What follows belongs to an exercise in optimizing a design on an open flow for small area, a short achievable clock period and few clock cycles; a production flow would make more cautious choices. The RTL was checked by simulation tests, not by an equivalence proof against the original design. Not every run is shown, and edits may drop behaviour that the tests do not exercise. Power figures rest on the tool's default switching activity, not on a simulated workload.

`design/flow/flow/run.sh`:
```
#!/bin/bash
# Own flow: the standard synthesis; then the synthesized logic (not the
# registers, which keep their names and cells) is mapped again with ABC for
# area; then the standard layout, with buf_1 cells as the port buffers.
# Each tool's output goes to a log file here.
set -euo pipefail
W=$(pwd)
F=$W/flow
R=$W/orfs/results/$FLOW_PLATFORM/steganography/base
LIB=$FLOW_HOME/platforms/sky130hd/lib/sky130_fd_sc_hd__tt_025C_1v80.lib
export BUFFER_PORTS_ARGS="-buffer_cell sky130_fd_sc_hd__buf_1"
export SETUP_SLACK_MARGIN=11.0

# 1. standard synthesis
bash standard.sh synth > synth.log 2>&1
cp $R/1_2_yosys.v synth_standard.v

# 2. logic re-mapping
yosys -q -l cells.log -p "read_liberty -ignore_miss_func -ignore_miss_dir $LIB; write_verilog -noattr cells_all.v"
python3 $F/mkmap.py cells_all.v comb_map.v
DU=""
for c in $(cat $F/dont_use.txt); do DU="$DU -dont_use $c"; done
printf 'strash\n&get -n\n&deepsyn -T %s\n&put\ndch -f\nmap -a\ntopo\nstime -c\n' "${DEEPSYN_T:-120}" > remap.abc
yosys -l remap.log -p "
read_liberty -lib $LIB
read_verilog synth_standard.v
hierarchy -top $FLOW_TOP
techmap -map comb_map.v
techmap
opt -fast
abc -script $W/remap.abc -liberty $LIB $DU
opt_clean -purge
hilomap -singleton -hicell sky130_fd_sc_hd__conb_1 HI -locell sky130_fd_sc_hd__conb_1 LO
insbuf -buf sky130_fd_sc_hd__buf_4 A X
write_verilog -noattr -noexpr -nohex -nodec $W/remapped.v
stat -liberty $LIB
" > /dev/null
cp remapped.v $R/1_2_yosys.v

# 3. standard layout from the re-mapped netlist
bash standard.sh > layout.log 2>&1
```
`design/flow/flow/dont_use.txt`:
```
sky130_fd_sc_hd__lpflow_bleeder_1
sky130_fd_sc_hd__lpflow_clkbufkapwr_1
sky130_fd_sc_hd__lpflow_clkbufkapwr_16
sky130_fd_sc_hd__lpflow_clkbufkapwr_2
sky130_fd_sc_hd__lpflow_clkbufkapwr_4
sky130_fd_sc_hd__lpflow_clkbufkapwr_8
sky130_fd_sc_hd__lpflow_clkinvkapwr_1
sky130_fd_sc_hd__lpflow_clkinvkapwr_16
sky130_fd_sc_hd__lpflow_clkinvkapwr_2
sky130_fd_sc_hd__lpflow_clkinvkapwr_4
sky130_fd_sc_hd__lpflow_clkinvkapwr_8
sky130_fd_sc_hd__lpflow_decapkapwr_12
sky130_fd_sc_hd__lpflow_decapkapwr_3
sky130_fd_sc_hd__lpflow_decapkapwr_4
sky130_fd_sc_hd__lpflow_decapkapwr_6
sky130_fd_sc_hd__lpflow_decapkapwr_8
sky130_fd_sc_hd__lpflow_inputiso0n_1
sky130_fd_sc_hd__lpflow_inputiso0p_1
sky130_fd_sc_hd__lpflow_inputiso1n_1
sky130_fd_sc_hd__lpflow_inputiso1p_1
sky130_fd_sc_hd__lpflow_inputisolatch_1
sky130_fd_sc_hd__lpflow_isobufsrc_1
sky130_fd_sc_hd__lpflow_isobufsrc_16
sky130_fd_sc_hd__lpflow_isobufsrc_2
sky130_fd_sc_hd__lpflow_isobufsrc_4
sky130_fd_sc_hd__lpflow_isobufsrc_8
sky130_fd_sc_hd__lpflow_isobufsrckapwr_16
sky130_fd_sc_hd__lpflow_lsbuf_lh_hl_isowell_tap_1
sky130_fd_sc_hd__lpflow_lsbuf_lh_hl_isowell_tap_2
sky130_fd_sc_hd__lpflow_lsbuf_lh_hl_isowell_tap_4
sky130_fd_sc_hd__lpflow_lsbuf_lh_isowell_4
sky130_fd_sc_hd__lpflow_lsbuf_lh_isowell_tap_1
sky130_fd_sc_hd__lpflow_lsbuf_lh_isowell_tap_2
sky130_fd_sc_hd__lpflow_lsbuf_lh_isowell_tap_4
sky130_fd_sc_hd__probe_p_8
sky130_fd_sc_hd__probec_p_8
```
`design/flow/flow/mkmap.py`:
```
#!/usr/bin/env python3
# Keep the combinational cell models of a yosys-written liberty model file
# (no flip-flops, latches or tie cells): a techmap file that turns the
# synthesized netlist's logic cells back into gates.
import re, sys
s = open(sys.argv[1]).read()
out = []
for body, name in re.findall(r'(module (\S+)\(.*?endmodule\n)', s, re.S):
    if 'always' in body or ' reg ' in body or 'conb' in name or 'output' not in body:
        continue
    out.append(body)
open(sys.argv[2], 'w').write("\n".join(out))
```
`design/flow/standard.sh`:
```
#!/bin/bash
# synth_recipe.tcl (not shown) runs the flow's synth.tcl, then flattens the netlist and writes it again
# the make line also repeats each setting of config.mk as NAME=value (left out here)
make -C /OpenROAD-flow-scripts/flow DESIGN_CONFIG=/design/flow/config.mk WORK_HOME=/design/flow/orfs CLKGATE_MAP_FILE= SYNTH_SCRIPT=/design/flow/synth_recipe.tcl "${@:-finish}"
```
`design/flow/config.mk`:
```
export PLATFORM = sky130hd
export DESIGN_NAME = steganography
export DESIGN_NICKNAME = steganography
export VERILOG_FILES = /design/flow/design.v
export SDC_FILE = /design/flow/constraint.sdc
export NUM_CORES = 4
export LEC_CHECK = 0
export ABC_AREA = 1
export CAP_MARGIN = 20
export CORE_MARGIN = 2
export CORE_UTILIZATION = 40
export SLEW_MARGIN = 20
```
`design/flow/constraint.sdc`:
```
create_clock -name core_clock -period 16.0 [get_ports {sys_clk}]
set_input_delay 3.2000 -clock core_clock [delete_from_list [all_inputs] [get_ports {sys_clk}]]
set_output_delay 3.2000 -clock core_clock [all_outputs]
set_load 0.01 [all_outputs]
```
`design/flow/design.v`:
```
module g_tr27(b, r);
  input [7:0] b;
  wire [7:0] b;
  output [5:0] r;
  wire [5:0] r;
  wire _0_;
  wire _10_;
  wire _11_;
  wire _12_;
  wire _13_;
  wire _14_;
  wire _15_;
  wire _16_;
  wire _17_;
  wire _18_;
  wire _19_;
  wire _1_;
  wire _20_;
  wire _21_;
  wire _22_;
  wire _23_;
  wire _24_;
  wire _25_;
  wire _26_;
  wire _27_;
  wire _28_;
  wire _29_;
  wire _2_;
  wire _30_;
  wire _31_;
  wire _32_;
  wire _33_;
  wire _34_;
  wire _35_;
  wire _36_;
  wire _37_;
  wire _38_;
  wire _39_;
  wire _3_;
  wire _40_;
  wire _41_;
  wire _42_;
  wire _43_;
  wire _44_;
  wire _45_;
  wire _46_;
  wire _47_;
  wire _48_;
  wire _49_;
  wire _4_;
  wire _50_;
  wire _51_;
  wire _52_;
  wire _53_;
  wire _54_;
  wire _55_;
  wire _56_;
  wire _57_;
  wire _58_;
  wire _59_;
  wire _5_;
  wire _60_;
  wire _61_;
  wire _62_;
  wire _63_;
  wire _64_;
  wire _65_;
  wire _66_;
  wire _67_;
  wire _68_;
  wire _69_;
  wire _6_;
  wire _70_;
  wire _71_;
  wire _72_;
  wire _73_;
  wire _74_;
  wire _75_;
  wire _76_;
  wire _77_;
  wire _78_;
  wire _79_;
  wire _7_;
  wire _80_;
  wire _81_;
  wire _8_;
  wire _9_;
  assign _49_ = _55_ & ~(_54_);
  assign _48_ = ~(_49_ | _57_);
  assign _47_ = _50_ & ~(_48_);
  assign _46_ = _47_ & _65_;
  assign _45_ = _46_ | _52_;
  assign _44_ = _47_ | _66_;
  assign _43_ = _44_ & ~(_45_);
  assign _42_ = _43_ | _51_;
  assign _41_ = b[6] | ~(b[7]);
  assign _40_ = b[7] | ~(b[6]);
  assign _39_ = _40_ & _41_;
  assign _38_ = ~(_39_ | _42_);
  assign _37_ = ~_66_;
  assign _36_ = _52_ ? _37_ : _46_;
  assign _35_ = _64_ | ~(_36_);
  assign _34_ = _65_ & ~(_44_);
  assign _33_ = _34_ | ~(_35_);
  assign _32_ = _33_ & _40_;
  assign _31_ = _38_ & ~(_32_);
  assign _30_ = _31_ | _67_;
  assign _29_ = ~(_57_ | _61_);
  assign _28_ = _36_ ? _61_ : _29_;
  assign _27_ = _28_ & _30_;
  assign _26_ = _50_ & _59_;
  assign _25_ = _26_ | _28_;
  assign _24_ = _60_ & ~(_45_);
  assign _23_ = _24_ | ~(_25_);
  assign _22_ = ~(_28_ | _30_);
  assign _21_ = _22_ & ~(_23_);
  assign r[2] = _21_ | _27_;
  assign _20_ = _41_ & ~(_33_);
  assign r[0] = ~(_20_ ^ _38_);
  assign _19_ = ~(_25_ | _42_);
  assign _18_ = b[4] | ~(b[3]);
  assign _17_ = b[5] & b[2];
  assign _16_ = b[3] | ~(b[4]);
  assign _15_ = ~(_16_ | _17_);
  assign _14_ = _18_ & ~(_15_);
  assign _13_ = _14_ ^ _19_;
  assign _12_ = _17_ | ~(b[3]);
  assign _11_ = ~(_12_ | _13_);
  assign _10_ = ~b[1];
  assign _9_ = _10_ & ~(_66_);
  assign _8_ = _9_ | _16_;
  assign _7_ = b[4] & b[1];
  assign _6_ = _7_ | ~(b[3]);
  assign _5_ = ~(_6_ & _17_);
  assign _4_ = _8_ & ~(_5_);
  assign _3_ = ~(_66_ & b[1]);
  assign _2_ = _61_ & ~(_3_);
  assign _1_ = _2_ | _4_;
  assign _0_ = _1_ | _11_;
  assign _81_ = _39_ & ~(_23_);
  assign _80_ = _39_ & _42_;
  assign _79_ = _31_ & ~(_20_);
  assign r[1] = _79_ | _80_;
  assign _78_ = ~(_23_ & b[7]);
  assign _77_ = r[1] & ~(_78_);
  assign _76_ = _77_ | _81_;
  assign _75_ = _14_ ^ b[6];
  assign _74_ = ~(_75_ | _76_);
  assign r[4] = _0_ ? _76_ : _74_;
  assign r[3] = _30_ ? _23_ : _28_;
  assign _73_ = ~(_74_ | _0_);
  assign _72_ = _19_ ^ b[6];
  assign _71_ = _76_ ? _13_ : _72_;
  assign _70_ = _73_ & ~(_71_);
  assign _69_ = _76_ | ~(_72_);
  assign _68_ = _0_ & ~(_69_);
  assign r[5] = _68_ | _70_;
  assign _67_ = ~(b[7] | b[6]);
  assign _66_ = b[0] & ~(b[3]);
  assign _65_ = b[0] | ~(b[3]);
  assign _64_ = _65_ & ~(_66_);
  assign _63_ = b[4] & ~(b[1]);
  assign _62_ = b[5] | ~(b[2]);
  assign _61_ = b[5] & ~(b[2]);
  assign _60_ = _62_ & ~(_61_);
  assign _59_ = _60_ | _63_;
  assign _58_ = b[1] & ~(b[4]);
  assign _57_ = _62_ & ~(_58_);
  assign _56_ = _57_ | ~(_59_);
  assign _55_ = b[2] | ~(b[5]);
  assign _54_ = ~(b[4] ^ b[1]);
  assign _53_ = _54_ & ~(_55_);
  assign _52_ = _53_ | ~(_56_);
  assign _51_ = _52_ & _64_;
  assign _50_ = ~(_60_ & _63_);
endmodule
module g_s2mix(r0, r1, r2, r3, carry, p, fA, fB, cn);
  input [5:0] r0;
  wire [5:0] r0;
  input [5:0] r1;
  wire [5:0] r1;
  input [5:0] r2;
  wire [5:0] r2;
  input [5:0] r3;
  wire [5:0] r3;
  input [5:0] carry;
  wire [5:0] carry;
  input [2:0] p;
  wire [2:0] p;
  output [5:0] fA;
  wire [5:0] fA;
  output [5:0] fB;
  wire [5:0] fB;
  output [5:0] cn;
  wire [5:0] cn;
  wire _0_;
  wire _100_;
  wire _101_;
  wire _102_;
  wire _103_;
  wire _104_;
  wire _105_;
  wire _106_;
  wire _107_;
  wire _108_;
  wire _109_;
  wire _10_;
  wire _110_;
  wire _111_;
  wire _112_;
  wire _113_;
  wire _114_;
  wire _115_;
  wire _116_;
  wire _117_;
  wire _118_;
  wire _119_;
  wire _11_;
  wire _120_;
  wire _121_;
  wire _122_;
  wire _123_;
  wire _124_;
  wire _125_;
  wire _126_;
  wire _127_;
  wire _128_;
  wire _129_;
  wire _12_;
  wire _130_;
  wire _131_;
  wire _132_;
  wire _133_;
  wire _134_;
  wire _135_;
  wire _136_;
  wire _137_;
  wire _138_;
  wire _139_;
  wire _13_;
  wire _140_;
  wire _141_;
  wire _142_;
  wire _143_;
  wire _144_;
  wire _145_;
  wire _146_;
  wire _147_;
  wire _148_;
  wire _149_;
  wire _14_;
  wire _150_;
  wire _151_;
  wire _152_;
  wire _153_;
  wire _154_;
  wire _155_;
  wire _156_;
  wire _157_;
  wire _158_;
  wire _159_;
  wire _15_;
  wire _160_;
  wire _161_;
  wire _16_;
  wire _17_;
  wire _18_;
  wire _19_;
  wire _1_;
  wire _20_;
  wire _21_;
  wire _22_;
  wire _23_;
  wire _24_;
  wire _25_;
  wire _26_;
  wire _27_;
  wire _28_;
  wire _29_;
  wire _2_;
  wire _30_;
  wire _31_;
  wire _32_;
  wire _33_;
  wire _34_;
  wire _35_;
  wire _36_;
  wire _37_;
  wire _38_;
  wire _39_;
  wire _3_;
  wire _40_;
  wire _41_;
  wire _42_;
  wire _43_;
  wire _44_;
  wire _45_;
  wire _46_;
  wire _47_;
  wire _48_;
  wire _49_;
  wire _4_;
  wire _50_;
  wire _51_;
  wire _52_;
  wire _53_;
  wire _54_;
  wire _55_;
  wire _56_;
  wire _57_;
  wire _58_;
  wire _59_;
  wire _5_;
  wire _60_;
  wire _61_;
  wire _62_;
  wire _63_;
  wire _64_;
  wire _65_;
  wire _66_;
  wire _67_;
  wire _68_;
  wire _69_;
  wire _6_;
  wire _70_;
  wire _71_;
  wire _72_;
  wire _73_;
  wire _74_;
  wire _75_;
  wire _76_;
  wire _77_;
  wire _78_;
  wire _79_;
  wire _7_;
  wire _80_;
  wire _81_;
  wire _82_;
  wire _83_;
  wire _84_;
  wire _85_;
  wire _86_;
  wire _87_;
  wire _88_;
  wire _89_;
  wire _8_;
  wire _90_;
  wire _91_;
  wire _92_;
  wire _93_;
  wire _94_;
  wire _95_;
  wire _96_;
  wire _97_;
  wire _98_;
  wire _99_;
  wire _9_;
  wire [5:0] cx;
  wire [1:0] n0_ ;
  wire [1:0] n1_ ;
  wire [1:0] n2_ ;
  wire [1:0] n3_ ;
  wire [1:0] n4_ ;
  wire [1:0] n5_ ;
  wire [1:0] n6_ ;
  wire [1:0] n7_ ;
  wire n8_ ;
  wire [1:0] n9_ ;
  wire [1:0] n10_ ;
  wire n11_ ;
  wire [1:0] n12_ ;
  wire [1:0] n13_ ;
  wire n14_ ;
  wire [1:0] n15_ ;
  wire [1:0] n16_ ;
  wire [1:0] n17_ ;
  wire [1:0] n18_ ;
  wire [1:0] n19_ ;
  wire [2:0] n20_ ;
  wire [2:0] n21_ ;
  wire [2:0] n22_ ;
  wire [5:0] n23_ ;
  wire [3:0] n24_ ;
  wire [1:0] n25_ ;
  wire [2:0] n26_ ;
  wire [2:0] n27_ ;
  wire [2:0] n28_ ;
  wire [5:0] n29_ ;
  wire [3:0] n30_ ;
  wire [1:0] n31_ ;
  wire [2:0] n32_ ;
  wire [2:0] n33_ ;
  wire [2:0] n34_ ;
  wire [5:0] n35_ ;
  wire [3:0] n36_ ;
  wire [5:0] xA;
  assign _112_ = ~r0[1];
  assign _111_ = p[0] ? p[2] : p[1];
  assign _110_ = p[0] & ~(p[1]);
  assign _109_ = _110_ | p[2];
  assign _108_ = _111_ | ~(_109_);
  assign _107_ = _108_ | _112_;
  assign _106_ = p[0] | ~(p[1]);
  assign _105_ = _109_ | ~(_106_);
  assign _104_ = r1[1] & ~(_105_);
  assign _103_ = _107_ & ~(_104_);
  assign _102_ = ~carry[3];
  assign _101_ = ~r0[3];
  assign _100_ = _105_ ? _102_ : _101_;
  assign _99_ = _100_ & _103_;
  assign _98_ = ~r0[0];
  assign _97_ = _108_ | _98_;
  assign _96_ = r1[0] & ~(_105_);
  assign _95_ = _97_ & ~(_96_);
  assign _94_ = _106_ & ~(_109_);
  assign _93_ = _94_ ? r0[2] : carry[2];
  assign _92_ = _93_ & ~(_95_);
  assign _91_ = _93_ | ~(_95_);
  assign _90_ = ~(_95_ ^ _103_);
  assign _89_ = _93_ & ~(_100_);
  assign _88_ = _100_ & ~(_93_);
  assign _87_ = _88_ | _99_;
  assign _86_ = _87_ | _89_;
  assign _85_ = _86_ | _90_;
  assign _84_ = _85_ & ~(_91_);
  assign fA[3] = _99_ ? _92_ : _84_;
  assign _83_ = _99_ & ~(_92_);
  assign _82_ = ~_85_;
  assign fA[2] = _91_ ? _83_ : _82_;
  assign cn[1] = _105_ ? r2[1] : r3[1];
  assign cn[0] = _105_ ? r2[0] : r3[0];
  assign fA[1] = _94_ ? r0[1] : carry[1];
  assign fA[0] = _94_ ? r0[0] : carry[0];
  assign _81_ = r3[3] & ~(r3[2]);
  assign _80_ = ~(r3[0] | r3[1]);
  assign _79_ = r2[3] & ~(r2[2]);
  assign _78_ = _79_ & _80_;
  assign _77_ = r2[2] & ~(r2[3]);
  assign _76_ = r3[0] & ~(r3[1]);
  assign _75_ = _76_ & _77_;
  assign _74_ = r3[1] & ~(r3[0]);
  assign _73_ = ~(r2[3] | r2[2]);
  assign _72_ = _73_ & _74_;
  assign _71_ = _72_ | _75_;
  assign _70_ = _71_ | _78_;
  assign cn[3] = _94_ ? _81_ : _70_;
  assign _69_ = r3[2] & ~(r3[3]);
  assign _68_ = _77_ & _80_;
  assign _67_ = _73_ & _76_;
  assign _66_ = _74_ & _79_;
  assign _65_ = _66_ | _67_;
  assign _64_ = _65_ | _68_;
  assign cn[2] = _94_ ? _69_ : _64_;
  assign _63_ = _105_ ? carry[5] : r0[5];
  assign _62_ = _63_ & ~(_85_);
  assign _61_ = _85_ & ~(_63_);
  assign _60_ = _105_ ? carry[4] : r0[4];
  assign _59_ = _61_ & ~(_60_);
  assign _58_ = _59_ | _62_;
  assign _57_ = r0[2] & ~(_108_);
  assign _56_ = r1[2] & ~(_105_);
  assign _55_ = ~(_56_ | _57_);
  assign _54_ = ~_55_;
  assign _53_ = _54_ & ~(_58_);
  assign _52_ = ~_63_;
  assign _51_ = ~_60_;
  assign _50_ = _85_ ? _52_ : _51_;
  assign _49_ = r0[3] & ~(_108_);
  assign _48_ = r1[3] & ~(_105_);
  assign _47_ = ~(_48_ | _49_);
  assign _46_ = _47_ & ~(_50_);
  assign _45_ = _58_ & ~(_54_);
  assign _44_ = _45_ | _46_;
  assign _43_ = _44_ | _53_;
  assign _42_ = r1[0] & ~(_108_);
  assign _41_ = r2[0] & ~(_105_);
  assign _40_ = _111_ & ~(_98_);
  assign _39_ = _40_ | _41_;
  assign _38_ = _39_ | _42_;
  assign _37_ = ~(_38_ | _43_);
  assign _36_ = _60_ & _63_;
  assign _35_ = _55_ & ~(_36_);
  assign _34_ = ~_35_;
  assign _33_ = _58_ & ~(_34_);
  assign _32_ = _47_ | ~(_50_);
  assign _31_ = ~_32_;
  assign _30_ = ~_47_;
  assign _29_ = _50_ ? _30_ : _34_;
  assign _28_ = ~_29_;
  assign _27_ = _33_ ? _31_ : _28_;
  assign _26_ = _27_ & ~(_37_);
  assign _25_ = ~(_94_ & r2[1]);
  assign _24_ = r1[1] & ~(_108_);
  assign _23_ = _111_ & ~(_112_);
  assign _22_ = _23_ | _24_;
  assign _21_ = _25_ & ~(_22_);
  assign _20_ = _26_ | ~(_21_);
  assign _113_ = _27_ | _38_;
  assign _114_ = _38_ & _43_;
  assign _115_ = _21_ & ~(_114_);
  assign _116_ = _113_ & ~(_115_);
  assign fA[5] = _20_ & ~(_116_);
  assign _117_ = _21_ | _38_;
  assign _118_ = _43_ & ~(_117_);
  assign _119_ = _20_ & ~(_118_);
  assign fA[4] = _113_ & ~(_119_);
  assign _120_ = ~(_77_ | _79_);
  assign _121_ = _76_ & ~(r2[2]);
  assign _122_ = ~(_121_ | _74_);
  assign _123_ = _122_ | _120_;
  assign _124_ = r2[5] | ~(r2[4]);
  assign _125_ = _69_ & ~(_124_);
  assign _126_ = ~(r2[5] & r3[3]);
  assign _127_ = r2[4] | r3[2];
  assign _128_ = ~(r2[5] | r3[3]);
  assign _129_ = _128_ | _127_;
  assign _130_ = _126_ & ~(_129_);
  assign _131_ = ~(_130_ | _125_);
  assign _132_ = _128_ ^ _127_;
  assign _133_ = _131_ & ~(_132_);
  assign _134_ = _133_ | _123_;
  assign _135_ = _131_ & _123_;
  assign _136_ = _135_ | _94_;
  assign _137_ = _134_ & ~(_136_);
  assign _138_ = r3[4] | ~(r3[5]);
  assign _139_ = _94_ & ~(_138_);
  assign cn[5] = _139_ | _137_;
  assign _140_ = ~(r1[2] | r2[0]);
  assign _141_ = r1[2] & r2[0];
  assign _142_ = ~(r1[3] | r2[1]);
  assign _143_ = _142_ & ~(_141_);
  assign _144_ = ~(r1[2] & r2[1]);
  assign _145_ = r1[3] ? r1[2] : _144_;
  assign _146_ = r2[0] ^ r2[1];
  assign _147_ = _146_ & ~(_145_);
  assign fB[2] = _140_ ? _147_ : _143_;
  assign _148_ = r2[4] | r3[3];
  assign _149_ = _132_ & ~(_148_);
  assign _150_ = _81_ & ~(_124_);
  assign _151_ = _150_ | _123_;
  assign _152_ = _151_ | _149_;
  assign _153_ = _123_ & ~(_133_);
  assign _154_ = _153_ | _94_;
  assign _155_ = _152_ & ~(_154_);
  assign _156_ = r3[5] | ~(r3[4]);
  assign _157_ = _94_ & ~(_156_);
  assign cn[4] = _157_ | _155_;
  assign _158_ = r1[5] | ~(r1[4]);
  assign _159_ = _73_ & ~(_158_);
  assign _160_ = r1[4] | ~(r1[5]);
  assign _161_ = _79_ & ~(_160_);
  assign _0_ = r1[5] | r1[4];
  assign _1_ = _77_ & ~(_0_);
  assign _2_ = _1_ | _161_;
  assign _3_ = ~(_2_ | _159_);
  assign _4_ = ~_3_;
  assign _5_ = _73_ & ~(_0_);
  assign _6_ = _77_ & ~(_160_);
  assign _7_ = _79_ & ~(_158_);
  assign _8_ = _7_ | _6_;
  assign _9_ = _8_ | _5_;
  assign _10_ = _147_ ? _9_ : _4_;
  assign _11_ = _73_ & ~(_160_);
  assign _12_ = _77_ & ~(_158_);
  assign _13_ = _79_ & ~(_0_);
  assign _14_ = _13_ | _12_;
  assign _15_ = ~(_14_ | _11_);
  assign _16_ = _147_ ? _3_ : _15_;
  assign _17_ = _16_ ? _76_ : _74_;
  assign fB[4] = _10_ ? _80_ : _17_;
  assign _18_ = _140_ & ~(_147_);
  assign fB[3] = _142_ ? _141_ : _18_;
  assign _19_ = _10_ ? _76_ : _74_;
  assign fB[5] = _16_ ? _19_ : _80_;
  assign n19_  = 2'hx;
  assign n11_  = 1'hx;
  assign n10_  = 2'hx;
  assign n9_  = 2'hx;
  assign n3_  = 2'hx;
  assign n2_  = 2'hx;
  assign n34_  = 3'hx;
  assign n33_  = 3'hx;
  assign n32_  = 3'hx;
  assign n36_  = 4'hx;
  assign n35_  = 6'hxx;
  assign n18_  = 2'hx;
  assign n17_  = 2'hx;
  assign n8_  = 1'hx;
  assign n7_  = 2'hx;
  assign n6_  = 2'hx;
  assign n1_  = 2'hx;
  assign n0_  = 2'hx;
  assign n28_  = 3'hx;
  assign n27_  = 3'hx;
  assign n26_  = 3'hx;
  assign n31_  = 2'hx;
  assign n30_  = 4'hx;
  assign n29_  = 6'hxx;
  assign n16_  = 2'hx;
  assign n15_  = 2'hx;
  assign n14_  = 1'hx;
  assign n13_  = 2'hx;
  assign n12_  = 2'hx;
  assign n5_  = 2'hx;
  assign n4_  = 2'hx;
  assign n22_  = 3'hx;
  assign n21_  = 3'hx;
  assign n20_  = 3'hx;
  assign n25_  = 2'hx;
  assign n24_  = 4'hx;
  assign n23_  = 6'hxx;
  assign cx[1:0] = cn[1:0];
  assign xA[1:0] = fA[1:0];
  assign fB[1:0] = r1[1:0];
endmodule
module g_s3(nA, nB, fA, fB, p, pw, pt, v3, emb, ptn, xA, xB);
  input [4:0] nA;
  wire [4:0] nA;
  input [4:0] nB;
  wire [4:0] nB;
  input [5:0] fA;
  wire [5:0] fA;
  input [5:0] fB;
  wire [5:0] fB;
  input [2:0] p;
  wire [2:0] p;
  input [31:0] pw;
  wire [31:0] pw;
  input [7:0] pt;
  wire [7:0] pt;
  input v3;
  wire v3;
  output [31:0] emb;
  wire [31:0] emb;
  output [7:0] ptn;
  wire [7:0] ptn;
  output [3:0] xA;
  wire [3:0] xA;
  output [3:0] xB;
  wire [3:0] xB;
  wire _0_;
  wire _100_;
  wire _101_;
  wire _102_;
  wire _103_;
  wire _104_;
  wire _105_;
  wire _106_;
  wire _107_;
  wire _108_;
  wire _109_;
  wire _10_;
  wire _110_;
  wire _111_;
  wire _112_;
  wire _113_;
  wire _114_;
  wire _115_;
  wire _116_;
  wire _117_;
  wire _118_;
  wire _119_;
  wire _11_;
  wire _120_;
  wire _121_;
  wire _122_;
  wire _123_;
  wire _124_;
  wire _125_;
  wire _126_;
  wire _127_;
  wire _128_;
  wire _129_;
  wire _12_;
  wire _130_;
  wire _131_;
  wire _132_;
  wire _133_;
  wire _134_;
  wire _135_;
  wire _136_;
  wire _137_;
  wire _138_;
  wire _139_;
  wire _13_;
  wire _140_;
  wire _141_;
  wire _142_;
  wire _143_;
  wire _144_;
  wire _145_;
  wire _146_;
  wire _147_;
  wire _148_;
  wire _149_;
  wire _14_;
  wire _150_;
  wire _151_;
  wire _152_;
  wire _153_;
  wire _154_;
  wire _155_;
  wire _156_;
  wire _157_;
  wire _158_;
  wire _159_;
  wire _15_;
  wire _160_;
  wire _161_;
  wire _162_;
  wire _163_;
  wire _164_;
  wire _165_;
  wire _166_;
  wire _167_;
  wire _168_;
  wire _169_;
  wire _16_;
  wire _170_;
  wire _171_;
  wire _172_;
  wire _173_;
  wire _174_;
  wire _175_;
  wire _176_;
  wire _177_;
  wire _178_;
  wire _179_;
  wire _17_;
  wire _180_;
  wire _181_;
  wire _182_;
  wire _183_;
  wire _184_;
  wire _185_;
  wire _186_;
  wire _187_;
  wire _188_;
  wire _189_;
  wire _18_;
  wire _190_;
  wire _191_;
  wire _192_;
  wire _193_;
  wire _194_;
  wire _195_;
  wire _196_;
  wire _197_;
  wire _198_;
  wire _199_;
  wire _19_;
  wire _1_;
  wire _200_;
  wire _201_;
  wire _202_;
  wire _203_;
  wire _204_;
  wire _205_;
  wire _206_;
  wire _207_;
  wire _208_;
  wire _209_;
  wire _20_;
  wire _210_;
  wire _211_;
  wire _212_;
  wire _213_;
  wire _214_;
  wire _215_;
  wire _216_;
  wire _217_;
  wire _218_;
  wire _219_;
  wire _21_;
  wire _220_;
  wire _221_;
  wire _222_;
  wire _223_;
  wire _224_;
  wire _225_;
  wire _226_;
  wire _227_;
  wire _228_;
  wire _229_;
  wire _22_;
  wire _230_;
  wire _231_;
  wire _232_;
  wire _233_;
  wire _234_;
  wire _235_;
  wire _236_;
  wire _237_;
  wire _238_;
  wire _239_;
  wire _23_;
  wire _240_;
  wire _241_;
  wire _242_;
  wire _243_;
  wire _244_;
  wire _245_;
  wire _246_;
  wire _247_;
  wire _248_;
  wire _249_;
  wire _24_;
  wire _250_;
  wire _251_;
  wire _252_;
  wire _253_;
  wire _254_;
  wire _255_;
  wire _256_;
  wire _257_;
  wire _258_;
  wire _259_;
  wire _25_;
  wire _260_;
  wire _261_;
  wire _262_;
  wire _263_;
  wire _264_;
  wire _265_;
  wire _266_;
  wire _267_;
  wire _268_;
  wire _269_;
  wire _26_;
  wire _270_;
  wire _271_;
  wire _272_;
  wire _273_;
  wire _274_;
  wire _275_;
  wire _276_;
  wire _277_;
  wire _278_;
  wire _279_;
  wire _27_;
  wire _280_;
  wire _281_;
  wire _282_;
  wire _283_;
  wire _284_;
  wire _285_;
  wire _286_;
  wire _287_;
  wire _288_;
  wire _289_;
  wire _28_;
  wire _290_;
  wire _291_;
  wire _292_;
  wire _293_;
  wire _294_;
  wire _295_;
  wire _296_;
  wire _297_;
  wire _298_;
  wire _299_;
  wire _29_;
  wire _2_;
  wire _300_;
  wire _301_;
  wire _302_;
  wire _303_;
  wire _304_;
  wire _305_;
  wire _306_;
  wire _307_;
  wire _308_;
  wire _309_;
  wire _30_;
  wire _310_;
  wire _311_;
  wire _312_;
  wire _313_;
  wire _314_;
  wire _315_;
  wire _316_;
  wire _317_;
  wire _318_;
  wire _319_;
  wire _31_;
  wire _320_;
  wire _321_;
  wire _322_;
  wire _323_;
  wire _324_;
  wire _325_;
  wire _326_;
  wire _327_;
  wire _328_;
  wire _329_;
  wire _32_;
  wire _330_;
  wire _331_;
  wire _332_;
  wire _333_;
  wire _334_;
  wire _335_;
  wire _336_;
  wire _337_;
  wire _338_;
  wire _339_;
  wire _33_;
  wire _340_;
  wire _341_;
  wire _342_;
  wire _343_;
  wire _344_;
  wire _345_;
  wire _346_;
  wire _347_;
  wire _348_;
  wire _349_;
  wire _34_;
  wire _350_;
  wire _351_;
  wire _352_;
  wire _353_;
  wire _354_;
  wire _355_;
  wire _356_;
  wire _357_;
  wire _358_;
  wire _359_;
  wire _35_;
  wire _360_;
  wire _361_;
  wire _362_;
  wire _363_;
  wire _364_;
  wire _365_;
  wire _366_;
  wire _367_;
  wire _368_;
  wire _369_;
  wire _36_;
  wire _370_;
  wire _371_;
  wire _372_;
  wire _373_;
  wire _374_;
  wire _375_;
  wire _376_;
  wire _377_;
  wire _378_;
  wire _379_;
  wire _37_;
  wire _380_;
  wire _381_;
  wire _382_;
  wire _383_;
  wire _384_;
  wire _385_;
  wire _386_;
  wire _387_;
  wire _388_;
  wire _389_;
  wire _38_;
  wire _390_;
  wire _391_;
  wire _392_;
  wire _393_;
  wire _394_;
  wire _395_;
  wire _396_;
  wire _397_;
  wire _398_;
  wire _399_;
  wire _39_;
  wire _3_;
  wire _400_;
  wire _401_;
  wire _402_;
  wire _403_;
  wire _404_;
  wire _405_;
  wire _406_;
  wire _407_;
  wire _408_;
  wire _409_;
  wire _40_;
  wire _410_;
  wire _41_;
  wire _42_;
  wire _43_;
  wire _44_;
  wire _45_;
  wire _46_;
  wire _47_;
  wire _48_;
  wire _49_;
  wire _4_;
  wire _50_;
  wire _51_;
  wire _52_;
  wire _53_;
  wire _54_;
  wire _55_;
  wire _56_;
  wire _57_;
  wire _58_;
  wire _59_;
  wire _5_;
  wire _60_;
  wire _61_;
  wire _62_;
  wire _63_;
  wire _64_;
  wire _65_;
  wire _66_;
  wire _67_;
  wire _68_;
  wire _69_;
  wire _6_;
  wire _70_;
  wire _71_;
  wire _72_;
  wire _73_;
  wire _74_;
  wire _75_;
  wire _76_;
  wire _77_;
  wire _78_;
  wire _79_;
  wire _7_;
  wire _80_;
  wire _81_;
  wire _82_;
  wire _83_;
  wire _84_;
  wire _85_;
  wire _86_;
  wire _87_;
  wire _88_;
  wire _89_;
  wire _8_;
  wire _90_;
  wire _91_;
  wire _92_;
  wire _93_;
  wire _94_;
  wire _95_;
  wire _96_;
  wire _97_;
  wire _98_;
  wire _99_;
  wire _9_;
  wire [7:0] n37_ ;
  wire n38_ ;
  wire [31:0] n39_ ;
  wire [1:0] n40_ ;
  wire n41_ ;
  wire [7:0] n42_ ;
  wire n43_ ;
  wire [31:0] n44_ ;
  wire [1:0] n45_ ;
  wire n46_ ;
  wire [7:0] n47_ ;
  wire n48_ ;
  wire [31:0] n49_ ;
  wire [1:0] n50_ ;
  wire n51_ ;
  wire [7:0] n52_ ;
  wire n53_ ;
  wire [31:0] n54_ ;
  wire [1:0] n55_ ;
  wire n56_ ;
  wire [1:0] n57_ ;
  wire [1:0] n58_ ;
  wire [1:0] n59_ ;
  wire [1:0] n60_ ;
  wire [1:0] n61_ ;
  wire [1:0] n62_ ;
  wire [1:0] n63_ ;
  wire [1:0] n64_ ;
  wire [1:0] n65_ ;
  wire [1:0] n66_ ;
  wire [1:0] n67_ ;
  wire [1:0] n68_ ;
  wire n69_ ;
  wire [1:0] n70_ ;
  wire [1:0] n71_ ;
  wire n72_ ;
  wire [1:0] q0;
  wire [1:0] q1;
  wire [5:0] tB;
  wire [5:0] n73_ ;
  wire [5:0] n74_ ;
  wire [3:0] n75_ ;
  wire [3:0] n76_ ;
  wire [5:0] n77_ ;
  wire [4:0] n78_ ;
  wire [3:0] n79_ ;
  wire [3:0] n80_ ;
  wire [5:0] n81_ ;
  wire [4:0] n82_ ;
  assign _296_ = ~nB[4];
  assign _295_ = ~(nB[2] | fB[2]);
  assign _294_ = fB[3] & ~(nB[3]);
  assign _293_ = _294_ & _295_;
  assign _292_ = fB[1] & ~(fB[0]);
  assign _291_ = nB[0] | nB[1];
  assign _290_ = _292_ & ~(_291_);
  assign _289_ = nB[3] | fB[3];
  assign _288_ = fB[2] & ~(nB[2]);
  assign _287_ = _289_ | ~(_288_);
  assign _286_ = fB[3] | ~(nB[3]);
  assign _285_ = _295_ & ~(_286_);
  assign _284_ = nB[2] & ~(fB[2]);
  assign _283_ = _284_ & _294_;
  assign _282_ = _283_ | _285_;
  assign _281_ = _287_ & ~(_282_);
  assign _280_ = _290_ & ~(_281_);
  assign _279_ = ~(_280_ | _293_);
  assign _278_ = _279_ & ~(_296_);
  assign _277_ = ~(fB[1] | fB[0]);
  assign _276_ = nB[0] | ~(nB[1]);
  assign _275_ = _277_ & ~(_276_);
  assign _274_ = _289_ | ~(_284_);
  assign _273_ = _288_ & ~(_286_);
  assign _272_ = _273_ | _293_;
  assign _271_ = _274_ & ~(_272_);
  assign _270_ = _275_ & ~(_271_);
  assign _269_ = ~(_270_ | _285_);
  assign _268_ = ~_269_;
  assign _267_ = _269_ & ~(fB[5]);
  assign _266_ = fB[4] & ~(fB[5]);
  assign _265_ = _266_ ? _268_ : _267_;
  assign _264_ = _265_ & _278_;
  assign _263_ = _296_ & ~(_279_);
  assign _262_ = ~(_263_ | _278_);
  assign _261_ = fB[5] & ~(fB[4]);
  assign _260_ = _261_ & ~(_269_);
  assign _259_ = _260_ | fB[4];
  assign _258_ = _259_ | _267_;
  assign _257_ = _262_ & ~(_258_);
  assign _256_ = ~_266_;
  assign _255_ = ~_261_;
  assign _254_ = _269_ ? _256_ : _255_;
  assign _253_ = _263_ & ~(_254_);
  assign _252_ = _253_ | _257_;
  assign ptn[6] = _252_ | _264_;
  assign _251_ = ~fB[3];
  assign _250_ = ~fB[2];
  assign _249_ = ~(fB[5] | fB[1]);
  assign _248_ = ~(fB[4] | fB[0]);
  assign _247_ = _249_ & ~(_248_);
  assign _246_ = fB[1] | ~(fB[0]);
  assign _245_ = _266_ & ~(_246_);
  assign _244_ = ~(fB[5] & fB[1]);
  assign _243_ = ~(_261_ | _292_);
  assign _242_ = _244_ & ~(_243_);
  assign _241_ = ~(_242_ | _245_);
  assign _240_ = _241_ & ~(_247_);
  assign _239_ = _240_ | _250_;
  assign _238_ = ~fB[1];
  assign _237_ = _248_ & ~(_238_);
  assign _236_ = _237_ & fB[5];
  assign _235_ = _239_ & ~(_236_);
  assign _234_ = _251_ & ~(_235_);
  assign _233_ = fB[3] & ~(fB[2]);
  assign _232_ = ~(_233_ & _249_);
  assign _231_ = ~(_232_ | _245_);
  assign xB[2] = _231_ | _234_;
  assign _230_ = ~(_233_ | _266_);
  assign _229_ = fB[3] & ~(_261_);
  assign _228_ = _229_ | _230_;
  assign _227_ = _292_ & ~(_228_);
  assign _226_ = ~(_227_ | _231_);
  assign _225_ = ~(_245_ | _248_);
  assign _224_ = _225_ | _250_;
  assign _223_ = _224_ | _241_;
  assign _222_ = _224_ & _241_;
  assign _221_ = _222_ | fB[3];
  assign _220_ = _221_ | ~(_223_);
  assign xB[1] = ~(_220_ & _226_);
  assign _219_ = _251_ & ~(_224_);
  assign _218_ = _225_ & ~(fB[2]);
  assign _217_ = _218_ & ~(_240_);
  assign xB[0] = _217_ | _219_;
  assign _216_ = ~(p[2] | p[0]);
  assign _215_ = _216_ ^ p[1];
  assign _214_ = ~nA[4];
  assign _213_ = fA[3] & ~(fA[2]);
  assign _212_ = nA[2] | nA[3];
  assign _211_ = _213_ & ~(_212_);
  assign _210_ = ~(nA[1] | nA[0]);
  assign _209_ = fA[1] & ~(fA[0]);
  assign _208_ = _209_ & _210_;
  assign _207_ = fA[3] | ~(fA[2]);
  assign _206_ = _207_ | _212_;
  assign _205_ = nA[3] | ~(nA[2]);
  assign _204_ = _213_ & ~(_205_);
  assign _203_ = fA[3] | fA[2];
  assign _202_ = nA[2] | ~(nA[3]);
  assign _201_ = ~(_202_ | _203_);
  assign _200_ = _201_ | _204_;
  assign _199_ = _206_ & ~(_200_);
  assign _198_ = _208_ & ~(_199_);
  assign _197_ = ~(_198_ | _211_);
  assign _196_ = _197_ & ~(_214_);
  assign _195_ = _214_ & ~(_197_);
  assign _194_ = ~(_195_ | _196_);
  assign _193_ = nA[1] & ~(nA[0]);
  assign _192_ = fA[1] | fA[0];
  assign _191_ = _193_ & ~(_192_);
  assign _190_ = _203_ | _205_;
  assign _189_ = fA[2] & ~(fA[3]);
  assign _188_ = _189_ & ~(_202_);
  assign _187_ = _188_ | _211_;
  assign _186_ = _187_ | ~(_190_);
  assign _185_ = _186_ & _191_;
  assign _184_ = ~(_185_ | _201_);
  assign _183_ = ~_184_;
  assign _182_ = ~(_184_ | fA[4]);
  assign _181_ = ~_182_;
  assign _180_ = fA[5] & ~(fA[4]);
  assign _179_ = _180_ ? _183_ : _181_;
  assign _178_ = _194_ & ~(_179_);
  assign _177_ = fA[4] & ~(fA[5]);
  assign _176_ = ~_177_;
  assign _175_ = _184_ & ~(_176_);
  assign _174_ = _175_ | fA[5];
  assign _173_ = _174_ | _182_;
  assign _172_ = _196_ & ~(_173_);
  assign _171_ = ~_180_;
  assign _170_ = _184_ ? _176_ : _171_;
  assign _169_ = _195_ & ~(_170_);
  assign _168_ = _169_ | _172_;
  assign _167_ = _168_ | _178_;
  assign _166_ = _167_ | ~(_215_);
  assign _165_ = ~(_215_ | _280_);
  assign _164_ = nB[3] & ~(_233_);
  assign _163_ = _284_ | _294_;
  assign _162_ = _163_ | _288_;
  assign _161_ = _162_ | _164_;
  assign _160_ = _275_ & ~(_161_);
  assign _159_ = _275_ | _290_;
  assign _158_ = ~(_159_ | _271_);
  assign _157_ = _158_ | _160_;
  assign _156_ = _165_ & ~(_157_);
  assign ptn[4] = _166_ & ~(_156_);
  assign _155_ = _216_ | p[1];
  assign _154_ = p[2] & p[0];
  assign _153_ = ~(_154_ | _155_);
  assign _152_ = _167_ | ~(_153_);
  assign _151_ = fA[2] | ~(fA[3]);
  assign _150_ = _202_ | _151_;
  assign _149_ = ~(_203_ | _212_);
  assign _148_ = _189_ & ~(_205_);
  assign _147_ = _148_ | _149_;
  assign _146_ = _150_ & ~(_147_);
  assign _145_ = _191_ & ~(_146_);
  assign _144_ = _191_ | _208_;
  assign _143_ = _186_ & ~(_144_);
  assign _142_ = _143_ | _198_;
  assign _141_ = _142_ | _145_;
  assign _140_ = _215_ & ~(_141_);
  assign _139_ = _153_ | _215_;
  assign _138_ = ~(_246_ | _276_);
  assign _137_ = nB[1] | ~(nB[0]);
  assign _136_ = _277_ & ~(_137_);
  assign _135_ = _136_ | _290_;
  assign _134_ = _135_ | _138_;
  assign _133_ = ~(_134_ | _139_);
  assign _132_ = _133_ | _140_;
  assign ptn[2] = _152_ & ~(_132_);
  assign _131_ = _139_ | _167_;
  assign _130_ = _153_ & ~(_141_);
  assign _129_ = nA[1] | ~(nA[0]);
  assign _128_ = ~(_129_ | _192_);
  assign _127_ = fA[1] | ~(fA[0]);
  assign _126_ = _193_ & ~(_127_);
  assign _125_ = _126_ | _208_;
  assign _124_ = ~(_125_ | _128_);
  assign _123_ = _124_ & _215_;
  assign _122_ = _123_ | _130_;
  assign ptn[0] = _131_ & ~(_122_);
  assign _121_ = ~(_139_ | _141_);
  assign _120_ = _124_ & _153_;
  assign _119_ = _215_ & ~(pt[6]);
  assign _118_ = _119_ | _120_;
  assign _117_ = _118_ | _121_;
  assign _116_ = _117_ | ~(pw[24]);
  assign _115_ = _116_ | ~(pw[25]);
  assign _114_ = _115_ | ~(pw[26]);
  assign _113_ = _114_ | ~(pw[27]);
  assign _112_ = _113_ | ~(pw[28]);
  assign _111_ = pw[29] & ~(_112_);
  assign _110_ = ~pw[29];
  assign _109_ = _144_ | _199_;
  assign _108_ = _208_ & ~(_146_);
  assign _107_ = _108_ | _185_;
  assign _106_ = _109_ & ~(_107_);
  assign _105_ = _106_ | _139_;
  assign _104_ = _129_ | ~(_209_);
  assign _103_ = _210_ & ~(_127_);
  assign _102_ = _103_ | _191_;
  assign _101_ = _104_ & ~(_102_);
  assign _100_ = _153_ & ~(_101_);
  assign _99_ = _215_ & pt[7];
  assign _98_ = _99_ | _100_;
  assign _97_ = _105_ & ~(_98_);
  assign _96_ = _97_ | pw[24];
  assign _95_ = _96_ | pw[25];
  assign _94_ = _95_ | pw[26];
  assign _93_ = _94_ | pw[27];
  assign _92_ = _93_ | pw[28];
  assign _91_ = _110_ & ~(_92_);
  assign _90_ = _91_ | pw[30];
  assign _89_ = _90_ | _111_;
  assign _88_ = pw[29] ? _112_ : _92_;
  assign _87_ = pw[30] & ~(_88_);
  assign _86_ = ~(_139_ | v3);
  assign _85_ = _86_ | _87_;
  assign emb[30] = _89_ & ~(_85_);
  assign _84_ = pw[28] ? _113_ : _93_;
  assign _83_ = ~(_84_ & _110_);
  assign _82_ = pw[29] & ~(_84_);
  assign _81_ = _82_ | _86_;
  assign emb[29] = _83_ & ~(_81_);
  assign _80_ = pw[27] ? _114_ : _94_;
  assign _79_ = pw[28] | ~(_80_);
  assign _78_ = pw[28] & ~(_80_);
  assign _77_ = _78_ | _86_;
  assign emb[28] = _79_ & ~(_77_);
  assign _76_ = pw[26] ? _115_ : _95_;
  assign _75_ = pw[27] | ~(_76_);
  assign _74_ = pw[27] & ~(_76_);
  assign _73_ = _74_ | _86_;
  assign emb[27] = _75_ & ~(_73_);
  assign _72_ = pw[25] ? _116_ : _96_;
  assign _71_ = pw[26] | ~(_72_);
  assign _70_ = pw[26] & ~(_72_);
  assign _297_ = _70_ | _86_;
  assign emb[26] = _71_ & ~(_297_);
  assign _298_ = pw[24] ? _117_ : _97_;
  assign _299_ = pw[25] | ~(_298_);
  assign _300_ = pw[25] & ~(_298_);
  assign _301_ = _300_ | _86_;
  assign emb[25] = _299_ & ~(_301_);
  assign _302_ = _97_ & _117_;
  assign _303_ = pw[24] | ~(_302_);
  assign _304_ = pw[24] & ~(_302_);
  assign _305_ = _304_ | _86_;
  assign emb[24] = _303_ & ~(_305_);
  assign _306_ = ~pw[16];
  assign _307_ = ~pt[4];
  assign _308_ = _139_ ? _307_ : _124_;
  assign _309_ = _308_ | _306_;
  assign _310_ = _309_ | ~(pw[17]);
  assign _311_ = _310_ | ~(pw[18]);
  assign _312_ = _311_ | ~(pw[19]);
  assign _313_ = pw[20] & ~(_312_);
  assign _314_ = ~pt[5];
  assign _315_ = _139_ ? _314_ : _101_;
  assign _316_ = _315_ | pw[16];
  assign _317_ = _316_ | pw[17];
  assign _318_ = _317_ | pw[18];
  assign _319_ = _318_ | pw[19];
  assign _320_ = ~(_319_ | pw[20]);
  assign _321_ = pw[21] ? _313_ : _320_;
  assign _322_ = ~(_321_ & pw[22]);
  assign _323_ = ~(_321_ | pw[22]);
  assign _324_ = _323_ | _86_;
  assign emb[22] = _322_ & ~(_324_);
  assign _325_ = pw[20] ? _312_ : _319_;
  assign _326_ = pw[21] | ~(_325_);
  assign _327_ = pw[21] & ~(_325_);
  assign _328_ = _327_ | _86_;
  assign emb[21] = _326_ & ~(_328_);
  assign _329_ = pw[19] ? _311_ : _318_;
  assign _330_ = pw[20] | ~(_329_);
  assign _331_ = pw[20] & ~(_329_);
  assign _332_ = _331_ | _86_;
  assign emb[20] = _330_ & ~(_332_);
  assign _333_ = pw[18] ? _310_ : _317_;
  assign _334_ = pw[19] | ~(_333_);
  assign _335_ = pw[19] & ~(_333_);
  assign _336_ = _335_ | _86_;
  assign emb[19] = _334_ & ~(_336_);
  assign _337_ = pw[17] ? _309_ : _316_;
  assign _338_ = pw[18] | ~(_337_);
  assign _339_ = pw[18] & ~(_337_);
  assign _340_ = _339_ | _86_;
  assign emb[18] = _338_ & ~(_340_);
  assign _341_ = pw[16] ? _308_ : _315_;
  assign _342_ = _341_ ^ pw[17];
  assign emb[17] = ~(_342_ | _86_);
  assign _343_ = _315_ & ~(_306_);
  assign _344_ = ~(_316_ & _308_);
  assign _345_ = _344_ | _343_;
  assign _346_ = _86_ | ~(_309_);
  assign emb[16] = _345_ & ~(_346_);
  assign _347_ = _151_ & ~(_177_);
  assign _348_ = fA[3] & ~(_180_);
  assign _349_ = _348_ | _347_;
  assign _350_ = _209_ & ~(_349_);
  assign _351_ = ~(fA[1] | fA[4]);
  assign _352_ = _351_ | ~(_192_);
  assign _353_ = _151_ | fA[5];
  assign _354_ = _352_ & ~(_353_);
  assign _355_ = ~(_354_ | _350_);
  assign _356_ = fA[4] & ~(_355_);
  assign _357_ = ~(_349_ | fA[1]);
  assign _358_ = _151_ | fA[4];
  assign _359_ = _209_ & ~(_358_);
  assign _360_ = _359_ | _357_;
  assign xA[3] = _360_ | _356_;
  assign _361_ = ~_351_;
  assign _362_ = fA[0] ? fA[1] : _351_;
  assign _363_ = fA[5] ? _361_ : _362_;
  assign _364_ = _189_ & ~(_363_);
  assign _365_ = fA[3] | ~(_180_);
  assign _366_ = _209_ & ~(_365_);
  assign _367_ = _366_ | _354_;
  assign xA[2] = _367_ | _364_;
  assign _368_ = fB[4] & ~(_226_);
  assign _369_ = _233_ & _237_;
  assign _370_ = _238_ & ~(_228_);
  assign _371_ = _370_ | _369_;
  assign xB[3] = _371_ | _368_;
  assign _372_ = _127_ & ~(_189_);
  assign _373_ = fA[2] & fA[0];
  assign _374_ = _373_ | fA[4];
  assign _375_ = _374_ | _372_;
  assign _376_ = ~(_207_ & fA[0]);
  assign _377_ = _127_ & fA[2];
  assign _378_ = _377_ | _176_;
  assign _379_ = _376_ & ~(_378_);
  assign _380_ = _375_ & ~(_379_);
  assign _381_ = _363_ | _203_;
  assign _382_ = _380_ & ~(_381_);
  assign _383_ = _363_ & ~(_375_);
  assign _384_ = _365_ | _127_;
  assign _385_ = ~(_384_ & _355_);
  assign _386_ = _385_ | _383_;
  assign xA[1] = _386_ | _382_;
  assign xA[0] = ~_380_;
  assign _387_ = _263_ & _265_;
  assign _388_ = _278_ & ~(_258_);
  assign _389_ = _262_ & ~(_254_);
  assign _390_ = _389_ | _388_;
  assign ptn[7] = _390_ | _387_;
  assign _391_ = ~pw[12];
  assign _392_ = ~pw[11];
  assign _393_ = ~pw[10];
  assign _394_ = ~(pw[8] & pt[2]);
  assign _395_ = _394_ | ~(pw[9]);
  assign _396_ = _395_ | _393_;
  assign _397_ = _396_ | _392_;
  assign _398_ = _397_ | _391_;
  assign _399_ = pw[13] & ~(_398_);
  assign _400_ = ~pw[13];
  assign _401_ = pt[3] & ~(pw[8]);
  assign _402_ = pw[9] | ~(_401_);
  assign _403_ = _402_ | pw[10];
  assign _404_ = _403_ | pw[11];
  assign _405_ = _404_ | pw[12];
  assign _406_ = _400_ & ~(_405_);
  assign _407_ = pw[14] ? _399_ : _406_;
  assign emb[15] = _407_ ^ pw[15];
  assign _408_ = pw[13] ? _398_ : _405_;
  assign emb[14] = ~(_408_ ^ pw[14]);
  assign _409_ = pw[12] ? _397_ : _404_;
  assign emb[13] = _409_ ^ _400_;
  assign _410_ = pw[11] ? _396_ : _403_;
  assign emb[12] = _410_ ^ _391_;
  assign _0_ = pw[10] ? _395_ : _402_;
  assign emb[11] = _0_ ^ _392_;
  assign _1_ = _402_ & _395_;
  assign emb[10] = _1_ ^ _393_;
  assign _2_ = pw[8] ? pt[2] : pt[3];
  assign emb[9] = _2_ ^ pw[9];
  assign _3_ = pt[3] | ~(pw[8]);
  assign _4_ = _401_ | pt[2];
  assign _5_ = _3_ & ~(_4_);
  assign emb[8] = _394_ & ~(_5_);
  assign _6_ = ~pw[6];
  assign _7_ = ~pw[1];
  assign _8_ = pt[1] & ~(pw[0]);
  assign _9_ = ~(_8_ & _7_);
  assign _10_ = _9_ | pw[2];
  assign _11_ = _10_ | pw[3];
  assign _12_ = _11_ | pw[4];
  assign _13_ = ~(_12_ | pw[5]);
  assign _14_ = ~pw[4];
  assign _15_ = ~pw[3];
  assign _16_ = ~pw[2];
  assign _17_ = ~(pw[0] & pt[0]);
  assign _18_ = _17_ | _7_;
  assign _19_ = _18_ | _16_;
  assign _20_ = _19_ | _15_;
  assign _21_ = _20_ | _14_;
  assign _22_ = pw[5] & ~(_21_);
  assign _23_ = _6_ ? _13_ : _22_;
  assign emb[7] = _23_ ^ pw[7];
  assign _24_ = pw[5] ? _21_ : _12_;
  assign _25_ = _6_ & ~(_24_);
  assign _26_ = pw[6] & ~(_22_);
  assign _27_ = _26_ & ~(_13_);
  assign emb[6] = _27_ | _25_;
  assign _28_ = ~(_12_ & pw[5]);
  assign _29_ = _13_ | ~(_21_);
  assign _30_ = _28_ & ~(_29_);
  assign emb[5] = ~(_30_ | _22_);
  assign _31_ = _15_ ? _10_ : _19_;
  assign emb[4] = _31_ ^ _14_;
  assign _32_ = _16_ ? _9_ : _18_;
  assign emb[3] = _32_ ^ _15_;
  assign _33_ = _18_ & _9_;
  assign emb[2] = _33_ ^ _16_;
  assign _34_ = pw[0] ? pt[0] : pt[1];
  assign emb[1] = _34_ ^ pw[1];
  assign _35_ = pt[1] | ~(pw[0]);
  assign _36_ = _8_ | pt[0];
  assign _37_ = _35_ & ~(_36_);
  assign emb[0] = _17_ & ~(_37_);
  assign _38_ = _195_ & ~(_173_);
  assign _39_ = _196_ & ~(_179_);
  assign _40_ = _194_ & ~(_170_);
  assign _41_ = _40_ | _39_;
  assign _42_ = _41_ | _38_;
  assign _43_ = _42_ | ~(_215_);
  assign _44_ = ~(_215_ | _270_);
  assign _45_ = ~(_159_ | _281_);
  assign _46_ = _290_ & ~(_161_);
  assign _47_ = _46_ | _45_;
  assign _48_ = _44_ & ~(_47_);
  assign ptn[5] = _43_ & ~(_48_);
  assign _49_ = _42_ | ~(_153_);
  assign _50_ = _106_ & _215_;
  assign _51_ = ~(_246_ | _291_);
  assign _52_ = _292_ & ~(_137_);
  assign _53_ = _52_ | _275_;
  assign _54_ = _53_ | _51_;
  assign _55_ = ~(_54_ | _139_);
  assign _56_ = _55_ | _50_;
  assign ptn[3] = _49_ & ~(_56_);
  assign _57_ = _42_ | _139_;
  assign _58_ = _106_ & _153_;
  assign _59_ = _101_ & _215_;
  assign _60_ = _59_ | _58_;
  assign ptn[1] = _57_ & ~(_60_);
  assign _61_ = pw[30] ? _111_ : _91_;
  assign _62_ = ~(_61_ & pw[31]);
  assign _63_ = ~(_61_ | pw[31]);
  assign _64_ = _63_ | _86_;
  assign emb[31] = _62_ & ~(_64_);
  assign _65_ = pw[22] ^ pw[19];
  assign _66_ = _321_ & ~(_65_);
  assign _67_ = ~(_66_ & pw[23]);
  assign _68_ = ~(_66_ | pw[23]);
  assign _69_ = _68_ | _86_;
  assign emb[23] = _67_ & ~(_69_);
  assign n54_  = 32'hxxxxxxxx;
  assign n53_  = 1'hx;
  assign n56_  = 1'hx;
  assign n55_  = 2'hx;
  assign n52_  = 8'hxx;
  assign n49_  = 32'hxxxxxxxx;
  assign n48_  = 1'hx;
  assign n51_  = 1'hx;
  assign n50_  = 2'hx;
  assign n47_  = 8'hxx;
  assign n44_  = 32'hxxxxxxxx;
  assign n43_  = 1'hx;
  assign n46_  = 1'hx;
  assign n45_  = 2'hx;
  assign n42_  = 8'hxx;
  assign n39_  = 32'hxxxxxxxx;
  assign n38_  = 1'hx;
  assign n41_  = 1'hx;
  assign n40_  = 2'hx;
  assign n37_  = 8'hxx;
  assign n74_  = 6'hxx;
  assign n73_  = 6'hxx;
  assign n70_  = 2'hx;
  assign n71_  = 2'hx;
  assign n72_  = 1'hx;
  assign n64_  = 2'hx;
  assign n65_  = 2'hx;
  assign n66_  = 2'hx;
  assign n59_  = 2'hx;
  assign n60_  = 2'hx;
  assign n80_  = 4'hx;
  assign n79_  = 4'hx;
  assign n81_  = 6'hxx;
  assign n82_  = 5'hxx;
  assign n67_  = 2'hx;
  assign n68_  = 2'hx;
  assign n69_  = 1'hx;
  assign n61_  = 2'hx;
  assign n62_  = 2'hx;
  assign n63_  = 2'hx;
  assign n57_  = 2'hx;
  assign n58_  = 2'hx;
  assign n76_  = 4'hx;
  assign n75_  = 4'hx;
  assign n77_  = 6'hxx;
  assign n78_  = 5'hxx;
  assign q1 = pt[3:2];
  assign q0 = pt[1:0];
  assign tB[5:4] = ptn[7:6];
endmodule
`timescale 1ns / 1ps
module steganography (
    input         sys_clk,
    input         reset,
    input         start,
    input         mode,
    input  [31:0] message_size,
    output        done,
    output [31:0] image_addra,
    input  [31:0] image_rddataa,
    output [31:0] secret_addra,
    input  [31:0] secret_rddataa,
    output [31:0] image_wrdatab,
    output [3:0]  image_web,
    output [31:0] image_addrb,
    output [31:0] secret_wrdatab,
    output [3:0]  secret_web,
    output [31:0] secret_addrb
);
    function [5:0] tlo;
        input [3:0] l;
        begin
            case (l)
                4'd0: tlo = 6'b000000;
                4'd1: tlo = 6'b000001;
                4'd2: tlo = 6'b000010;
                4'd3: tlo = 6'b000100;
                4'd4: tlo = 6'b000101;
                4'd5: tlo = 6'b000110;
                4'd6: tlo = 6'b001000;
                4'd7: tlo = 6'b001001;
                4'd8: tlo = 6'b001010;
                4'd9: tlo = 6'b010000;
                4'd10: tlo = 6'b010001;
                4'd11: tlo = 6'b010010;
                4'd12: tlo = 6'b010100;
                4'd13: tlo = 6'b010101;
                4'd14: tlo = 6'b010110;
                4'd15: tlo = 6'b011000;
                default: tlo = 6'b0;
            endcase
        end
    endfunction
    function [7:0] clamp;
        input [7:0] b;
        begin
            clamp = {b[7:1], b[0] ^ ((b == 8'd0) | (b == 8'd255))};
        end
    endfunction
    reg        started;
    reg        mode_r;
    reg        v1, v2, v3, pv;     
    reg        wvi, wvs;           
    reg        done_r;
    reg [16:0] ra;                 
    reg [15:0] K;                  
    reg [16:0] wa;                 
    reg [2:0]  p1, p2, p3;         
    wire hit = (K == message_size[15:0]);    
    always @(posedge sys_clk) begin
        if (reset) begin
            started <= 1'b0;
            v1      <= 1'b0;
            v2      <= 1'b0;
            v3      <= 1'b0;
            pv      <= 1'b0;
            wvi     <= 1'b0;
            wvs     <= 1'b0;
            done_r  <= 1'b0;
            ra      <= 17'd0;
            K       <= 16'd0;
            wa      <= 17'd0;
            p1      <= 3'd5;
        end else begin
            if (!started) begin
                if (start) begin
                    started <= 1'b1;
                    v1      <= 1'b1;
                    ra      <= 17'd1;
                    p1      <= 3'd0;
                end
            end else begin
                ra <= ra + 17'd1;
                if (p1 != 3'd2 && p1 != 3'd5)
                    K <= K + 16'd1;
                p1 <= (p1 == 3'd5) ? 3'd0 : p1 + 3'd1;
                if (hit)
                    v1 <= 1'b0;
            end
            v2  <= v1;
            v3  <= v2;
            pv  <= v3;
            wvi <= ~mode_r & pv;
            wvs <= mode_r & v3 & ((p3 == 3'd5) | ~v2);
            if (wvi | wvs)
                wa <= wa + 17'd1;
            if ((wvi & ~pv) | (wvs & ~v3))
                done_r <= 1'b1;
        end
    end
    always @(posedge sys_clk) begin
        mode_r <= mode;
        p2 <= p1;
        p3 <= p2;
    end
    reg [31:0] d1;
    reg [3:0]  sA1, sB1;           
    always @(posedge sys_clk) begin
        if (mode_r)
            d1 <= image_rddataa;
        else
            d1 <= {clamp(image_rddataa[31:24]), clamp(image_rddataa[23:16]),
                   clamp(image_rddataa[15:8]),  clamp(image_rddataa[7:0])};
        case (p1)
            3'd0:    sA1 <= secret_rddataa[7:4];
            3'd1:    sA1 <= secret_rddataa[3:0];
            3'd2:    sA1 <= secret_rddataa[15:12];
            3'd3:    sA1 <= secret_rddataa[23:20];
            3'd4:    sA1 <= secret_rddataa[19:16];
            default: sA1 <= secret_rddataa[31:28];
        endcase
        sB1 <= (p1 == 3'd2) ? secret_rddataa[11:8] : secret_rddataa[27:24];
    end
    wire [5:0] r0, r1, r2, r3;     
    g_tr27 u_r0 (.b(d1[7:0]),   .r(r0));
    g_tr27 u_r1 (.b(d1[15:8]),  .r(r1));
    g_tr27 u_r2 (.b(d1[23:16]), .r(r2));
    g_tr27 u_r3 (.b(d1[31:24]), .r(r3));
    reg  [5:0] carry;              
    wire [5:0] fA2, fB2, cn2;
    g_s2mix u_s2 (.r0(r0), .r1(r1), .r2(r2), .r3(r3), .carry(carry), .p(p2),
                  .fA(fA2), .fB(fB2), .cn(cn2));
    reg  [5:0] fA, fB;             
    reg  [31:0] d2;
    reg  [4:0] nA, nB;             
    wire [5:0] tnA = tlo(sA1);
    wire [5:0] tnB = tlo(sB1);
    always @(posedge sys_clk) begin
        fA <= fA2;
        fB <= fB2;
        carry <= cn2;
        d2 <= d1;
        nA <= {tnA[4], tnA[3:0]};
        nB <= {tnB[4], tnB[3:0]};
    end
    reg [31:0] pw;                 
    reg [7:0]  pt;                 
    wire [31:0] emb;               
    wire [7:0]  ptn;               
    wire [3:0]  xA3, xB3;          
    g_s3 u_s3 (.nA(nA), .nB(nB), .fA(fA), .fB(fB), .p(p3), .pw(pw), .pt(pt),
               .v3(v3), .emb(emb), .ptn(ptn), .xA(xA3), .xB(xB3));
    reg [31:0] wrdata;
    always @(posedge sys_clk) begin
        pw <= d2;
        pt <= ptn;
        if (!mode_r)
            wrdata <= emb;
        else if (v3) begin
            case (p3)
                3'd0: wrdata <= {24'd0, xA3, 4'd0};
                3'd1: wrdata[3:0] <= xA3;
                3'd2: begin
                    wrdata[15:12] <= xA3;
                    wrdata[11:8]  <= xB3;
                end
                3'd3: wrdata[23:20] <= xA3;
                3'd4: wrdata[19:16] <= xA3;
                default: begin
                    wrdata[31:28] <= xA3;
                    wrdata[27:24] <= xB3;
                end
            endcase
        end
    end
    assign done           = done_r;
    assign image_addra    = {13'd0, ra, 2'b00};
    assign secret_addra   = {14'd0, K[15:2], 2'b00};
    assign image_addrb    = {13'd0, wa, 2'b00};
    assign secret_addrb   = {13'd0, wa, 2'b00};
    assign image_wrdatab  = wrdata;
    assign secret_wrdatab = wrdata;
    assign image_web      = {4{wvi}};
    assign secret_web     = {4{wvs}};
endmodule
```
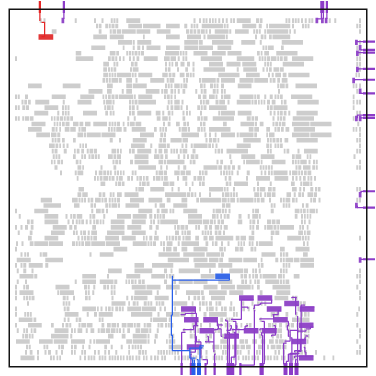
Fig. 1. Nets reached from selected ports (run 1).
Scale: 2 px per µm.
purple -> image_addra  # bits 32, direction output, edge 17 bottom, 11 right, 4 top, end cells 32, buffers 17, wire 635 µm
red -> mode  # bits 1, direction input, edge top, end cells 1, buffers 1, wire 15.2 µm
blue -> secret_web  # bits 4, direction output, edge bottom, end cells 1, buffers 4, wire 112 µm

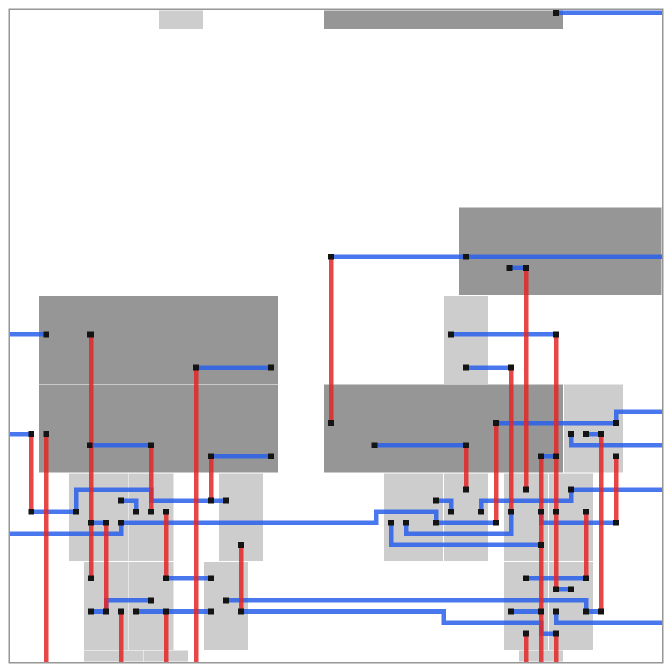
Fig. 2. A small window of the routed layout (run 1).
Window x 35 to 55, y 35 to 55 µm. Cells in grey, sequential cells in the stronger grey; small squares are vias.
red -> met2
blue -> met1
sequential cells in the window = 4
cells with their middle in the window = 18
netlist names of flops here include = K (4)
most frequent = nor2_1 (6), dfxtp_1 (4), clkinv_1 (4)

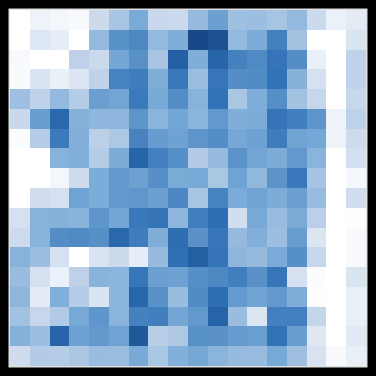
Fig. 3. Placement density heat map (run 1).
Scale: 2 px per µm. 18 x 18 tiles, from white (low) to dark blue (high), 0 to 100% covered.
fullest tile = 90%
nearly empty tiles = 9.0%
mean over tiles = 41%
tiles over 75% full = 4.3%
CORE AREA: 29700 µm²
Final Util: 0.451
Initial Utilization: 0.408

==> results by group, run 1 <==
Worst hold path
  – Hold Crit Class: register to register
  – Hold path endpoint: pw[27]

Pwr
  – P_seq: about 760 µW
  – Pint: ~1200 µW
  – Total power: a little under 2000 µW
  – Combinational share of power: 0.303
  – Max VDD drop: 0.0710 mV
  – Top Consumer: registers

Global route
  – Initial antenna violation count: 2
  – Largest net degree at the start of global routing: 36

Status
  – Status: no timing/DRC/antenna violations

Routing
  – Via-per-instance ratio: slightly below 5
  – TritonRoute pass-1 iters: 7
  – Wl on met1: between 10000 and 15000 µm

Finish
  – Buffers, non-clock: between 200 and 250
  – Top cell category: multi-input gates
  – Share of cells above drive strength 1: 0.0418
  – ClkCell Share: 0.0640
  – Seq_cells: 240
  – Register Area: between 5000 and 6000 µm²
  – Area growth from synthesis to layout: 10.8%

Timing
  – Tmin final: roughly 4.7 ns
  – Slew Limit Fails: 0
  – Final period utilization: 0.295
  – Worst-margin pin slew: ~1.1 ns
  – Final hold slack: around 0.33 ns

Placement
  – IO buf count: 221
  – DP Wirelength: 22800 µm

Logic synthesis
  – Post-Syn Instances: between 1500 and 2000
  – Avg Inst Size Synth: around 7.5 µm²

Critical path
  – CP required: around 16 ns
  – Worst flop-to-flop path startpoint: d1[5]

Die
  – Die area: about 32000 µm²
  – # Taps: between 300 and 400

Job
  – Max-Cap Viols: 0
Testbench counts for the RTL of run 1, summed over its fixed seeds: cycles 9,323.
[run 1: worst max-delay path, cell delays in order]
cell	delay [ns]
buf_1	0.71
clkinv_2	0.65
nand2_1	0.45
nor3_1	0.10
[run 1: metrics by stage]
stage,std cells,area (µm²),setup slack [ns]
3_3_place_gp,2137,12500,10.23
4_1_cts,2185,13400,11.05
6_report,2186,13400,11.28
2_1_floorplan,1677,12300,11.89
3_5_place_dp,2137,12500,10.19
5_1_grt,2186,13400,10.99
[run 1: layer usage]
layer / vias up / global-route usage
met1: 4884 / 0.228
met5: - / 0
li1: 5532 / -
met3: 71 / 0.0247
met4: 2 / 0.0680
met2: 320 / 0.302
[run 1: cells in the final DEF, fill, tap and decap left out, drive strengths merged, types with 3 or more instances in the layout]
cell    instances
a221oi          4
buf           225
conb           63
a31oi          11
a32o            4
a21oi          74
a211oi          7
and3            3
clkinv        246
or2             8
xor2           34
xnor2           8
o32ai           4
nor2          237
o22ai          38
a22oi          31
o21bai          3
o311ai          5
edfxtp         32
clkbuf         29
nand4           7
mux2            5
o21a            6
nand2         212
nor3           56
dfxtp         208
o21ai         145
nand3          49
o211ai          6
nor4           14
==> inputs of run 2 (changes only) <==
--- a/design/flow/flow/run.sh
+++ b/design/flow/flow/run.sh
@@ -9,7 +9,7 @@
 R=$W/orfs/results/$FLOW_PLATFORM/steganography/base
 LIB=$FLOW_HOME/platforms/sky130hd/lib/sky130_fd_sc_hd__tt_025C_1v80.lib
 export BUFFER_PORTS_ARGS="-buffer_cell sky130_fd_sc_hd__buf_1"
-export SETUP_SLACK_MARGIN=11.0
+export SETUP_SLACK_MARGIN=11.6
 
 # 1. standard synthesis
 bash standard.sh synth > synth.log 2>&1
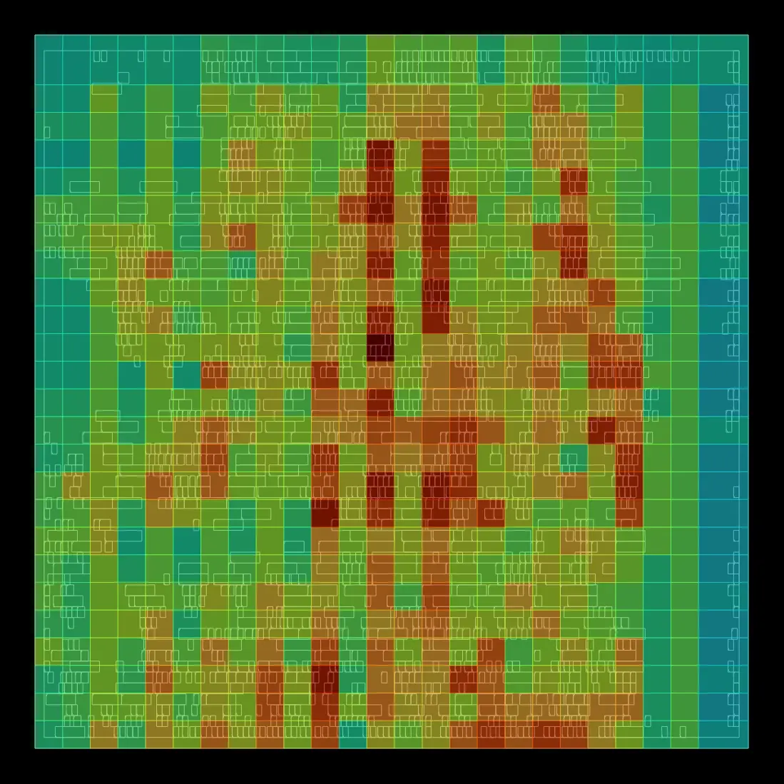
Fig. 4. Routing congestion map (run 2).
GRT busiest layer: met2
met1 usage: 0.228
Global Route met3 Usage: 0.0247
met2 Usage GRT: 0.305
Final Util: 0.457

==> results by group, run 2 <==
Status
  – Status: no timing/DRC/antenna violations

Clock network
  – Hold_buf cts: 0
  – Sink Count: 240
  – Root Driver: clkbuf_16

Critical path
  – Critical path, cell by cell: buf_1
  – WP buf/inv: 1 (-1)
  – CP required: 12.80 ns (-3.61 ns)
  – Crit path max-delay cell type: edfxtp_1
  – Top delay family on crit path: flip-flops
  – Crit-path max cell delay: 0.35 ns (-0.36 ns)
  – Worst path depth: 1 (-3)
  – Worst flop-to-flop path startpoint: d1[2]

Routing
  – DR WL met3: ~1500 µm
  – DR DRC count: 0
  – Wl on met1: 13100 µm (+1.9%)
  – Via-per-instance ratio: 4.94 (about the same)
  – TritonRoute pass-1 iters: 5 (-2)
  – WL met2: approximately 14000 µm

Timing
  – Final period utilization: 0.271 (-0.0241)
  – RSZ-0062 raised after global routing: true
  – Worst-margin pin slew: 1.10 ns (+0.00639 ns)
  – Final hold slack: 0.326 ns (+0.0000730 ns)
  – Slew Limit Fails: 0 (unchanged)
  – Tmin final: 4.33 ns (-0.385 ns)

Finish
  – Area growth from synthesis to layout: 12.0%
  – Register Area: 5130 µm² (+0.20%)
  – Diode count: 0
  – Most frequent cells in the layout: nor2_1, clkinv_1, buf_1
  – Share of cells above drive strength 1: 0.0639 (+0.0221)
  – Commonest non-fill, non-tap cell in the layout: nor2_1
  – Fillers: 2964

Worst hold path
  – Hold Crit Class: register to register
  – Hold path endpoint: pw[27]

Die
  – Initial Utilization: 0.408 (unchanged)
  – Core Rows: 63
  – Die Wd: between 150 and 200 µm
  – Die height: 178 µm
  – CORE AREA: 29700 µm² (unchanged)
  – Die area: 31700 µm² (unchanged)

Pwr
  – Combinational share of power: 0.310 (+0.007)
  – Total power: 1950 µW (+1.1%)
  – P_sw: 720 µW
  – Max VDD drop: 0.0715 mV (+0.68%)
  – Pint: 1230 µW (+0.93%)
  – Reg power frac: 0.390
  – Power per cell area: 144 nW/µm²

Placement
  – DP Wirelength: 22800 µm (unchanged)
  – IO buf count: 221 (unchanged)
  – Final GP Congestion: 0.894

Global route
  – Total track usage: 0.178
  – Initial antenna violation count: 2 (unchanged)
  – Largest net degree at the start of global routing: 36 (unchanged)

Logic synthesis
  – Post-Syn Instances: 1615 (unchanged)
  – Avg Inst Size Synth: 7.50 µm² (unchanged)

Job
  – Max-Cap Viols: 0 (unchanged)
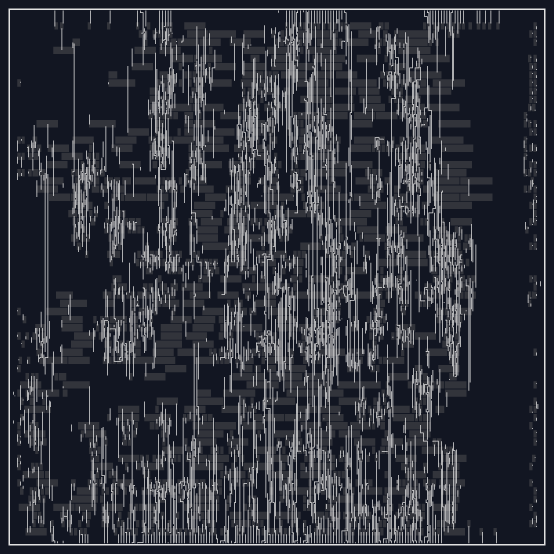
Fig. 5. The metal 2 layer (run 2).
Scale: 3 px per µm.
share of all routed wire = 47%
longest straight run = 61.1 µm
main direction = vertical

-- run 2: what timing repair did --
item / CTS / global route
setup endpoints to repair: 48 / 13
setup buffers: 3 / 3
pin swaps: 3 / 5
hold endpoints to repair: 0 / 0
gates resized for setup: 20 / 46
-- run 2: layout make-up --
class | count | share of cell area
multi-input combinational | 1054 | 0.392
sequential | 240 | 0.378
timing repair buffer | 230 | 0.0668
inverter | 229 | 0.0637
clock buffer | 29 | 0.0518
tap | 390 | 0.0360
clock inverter | 19 | 0.0114
-- run 2: stage by stage --
| step | worst slack [ns] | instance area, µm² | std cells |
|---|---|---|---|
| 2_1_floorplan | 11.89 | 12300 | 1677 |
| 3_3_place_gp | 10.23 | 12500 | 2137 |
| 3_5_place_dp | 10.19 | 12500 | 2137 |
| 4_1_cts | 11.60 | 13500 | 2188 |
| 5_1_grt | 11.50 | 13600 | 2191 |
| 6_report | 11.67 | 13600 | 2191 |
-- run 2: power groups by stage --
stage	sequential, µW	combinational, µW	clock (µW)
after detailed placement	772	572	0
after global routing	771	677	628
after global placement	770	562	0
after floorplan	755	440	0
after CTS	760	583	601
final	761	605	586
==> inputs of run 3 (changes only) <==
--- a/design/flow/design.v
+++ b/design/flow/design.v
@@ -1664,7 +1664,8 @@
     reg [16:0] ra;                 
     reg [15:0] K;                  
     reg [16:0] wa;                 
-    reg [2:0]  p1, p2, p3;         
+    reg [2:0]  p1;                 
+    reg [2:0]  p2, p3;             
     wire hit = (K == message_size[15:0]);    
     always @(posedge sys_clk) begin
         if (reset) begin
@@ -1678,8 +1679,6 @@
             done_r  <= 1'b0;
             ra      <= 17'd0;
             K       <= 16'd0;
-            wa      <= 17'd0;
-            p1      <= 3'd5;
         end else begin
             if (!started) begin
                 if (start) begin
@@ -1701,16 +1700,25 @@
             pv  <= v3;
             wvi <= ~mode_r & pv;
             wvs <= mode_r & v3 & ((p3 == 3'd5) | ~v2);
-            if (wvi | wvs)
+            if (!started)
+                wa <= 17'd0;
+            else if (wvi | wvs)
                 wa <= wa + 17'd1;
             if ((wvi & ~pv) | (wvs & ~v3))
                 done_r <= 1'b1;
         end
     end
-    always @(posedge sys_clk) begin
+    always @(posedge sys_clk)
         mode_r <= mode;
-        p2 <= p1;
-        p3 <= p2;
+    always @(*) begin
+        case (p1)
+            3'd0:    begin p2 = 3'd5; p3 = 3'd4; end
+            3'd1:    begin p2 = 3'd0; p3 = 3'd5; end
+            3'd2:    begin p2 = 3'd1; p3 = 3'd0; end
+            3'd3:    begin p2 = 3'd2; p3 = 3'd1; end
+            3'd4:    begin p2 = 3'd3; p3 = 3'd2; end
+            default: begin p2 = 3'd4; p3 = 3'd3; end
+        endcase
     end
     reg [31:0] d1;
     reg [3:0]  sA1, sB1;           
--- a/design/flow/flow/run.sh
+++ b/design/flow/flow/run.sh
@@ -20,7 +20,7 @@
 python3 $F/mkmap.py cells_all.v comb_map.v
 DU=""
 for c in $(cat $F/dont_use.txt); do DU="$DU -dont_use $c"; done
-printf 'strash\n&get -n\n&deepsyn -T %s\n&put\ndch -f\nmap -a\ntopo\nstime -c\n' "${DEEPSYN_T:-120}" > remap.abc
+printf 'strash\n&get -n\n&deepsyn -T %s\n&put\ndch -f\n&get -n\n&nf -R 1000\n&put\ntopo\nstime -c\n' "${DEEPSYN_T:-120}" > remap.abc
 yosys -l remap.log -p "
 read_liberty -lib $LIB
 read_verilog synth_standard.v
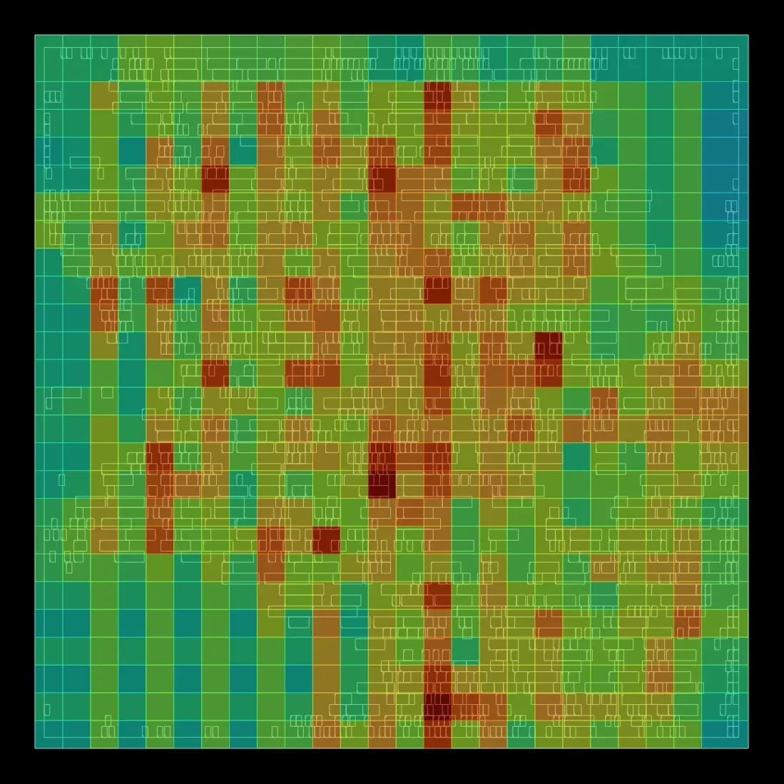
Fig. 6. Routing congestion map (run 3).
Global Route met3 Usage: 0.0256
total track usage: 0.174
met2 Usage GRT: 0.309
Wirelength per Cell: 14.5 µm
Final Util: 0.460

==> results by group, run 3 <==
Finish
  – Share of cells above drive strength 1: 0.0614 (-0.00245)
  – Area growth from synthesis to layout: 13.4%
  – Diode count: 0 (unchanged)
  – Cell area after layout: 13600 µm² (+0.27%)

Routing
  – TritonRoute pass-1 iters: 5 (unchanged)
  – Via-per-instance ratio: 5.11 (+3.4%)

Logic synthesis
  – Post-Syn Instances: 1395 (-14%)
  – Avg Inst Size Synth: 8.60 µm² (+15%)

Pwr
  – Pint: 1260 µW (+2.5%)
  – Total power: 1920 µW (-1.5%)
  – Max VDD drop: 0.0821 mV (+15%)
  – Combinational share of power: 0.298 (-0.012)
  – Reg power frac: 0.392 (+0.002)
  – Power per cell area: 141 nW/µm² (-1.8%)

Critical path
  – WP buf/inv: 1 (unchanged)
  – Worst flop-to-flop path startpoint: d1[2]
  – Worst path depth: 1 (unchanged)
  – CP required: 12.80 ns (about the same)
  – Crit path max-delay cell type: edfxtp_1
  – Top delay family on crit path: flip-flops

Die
  – Die height: 177 µm (-0.46%)
  – CORE AREA: 29600 µm² (-0.53%)
  – Core Rows: 63 (unchanged)

Timing
  – Worst-margin pin slew: 1.00 ns (-0.0956 ns)
  – RSZ-0062 raised after global routing: true
  – Slew Limit Fails: 0 (unchanged)
  – Final hold slack: 0.325 ns (-0.000707 ns)
  – Final period utilization: 0.272 (+0.00117)

Clock network
  – Root Driver: clkbuf_16
  – Sink Count: 234 (-2.5%)
  – Hold_buf cts: 0 (unchanged)

Worst hold path
  – Hold Crit Class: register to register
  – Hold path endpoint: pw[24]

Job
  – Max-Cap Viols: 0 (unchanged)

Status
  – Status: no timing/DRC/antenna violations

Global route
  – Largest net degree at the start of global routing: 35 (-2.8%)
Testbench counts for the RTL of run 3, summed over its fixed seeds: cycles 9,323.
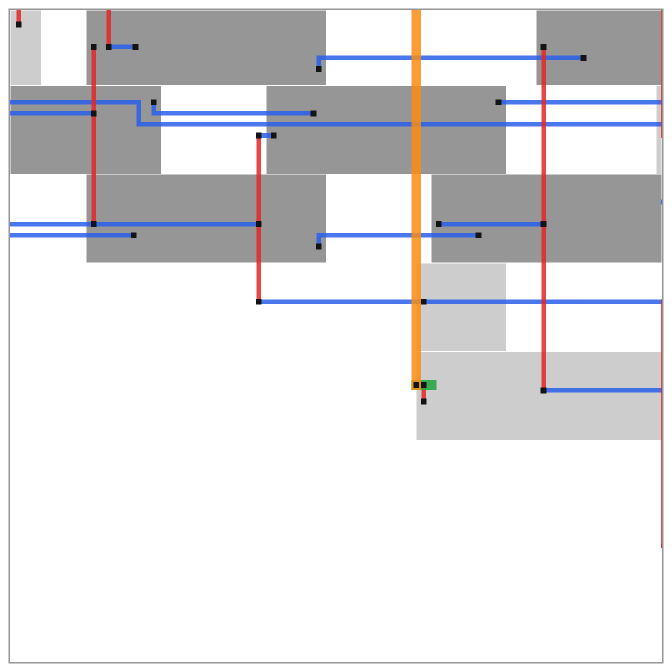
Fig. 7. A small window of the routed layout (run 3).
Window x 34 to 54, y 34 to 54 µm. Cells in grey, sequential cells in the stronger grey; small squares are vias.

run 3: cell count changes in the layout (fill, tap and decap cells not counted), sizes merged, moves of 35 or more:
cell / change
nor2: -92
clkinv: -196
nand2: -89
a21oi: +37
nor2b: +59
nand2b: +35
o21ai: -47
run 3: metal layers:
metal  up-vias  GRT usage  wire [µm]
met1      4702      0.219      12400
met4         0     0.0506        664
met2       281      0.309      14200
met5         -          0          0
li1       5122          -          -
met3        47     0.0256       1530
run 3: per-stage QoR:
stage	worst slack (ns)	std cells
6_report	11.65	1986
5_1_grt	11.54	1986
4_1_cts	11.58	1975
3_5_place_dp	11.35	1925
3_3_place_gp	11.33	1925
2_1_floorplan	11.89	1457
run 3: final cells by class:
type                       instances  area (µm²)
clock buffer                      41         810
clock inverter                     7        70.1
fill                            2866       16000
inverter                          38         143
multi-input combinational       1035        5900
sequential                       234        5210
tap                              390         488
timing repair buffer             241         985
run 3: power groups by stage:
stage | Sequential [µW] | Clock, µW | Combinational [µW]
after global placement | 764 | 0 | 536
after CTS | 753 | 609 | 553
after global routing | 765 | 635 | 640
after floorplan | 751 | 0 | 427
final | 754 | 596 | 573
after detailed placement | 765 | 0 | 548
==> inputs of run 4 (changes only) <==
--- a/design/flow/flow/run.sh
+++ b/design/flow/flow/run.sh
@@ -10,6 +10,7 @@
 LIB=$FLOW_HOME/platforms/sky130hd/lib/sky130_fd_sc_hd__tt_025C_1v80.lib
 export BUFFER_PORTS_ARGS="-buffer_cell sky130_fd_sc_hd__buf_1"
 export SETUP_SLACK_MARGIN=11.6
+export CTS_ARGS="-sink_clustering_enable -repair_clock_nets -buf_list {sky130_fd_sc_hd__clkbuf_8 sky130_fd_sc_hd__clkbuf_16} -root_buf sky130_fd_sc_hd__clkbuf_16 -sink_clustering_size 24 -sink_clustering_max_diameter 120 -dont_use_dummy_load"
 
 # 1. standard synthesis
 bash standard.sh synth > synth.log 2>&1
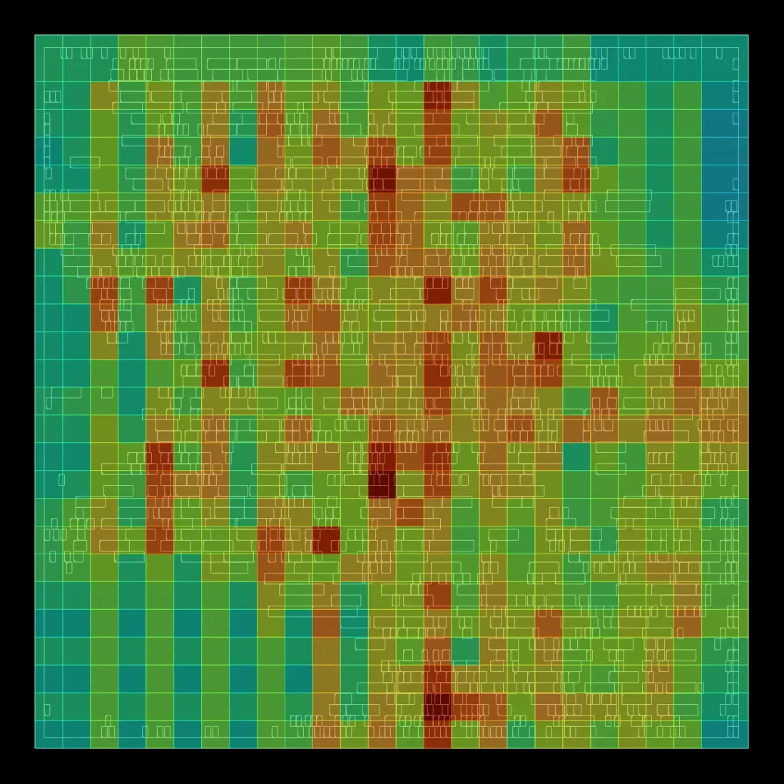
Fig. 8. Routing congestion map (run 4).
total track usage: 0.173
Wirelength per Cell: 14.6 µm
met2 Usage GRT: 0.310
Global Route met3 Usage: 0.0202
met1 usage: 0.221

==> results by group, run 4 <==
Status
  – Status: no timing/DRC/antenna violations

Routing
  – TritonRoute pass-1 iters: 5 (unchanged)
  – DR WL met3: 1370 µm (-10%)
  – Via-per-instance ratio: 5.16 (+1.0%)
  – WL met2: 14000 µm (-1.3%)

Global route
  – GRT busiest layer: met2
  – Largest net degree at the start of global routing: 35 (unchanged)

Job
  – Max-Cap Viols: 0 (unchanged)

Timing
  – Final WS setup: 11.67 ns (+0.0196 ns)
  – Final hold slack: 0.317 ns (-0.00868 ns)
  – Worst-margin pin slew: 1.00 ns (+0.000120 ns)
  – RSZ-0062 raised after global routing: false

Placement
  – Place WS: 11.35 ns (unchanged)
  – Placed Instances: 1925 (unchanged)

Worst hold path
  – Hold Crit Class: register to register
  – Hold path endpoint: pw[9]

Pwr
  – Top Consumer: registers
  – Combinational share of power: 0.346 (+0.048)
  – Power per cell area: 127 nW/µm² (-10%)
  – Power Clock: 327 µW (-45%)
  – Max VDD drop: 0.0575 mV (-30%)
  – Pint: 1040 µW (-17%)
  – Comb. pwr: 572 µW (about the same)

Die
  – Die height: 177 µm (unchanged)
  – Core Rows: 63 (unchanged)
  – CORE AREA: 29600 µm² (unchanged)

Clock network
  – Root Driver: clkbuf_16
  – Sink Count: 234 (unchanged)
  – Hold_buf cts: 0 (unchanged)

Finish
  – Layout Cells excl Fill: 1944 (-2.1%)
  – Diode count: 0 (unchanged)
  – Share of cells above drive strength 1: 0.0380 (-0.0234)

Critical path
  – Worst flop-to-flop path startpoint: d1[2]

Logic synthesis
  – Post-Syn Instances: 1395 (unchanged)
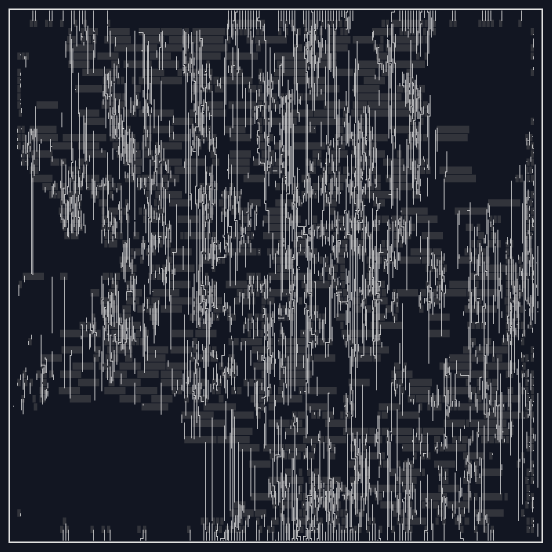
Fig. 9. The metal 2 layer (run 4).
Scale: 3 px per µm.
nets with wire on the layer = 1409
main direction = vertical
share of all routed wire = 49%
longest straight run = 67.3 µm

==> run 4: cell types whose count changed in the layout (fill, tap and decap cells not counted), sizes merged <==
cell / delta
buf: -3
clkinv: -3
clkinvlp: -1
bufinv: -1
inv: -2
clkbuf: -32
==> run 4: stage by stage <==
step	cell area, µm²	total power (µW)
after floorplan	12200	1180
after global placement	12500	1300
after detailed placement	12500	1310
after CTS	12800	1640
after global routing	13000	1770
final	13000	1650
==> run 4: cell type report <==
class / instances / area, µm²
well taps: 390 / 488
repair buffers: 234 / 927
flip-flops and latches: 234 / 5210
fillers: 2915 / 16600
clock buffers: 13 / 325
multi-input cells: 1035 / 5910
inverters: 38 / 143
==> run 4: worst max-delay path by stage <==
| stage | cells after the start | slack (ns) | start | end |
|---|---|---|---|---|
| 6_report | 1 | 11.67 | wa[9] | secret_addrb[11] |
| 4_1_cts | 1 | 11.62 | wa[0] | image_addrb[2] |
| 3_3_place_gp | 3 | 11.33 | reset | wa[9] |
| 2_1_floorplan | 6 | 11.89 | message_size[3] | v1 |
| 3_5_place_dp | 3 | 11.35 | reset | wa[9] |
| 5_1_grt | 25 | 11.59 | d1[2] | fA[4] |
==> inputs of run 5 (changes only) <==
--- a/design/flow/design.v
+++ b/design/flow/design.v
@@ -1658,15 +1658,18 @@
     endfunction
     reg        started;
     reg        mode_r;
-    reg        v1, v2, v3, pv;     
+    reg        v1;                 
+    reg        v2, v3, pv;         
     reg        wvi, wvs;           
     reg        done_r;
     reg [16:0] ra;                 
-    reg [15:0] K;                  
+    reg [15:0] K;
     reg [16:0] wa;                 
-    reg [2:0]  p1;                 
-    reg [2:0]  p2, p3;             
+    reg [2:0]  p2;                 
+    reg [2:0]  p3;                 
     wire hit = (K == message_size[15:0]);    
+    wire kinc = v2 & (p2 != 3'd2) & (p2 != 3'd5);
+    wire wr   = wvi | wvs;
     always @(posedge sys_clk) begin
         if (reset) begin
             started <= 1'b0;
@@ -1680,63 +1683,41 @@
             ra      <= 17'd0;
             K       <= 16'd0;
         end else begin
-            if (!started) begin
-                if (start) begin
-                    started <= 1'b1;
-                    v1      <= 1'b1;
-                    ra      <= 17'd1;
-                    p1      <= 3'd0;
-                end
-            end else begin
-                ra <= ra + 17'd1;
-                if (p1 != 3'd2 && p1 != 3'd5)
-                    K <= K + 16'd1;
-                p1 <= (p1 == 3'd5) ? 3'd0 : p1 + 3'd1;
-                if (hit)
-                    v1 <= 1'b0;
-            end
-            v2  <= v1;
-            v3  <= v2;
-            pv  <= v3;
-            wvi <= ~mode_r & pv;
-            wvs <= mode_r & v3 & ((p3 == 3'd5) | ~v2);
-            if (!started)
-                wa <= 17'd0;
-            else if (wvi | wvs)
-                wa <= wa + 17'd1;
-            if ((wvi & ~pv) | (wvs & ~v3))
-                done_r <= 1'b1;
+            started <= started | start;
+            v1      <= ~started & start;
+            ra      <= started ? ra + 17'd1 : {16'd0, start};
+            K       <= K + {15'd0, kinc};
+            v2      <= v1 | (v2 & ~hit);
+            v3      <= v2;
+            pv      <= v3;
+            wvi     <= ~mode_r & pv;
+            wvs     <= mode_r & v3 & ((p3 == 3'd5) | ~v2);
+            done_r  <= done_r | (wvi & ~pv) | (wvs & ~v3);
         end
     end
     always @(posedge sys_clk)
+        wa <= {17{started}} & (wa + {16'd0, wr});
+    always @(posedge sys_clk)
+        p2 <= ~started ? 3'd5 : (p2 == 3'd5) ? 3'd0 : p2 + 3'd1;
+    always @(posedge sys_clk)
         mode_r <= mode;
     always @(*) begin
-        case (p1)
-            3'd0:    begin p2 = 3'd5; p3 = 3'd4; end
-            3'd1:    begin p2 = 3'd0; p3 = 3'd5; end
-            3'd2:    begin p2 = 3'd1; p3 = 3'd0; end
-            3'd3:    begin p2 = 3'd2; p3 = 3'd1; end
-            3'd4:    begin p2 = 3'd3; p3 = 3'd2; end
-            default: begin p2 = 3'd4; p3 = 3'd3; end
+        case (p2)
+            3'd0:    p3 = 3'd5;
+            3'd1:    p3 = 3'd0;
+            3'd2:    p3 = 3'd1;
+            3'd3:    p3 = 3'd2;
+            3'd4:    p3 = 3'd3;
+            default: p3 = 3'd4;
         endcase
     end
     reg [31:0] d1;
-    reg [3:0]  sA1, sB1;           
     always @(posedge sys_clk) begin
         if (mode_r)
             d1 <= image_rddataa;
         else
             d1 <= {clamp(image_rddataa[31:24]), clamp(image_rddataa[23:16]),
                    clamp(image_rddataa[15:8]),  clamp(image_rddataa[7:0])};
-        case (p1)
-            3'd0:    sA1 <= secret_rddataa[7:4];
-            3'd1:    sA1 <= secret_rddataa[3:0];
-            3'd2:    sA1 <= secret_rddataa[15:12];
-            3'd3:    sA1 <= secret_rddataa[23:20];
-            3'd4:    sA1 <= secret_rddataa[19:16];
-            default: sA1 <= secret_rddataa[31:28];
-        endcase
-        sB1 <= (p1 == 3'd2) ? secret_rddataa[11:8] : secret_rddataa[27:24];
     end
     wire [5:0] r0, r1, r2, r3;     
     g_tr27 u_r0 (.b(d1[7:0]),   .r(r0));
@@ -1750,8 +1731,20 @@
     reg  [5:0] fA, fB;             
     reg  [31:0] d2;
     reg  [4:0] nA, nB;             
-    wire [5:0] tnA = tlo(sA1);
-    wire [5:0] tnB = tlo(sB1);
+    reg  [3:0] sA;                 
+    always @(*) begin
+        case (p2)
+            3'd0:    sA = secret_rddataa[7:4];
+            3'd1:    sA = secret_rddataa[3:0];
+            3'd2:    sA = secret_rddataa[15:12];
+            3'd3:    sA = secret_rddataa[23:20];
+            3'd4:    sA = secret_rddataa[19:16];
+            default: sA = secret_rddataa[31:28];
+        endcase
+    end
+    wire [3:0] sB = (p2 == 3'd2) ? secret_rddataa[11:8] : secret_rddataa[27:24];
+    wire [5:0] tnA = tlo(sA);
+    wire [5:0] tnB = tlo(sB);
     always @(posedge sys_clk) begin
         fA <= fA2;
         fB <= fB2;
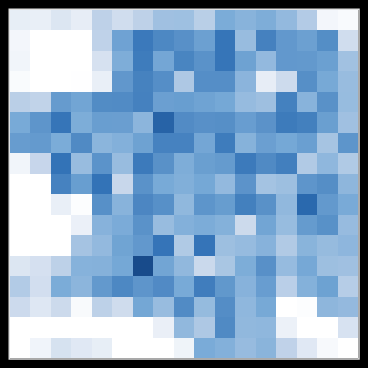
Fig. 10. Placement density heat map (run 5).
Scale: 2 px per µm. 17 x 17 tiles, from white (low) to dark blue (high), 0 to 100% covered.
nearly empty tiles = 13%
fullest tile = 89%
mean over tiles = 40%
tiles over 75% full = 1.0%
Final Util: 0.438
Initial Utilization: 0.405
CORE AREA: 28600 µm²

==> results by group, run 5 <==
Finish
  – Layout Cells excl Fill: 1916 (-1.4%)
  – Share of cells above drive strength 1: 0.0333 (-0.00468)
  – Area occupied by multi-input gates: 5820 µm² (-1.5%)
  – Diode count: 0 (unchanged)
  – Cell area after layout: 12500 µm² (-3.5%)
  – Fillers: 2833 (-2.8%)
  – Nets@finish: 1634
  – Register Area: 4850 µm² (-6.8%)

Timing
  – Relative slew slack: 0.297
  – Worst-margin pin slew: 1.05 ns (+0.0480 ns)
  – RSZ-0062 raised after global routing: true
  – Final hold slack: 0.328 ns (+0.0114 ns)
  – Final WS setup: 11.68 ns (+0.00980 ns)
  – Tmin final: about 4.3 ns

Global route
  – Vias in the first global route: around 8600
  – Initial antenna violation count: 0
  – Largest net degree at the start of global routing: 38 (+8.6%)
  – Total track usage: 0.172 (-0.00122)

Critical path
  – Worst flop-to-flop path startpoint: d1[13]
  – WP buf/inv: 1
  – Crit Path Category: register to primary output
  – CP required: about 13 ns
  – Crit start category: register

Clock network
  – Root Driver: clkbuf_16
  – CTS tree: yes
  – Hold_buf cts: 0 (unchanged)
  – Sink Count: 226 (-3.4%)
  – Clock latency (worst-skew pair): around 0.47 ns
  – Max Buffers Root-to-Sink: 3
  – H-tree depth: 1

Routing
  – Via-per-instance ratio: 5.11 (-1.0%)
  – Wirelength per Cell: 14.5 µm (-0.87%)
  – DR DRC count: 0
  – TritonRoute pass-1 iters: 6 (+1)

Pwr
  – Power per cell area: 130 nW/µm² (+2.3%)
  – Comb. pwr: 584 µW (+2%)
  – Pint: 1030 µW (-1.7%)
  – Max VDD drop: 0.0565 mV (-1.8%)
  – Combinational share of power: 0.358 (+0.012)
  – Power Clock: 320 µW (-2%)
  – Pleak: between 0.004 and 0.005 µW
  – Top Consumer: registers
  – Total power: 1630 µW (-1.4%)
  – Reg power frac: 0.445
  – P_seq: approximately 730 µW

Logic synthesis
  – Yosys Warn Count: 1
  – Post-Syn Instances: 1371 (-1.7%)

Worst hold path
  – Hold Crit Class: register to register
  – Hold path endpoint: pw[29]

Job
  – Max-Cap Viols: 0 (unchanged)

Die
  – Die height: 174 µm (-1.7%)
  – Core Rows: 62 (-1.6%)
  – # IOs: 301

Placement
  – Placed Instances: 1897 (-1.5%)
  – Final GP Congestion: roughly 0.90
  – Post-Place Cell Area: 12100 µm² (-3.3%)
  – DP Wirelength: 21900 µm
  – Place WS: 11.36 ns (+0.0152 ns)

Status
  – Status: no timing/DRC/antenna violations
Testbench counts for the RTL of run 5, summed over its fixed seeds: cycles 9,323.
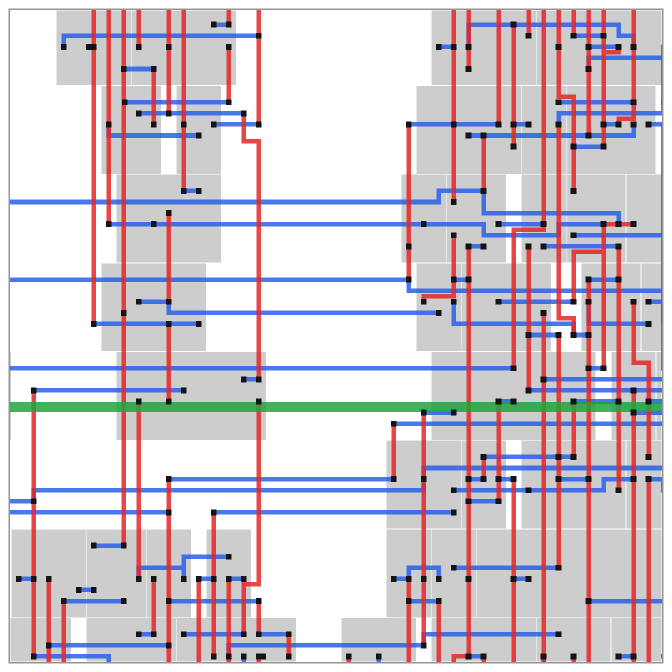
Fig. 11. A small window of the routed layout (run 5).
Window x 34 to 54, y 34 to 54 µm. Cells in grey, sequential cells in the stronger grey; small squares are vias.
blue -> met1
green -> met3
red -> met2
sequential cells in the window = 0
most frequent = nor2_1 (7), a21oi_1 (5), nor2b_1 (4)
cells with their middle in the window = 39

run 5: worst max path at each step:
| stage | startpoint | endpoint | slack (ns) | depth (start not counted) |
|---|---|---|---|---|
| after floorplan | message_size[13] | v2 | 11.62 | 7 |
| after global placement | message_size[13] | v2 | 11.33 | 8 |
| after detailed placement | message_size[13] | v2 | 11.36 | 8 |
| after CTS | d1[2] | fA[4] | 11.56 | 25 |
| after global routing | d1[13] | fB[4] | 11.53 | 24 |
| final | wrdata[14] | secret_wrdatab[14] | 11.68 | 1 |
run 5: cell type report:
| class | instances | area share |
|---|---|---|
| multi-input cells | 1021 | 0.464 |
| well taps | 384 | 0.0383 |
| repair buffers | 232 | 0.0727 |
| inverters | 40 | 0.0120 |
| clock buffers | 13 | 0.0259 |
| flip-flops and latches | 226 | 0.387 |
run 5: timing repair:
item / in CTS / in global routing
setup buffers: 0 / 6
resized for setup: 8 / 29
pin swaps: 0 / 5
endpoints found under the setup margin: 6 / 10
endpoints found under the hold margin: 0 / 0
run 5: metal layers:
layer	vias to the layer above	wire (µm)	GRT usage
met4	0	774	0.0494
met3	36	1300	0.0219
met5	-	0	0
li1	4980	-	-
met1	4503	12600	0.219
met2	273	13100	0.303
==> inputs of run 6 (changes only) <==
--- a/design/flow/design.v
+++ b/design/flow/design.v
@@ -1663,12 +1663,22 @@
     reg        wvi, wvs;           
     reg        done_r;
     reg [16:0] ra;                 
-    reg [15:0] K;
+    reg [13:0] G;                  
+    reg [1:0]  Kl;                 
     reg [16:0] wa;                 
     reg [2:0]  p2;                 
     reg [2:0]  p3;                 
-    wire hit = (K == message_size[15:0]);    
-    wire kinc = v2 & (p2 != 3'd2) & (p2 != 3'd5);
+    always @(*) begin
+        case (p2)
+            3'd1:    Kl = 2'd1;
+            3'd2:    Kl = 2'd2;
+            3'd3:    Kl = 2'd2;
+            3'd4:    Kl = 2'd3;
+            default: Kl = 2'd0;
+        endcase
+    end
+    wire hit = ({G, Kl} == message_size[15:0]);    
+    wire ginc = v2 & (p2 == 3'd4);
     wire wr   = wvi | wvs;
     always @(posedge sys_clk) begin
         if (reset) begin
@@ -1681,12 +1691,12 @@
             wvs     <= 1'b0;
             done_r  <= 1'b0;
             ra      <= 17'd0;
-            K       <= 16'd0;
+            G       <= 14'd0;
         end else begin
             started <= started | start;
             v1      <= ~started & start;
             ra      <= started ? ra + 17'd1 : {16'd0, start};
-            K       <= K + {15'd0, kinc};
+            G       <= G + {13'd0, ginc};
             v2      <= v1 | (v2 & ~hit);
             v3      <= v2;
             pv      <= v3;
@@ -1785,7 +1795,7 @@
     end
     assign done           = done_r;
     assign image_addra    = {13'd0, ra, 2'b00};
-    assign secret_addra   = {14'd0, K[15:2], 2'b00};
+    assign secret_addra   = {16'd0, G, 2'b00};
     assign image_addrb    = {13'd0, wa, 2'b00};
     assign secret_addrb   = {13'd0, wa, 2'b00};
     assign image_wrdatab  = wrdata;
--- a/design/flow/flow/run.sh
+++ b/design/flow/flow/run.sh
@@ -9,7 +9,7 @@
 R=$W/orfs/results/$FLOW_PLATFORM/steganography/base
 LIB=$FLOW_HOME/platforms/sky130hd/lib/sky130_fd_sc_hd__tt_025C_1v80.lib
 export BUFFER_PORTS_ARGS="-buffer_cell sky130_fd_sc_hd__buf_1"
-export SETUP_SLACK_MARGIN=11.6
+export SETUP_SLACK_MARGIN=12.0
 export CTS_ARGS="-sink_clustering_enable -repair_clock_nets -buf_list {sky130_fd_sc_hd__clkbuf_8 sky130_fd_sc_hd__clkbuf_16} -root_buf sky130_fd_sc_hd__clkbuf_16 -sink_clustering_size 24 -sink_clustering_max_diameter 120 -dont_use_dummy_load"
 
 # 1. standard synthesis
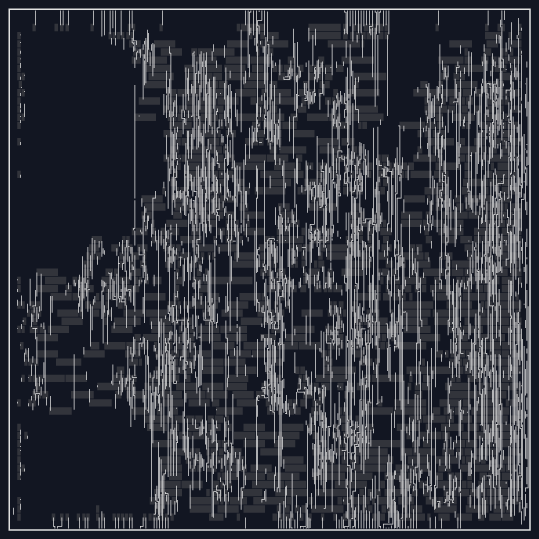
Fig. 12. The metal 2 layer (run 6).
Scale: 3 px per µm.
Post-Route WL: 30600 µm
DR vias: 10100
met2 Usage GRT: 0.334

==> results by group, run 6 <==
Status
  – Status: no timing/DRC/antenna violations

Routing
  – Wl on met1: 13100 µm (+4.3%)
  – Via-per-instance ratio: 5.21 (+1.9%)
  – DR WL met3: 1410 µm (+8.5%)
  – Max layer used: met4
  – WL met2: 15200 µm (+16%)
  – TritonRoute pass-1 iters: 6 (unchanged)

Global route
  – Initial antenna violation count: 0 (unchanged)
  – Global Route met3 Usage: 0.0222 (+0.000335)
  – Total track usage: 0.188 (+0.0163)

Pwr
  – Power per cell area: 119 nW/µm² (-8.2%)
  – Max VDD drop: 0.0590 mV (+4.6%)
  – Pleak: 0.00578 µW (+23%)

Critical path
  – WP buf/inv: 1 (unchanged)
  – Worst path depth: 1 (unchanged)
  – CP startpoint: wrdata[24]
  – CP required: 12.80 ns (about the same)
  – Worst flop-to-flop path startpoint: d1[5]
  – Crit Path Category: register to primary output
  – Setup crit end: secret_wrdatab[24]

Finish
  – Inverter count: 43 (+7.5%)
  – Register Area: 4940 µm² (+1.8%)
  – NonClk Buf Share: 0.148 (+0.0751)
  – Area occupied by multi-input gates: 6220 µm² (+6.8%)
  – Buffers, non-clock: 302 (+30%)
  – Fillers: 2550 (-10%)
  – Multi-input combinational area share: 0.437 (-0.0274)
  – #MultiIn Comb: 988 (-3.2%)
  – Share of cells above drive strength 1: 0.254 (+0.220)
  – Seq_cells: 224 (-0.88%)
  – ClkCell Share: 0.0228 (-0.00309)
  – Diode count: 0 (unchanged)

Logic synthesis
  – Yosys Warn Count: 1 (unchanged)
  – Post-Syn Instances: 1334 (-2.7%)

Clock network
  – CTS tree: yes
  – H-tree depth: 1 (unchanged)
  – Sink Count: 224 (-0.88%)
  – Hold_buf cts: 0 (unchanged)
  – Max Buffers Root-to-Sink: 3 (unchanged)

Timing
  – RSZ-0062 raised after global routing: true

Die
  – Initial Utilization: 0.410 (+0.00481)
  – # IOs: 301 (unchanged)
  – CORE AREA: 27900 µm² (-2.4%)

Worst hold path
  – Hold Crit Class: register to register

Placement
  – DP Wirelength: 22000 µm (+0.49%)
Testbench counts for the RTL of run 6, summed over its fixed seeds: cycles 9,323.
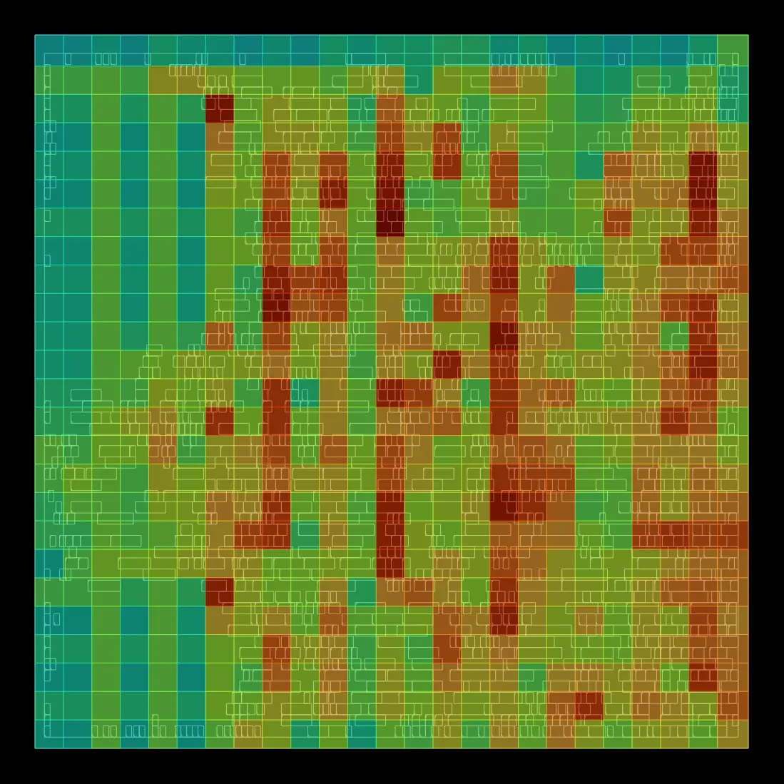
Fig. 13. Routing congestion map (run 6).
Final Util: 0.510
Wirelength per Cell: 15.7 µm

==> run 6: power by group <==
group	internal [µW]	switching (µW)
logic	273	385
registers	643	74.4
clock network	146	175
==> run 6: how the worst min path moves through the flow <==
| stage | start | to | slack, ns | cells after the start |
|---|---|---|---|---|
| after floorplan | d2[0] | pw[0] | 0.31 | 0 |
| final | d2[10] | pw[10] | 0.30 | 0 |
| after global placement | d2[18] | pw[18] | 0.31 | 0 |
| after global routing | d2[10] | pw[10] | 0.30 | 0 |
| after CTS | d2[10] | pw[10] | 0.30 | 0 |
| after detailed placement | d2[14] | pw[14] | 0.31 | 0 |
==> run 6: per-stage QoR <==
stage	cells	setup WS [ns]	total power, µW	hold slack [ns]	area, µm²
2_1_floorplan	1396	11.56	1160	0.310	11800
3_3_place_gp	1860	10.98	1290	0.311	12100
3_5_place_dp	1860	10.96	1300	0.312	12100
4_1_cts	1929	11.63	1640	0.303	13600
5_1_grt	1948	11.58	1810	0.300	14200
6_report	1948	11.65	1700	0.302	14200
==> run 6: timing repair <==
action                     in CTS  in global routing
setup endpoints to repair     145                161
setup buffers                  56                 19
pin swaps                      12                 21
resized for setup             267                164
==> inputs of run 7 (changes only) <==
--- a/design/flow/flow/run.sh
+++ b/design/flow/flow/run.sh
@@ -9,7 +9,7 @@
 R=$W/orfs/results/$FLOW_PLATFORM/steganography/base
 LIB=$FLOW_HOME/platforms/sky130hd/lib/sky130_fd_sc_hd__tt_025C_1v80.lib
 export BUFFER_PORTS_ARGS="-buffer_cell sky130_fd_sc_hd__buf_1"
-export SETUP_SLACK_MARGIN=12.0
+export SETUP_SLACK_MARGIN=11.6
 export CTS_ARGS="-sink_clustering_enable -repair_clock_nets -buf_list {sky130_fd_sc_hd__clkbuf_8 sky130_fd_sc_hd__clkbuf_16} -root_buf sky130_fd_sc_hd__clkbuf_16 -sink_clustering_size 24 -sink_clustering_max_diameter 120 -dont_use_dummy_load"
 
 # 1. standard synthesis
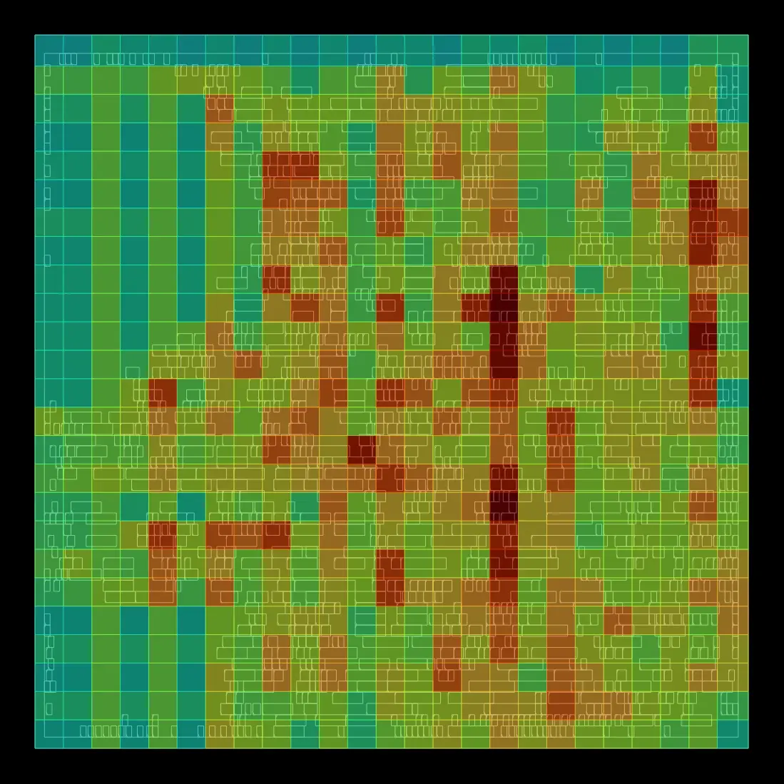
Fig. 14. Routing congestion map (run 7).
Wirelength per Cell: 14.9 µm
total track usage: 0.177

==> results by group, run 7 <==
Critical path
  – Crit Path Category: register to primary output
  – WP buf/inv: 1 (unchanged)
  – Top delay family on crit path: flip-flops
  – CP required: 12.80 ns (about the same)

Global route
  – GRT busiest layer: met2
  – Initial antenna violation count: 0 (unchanged)
  – Met2 Usage GRT: 0.301 (-0.0330)
  – Global Route met3 Usage: 0.0224 (+0.000220)

Pwr
  – Max VDD drop: 0.0650 mV (+10%)
  – Pleak: 0.00468 µW (-19%)
  – Power per cell area: 130 nW/µm² (+9.2%)
  – Total power: 1630 µW (-4.1%)

Finish
  – Final Util: 0.448 (-0.0622)
  – Diode count: 0 (unchanged)
  – Area occupied by multi-input gates: 5810 µm² (-6.7%)
  – Fillers: 2755 (+8.0%)
  – Cell area after layout: 12500 µm² (-12%)
  – Share of cells above drive strength 1: 0.0433 (-0.210)
  – Layout Cells excl Fill: 1879 (-3.5%)
  – Register Area: 4820 µm² (-2.5%)

Clock network
  – Max Buffers Root-to-Sink: 3 (unchanged)
  – H-tree depth: 1 (unchanged)
  – Hold_buf cts: 0 (unchanged)
  – CTS tree: yes
  – Root Driver: clkbuf_16

Logic synthesis
  – Yosys Warn Count: 1 (unchanged)
  – Post-Syn Instances: 1334 (unchanged)

Placement
  – Place WS: 11.08 ns (+0.120 ns)
  – Placed Instances: 1859 (-0.054%)
  – Post-Place Cell Area: 12000 µm² (-1.1%)
  – DP Wirelength: 21900 µm (-0.25%)
  – IO buf count: between 200 and 250

Routing
  – Via-per-instance ratio: 5.16 (-1.0%)
  – WL met2: 13200 µm (-13%)
  – DR vias: 9687 (-4.5%)
  – Wl on met1: 12600 µm (-4.2%)
  – DR WL met3: 1260 µm (-10%)
  – DR DRC count: 0
  – Post-Route WL: 28000 µm (-8.4%)
  – Max layer used: met4

Status
  – Status: no timing/DRC/antenna violations

Die
  – CORE AREA: 27900 µm² (unchanged)
  – # IOs: 301 (unchanged)

Worst hold path
  – Hold Crit Class: register to register

Timing
  – Final WS setup: 11.66 ns (+0.00940 ns)
  – RSZ-0062 raised after global routing: true
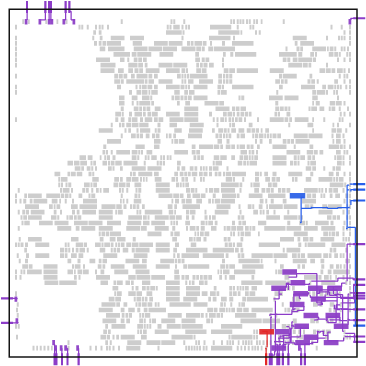
Fig. 15. Nets reached from selected ports (run 7).
Scale: 2 px per µm.
blue -> secret_web  # bits 4, direction output, edge right, end cells 1, buffers 4, wire 127 µm
red -> mode  # bits 1, direction input, edge bottom, end cells 1, buffers 1, wire 14.2 µm
purple -> image_addra  # bits 32, direction output, edge 13 bottom, 11 right, 6 top, 2 left, end cells 32, buffers 17, wire 661 µm

==> run 7: cell types whose count changed in the layout (fill, tap and decap cells not counted), sizes merged <==
| cell | change |
|---|---|
| clkbuf | -55 |
| inv | -4 |
| buf | -14 |
| clkinv | +4 |
==> run 7: power by group <==
group / total, µW / switching [µW] / internal (µW) / leakage [µW]
registers: 717 / 70.8 / 646 / 0.00192
logic: 592 / 359 / 233 / 0.00260
clock network: 318 / 172 / 146 / 0.000160
==> run 7: what timing repair did <==
item                                    CTS  global route
setup buffers                             4             3
gates cloned                              0             0
resized for setup                         8            47
pin swaps                                 4             9
endpoints found under the setup margin    4            12
hold endpoints to repair                  0             0
==> run 7: layout make-up <==
type	count	area share
clock buffers	13	0.0260
well taps	378	0.0378
multi-input cells	988	0.464
inverters	43	0.0129
flip-flops and latches	224	0.385
repair buffers	233	0.0736
==> run 7: final timing paths <==
kind / startpoint / end / slack [ns] / cells past startpoint
setup / recovery: wrdata[25] / image_wrdatab[25] / 11.66 / 1
hold reg to reg: d2[19] / pw[19] / 0.32 / 0
setup reg to reg: d1[2] / fA[4] / 11.84 / 24
hold / removal: d2[19] / pw[19] / 0.32 / 0
==> inputs of run 8 (changes only) <==
--- a/design/flow/design.v
+++ b/design/flow/design.v
@@ -1660,7 +1660,8 @@
     reg        mode_r;
     reg        v1;                 
     reg        v2, v3, pv;         
-    reg        wvi, wvs;           
+    reg        wvi;                
+    reg [3:0]  wvs;                
     reg        done_r;
     reg [16:0] ra;                 
     reg [13:0] G;                  
@@ -1679,7 +1680,7 @@
     end
     wire hit = ({G, Kl} == message_size[15:0]);    
     wire ginc = v2 & (p2 == 3'd4);
-    wire wr   = wvi | wvs;
+    wire wr   = wvi | (wvs == 4'b1000);    
     always @(posedge sys_clk) begin
         if (reset) begin
             started <= 1'b0;
@@ -1688,24 +1689,30 @@
             v3      <= 1'b0;
             pv      <= 1'b0;
             wvi     <= 1'b0;
-            wvs     <= 1'b0;
+            wvs     <= 4'd0;
             done_r  <= 1'b0;
             ra      <= 17'd0;
-            G       <= 14'd0;
         end else begin
             started <= started | start;
             v1      <= ~started & start;
             ra      <= started ? ra + 17'd1 : {16'd0, start};
-            G       <= G + {13'd0, ginc};
             v2      <= v1 | (v2 & ~hit);
             v3      <= v2;
             pv      <= v3;
             wvi     <= ~mode_r & pv;
-            wvs     <= mode_r & v3 & ((p3 == 3'd5) | ~v2);
-            done_r  <= done_r | (wvi & ~pv) | (wvs & ~v3);
+            case (p3)
+                3'd1:    wvs <= {4{mode_r & v3}};
+                3'd2:    wvs <= {2'b00, mode_r & v3, 1'b0};
+                3'd4:    wvs <= {1'b0, mode_r & v3, 2'b00};
+                3'd5:    wvs <= {mode_r & v3, 3'b000};
+                default: wvs <= 4'd0;
+            endcase
+            done_r  <= done_r | (wvi & ~pv) | ((|wvs) & ~v3);
         end
     end
     always @(posedge sys_clk)
+        G <= {14{started}} & (G + {13'd0, ginc});
+    always @(posedge sys_clk)
         wa <= {17{started}} & (wa + {16'd0, wr});
     always @(posedge sys_clk)
         p2 <= ~started ? 3'd5 : (p2 == 3'd5) ? 3'd0 : p2 + 3'd1;
@@ -1770,28 +1777,14 @@
     wire [3:0]  xA3, xB3;          
     g_s3 u_s3 (.nA(nA), .nB(nB), .fA(fA), .fB(fB), .p(p3), .pw(pw), .pt(pt),
                .v3(v3), .emb(emb), .ptn(ptn), .xA(xA3), .xB(xB3));
+    wire        xph14 = (p3 == 3'd1) | (p3 == 3'd4);
+    wire [7:0]  xb    = xph14 ? {wrdata[7:4], xA3} : {xA3, xB3};
+    wire [31:0] ext   = (p3 == 3'd1) ? {24'd0, xb} : {4{xb}};
     reg [31:0] wrdata;
     always @(posedge sys_clk) begin
         pw <= d2;
         pt <= ptn;
-        if (!mode_r)
-            wrdata <= emb;
-        else if (v3) begin
-            case (p3)
-                3'd0: wrdata <= {24'd0, xA3, 4'd0};
-                3'd1: wrdata[3:0] <= xA3;
-                3'd2: begin
-                    wrdata[15:12] <= xA3;
-                    wrdata[11:8]  <= xB3;
-                end
-                3'd3: wrdata[23:20] <= xA3;
-                3'd4: wrdata[19:16] <= xA3;
-                default: begin
-                    wrdata[31:28] <= xA3;
-                    wrdata[27:24] <= xB3;
-                end
-            endcase
-        end
+        wrdata <= mode_r ? ext : emb;
     end
     assign done           = done_r;
     assign image_addra    = {13'd0, ra, 2'b00};
@@ -1801,5 +1794,5 @@
     assign image_wrdatab  = wrdata;
     assign secret_wrdatab = wrdata;
     assign image_web      = {4{wvi}};
-    assign secret_web     = {4{wvs}};
+    assign secret_web     = wvs;
 endmodule
--- a/design/flow/config.mk
+++ b/design/flow/config.mk
@@ -8,5 +8,5 @@
 export ABC_AREA = 1
 export CAP_MARGIN = 20
 export CORE_MARGIN = 2
-export CORE_UTILIZATION = 40
+export CORE_UTILIZATION = 60
 export SLEW_MARGIN = 20
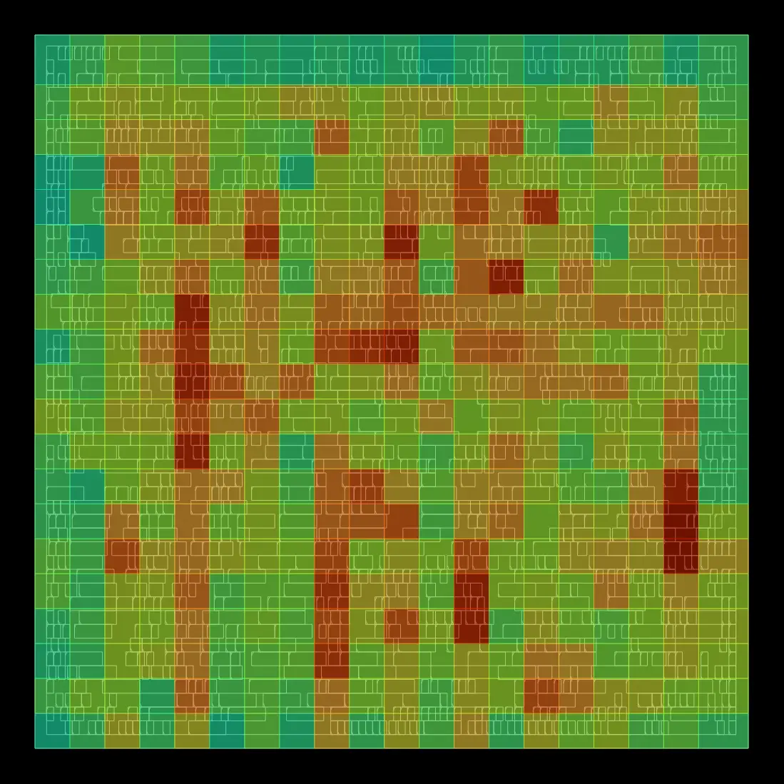
Fig. 16. Routing congestion map (run 8).
Global Route met3 Usage: 0.0231
Final Util: 0.649
met2 Usage GRT: 0.411
met1 usage: 0.314

==> results by group, run 8 <==
Critical path
  – Worst-case reg-to-reg path depth: 19 (-21%)
  – FF-to-FF End: carry[5]
  – Top delay family on crit path: flip-flops
  – WP buf/inv: 1 (unchanged)
  – Worst flop-to-flop path startpoint: d1[21]
  – CP required: 12.80 ns (about the same)

Pwr
  – Combinational share of power: 0.378 (+0.014)
  – Switch share: 0.381 (+0.0111)
  – P_seq: 727 µW (+1%)
  – P_sw: 638 µW (+6.0%)
  – Top Consumer: registers
  – Power Clock: 315 µW (about the same)
  – Reg power frac: 0.434 (-0.007)
  – Max VDD drop: 0.0887 mV (+37%)
  – Comb. pwr: 633 µW (+6.9%)
  – Pint: 1040 µW (+1.1%)
  – Pleak: 0.00457 µW (-2.4%)

Routing
  – DR WL met3: 1390 µm (+11%)
  – Wirelength per Cell: 14.1 µm (-5.7%)
  – DR DRC count: 0 (unchanged)
  – Via-per-instance ratio: 5.49 (+6.5%)
  – WL met2: 11800 µm (-11%)
  – DR vias: 9744 (+0.59%)

Placement
  – IO buf count: 221 (unchanged)
  – DP Wirelength: 19400 µm (-12%)

Worst hold path
  – Hold Crit Class: register to register
  – Hold path endpoint: pw[6]
  – Hold Crit Start: d2[6]
  – WHS Path Cells: 0 (unchanged)

Die
  – # IOs: 301 (unchanged)
  – CORE AREA: 18500 µm² (-34%)

Status
  – Status: no timing/DRC/antenna violations

Clock network
  – H-tree depth: 1 (unchanged)
  – Max Buffers Root-to-Sink: 3 (unchanged)
  – Hold_buf cts: 0 (unchanged)

Global route
  – Total track usage: 0.235 (+0.0581)
  – Initial antenna violation count: 0 (unchanged)
  – GRT busiest layer: met2

Finish
  – Fillers: 1643 (-40%)
  – Share of cells above drive strength 1: 0.0279 (-0.0154)
  – Diode count: 0 (unchanged)

Timing
  – RSZ-0062 raised after global routing: false
Testbench counts for the RTL of run 8, summed over its fixed seeds: cycles 9,323.
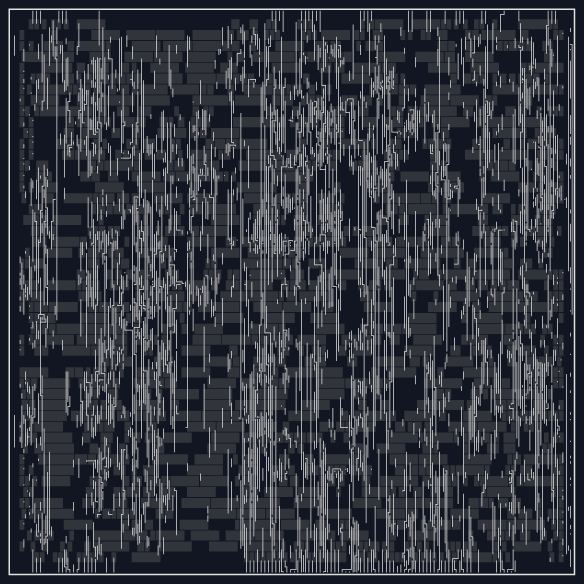
Fig. 17. The metal 2 layer (run 8).
Scale: 4 px per µm.
share of all routed wire = 47%
wire length on this layer = 11800 µm
longest straight run = 76.5 µm

==> run 8: cell type report <==
type / instances / area [µm²] / share of cell area
clock buffers: 13 / 325 / 0.0271
inverters: 41 / 154 / 0.0128
multi-input cells: 1031 / 5820 / 0.484
flip-flops and latches: 227 / 4550 / 0.378
well taps: 234 / 293 / 0.0243
repair buffers: 228 / 882 / 0.0734
==> run 8: how the worst max path moves through the flow <==
stage	slack, ns	endpoint	from
5_1_grt	11.59	fA[4]	d1[2]
2_1_floorplan	11.65	nA[3]	secret_rddataa[1]
4_1_cts	11.60	fA[5]	d1[5]
3_5_place_dp	11.31	v2	message_size[3]
3_3_place_gp	11.32	nA[3]	secret_rddataa[30]
6_report	11.68	secret_addra[9]	G[7]
==> run 8: through the flow <==
stage	util	power, µW	area, µm²	setup slack (ns)	instances
3_5_place_dp	0.627	1350	11600	11.31	1760
3_3_place_gp	0.627	1340	11600	11.32	1760
6_report	0.649	1680	12000	11.68	1774
2_1_floorplan	-	1220	11500	11.65	1438
5_1_grt	0.649	1790	12000	11.59	1774
4_1_cts	0.645	1670	11900	11.60	1773
==> run 8: repair_timing <==
action / in CTS / in global routing
setup endpoints to repair: 0 / 7
gates resized for setup: 0 / 31
buffers inserted: 0 / 1
==> inputs of run 9 (changes only) <==
--- a/design/flow/flow/run.sh
+++ b/design/flow/flow/run.sh
@@ -9,7 +9,7 @@
 R=$W/orfs/results/$FLOW_PLATFORM/steganography/base
 LIB=$FLOW_HOME/platforms/sky130hd/lib/sky130_fd_sc_hd__tt_025C_1v80.lib
 export BUFFER_PORTS_ARGS="-buffer_cell sky130_fd_sc_hd__buf_1"
-export SETUP_SLACK_MARGIN=11.6
+export SETUP_SLACK_MARGIN=11.7
 export CTS_ARGS="-sink_clustering_enable -repair_clock_nets -buf_list {sky130_fd_sc_hd__clkbuf_8 sky130_fd_sc_hd__clkbuf_16} -root_buf sky130_fd_sc_hd__clkbuf_16 -sink_clustering_size 24 -sink_clustering_max_diameter 120 -dont_use_dummy_load"
 
 # 1. standard synthesis
--- a/design/flow/config.mk
+++ b/design/flow/config.mk
@@ -8,5 +8,5 @@
 export ABC_AREA = 1
 export CAP_MARGIN = 20
 export CORE_MARGIN = 2
-export CORE_UTILIZATION = 60
+export CORE_UTILIZATION = 40
 export SLEW_MARGIN = 20
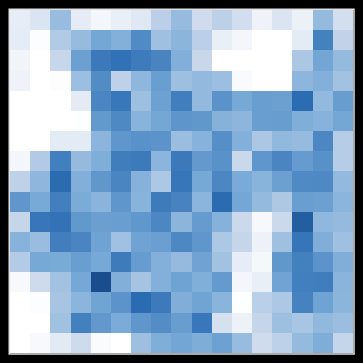
Fig. 18. Placement density heat map (run 9).
Scale: 2 px per µm. 17 x 17 tiles, from white (low) to dark blue (high), 0 to 100% covered.
emptiest ninth of the die = top left
mean over tiles = 40%
densest ninth of the die = middle
tiles over 75% full = 2.1%
fullest tile = 88%

==> results by group, run 9 <==
Status
  – Status: no timing/DRC/antenna violations

Routing
  – DR vias: 9775 (+0.32%)
  – DR DRC count: 0 (unchanged)
  – WL met2: 12900 µm (+10%)
  – Wirelength per Cell: 14.3 µm (+1.9%)
  – DR WL met3: 1660 µm (+19%)
  – Via-per-instance ratio: 5.09 (-7.4%)

Timing
  – RSZ-0062 raised after global routing: false

Placement
  – DP Wirelength: 21600 µm (+11%)
  – IO buf count: 221 (unchanged)
  – Post-Place Cell Area: 11800 µm² (+1.7%)
  – Placed Instances: 1904 (+8.2%)
  – Place WS: 11.42 ns (+0.117 ns)

Pwr
  – Switch share: 0.387 (+0.00634)
  – Top Consumer: registers
  – Pint: 1050 µW (+0.84%)
  – Total power: 1710 µW (+1.9%)
  – P_seq: 729 µW (about the same)
  – Comb. pwr: 653 µW (+3.2%)
  – Combinational share of power: 0.383 (+0.005)
  – Pleak: 0.00468 µW (+2.3%)
  – Max VDD drop: 0.0995 mV (+12%)
  – Power Clock: 324 µW (+3%)
  – P_sw: 661 µW (+3.6%)
  – Reg power frac: 0.427 (-0.007)

Clock network
  – H-tree depth: 1 (unchanged)
  – Max Buffers Root-to-Sink: 3 (unchanged)
  – Setup Fix Bufs, Post-CTS: 0 (unchanged)
  – Hold_buf cts: 0 (unchanged)
  – Post-cts sizing count: 18 (+18)

Critical path
  – Worst-case reg-to-reg path depth: 22 (+3)
  – WP buf/inv: 1 (unchanged)

Finish
  – Final Util: 0.445 (-0.204)
  – Fillers: 2788 (+70%)
  – Layout Cells excl Fill: 1922 (+8.3%)
  – Cell area after layout: 12300 µm² (+2.6%)
  – Diode count: 0 (unchanged)

Global route
  – Met1 usage: 0.222 (-0.0920)
  – Initial antenna violation count: 0 (unchanged)
  – GRT busiest layer: met2
  – Global Route met3 Usage: 0.0242 (+0.00106)
  – Total track usage: 0.177 (-0.0585)
  – Met2 Usage GRT: 0.310 (-0.101)

Die
  – CORE AREA: 27700 µm² (+50%)
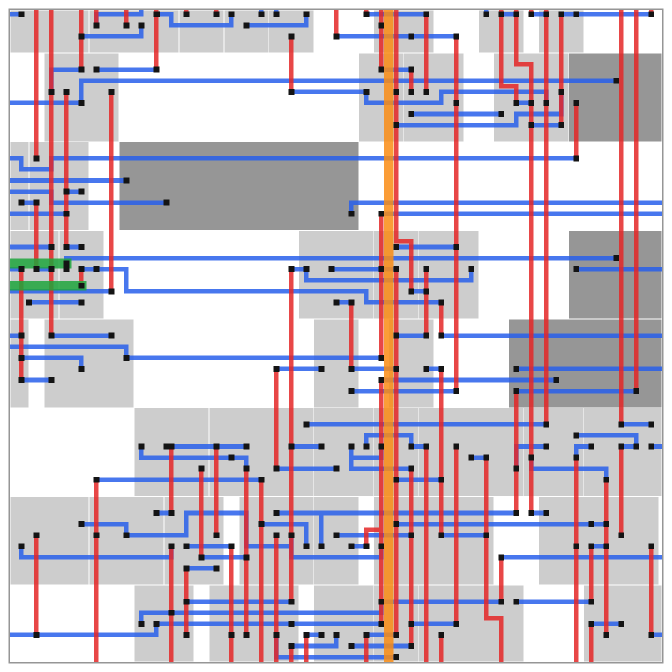
Fig. 19. A small window of the routed layout (run 9).
Window x 33 to 53, y 33 to 53 µm. Cells in grey, sequential cells in the stronger grey; small squares are vias.
blue -> met1
green -> met3
orange -> met4
red -> met2
netlist names of flops here include = d2 (2)
cells with their middle in the window = 34
sequential cells in the window = 2
most frequent = nand2_1 (5), o21ai_0 (4), xnor2_1 (3)

==> run 9: final timing paths <==
path	start	endpoint	slack, ns
setup / recovery	G[3]	secret_addra[5]	11.74
hold reg to reg	d2[19]	pw[19]	0.31
setup reg to reg	d1[10]	fB[4]	11.99
hold / removal	d2[19]	pw[19]	0.31
==> run 9: final cells by class <==
type                            instances  share of cell area
Tap cell                              378              0.0384
Inverter                               41              0.0125
Timing Repair Buffer                  232              0.0756
Sequential cell                       227               0.371
Clock buffer                           13              0.0264
Multi-Input combinational cell       1031               0.476
==> run 9: worst register-to-register path, cell delays in order, from the launching register on <==
cell and delay, ns:
dfxtp_2 0.43, nand2b_1 0.19, a21boi_0 0.25, xnor2_1 0.15, o21ai_2 0.20, clkinv_1 0.13, nor2_2 0.16, o21ai_0 0.09
o21ai_1 0.17, o21a_1 0.20, nand2_1 0.11, xnor2_1 0.22, o21ai_0 0.16, or2_0 0.28, o21ai_0 0.21, clkinv_1 0.15
nand2_1 0.13, a22oi_2 0.08, o21a_1 0.20, a21oi_2 0.17, nor2_1 0.06, a21oi_1 0.11, mux2i_1 0.09
==> inputs of run 10 (changes only) <==
--- a/design/flow/flow/run.sh
+++ b/design/flow/flow/run.sh
@@ -9,7 +9,7 @@
 R=$W/orfs/results/$FLOW_PLATFORM/steganography/base
 LIB=$FLOW_HOME/platforms/sky130hd/lib/sky130_fd_sc_hd__tt_025C_1v80.lib
 export BUFFER_PORTS_ARGS="-buffer_cell sky130_fd_sc_hd__buf_1"
-export SETUP_SLACK_MARGIN=11.7
+export SETUP_SLACK_MARGIN=11.5
 export CTS_ARGS="-sink_clustering_enable -repair_clock_nets -buf_list {sky130_fd_sc_hd__clkbuf_8 sky130_fd_sc_hd__clkbuf_16} -root_buf sky130_fd_sc_hd__clkbuf_16 -sink_clustering_size 24 -sink_clustering_max_diameter 120 -dont_use_dummy_load"
 
 # 1. standard synthesis
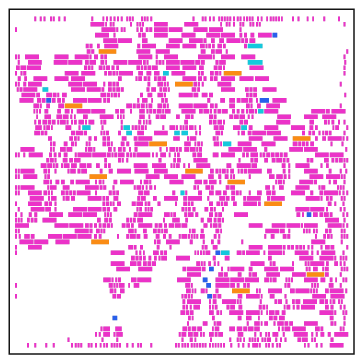
Fig. 20. Sizing map (run 10).
Scale: 2 px per µm.
magenta -> drive 1 or less  # cells 1505, share 98%
blue -> drive 3 to 4  # cells 10, share 0.65%
cyan -> drive 2  # cells 14, share 0.91%
orange -> drive 6 and up  # cells 13, share 0.84%

==> results by group, run 10 <==
Placement
  – DP Wirelength: 20100 µm (-6.6%)
  – IO buf count: 221 (unchanged)

Die
  – Initial Utilization: 0.406
  – Die Wd: between 150 and 200 µm
  – Die area: 29500 µm²
  – Core Rows: 61
  – CORE AREA: 27700 µm² (unchanged)

Routing
  – WL met2: 12400 µm (-4.5%)
  – DR WL met3: 1280 µm (-23%)
  – Wirelength per Cell: 13.8 µm (-3.9%)
  – DR vias: 9656 (-1.2%)
  – Post-DRT Antenna Nets: 0
  – DR DRC count: 0 (unchanged)
  – 1st-iter DRT viols: between 500 and 600
  – Via-per-instance ratio: 5.03 (-1.1%)

Clock network
  – Root Driver: clkbuf_16
  – Sink Count: between 200 and 250
  – Hold_buf cts: 0 (unchanged)
  – H-tree depth: 1 (unchanged)
  – Reg clk slew, reported paths: roughly 0.09 ns
  – Max Buffers Root-to-Sink: 3 (unchanged)

Critical path
  – Critical Path Fanout Max: 6
  – Top delay family on crit path: flip-flops
  – WP buf/inv: 1 (unchanged)
  – Reg-to-reg slack, setup: 11.90 ns (-0.09 ns)
  – Worst path arrival time: between 1 and 1.5 ns
  – CP endpoint kind: primary output

Logic synthesis
  – Post-Syn Instances: roughly 1400
  – Avg Inst Size Synth: between 8 and 9 µm²

Global route
  – Met1 usage: 0.218 (-0.00409)
  – Total track usage: 0.172 (-0.00518)
  – Initial antenna violation count: 1 (+1)
  – GRT busiest layer: met2
  – Vias in the first global route: 8518
  – Global Route met3 Usage: 0.0249 (+0.000690)
  – GR Overflow Total: 0

Pwr
  – Top Consumer: registers
  – Combinational share of power: 0.383 (about the same)
  – Max VDD drop: 0.0579 mV (-42%)
  – P_seq: 727 µW (about the same)
  – P_sw: 661 µW (about the same)
  – Comb. pwr: 650 µW (about the same)
  – Power Clock: 321 µW (about the same)
  – Switch share: 0.389 (+0.00182)
  – Clock Power Share: 0.189
  – Pint: 1040 µW (-0.77%)
  – Pleak: 0.00457 µW (-2.3%)
  – Reg power frac: 0.428 (about the same)

Timing
  – RSZ-0062 raised after global routing: true
  – Sum Neg Setup Slack: 0 ns

Finish
  – Area growth from synthesis to layout: 8.39%
  – Share of cells above drive strength 1: 0.0240
  – Diode count: 0 (unchanged)
  – Final Util: 0.440 (-0.00510)
  – Fillers: 2808 (+0.72%)

Worst hold path
  – Hold Crit Class: register to register

Status
  – Status: no timing/DRC/antenna violations
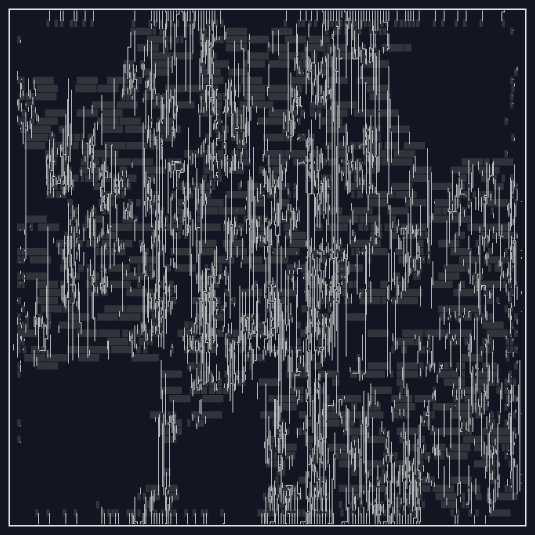
Fig. 21. The metal 2 layer (run 10).
Scale: 3 px per µm.
longest straight run = 67.3 µm
wire length on this layer = 12400 µm
nets with wire on the layer = 1399
met2 Usage GRT: 0.303
Post-Route WL: 26500 µm

## run 10: path summary, 6_finish.rpt
check,startpoint,end,cells after the start
hold reg to reg,d2[28],pw[28],0
setup reg to reg,d1[5],fA[4],23
setup / recovery,wvi,image_web[1],1
hold / removal,d2[28],pw[28],0
## run 10: metrics by stage
stage | area, µm² | hold slack (ns) | total power [µW] | instances | worst slack [ns]
after global placement | 11800 | 0.310 | 1360 | 1906 | 11.40
final | 12200 | 0.321 | 1700 | 1920 | 11.69
after floorplan | 11500 | 0.310 | 1220 | 1438 | 11.65
after CTS | 12100 | 0.324 | 1700 | 1919 | 11.53
after global routing | 12200 | 0.333 | 1820 | 1920 | 11.46
after detailed placement | 11800 | 0.312 | 1370 | 1906 | 11.36
## run 10: layout make-up
cell class              count  area [µm²]  share of cell area
multi-input cells        1031        5790               0.475
repair buffers            230         897              0.0736
flip-flops and latches    227        4550               0.373
inverters                  41         154              0.0126
clock buffers              13         325              0.0267
well taps                 378         473              0.0388
## run 10: what timing repair did
| item | CTS | global route |
|---|---|---|
| setup endpoints to repair | 2 | 7 |
| endpoints found under the hold margin | 0 | 0 |
| buffers inserted | 0 | 1 |
| gates resized for setup | 2 | 19 |
| pin swaps | 0 | 2 |
==> inputs of run 11 (changes only) <==
--- a/design/flow/flow/run.sh
+++ b/design/flow/flow/run.sh
@@ -9,7 +9,7 @@
 R=$W/orfs/results/$FLOW_PLATFORM/steganography/base
 LIB=$FLOW_HOME/platforms/sky130hd/lib/sky130_fd_sc_hd__tt_025C_1v80.lib
 export BUFFER_PORTS_ARGS="-buffer_cell sky130_fd_sc_hd__buf_1"
-export SETUP_SLACK_MARGIN=11.5
+export SETUP_SLACK_MARGIN=11.6
 export CTS_ARGS="-sink_clustering_enable -repair_clock_nets -buf_list {sky130_fd_sc_hd__clkbuf_8 sky130_fd_sc_hd__clkbuf_16} -root_buf sky130_fd_sc_hd__clkbuf_16 -sink_clustering_size 24 -sink_clustering_max_diameter 120 -dont_use_dummy_load"
 
 # 1. standard synthesis
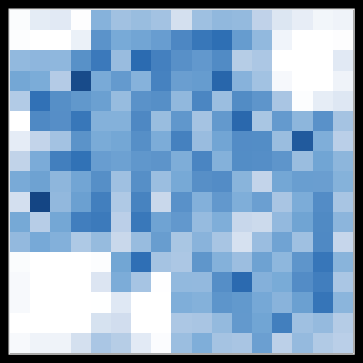
Fig. 22. Placement density heat map (run 11).
Scale: 2 px per µm. 17 x 17 tiles, from white (low) to dark blue (high), 0 to 100% covered.
CORE AREA: 27700 µm²
Initial Utilization: 0.406
Final Util: 0.441

==> results by group, run 11 <==
Status
  – Status: no timing/DRC/antenna violations

Critical path
  – Reg-to-reg slack, setup: 11.97 ns (+0.07 ns)
  – CP endpoint kind: primary output
  – WP buf/inv: 1 (unchanged)
  – Critical Path Fanout Max: 6 (unchanged)

Logic synthesis
  – Post-Syn Instances: 1376 (unchanged)
  – Avg Inst Size Synth: 8.17 µm² (unchanged)

Clock network
  – Root Driver: clkbuf_16
  – Hold_buf cts: 0 (unchanged)
  – Reg clk slew, reported paths: 0.09 ns (about the same)
  – Max Buffers Root-to-Sink: 3 (unchanged)

Die
  – Die area: 29500 µm² (unchanged)
  – Die Wd: 172 µm (unchanged)

Routing
  – DR DRC count: 0 (unchanged)
  – Via-per-instance ratio: 5.04 (+0.30%)
  – Post-DRT Antenna Nets: 0 (unchanged)
  – WL met2: 12300 µm (-0.15%)

Global route
  – GRT busiest layer: met2
  – GR Overflow Total: 0 (unchanged)
  – Total track usage: 0.172 (unchanged)

Finish
  – Area growth from synthesis to layout: 8.73%
  – Register Area: 4550 µm² (unchanged)

Timing
  – Sum Neg Setup Slack: 0 ns (unchanged)
  – Final hold slack: 0.319 ns (-0.00165 ns)

Pwr
  – Pleak: 0.00458 µW (+0.16%)

Placement
  – DP Wirelength: 20100 µm (unchanged)

Worst hold path
  – WHS Path Cells: 0 (unchanged)
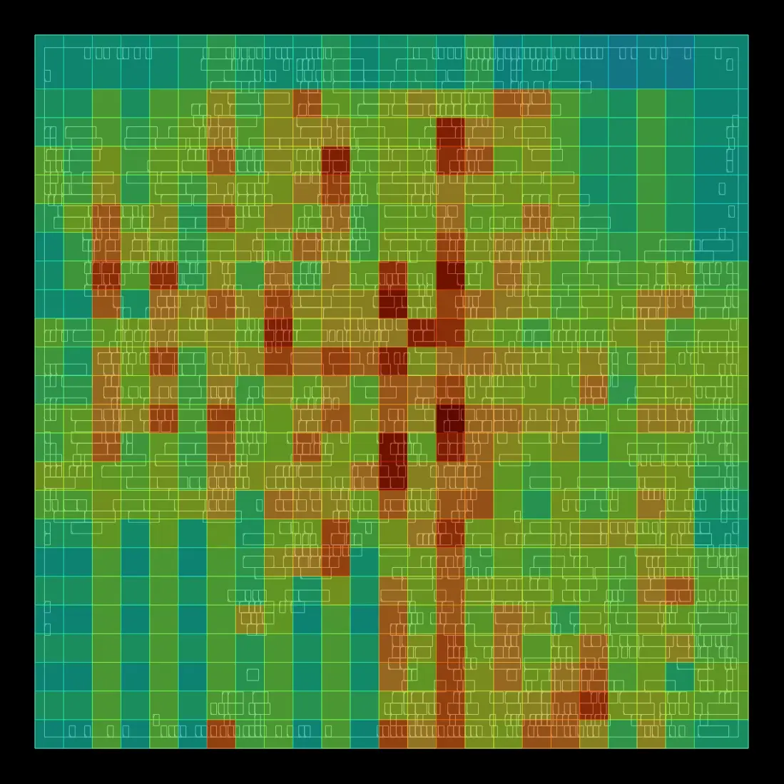
Fig. 23. Routing congestion map (run 11).
Wirelength per Cell: 13.8 µm
met1 usage: 0.218

-- run 11: where the power goes --
group	switching (µW)	internal [µW]
Sequential	76.1	651
Combinational	415	246
Clock	174	146
-- run 11: worst paths after layout --
check | to | from
worst max-delay path | image_web[1] | wvi
worst min-delay path | pw[28] | d2[28]
worst max register to register | fA[5] | d1[5]
worst min register to register | pw[28] | d2[28]
-- run 11: cell type report --
type | count | share of cell area
well taps | 378 | 0.0387
inverters | 41 | 0.0126
repair buffers | 231 | 0.0740
clock buffers | 13 | 0.0266
flip-flops and latches | 227 | 0.372
multi-input cells | 1031 | 0.476
-- run 11: stage by stage --
stage	instances	cell area [µm²]	total power (µW)	setup slack (ns)	utilization
2_1_floorplan	1438	11500	1220	11.65	-
6_report	1921	12200	1710	11.69	0.441
3_5_place_dp	1906	11800	1370	11.36	0.426
4_1_cts	1919	12100	1700	11.65	0.438
5_1_grt	1921	12200	1830	11.55	0.441
3_3_place_gp	1906	11800	1360	11.40	0.426
-- run 11: what timing repair did --
| action | in CTS | in global routing |
|---|---|---|
| gates resized for setup | 3 | 29 |
| buffers inserted | 0 | 2 |
| setup endpoints to repair | 2 | 8 |
| pin swaps | 0 | 2 |
| endpoints found under the hold margin | 0 | 0 |
==> inputs of run 12 (changes only) <==
--- a/design/flow/design.v
+++ b/design/flow/design.v
@@ -1777,10 +1777,10 @@
     wire [3:0]  xA3, xB3;          
     g_s3 u_s3 (.nA(nA), .nB(nB), .fA(fA), .fB(fB), .p(p3), .pw(pw), .pt(pt),
                .v3(v3), .emb(emb), .ptn(ptn), .xA(xA3), .xB(xB3));
+    reg  [31:0] wrdata;
     wire        xph14 = (p3 == 3'd1) | (p3 == 3'd4);
     wire [7:0]  xb    = xph14 ? {wrdata[7:4], xA3} : {xA3, xB3};
     wire [31:0] ext   = (p3 == 3'd1) ? {24'd0, xb} : {4{xb}};
-    reg [31:0] wrdata;
     always @(posedge sys_clk) begin
         pw <= d2;
         pt <= ptn;
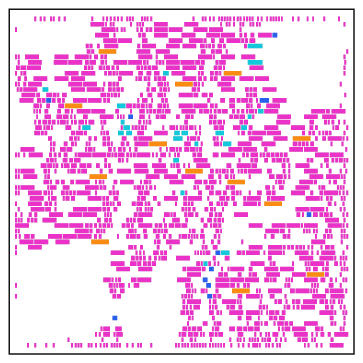
Fig. 24. Sizing map (run 12).
Scale: 2 px per µm.
blue -> drive 3 to 4  # cells 11, share 0.71%
orange -> drive 6 and up  # cells 13, share 0.84%
cyan -> drive 2  # cells 23, share 1.5%
magenta -> drive 1 or less  # cells 1496, share 97%

==> results by group, run 12 <==
Timing
  – Sum Neg Setup Slack: 0 ns (unchanged)
  – Tmin final: 4.31 ns
  – Slew Limit Fails: 0
  – Max Clock Freq: around 230 MHz

Finish
  – Final Util: 0.441 (unchanged)
  – Share of cells above drive strength 1: 0.0305
  – Cell area after layout: 12200 µm² (unchanged)
  – Register Area: 4550 µm² (unchanged)
  – Layout Cells excl Fill: 1921 (unchanged)
  – Area growth from synthesis to layout: 8.73% (unchanged)

Critical path
  – CP startpoint: wvi
  – CP endpoint kind: primary output
  – WP buf/inv: 1 (unchanged)
  – Setup crit end: image_web[1]
  – Worst path arrival time: roughly 1.1 ns
  – Reg-to-reg slack, setup: 11.97 ns (about the same)
  – CP required: ~13 ns
  – Critical path, cell by cell: buf_1
  – Crit Path Category: register to primary output
  – Worst flop-to-flop path startpoint: d1[5]
  – Crit path max-delay cell type: dfxtp_1
  – Critical Path Fanout Max: 6 (unchanged)
  – Worst-case reg-to-reg path depth: 23
  – FF-to-FF End: fA[5]

Pwr
  – Pleak: 0.00458 µW (unchanged)
  – Total power: 1710 µW (unchanged)

Routing
  – Via-per-instance ratio: 5.04 (unchanged)
  – Wirelength per Cell: 13.8 µm (unchanged)
  – WL met2: 12300 µm (unchanged)
  – Post-DRT Antenna Nets: 0 (unchanged)
  – DR DRC count: 0 (unchanged)
  – 1st-iter DRT viols: approximately 530

Worst hold path
  – Hold Crit Class: register to register
  – WHS Path Cells: 0 (unchanged)

Global route
  – GRT busiest layer: met2
  – Vias in the first global route: roughly 8500
  – Met1 usage: 0.218 (unchanged)
  – Total track usage: 0.172 (unchanged)
  – Largest net degree at the start of global routing: 38
  – Initial antenna violation count: 1
  – GR Overflow Total: 0 (unchanged)

Clock network
  – Reg clk slew, reported paths: 0.09 ns (about the same)
  – Clock latency (worst-skew pair): 0.48 ns
  – CTS tree: yes
  – Max Buffers Root-to-Sink: 3 (unchanged)
  – Root Driver: clkbuf_16

Logic synthesis
  – Avg Inst Size Synth: 8.17 µm² (unchanged)
  – Yosys Warn Count: 1
  – Post-Syn Instances: 1376 (unchanged)
  – Mapped Area: 11200 µm²

Die
  – Die area: 29500 µm² (unchanged)
  – Die Wd: 172 µm (unchanged)
  – CORE AREA: 27700 µm² (unchanged)
  – Initial Utilization: 0.406 (unchanged)

Placement
  – DP Wirelength: 20100 µm (unchanged)
  – Placed Instances: 1906 (unchanged)
  – Post-Place Cell Area: 11800 µm² (unchanged)

Status
  – Status: no timing/DRC/antenna violations
Testbench counts for the RTL of run 12, summed over its fixed seeds: cycles 9,323.
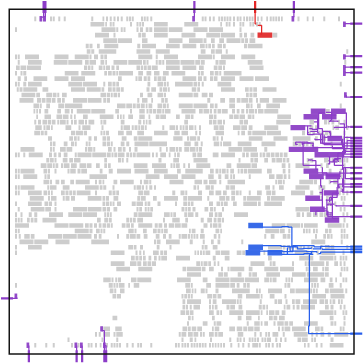
Fig. 25. Nets reached from selected ports (run 12).
Scale: 2 px per µm.
IO buf count: 221
# IOs: 301

run 12: worst min-delay path by stage:
stage,start,to,slack (ns)
floorplan,d2[0],pw[0],0.31
global placement,d2[25],pw[25],0.31
detailed placement,d2[0],pw[0],0.31
CTS,d2[28],pw[28],0.32
global route,d2[29],pw[29],0.33
finish,d2[28],pw[28],0.32
run 12: timing repair:
action,in CTS,in global routing
endpoints found under the setup margin,2,8
buffers inserted,0,2
hold buffers,0,0
resized for setup,3,29
pin swaps,0,2
run 12: area by class of cell:
class	count	area share
well taps	378	0.0387
multi-input cells	1031	0.476
inverters	41	0.0126
clock buffers	13	0.0266
repair buffers	231	0.0740
flip-flops and latches	227	0.372
run 12: through the flow:
stage / hold slack (ns) / setup WS (ns)
final: 0.319 / 11.69
after CTS: 0.324 / 11.65
after floorplan: 0.310 / 11.65
after global placement: 0.310 / 11.40
after global routing: 0.333 / 11.55
after detailed placement: 0.312 / 11.36
run 12: power breakdown:
group	switching (µW)	internal (µW)
Sequential	76.1	651
Combinational	415	246
Clock	174	146
==> inputs of run 13 (changes only) <==
--- a/design/flow/design.v
+++ b/design/flow/design.v
@@ -254,14 +254,7 @@
   wire _152_;
   wire _153_;
   wire _154_;
-  wire _155_;
-  wire _156_;
-  wire _157_;
-  wire _158_;
-  wire _159_;
   wire _15_;
-  wire _160_;
-  wire _161_;
   wire _16_;
   wire _17_;
   wire _18_;
@@ -355,263 +348,253 @@
   wire _98_;
   wire _99_;
   wire _9_;
-  wire [5:0] cx;
+  wire [5:0] c2;
   wire [1:0] n0_ ;
   wire [1:0] n1_ ;
   wire [1:0] n2_ ;
   wire [1:0] n3_ ;
   wire [1:0] n4_ ;
   wire [1:0] n5_ ;
-  wire [1:0] n6_ ;
+  wire n6_ ;
   wire [1:0] n7_ ;
-  wire n8_ ;
-  wire [1:0] n9_ ;
+  wire [1:0] n8_ ;
+  wire n9_ ;
   wire [1:0] n10_ ;
-  wire n11_ ;
-  wire [1:0] n12_ ;
+  wire [1:0] n11_ ;
+  wire n12_ ;
   wire [1:0] n13_ ;
-  wire n14_ ;
+  wire [1:0] n14_ ;
   wire [1:0] n15_ ;
   wire [1:0] n16_ ;
   wire [1:0] n17_ ;
-  wire [1:0] n18_ ;
-  wire [1:0] n19_ ;
+  wire [2:0] n18_ ;
+  wire [2:0] n19_ ;
   wire [2:0] n20_ ;
-  wire [2:0] n21_ ;
-  wire [2:0] n22_ ;
-  wire [5:0] n23_ ;
-  wire [3:0] n24_ ;
-  wire [1:0] n25_ ;
+  wire [5:0] n21_ ;
+  wire [3:0] n22_ ;
+  wire [1:0] n23_ ;
+  wire [2:0] n24_ ;
+  wire [2:0] n25_ ;
   wire [2:0] n26_ ;
-  wire [2:0] n27_ ;
-  wire [2:0] n28_ ;
-  wire [5:0] n29_ ;
-  wire [3:0] n30_ ;
-  wire [1:0] n31_ ;
-  wire [2:0] n32_ ;
-  wire [2:0] n33_ ;
-  wire [2:0] n34_ ;
-  wire [5:0] n35_ ;
-  wire [3:0] n36_ ;
-  wire [5:0] xA;
-  assign _112_ = ~r0[1];
-  assign _111_ = p[0] ? p[2] : p[1];
-  assign _110_ = p[0] & ~(p[1]);
-  assign _109_ = _110_ | p[2];
-  assign _108_ = _111_ | ~(_109_);
-  assign _107_ = _108_ | _112_;
-  assign _106_ = p[0] | ~(p[1]);
-  assign _105_ = _109_ | ~(_106_);
-  assign _104_ = r1[1] & ~(_105_);
-  assign _103_ = _107_ & ~(_104_);
-  assign _102_ = ~carry[3];
-  assign _101_ = ~r0[3];
-  assign _100_ = _105_ ? _102_ : _101_;
-  assign _99_ = _100_ & _103_;
-  assign _98_ = ~r0[0];
-  assign _97_ = _108_ | _98_;
-  assign _96_ = r1[0] & ~(_105_);
-  assign _95_ = _97_ & ~(_96_);
-  assign _94_ = _106_ & ~(_109_);
-  assign _93_ = _94_ ? r0[2] : carry[2];
-  assign _92_ = _93_ & ~(_95_);
-  assign _91_ = _93_ | ~(_95_);
-  assign _90_ = ~(_95_ ^ _103_);
-  assign _89_ = _93_ & ~(_100_);
-  assign _88_ = _100_ & ~(_93_);
-  assign _87_ = _88_ | _99_;
-  assign _86_ = _87_ | _89_;
-  assign _85_ = _86_ | _90_;
-  assign _84_ = _85_ & ~(_91_);
-  assign fA[3] = _99_ ? _92_ : _84_;
-  assign _83_ = _99_ & ~(_92_);
-  assign _82_ = ~_85_;
-  assign fA[2] = _91_ ? _83_ : _82_;
-  assign cn[1] = _105_ ? r2[1] : r3[1];
-  assign cn[0] = _105_ ? r2[0] : r3[0];
-  assign fA[1] = _94_ ? r0[1] : carry[1];
-  assign fA[0] = _94_ ? r0[0] : carry[0];
-  assign _81_ = r3[3] & ~(r3[2]);
-  assign _80_ = ~(r3[0] | r3[1]);
-  assign _79_ = r2[3] & ~(r2[2]);
-  assign _78_ = _79_ & _80_;
-  assign _77_ = r2[2] & ~(r2[3]);
-  assign _76_ = r3[0] & ~(r3[1]);
-  assign _75_ = _76_ & _77_;
-  assign _74_ = r3[1] & ~(r3[0]);
-  assign _73_ = ~(r2[3] | r2[2]);
-  assign _72_ = _73_ & _74_;
-  assign _71_ = _72_ | _75_;
-  assign _70_ = _71_ | _78_;
-  assign cn[3] = _94_ ? _81_ : _70_;
-  assign _69_ = r3[2] & ~(r3[3]);
-  assign _68_ = _77_ & _80_;
-  assign _67_ = _73_ & _76_;
-  assign _66_ = _74_ & _79_;
-  assign _65_ = _66_ | _67_;
-  assign _64_ = _65_ | _68_;
-  assign cn[2] = _94_ ? _69_ : _64_;
-  assign _63_ = _105_ ? carry[5] : r0[5];
-  assign _62_ = _63_ & ~(_85_);
-  assign _61_ = _85_ & ~(_63_);
-  assign _60_ = _105_ ? carry[4] : r0[4];
-  assign _59_ = _61_ & ~(_60_);
-  assign _58_ = _59_ | _62_;
-  assign _57_ = r0[2] & ~(_108_);
-  assign _56_ = r1[2] & ~(_105_);
-  assign _55_ = ~(_56_ | _57_);
-  assign _54_ = ~_55_;
-  assign _53_ = _54_ & ~(_58_);
-  assign _52_ = ~_63_;
-  assign _51_ = ~_60_;
-  assign _50_ = _85_ ? _52_ : _51_;
-  assign _49_ = r0[3] & ~(_108_);
-  assign _48_ = r1[3] & ~(_105_);
-  assign _47_ = ~(_48_ | _49_);
-  assign _46_ = _47_ & ~(_50_);
-  assign _45_ = _58_ & ~(_54_);
-  assign _44_ = _45_ | _46_;
-  assign _43_ = _44_ | _53_;
-  assign _42_ = r1[0] & ~(_108_);
-  assign _41_ = r2[0] & ~(_105_);
-  assign _40_ = _111_ & ~(_98_);
-  assign _39_ = _40_ | _41_;
-  assign _38_ = _39_ | _42_;
-  assign _37_ = ~(_38_ | _43_);
-  assign _36_ = _60_ & _63_;
-  assign _35_ = _55_ & ~(_36_);
-  assign _34_ = ~_35_;
-  assign _33_ = _58_ & ~(_34_);
-  assign _32_ = _47_ | ~(_50_);
-  assign _31_ = ~_32_;
-  assign _30_ = ~_47_;
-  assign _29_ = _50_ ? _30_ : _34_;
-  assign _28_ = ~_29_;
-  assign _27_ = _33_ ? _31_ : _28_;
-  assign _26_ = _27_ & ~(_37_);
-  assign _25_ = ~(_94_ & r2[1]);
-  assign _24_ = r1[1] & ~(_108_);
-  assign _23_ = _111_ & ~(_112_);
-  assign _22_ = _23_ | _24_;
-  assign _21_ = _25_ & ~(_22_);
-  assign _20_ = _26_ | ~(_21_);
-  assign _113_ = _27_ | _38_;
-  assign _114_ = _38_ & _43_;
-  assign _115_ = _21_ & ~(_114_);
-  assign _116_ = _113_ & ~(_115_);
-  assign fA[5] = _20_ & ~(_116_);
-  assign _117_ = _21_ | _38_;
-  assign _118_ = _43_ & ~(_117_);
-  assign _119_ = _20_ & ~(_118_);
-  assign fA[4] = _113_ & ~(_119_);
-  assign _120_ = ~(_77_ | _79_);
-  assign _121_ = _76_ & ~(r2[2]);
-  assign _122_ = ~(_121_ | _74_);
-  assign _123_ = _122_ | _120_;
-  assign _124_ = r2[5] | ~(r2[4]);
-  assign _125_ = _69_ & ~(_124_);
-  assign _126_ = ~(r2[5] & r3[3]);
-  assign _127_ = r2[4] | r3[2];
-  assign _128_ = ~(r2[5] | r3[3]);
-  assign _129_ = _128_ | _127_;
-  assign _130_ = _126_ & ~(_129_);
-  assign _131_ = ~(_130_ | _125_);
-  assign _132_ = _128_ ^ _127_;
-  assign _133_ = _131_ & ~(_132_);
-  assign _134_ = _133_ | _123_;
-  assign _135_ = _131_ & _123_;
-  assign _136_ = _135_ | _94_;
-  assign _137_ = _134_ & ~(_136_);
-  assign _138_ = r3[4] | ~(r3[5]);
-  assign _139_ = _94_ & ~(_138_);
-  assign cn[5] = _139_ | _137_;
-  assign _140_ = ~(r1[2] | r2[0]);
-  assign _141_ = r1[2] & r2[0];
-  assign _142_ = ~(r1[3] | r2[1]);
-  assign _143_ = _142_ & ~(_141_);
-  assign _144_ = ~(r1[2] & r2[1]);
-  assign _145_ = r1[3] ? r1[2] : _144_;
-  assign _146_ = r2[0] ^ r2[1];
-  assign _147_ = _146_ & ~(_145_);
-  assign fB[2] = _140_ ? _147_ : _143_;
-  assign _148_ = r2[4] | r3[3];
-  assign _149_ = _132_ & ~(_148_);
-  assign _150_ = _81_ & ~(_124_);
-  assign _151_ = _150_ | _123_;
-  assign _152_ = _151_ | _149_;
-  assign _153_ = _123_ & ~(_133_);
-  assign _154_ = _153_ | _94_;
-  assign _155_ = _152_ & ~(_154_);
-  assign _156_ = r3[5] | ~(r3[4]);
-  assign _157_ = _94_ & ~(_156_);
-  assign cn[4] = _157_ | _155_;
-  assign _158_ = r1[5] | ~(r1[4]);
-  assign _159_ = _73_ & ~(_158_);
-  assign _160_ = r1[4] | ~(r1[5]);
-  assign _161_ = _79_ & ~(_160_);
-  assign _0_ = r1[5] | r1[4];
-  assign _1_ = _77_ & ~(_0_);
-  assign _2_ = _1_ | _161_;
-  assign _3_ = ~(_2_ | _159_);
-  assign _4_ = ~_3_;
-  assign _5_ = _73_ & ~(_0_);
-  assign _6_ = _77_ & ~(_160_);
-  assign _7_ = _79_ & ~(_158_);
-  assign _8_ = _7_ | _6_;
-  assign _9_ = _8_ | _5_;
-  assign _10_ = _147_ ? _9_ : _4_;
-  assign _11_ = _73_ & ~(_160_);
-  assign _12_ = _77_ & ~(_158_);
-  assign _13_ = _79_ & ~(_0_);
-  assign _14_ = _13_ | _12_;
-  assign _15_ = ~(_14_ | _11_);
-  assign _16_ = _147_ ? _3_ : _15_;
-  assign _17_ = _16_ ? _76_ : _74_;
-  assign fB[4] = _10_ ? _80_ : _17_;
-  assign _18_ = _140_ & ~(_147_);
-  assign fB[3] = _142_ ? _141_ : _18_;
-  assign _19_ = _10_ ? _76_ : _74_;
-  assign fB[5] = _16_ ? _19_ : _80_;
-  assign n19_  = 2'hx;
-  assign n11_  = 1'hx;
-  assign n10_  = 2'hx;
-  assign n9_  = 2'hx;
-  assign n3_  = 2'hx;
-  assign n2_  = 2'hx;
-  assign n34_  = 3'hx;
-  assign n33_  = 3'hx;
-  assign n32_  = 3'hx;
-  assign n36_  = 4'hx;
-  assign n35_  = 6'hxx;
-  assign n18_  = 2'hx;
+  wire [5:0] n27_ ;
+  wire [1:0] n28_ ;
+  wire [2:0] n29_ ;
+  wire [2:0] n30_ ;
+  wire [2:0] n31_ ;
+  wire [5:0] n32_ ;
+  wire [3:0] n33_ ;
+  wire [5:0] u;
+  wire [5:0] x;
+  assign _103_ = p[0] ^ p[1];
+  assign _102_ = _103_ | p[2];
+  assign _101_ = r0[3] & ~(_102_);
+  assign _100_ = ~(p[0] ^ p[2]);
+  assign _99_ = _100_ | p[1];
+  assign _98_ = carry[3] & ~(_99_);
+  assign _97_ = p[0] ? p[2] : p[1];
+  assign _96_ = _97_ & r1[3];
+  assign _95_ = _96_ | _98_;
+  assign _94_ = _95_ | _101_;
+  assign _93_ = _102_ | r1[1];
+  assign _92_ = ~r0[1];
+  assign _91_ = _92_ & ~(_99_);
+  assign _90_ = _97_ & ~(r2[1]);
+  assign _89_ = _90_ | _91_;
+  assign _88_ = _93_ & ~(_89_);
+  assign _87_ = ~(_88_ | _94_);
+  assign _86_ = _102_ | ~(r1[0]);
+  assign _85_ = r0[0] & ~(_99_);
+  assign _84_ = _97_ & r2[0];
+  assign _83_ = _84_ | _85_;
+  assign _82_ = _86_ & ~(_83_);
+  assign _81_ = _102_ | ~(r0[2]);
+  assign _80_ = carry[2] & ~(_99_);
+  assign _79_ = _97_ & r1[2];
+  assign _78_ = _79_ | _80_;
+  assign _77_ = _78_ | ~(_81_);
+  assign _76_ = _77_ & ~(_82_);
+  assign _75_ = _82_ & ~(_77_);
+  assign _74_ = _88_ & _94_;
+  assign _73_ = _75_ & ~(_74_);
+  assign fB[3] = _87_ ? _76_ : _73_;
+  assign _72_ = _87_ & ~(_76_);
+  assign fB[2] = _75_ ? _74_ : _72_;
+  assign _71_ = r2[3] & ~(r2[2]);
+  assign _70_ = ~(r3[0] ^ r3[1]);
+  assign _69_ = _71_ & ~(_70_);
+  assign _68_ = ~r2[3];
+  assign _67_ = _68_ & ~(_70_);
+  assign _66_ = r3[0] | ~(r2[2]);
+  assign _65_ = _67_ & ~(_66_);
+  assign _64_ = _65_ | _69_;
+  assign _63_ = r2[5] | r3[2];
+  assign _62_ = ~(r2[4] | r3[3]);
+  assign _61_ = _63_ & ~(_62_);
+  assign _60_ = ~(r2[4] | r3[2]);
+  assign _59_ = ~_60_;
+  assign _58_ = ~(r2[5] | r3[3]);
+  assign _57_ = _60_ | ~(_58_);
+  assign _56_ = _61_ ? _59_ : _57_;
+  assign _55_ = _64_ & ~(_56_);
+  assign _54_ = _102_ & ~(_55_);
+  assign _53_ = _60_ & ~(_58_);
+  assign _52_ = _53_ | _61_;
+  assign _51_ = _64_ & ~(_52_);
+  assign _50_ = _56_ & ~(_51_);
+  assign _49_ = _54_ & ~(_50_);
+  assign _48_ = r3[4] & ~(_102_);
+  assign cn[4] = _48_ | _49_;
+  assign _47_ = ~(r2[2] ^ r3[0]);
+  assign _46_ = _47_ & _67_;
+  assign _45_ = r3[0] | r3[1];
+  assign _44_ = _71_ & ~(_45_);
+  assign _43_ = _44_ | ~(_102_);
+  assign _42_ = _43_ | _46_;
+  assign _41_ = ~(_102_ | r3[3]);
+  assign cn[3] = _42_ & ~(_41_);
+  assign _40_ = r3[2] & ~(_102_);
+  assign _39_ = ~r3[1];
+  assign _38_ = _69_ | _39_;
+  assign _37_ = _68_ & ~(_47_);
+  assign _36_ = _39_ & ~(_37_);
+  assign _35_ = _36_ | ~(_102_);
+  assign _34_ = _38_ & ~(_35_);
+  assign cn[2] = _34_ | _40_;
+  assign cn[1] = _102_ ? r2[1] : r3[1];
+  assign cn[0] = _102_ ? r2[0] : r3[0];
+  assign _104_ = _102_ | ~(r0[5]);
+  assign _105_ = carry[5] & ~(_99_);
+  assign _106_ = _97_ & r1[5];
+  assign _107_ = _106_ | _105_;
+  assign _108_ = _104_ & ~(_107_);
+  assign _109_ = _73_ | _87_;
+  assign _110_ = _88_ & ~(_82_);
+  assign _111_ = _77_ & _94_;
+  assign _112_ = _111_ | _110_;
+  assign _113_ = _112_ | _109_;
+  assign _114_ = r0[3] & ~(_99_);
+  assign _115_ = _97_ & ~(_68_);
+  assign _116_ = r1[3] & ~(_102_);
+  assign _117_ = _116_ | _115_;
+  assign _118_ = _117_ | _114_;
+  assign _119_ = r0[2] & ~(_99_);
+  assign _120_ = _97_ & r2[2];
+  assign _121_ = r1[2] & ~(_102_);
+  assign _122_ = _121_ | _120_;
+  assign _123_ = ~(_122_ | _119_);
+  assign _124_ = ~_123_;
+  assign _125_ = _113_ ? _118_ : _124_;
+  assign _126_ = _125_ & ~(_108_);
+  assign _127_ = _108_ & ~(_125_);
+  assign _128_ = ~carry[4];
+  assign _129_ = _128_ & ~(_99_);
+  assign _130_ = ~(_102_ | r0[4]);
+  assign _131_ = _97_ & ~(r1[4]);
+  assign _132_ = _131_ | _130_;
+  assign _133_ = ~(_132_ | _129_);
+  assign _134_ = ~_133_;
+  assign _135_ = ~(_118_ | _113_);
+  assign _136_ = _135_ ^ _124_;
+  assign _137_ = _136_ & ~(_134_);
+  assign _138_ = _127_ & ~(_137_);
+  assign _139_ = _138_ | _126_;
+  assign _140_ = ~(_99_ | r1[1]);
+  assign _141_ = ~(_102_ | r2[1]);
+  assign _142_ = _97_ & ~(r3[1]);
+  assign _143_ = _142_ | _141_;
+  assign _144_ = ~(_143_ | _140_);
+  assign _145_ = ~_144_;
+  assign _146_ = _145_ & ~(_139_);
+  assign _147_ = _134_ & ~(_136_);
+  assign _148_ = ~(_147_ ^ _127_);
+  assign _149_ = _148_ | _146_;
+  assign _150_ = r2[0] & ~(_102_);
+  assign _151_ = r1[0] & ~(_99_);
+  assign _152_ = _97_ & r3[0];
+  assign _153_ = _152_ | _151_;
+  assign _154_ = ~(_153_ | _150_);
+  assign _0_ = ~_154_;
+  assign _1_ = _139_ & ~(_145_);
+  assign _2_ = _1_ | _0_;
+  assign _3_ = ~(_2_ | _149_);
+  assign _4_ = ~(_154_ | _144_);
+  assign _5_ = _4_ & _148_;
+  assign fB[4] = _5_ | _3_;
+  assign _6_ = carry[5] | ~(r0[0]);
+  assign _7_ = carry[5] & ~(r0[0]);
+  assign _8_ = ~_7_;
+  assign _9_ = _92_ ? _6_ : _8_;
+  assign _10_ = carry[4] & ~(_9_);
+  assign _11_ = _92_ & ~(_7_);
+  assign _12_ = carry[4] | r0[0];
+  assign _13_ = _12_ | _11_;
+  assign _14_ = _9_ & ~(_13_);
+  assign _15_ = _14_ | ~(_97_);
+  assign _16_ = ~(_15_ | _10_);
+  assign _17_ = _11_ & ~(_128_);
+  assign _18_ = _9_ & ~(_17_);
+  assign _19_ = _16_ & ~(_18_);
+  assign _20_ = fB[4] & ~(_97_);
+  assign fA[4] = _20_ | _19_;
+  assign _21_ = carry[3] & ~(carry[2]);
+  assign fA[3] = _97_ ? _21_ : fB[3];
+  assign _22_ = carry[2] & ~(carry[3]);
+  assign fA[2] = _97_ ? _22_ : fB[2];
+  assign fA[1] = _102_ ? carry[1] : r0[1];
+  assign fB[1] = _97_ ? r1[1] : fA[1];
+  assign fA[0] = _102_ ? carry[0] : r0[0];
+  assign fB[0] = _97_ ? r1[0] : fA[0];
+  assign _23_ = _4_ | _149_;
+  assign _24_ = _148_ & ~(_144_);
+  assign _25_ = _139_ & ~(_148_);
+  assign _26_ = _0_ & ~(_25_);
+  assign _27_ = _26_ | _24_;
+  assign fB[5] = _23_ & ~(_27_);
+  assign _28_ = _102_ | r3[5];
+  assign _29_ = ~_53_;
+  assign _30_ = _61_ ? _57_ : _29_;
+  assign _31_ = ~(_30_ | _64_);
+  assign _32_ = _54_ & ~(_31_);
+  assign cn[5] = _28_ & ~(_32_);
+  assign _33_ = fB[5] | _97_;
+  assign fA[5] = _33_ & ~(_16_);
   assign n17_  = 2'hx;
-  assign n8_  = 1'hx;
+  assign n9_  = 1'hx;
+  assign n8_  = 2'hx;
   assign n7_  = 2'hx;
-  assign n6_  = 2'hx;
+  assign n2_  = 2'hx;
   assign n1_  = 2'hx;
-  assign n0_  = 2'hx;
-  assign n28_  = 3'hx;
-  assign n27_  = 3'hx;
-  assign n26_  = 3'hx;
-  assign n31_  = 2'hx;
-  assign n30_  = 4'hx;
-  assign n29_  = 6'hxx;
+  assign n31_  = 3'hx;
+  assign n30_  = 3'hx;
+  assign n29_  = 3'hx;
+  assign n33_  = 4'hx;
+  assign n32_  = 6'hxx;
   assign n16_  = 2'hx;
   assign n15_  = 2'hx;
-  assign n14_  = 1'hx;
-  assign n13_  = 2'hx;
-  assign n12_  = 2'hx;
+  assign n6_  = 1'hx;
   assign n5_  = 2'hx;
+  assign n0_  = 2'hx;
+  assign n26_  = 3'hx;
+  assign n25_  = 3'hx;
+  assign n24_  = 3'hx;
+  assign n28_  = 2'hx;
+  assign n27_  = 6'hxx;
+  assign n14_  = 2'hx;
+  assign n13_  = 2'hx;
+  assign n12_  = 1'hx;
+  assign n11_  = 2'hx;
+  assign n10_  = 2'hx;
   assign n4_  = 2'hx;
-  assign n22_  = 3'hx;
-  assign n21_  = 3'hx;
+  assign n3_  = 2'hx;
   assign n20_  = 3'hx;
-  assign n25_  = 2'hx;
-  assign n24_  = 4'hx;
-  assign n23_  = 6'hxx;
-  assign cx[1:0] = cn[1:0];
-  assign xA[1:0] = fA[1:0];
-  assign fB[1:0] = r1[1:0];
+  assign n19_  = 3'hx;
+  assign n18_  = 3'hx;
+  assign n23_  = 2'hx;
+  assign n22_  = 4'hx;
+  assign n21_  = 6'hxx;
+  assign c2[1:0] = carry[1:0];
+  assign u = fB;
+  assign x[1:0] = fB[1:0];
 endmodule
 module g_s3(nA, nB, fA, fB, p, pw, pt, v3, emb, ptn, xA, xB);
   input [4:0] nA;
@@ -1777,10 +1760,10 @@
     wire [3:0]  xA3, xB3;          
     g_s3 u_s3 (.nA(nA), .nB(nB), .fA(fA), .fB(fB), .p(p3), .pw(pw), .pt(pt),
                .v3(v3), .emb(emb), .ptn(ptn), .xA(xA3), .xB(xB3));
-    reg  [31:0] wrdata;
     wire        xph14 = (p3 == 3'd1) | (p3 == 3'd4);
     wire [7:0]  xb    = xph14 ? {wrdata[7:4], xA3} : {xA3, xB3};
     wire [31:0] ext   = (p3 == 3'd1) ? {24'd0, xb} : {4{xb}};
+    reg [31:0] wrdata;
     always @(posedge sys_clk) begin
         pw <= d2;
         pt <= ptn;
--- a/design/flow/flow/run.sh
+++ b/design/flow/flow/run.sh
@@ -10,7 +10,7 @@
 LIB=$FLOW_HOME/platforms/sky130hd/lib/sky130_fd_sc_hd__tt_025C_1v80.lib
 export BUFFER_PORTS_ARGS="-buffer_cell sky130_fd_sc_hd__buf_1"
 export SETUP_SLACK_MARGIN=11.6
-export CTS_ARGS="-sink_clustering_enable -repair_clock_nets -buf_list {sky130_fd_sc_hd__clkbuf_8 sky130_fd_sc_hd__clkbuf_16} -root_buf sky130_fd_sc_hd__clkbuf_16 -sink_clustering_size 24 -sink_clustering_max_diameter 120 -dont_use_dummy_load"
+export CTS_ARGS="-sink_clustering_enable -repair_clock_nets -buf_list {sky130_fd_sc_hd__clkbuf_16} -root_buf sky130_fd_sc_hd__clkbuf_16 -sink_clustering_size 32 -sink_clustering_max_diameter 150 -dont_use_dummy_load"
 
 # 1. standard synthesis
 bash standard.sh synth > synth.log 2>&1
@@ -21,7 +21,7 @@
 python3 $F/mkmap.py cells_all.v comb_map.v
 DU=""
 for c in $(cat $F/dont_use.txt); do DU="$DU -dont_use $c"; done
-printf 'strash\n&get -n\n&deepsyn -T %s\n&put\ndch -f\n&get -n\n&nf -R 1000\n&put\ntopo\nstime -c\n' "${DEEPSYN_T:-120}" > remap.abc
+printf 'strash\n&get -n\n&deepsyn -T %s\n&put\ndch -f\n&get -n\n&nf -R 1000\n&put\ntopo\nstime -c\n' "${DEEPSYN_T:-300}" > remap.abc
 yosys -l remap.log -p "
 read_liberty -lib $LIB
 read_verilog synth_standard.v
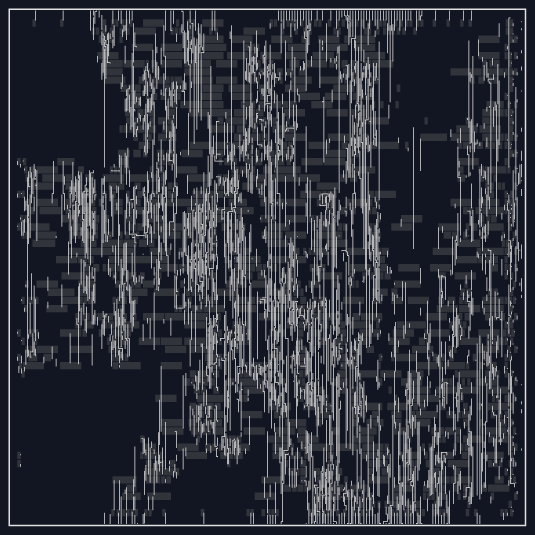
Fig. 26. The metal 2 layer (run 13).
Scale: 3 px per µm.
DR vias: 9662
met2 Usage GRT: 0.322
Post-Route WL: 27800 µm

==> results by group, run 13 <==
Pwr
  – Combinational share of power: 0.400 (+0.013)
  – Switch share: 0.394 (+0.00402)
  – P_sw: 676 µW (+1.6%)
  – Reg power frac: 0.427 (about the same)
  – Pint: 1040 µW (-0.13%)
  – Pleak: 0.00466 µW (+1.7%)

Global route
  – Vias in the first global route: 8443 (-0.88%)
  – Largest net degree at the start of global routing: 37 (-2.6%)

Critical path
  – Setup crit end: image_wrdatab[7]
  – CP startpoint: wrdata[7]
  – Crit path max-delay cell type: dfxtp_1
  – Critical path, cell by cell: buf_1
  – Reg-to-reg slack, setup: 11.74 ns (-0.23 ns)
  – Worst path arrival time: 1.13 ns (+0.02 ns)
  – WP buf/inv: 1 (unchanged)
  – Worst flop-to-flop path startpoint: d1[5]

Die
  – Die Wd: 172 µm (about the same)
  – # IOs: 301 (unchanged)
  – CORE AREA: 27700 µm² (unchanged)
  – Die area: 29400 µm² (about the same)

Placement
  – Placed Instances: 1887 (-1.0%)
  – Place WS: 11.16 ns (-0.196 ns)
  – DP Wirelength: 21400 µm (+6.0%)

Timing
  – Final WS setup: 11.67 ns (-0.0178 ns)
  – Final hold slack: 0.314 ns (-0.00469 ns)
  – Max Clock Freq: 231 MHz (-0.41%)

Clock network
  – Clock latency (worst-skew pair): 0.49 ns (about the same)

Routing
  – 1st-iter DRT viols: 690 (+30%)
  – Wirelength per Cell: 14.6 µm (+5.8%)
  – DR DRC count: 0 (unchanged)
  – Via-per-instance ratio: 5.07 (+0.44%)

Status
  – Status: no timing/DRC/antenna violations

Logic synthesis
  – Mapped Area: 11200 µm² (-0.10%)
  – Post-Syn Instances: 1357 (-1.4%)
Testbench counts for the RTL of run 13, summed over its fixed seeds: cycles 9,323.
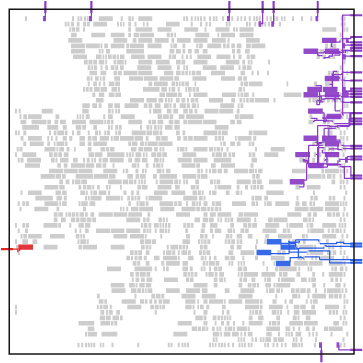
Fig. 27. Nets reached from selected ports (run 13).
Scale: 2 px per µm.
purple -> image_addra  # bits 32, direction output, edge 25 right, 6 top, 1 bottom, end cells 32, buffers 17, wire 581 µm
red -> mode  # bits 1, direction input, edge left, end cells 1, buffers 1, wire 7.10 µm
blue -> secret_web  # bits 4, direction output, edge right, end cells 4, buffers 4, wire 168 µm

[run 13: worst min-delay path by stage]
stage | startpoint | end | slack (ns)
2_1_floorplan | d2[0] | pw[0] | 0.31
3_3_place_gp | d2[8] | pw[8] | 0.31
3_5_place_dp | d2[16] | pw[16] | 0.31
4_1_cts | d1[18] | d2[18] | 0.32
5_1_grt | d1[18] | d2[18] | 0.32
6_report | d1[18] | d2[18] | 0.31
[run 13: area by class of cell]
class                           count  area (µm²)  area share
Sequential cell                   227        4560       0.368
Multi-Input combinational cell   1017        6000       0.484
Clock buffer                       11         275      0.0222
Inverter                           36         136      0.0110
Tap cell                          378         473      0.0382
Timing Repair Buffer              238         957      0.0772
[run 13: power by group through the flow]
stage | Clock (µW) | Combinational [µW] | Sequential (µW)
5_1_grt | 325 | 765 | 748
4_1_cts | 307 | 647 | 733
6_report | 297 | 687 | 734
2_1_floorplan | 0 | 491 | 738
3_5_place_dp | 0 | 637 | 747
3_3_place_gp | 0 | 631 | 745
[run 13: repair_timing]
item / CTS / global route
setup endpoints to repair: 2 / 6
hold buffers: 0 / 0
gates resized for setup: 10 / 53
buffers inserted: 1 / 8
cloned: 0 / 0
pin swaps: 3 / 13
==> inputs of run 14 (changes only) <==
--- a/design/flow/flow/run.sh
+++ b/design/flow/flow/run.sh
@@ -10,7 +10,7 @@
 LIB=$FLOW_HOME/platforms/sky130hd/lib/sky130_fd_sc_hd__tt_025C_1v80.lib
 export BUFFER_PORTS_ARGS="-buffer_cell sky130_fd_sc_hd__buf_1"
 export SETUP_SLACK_MARGIN=11.6
-export CTS_ARGS="-sink_clustering_enable -repair_clock_nets -buf_list {sky130_fd_sc_hd__clkbuf_16} -root_buf sky130_fd_sc_hd__clkbuf_16 -sink_clustering_size 32 -sink_clustering_max_diameter 150 -dont_use_dummy_load"
+export CTS_ARGS="-sink_clustering_enable -repair_clock_nets -buf_list {sky130_fd_sc_hd__clkbuf_8 sky130_fd_sc_hd__clkbuf_16} -root_buf sky130_fd_sc_hd__clkbuf_16 -sink_clustering_size 24 -sink_clustering_max_diameter 120 -dont_use_dummy_load"
 
 # 1. standard synthesis
 bash standard.sh synth > synth.log 2>&1
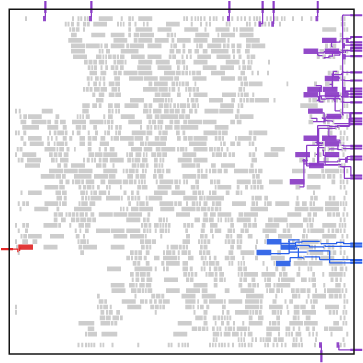
Fig. 28. Nets reached from selected ports (run 14).
Scale: 2 px per µm.
blue -> secret_web  # bits 4, direction output, edge right, end cells 4, buffers 4, wire 167 µm
purple -> image_addra  # bits 32, direction output, edge 25 right, 6 top, 1 bottom, end cells 32, buffers 17, wire 584 µm
red -> mode  # bits 1, direction input, edge left, end cells 1, buffers 1, wire 7.10 µm

==> results by group, run 14 <==
Status
  – Status: no timing/DRC/antenna violations

Logic synthesis
  – Post-Syn Instances: 1357 (unchanged)

Routing
  – Via-per-instance ratio: 5.06 (-0.21%)
  – DR DRC count: 0 (unchanged)
  – 1st-iter DRT viols: 655 (-5.1%)
  – DR vias: 9652 (-0.10%)
  – Wirelength per Cell: 14.6 µm (about the same)

Die
  – Die area: 29400 µm² (unchanged)
  – Die Wd: 172 µm (unchanged)
  – # Taps: 378 (unchanged)
  – # IOs: 301 (unchanged)

Critical path
  – CP startpoint: secret_rddataa[9]
  – Worst flop-to-flop path startpoint: d1[5]
  – Reg-to-reg slack, setup: 11.76 ns (+0.02 ns)
  – Crit path max-delay cell type: or3_1
  – Setup crit end: nB[2]
  – Worst path arrival time: 4.70 ns (+3.57 ns)
  – WP buf/inv: 1 (unchanged)

Finish
  – ClkCell Share: 0.0261 (+0.00388)
  – Multi-input combinational area share: 0.483 (-0.000551)
  – Inverter count: 36 (unchanged)

Timing
  – Final WS setup: 11.66 ns (-0.0104 ns)

Clock network
  – Clock latency (worst-skew pair): 0.47 ns (-0.02 ns)
  – Hold_buf cts: 0 (unchanged)

Pwr
  – Pleak: 0.00469 µW (+0.83%)

Global route
  – Largest net degree at the start of global routing: 37 (unchanged)
  – Vias in the first global route: 8465 (+0.26%)

Placement
  – Place WS: 11.16 ns (unchanged)
  – Placed Instances: 1887 (unchanged)
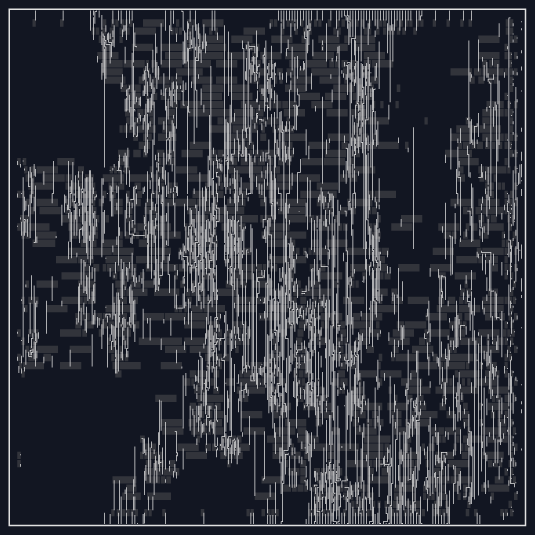
Fig. 29. The metal 2 layer (run 14).
Scale: 3 px per µm.
nets with wire on the layer = 1384
main direction = vertical
longest straight run = 76.7 µm
wire length on this layer = 13400 µm
share of all routed wire = 48%

[run 14: cell types whose count changed in the layout (fill, tap and decap cells not counted), sizes merged]
cell    previous run  this run
clkinv            36        35
inv                0         1
clkbuf            11        13
[run 14: per-layer routing]
layer / track usage / up-vias / routed length, µm
met5: 0 / - / 0
met4: 0.0438 / 0 / 548
met3: 0.0207 / 27 / 1470
met2: 0.322 / 294 / 13400
met1: 0.225 / 4416 / 12500
li1: - / 4915 / -
[run 14: worst min path at each step]
stage	startpoint	end	slack [ns]
global placement	d2[8]	pw[8]	0.31
floorplan	d2[0]	pw[0]	0.31
finish	d2[18]	pw[18]	0.30
global route	d2[18]	pw[18]	0.30
CTS	d2[18]	pw[18]	0.30
detailed placement	d2[16]	pw[16]	0.31
[run 14: what timing repair did]
action,CTS,global route
pin swaps,3,11
resized for setup,10,59
setup buffers,2,7
endpoints found under the setup margin,2,6
[run 14: where the power goes]
group	switching [µW]	internal [µW]	leakage, µW
Combinational	425	268	0.00264
Clock	177	146	0.000160
Sequential	81.5	652	0.00189
==> inputs of run 15 (changes only) <==
--- a/design/flow/flow/run.sh
+++ b/design/flow/flow/run.sh
@@ -21,7 +21,7 @@
 python3 $F/mkmap.py cells_all.v comb_map.v
 DU=""
 for c in $(cat $F/dont_use.txt); do DU="$DU -dont_use $c"; done
-printf 'strash\n&get -n\n&deepsyn -T %s\n&put\ndch -f\n&get -n\n&nf -R 1000\n&put\ntopo\nstime -c\n' "${DEEPSYN_T:-300}" > remap.abc
+printf 'strash\n&get -n\n&deepsyn -T %s\n&put\ndch -f\n&get -n\n&nf -R 1000\n&put\ntopo\nstime -c\n' "${DEEPSYN_T:-120}" > remap.abc
 yosys -l remap.log -p "
 read_liberty -lib $LIB
 read_verilog synth_standard.v
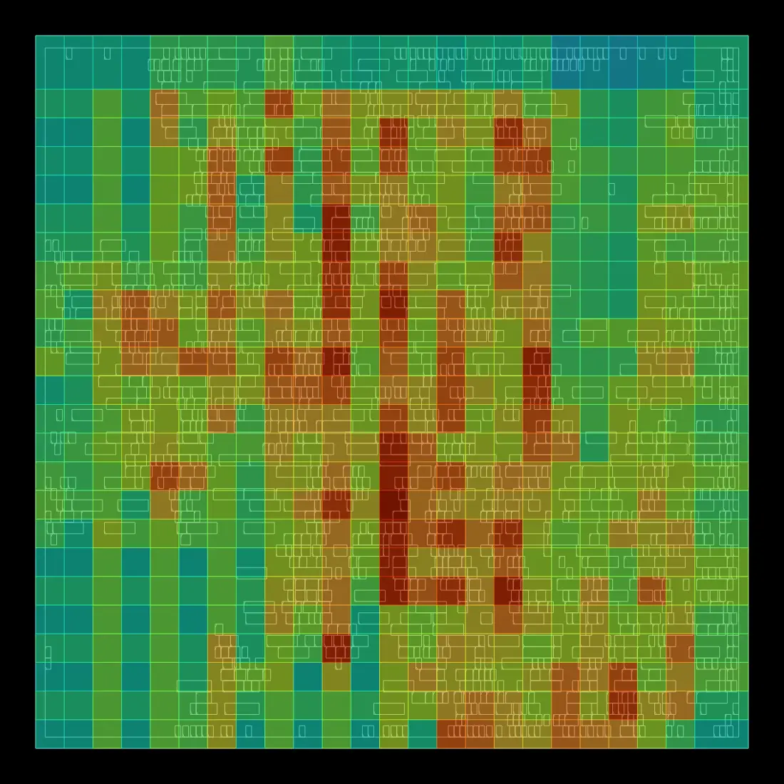
Fig. 30. Routing congestion map (run 15).
Wirelength per Cell: 14.6 µm
Global Route met3 Usage: 0.0207

==> results by group, run 15 <==
Status
  – Status: no timing/DRC/antenna violations

Global route
  – Met2 Usage GRT: 0.322 (unchanged)
  – GRT busiest layer: met2
  – Met1 usage: 0.225 (unchanged)

Placement
  – Place WS: 11.16 ns (unchanged)
  – Placed Instances: 1887 (unchanged)

Routing
  – DR WL met3: 1470 µm (unchanged)
  – 1st-iter DRT viols: 655 (unchanged)
  – Via-per-instance ratio: 5.06 (unchanged)
  – WL met2: 13400 µm (unchanged)
  – DR DRC count: 0 (unchanged)
  – Max layer used: met4

Pwr
  – Pleak: 0.00469 µW (unchanged)
  – P_sw: 684 µW (unchanged)
  – Clock Power Share: 0.185 (about the same)
  – Comb. pwr: 693 µW (about the same)
  – Reg power frac: 0.419 (about the same)

Critical path
  – Worst path arrival time: 4.70 ns (about the same)
  – Crit path max-delay cell type: or3_1
  – WP buf/inv: 1 (unchanged)

Die
  – # IOs: 301 (unchanged)
  – Die Wd: 172 µm (unchanged)

Clock network
  – Post-cts sizing count: 10 (unchanged)
  – Hold_buf cts: 0 (unchanged)
  – Clock latency (worst-skew pair): 0.47 ns (about the same)
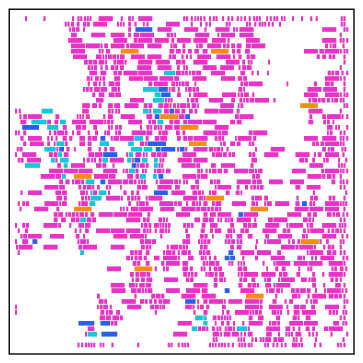
Fig. 31. Sizing map (run 15).
Scale: 2 px per µm.
orange -> drive 6 and up  # cells 13, share 0.85%
cyan -> drive 2  # cells 46, share 3.0%
blue -> drive 3 to 4  # cells 30, share 2.0%
magenta -> drive 1 or less  # cells 1442, share 94%
Buffers, non-clock: 238
Final WS setup: 11.66 ns

==> run 15: final timing paths <==
kind,from,slack (ns),to,depth (start not counted)
max,secret_rddataa[9],11.66,nB[2],9
min,d2[18],0.30,pw[18],0
max reg2reg,d1[5],11.76,fA[5],26
min reg2reg,d2[18],0.30,pw[18],0
==> run 15: worst register-to-register path, stage by stage, from the launching register on <==
cell	delay [ns]
dfxtp_4	0.39
clkinv_1	0.10
nor2_2	0.15
nor2_1	0.10
xnor2_2	0.16
nor2_2	0.13
nor2_2	0.08
a21oi_2	0.18
nor2_1	0.06
mux2_2	0.33
nor2_2	0.12
a21o_1	0.16
nor3_1	0.07
a21o_1	0.19
a22oi_2	0.17
nand2_2	0.10
buf_4	0.16
a211oi_4	0.31
nand2_2	0.10
xnor2_2	0.15
nor2_1	0.07
xnor2_1	0.23
and2_0	0.20
nor2_1	0.05
nor2_1	0.09
nor2_1	0.06
o22a_1	0.20
==> run 15: cell type report <==
| type | instances | area share |
|---|---|---|
| Tap cell | 378 | 0.0379 |
| Multi-Input combinational cell | 1017 | 0.483 |
| Inverter | 36 | 0.0109 |
| Timing Repair Buffer | 238 | 0.0767 |
| Sequential cell | 227 | 0.365 |
| Clock buffer | 13 | 0.0261 |

## Gallery

A small window of the routed layout.
image #1
Window x 34 to 54, y 34 to 54 µm. Cells in grey, sequential cells in the stronger grey; small squares are vias.
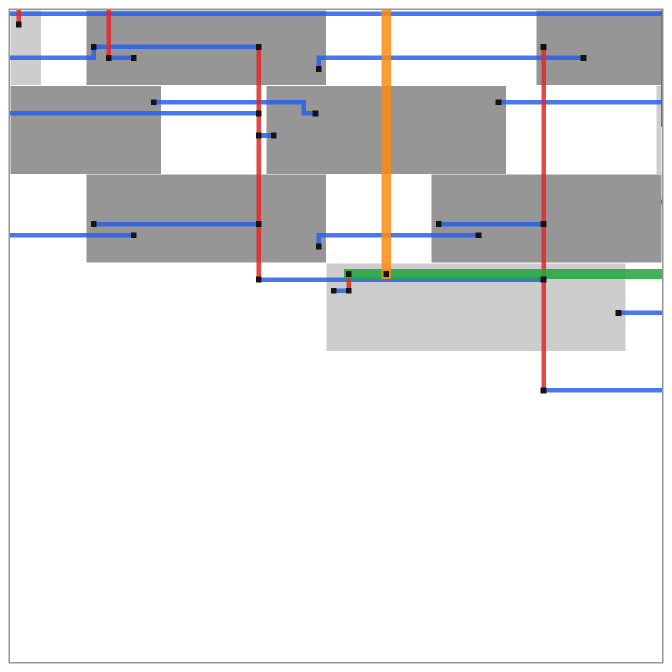
image #2
Window x 25 to 45, y 25 to 45 µm. Cells in grey, sequential cells in the stronger grey; small squares are vias.
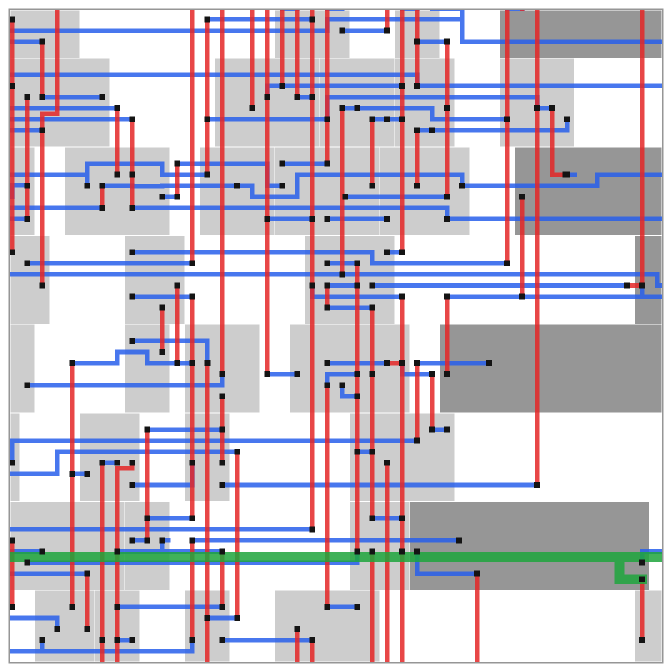
image #3
Window x 33 to 53, y 33 to 53 µm. Cells in grey, sequential cells in the stronger grey; small squares are vias.
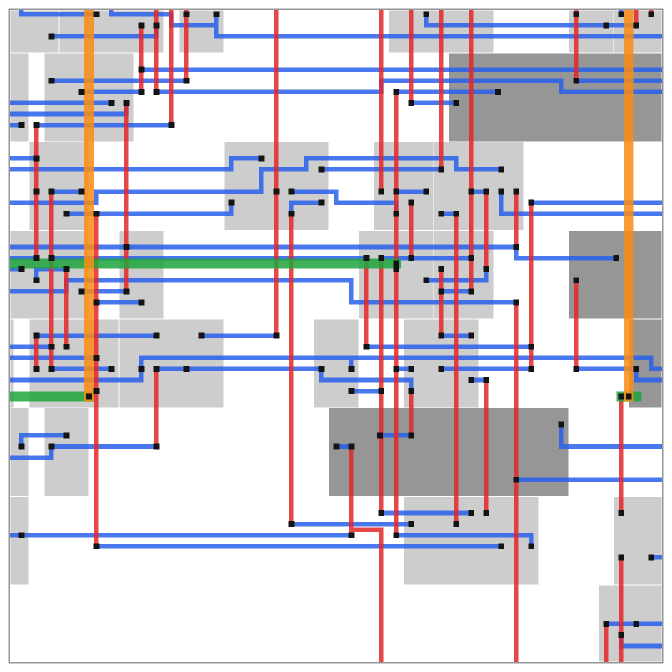
image #4
Window x 35 to 55, y 35 to 55 µm. Cells in grey, sequential cells in the stronger grey; small squares are vias.
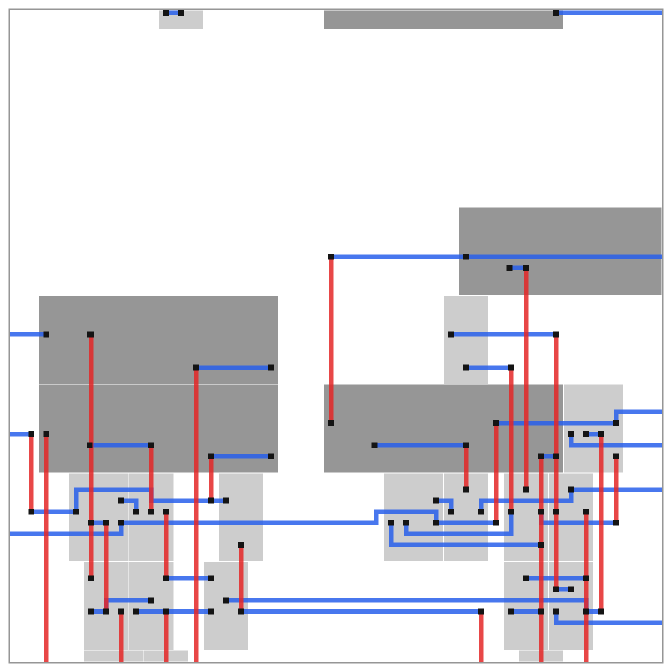
image #5
Window x 33 to 53, y 33 to 53 µm. Cells in grey, sequential cells in the stronger grey; small squares are vias.
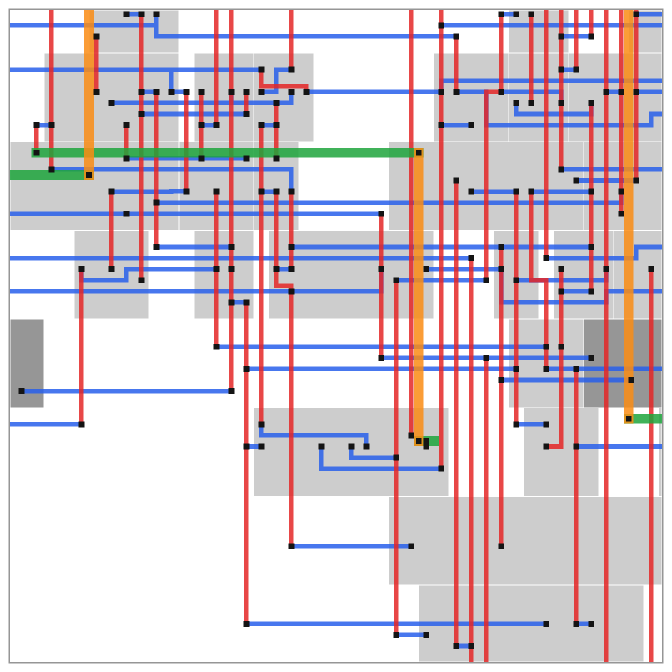
run 6 -> image #5
run 8 -> image #2
run 2 -> image #4
run 4 -> image #1
run 7 -> image #3

Key to image #3:
green -> met3
orange -> met4
blue -> met1
red -> met2
netlist names of flops here include = d2 (2)
most frequent = a21oi_1 (3)
sequential cells in the window = 2
cells with their middle in the window = 19


==> gallery <==
Routing congestion map.
Plate I
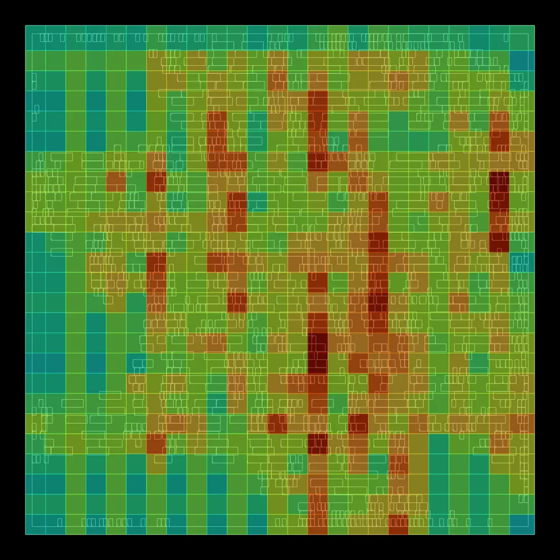
Plate II
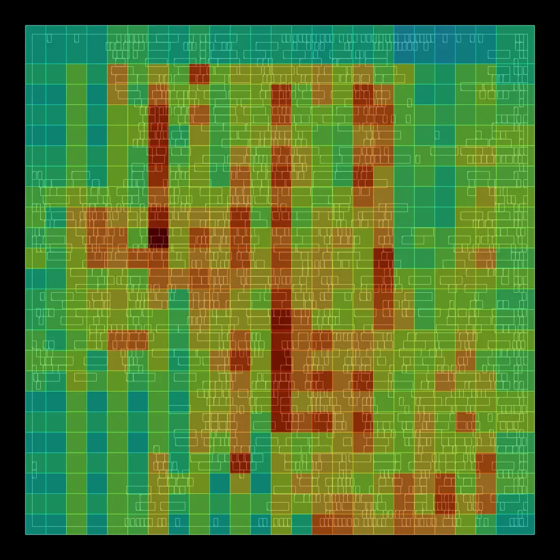
Plate III
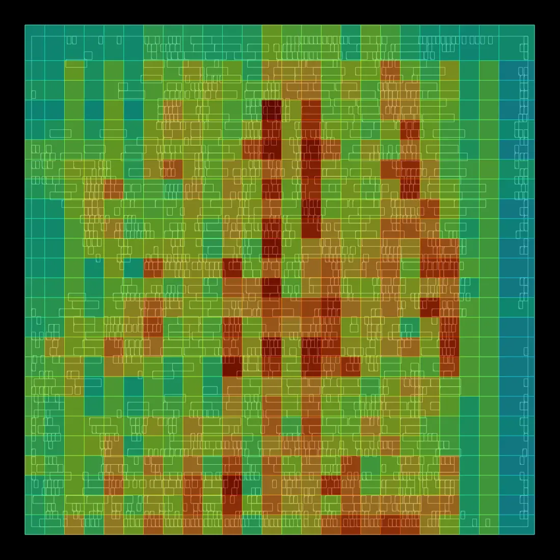
Plate IV
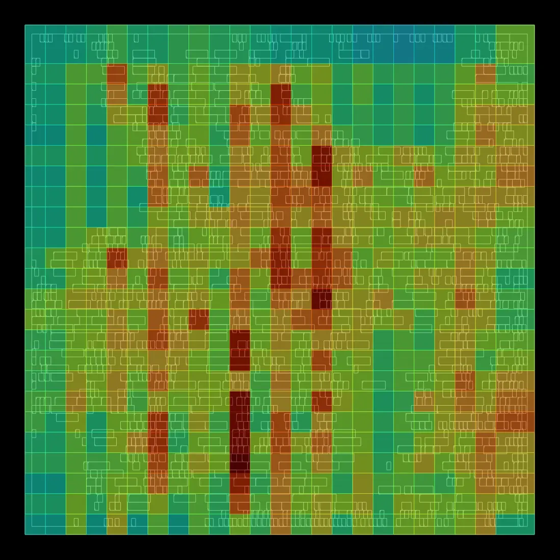
- Plate II = run 13
- Plate I = run 5
- Plate III = run 1
- Plate IV = run 9

==> afterwards: timing with drivers on the ports <==
No port has a modelled driver above. Below, the same layouts with a new extraction and two added sets of constraints. Step 1 (the two cells are an assumption about what drives the block):
set clk [get_ports {sys_clk}]
set_driving_cell -lib_cell sky130_fd_sc_hd__clkbuf_16 $clk
set_driving_cell -lib_cell sky130_fd_sc_hd__buf_2 [delete_from_list [all_inputs] $clk]
Step 2 moves the port delays by t, midway between the first and last clock arrival at a register: inputs arrive t later, outputs are due t later. That takes back most of the time a late clock gives input paths. a / b / c = ideal / step 1 / step 2; a / b = the first two.
| run | t, ns | setup WS [ns] | worst register clock-pin slew, ns | worst slew at a driven data input, ns |
|---|---|---|---|---|
| run 1 | 0.573 | 11.281 / 11.301 / 10.728 | 0.06 / 0.06 | 0.04 |
| run 2 | 0.575 | 11.666 / 11.617 / 11.394 | 0.06 / 0.06 | 0.04 |
| run 3 | 0.568 | 11.648 / 11.600 / 11.362 | 0.06 / 0.06 | 0.04 |
| run 4 | 0.510 | 11.667 / 11.617 / 11.382 | 0.10 / 0.10 | 0.04 |
| run 5 | 0.505 | 11.677 / 11.629 / 11.371 | 0.10 / 0.10 | 0.06 |
| run 6 | 0.510 | 11.648 / 11.599 / 11.350 | 0.10 / 0.10 | 0.06 |
| run 7 | 0.512 | 11.657 / 11.604 / 11.248 | 0.10 / 0.10 | 0.05 |
| run 8 | 0.507 | 11.676 / 11.633 / 11.236 | 0.09 / 0.09 | 0.04 |
| run 9 | 0.514 | 11.737 / 11.688 / 11.425 | 0.10 / 0.10 | 0.05 |
| run 10 | 0.515 | 11.689 / 11.638 / 11.285 | 0.10 / 0.10 | 0.04 |
| run 11 | 0.514 | 11.690 / 11.639 / 11.275 | 0.10 / 0.10 | 0.04 |
| run 12 | 0.514 | 11.690 / 11.639 / 11.275 | 0.10 / 0.10 | 0.04 |
| run 13 | 0.497 | 11.672 / 11.621 / 11.222 | 0.13 / 0.13 | 0.04 |
| run 14 | 0.506 | 11.662 / 11.636 / 11.182 | 0.10 / 0.10 | 0.05 |
| run 15 | 0.506 | 11.662 / 11.636 / 11.182 | 0.10 / 0.10 | 0.05 |
After both steps setup and hold are still met in every run listed. The setup slack of run 1, which loses most, moves by +0.020 ns with the drivers and by -0.553 ns with both steps.
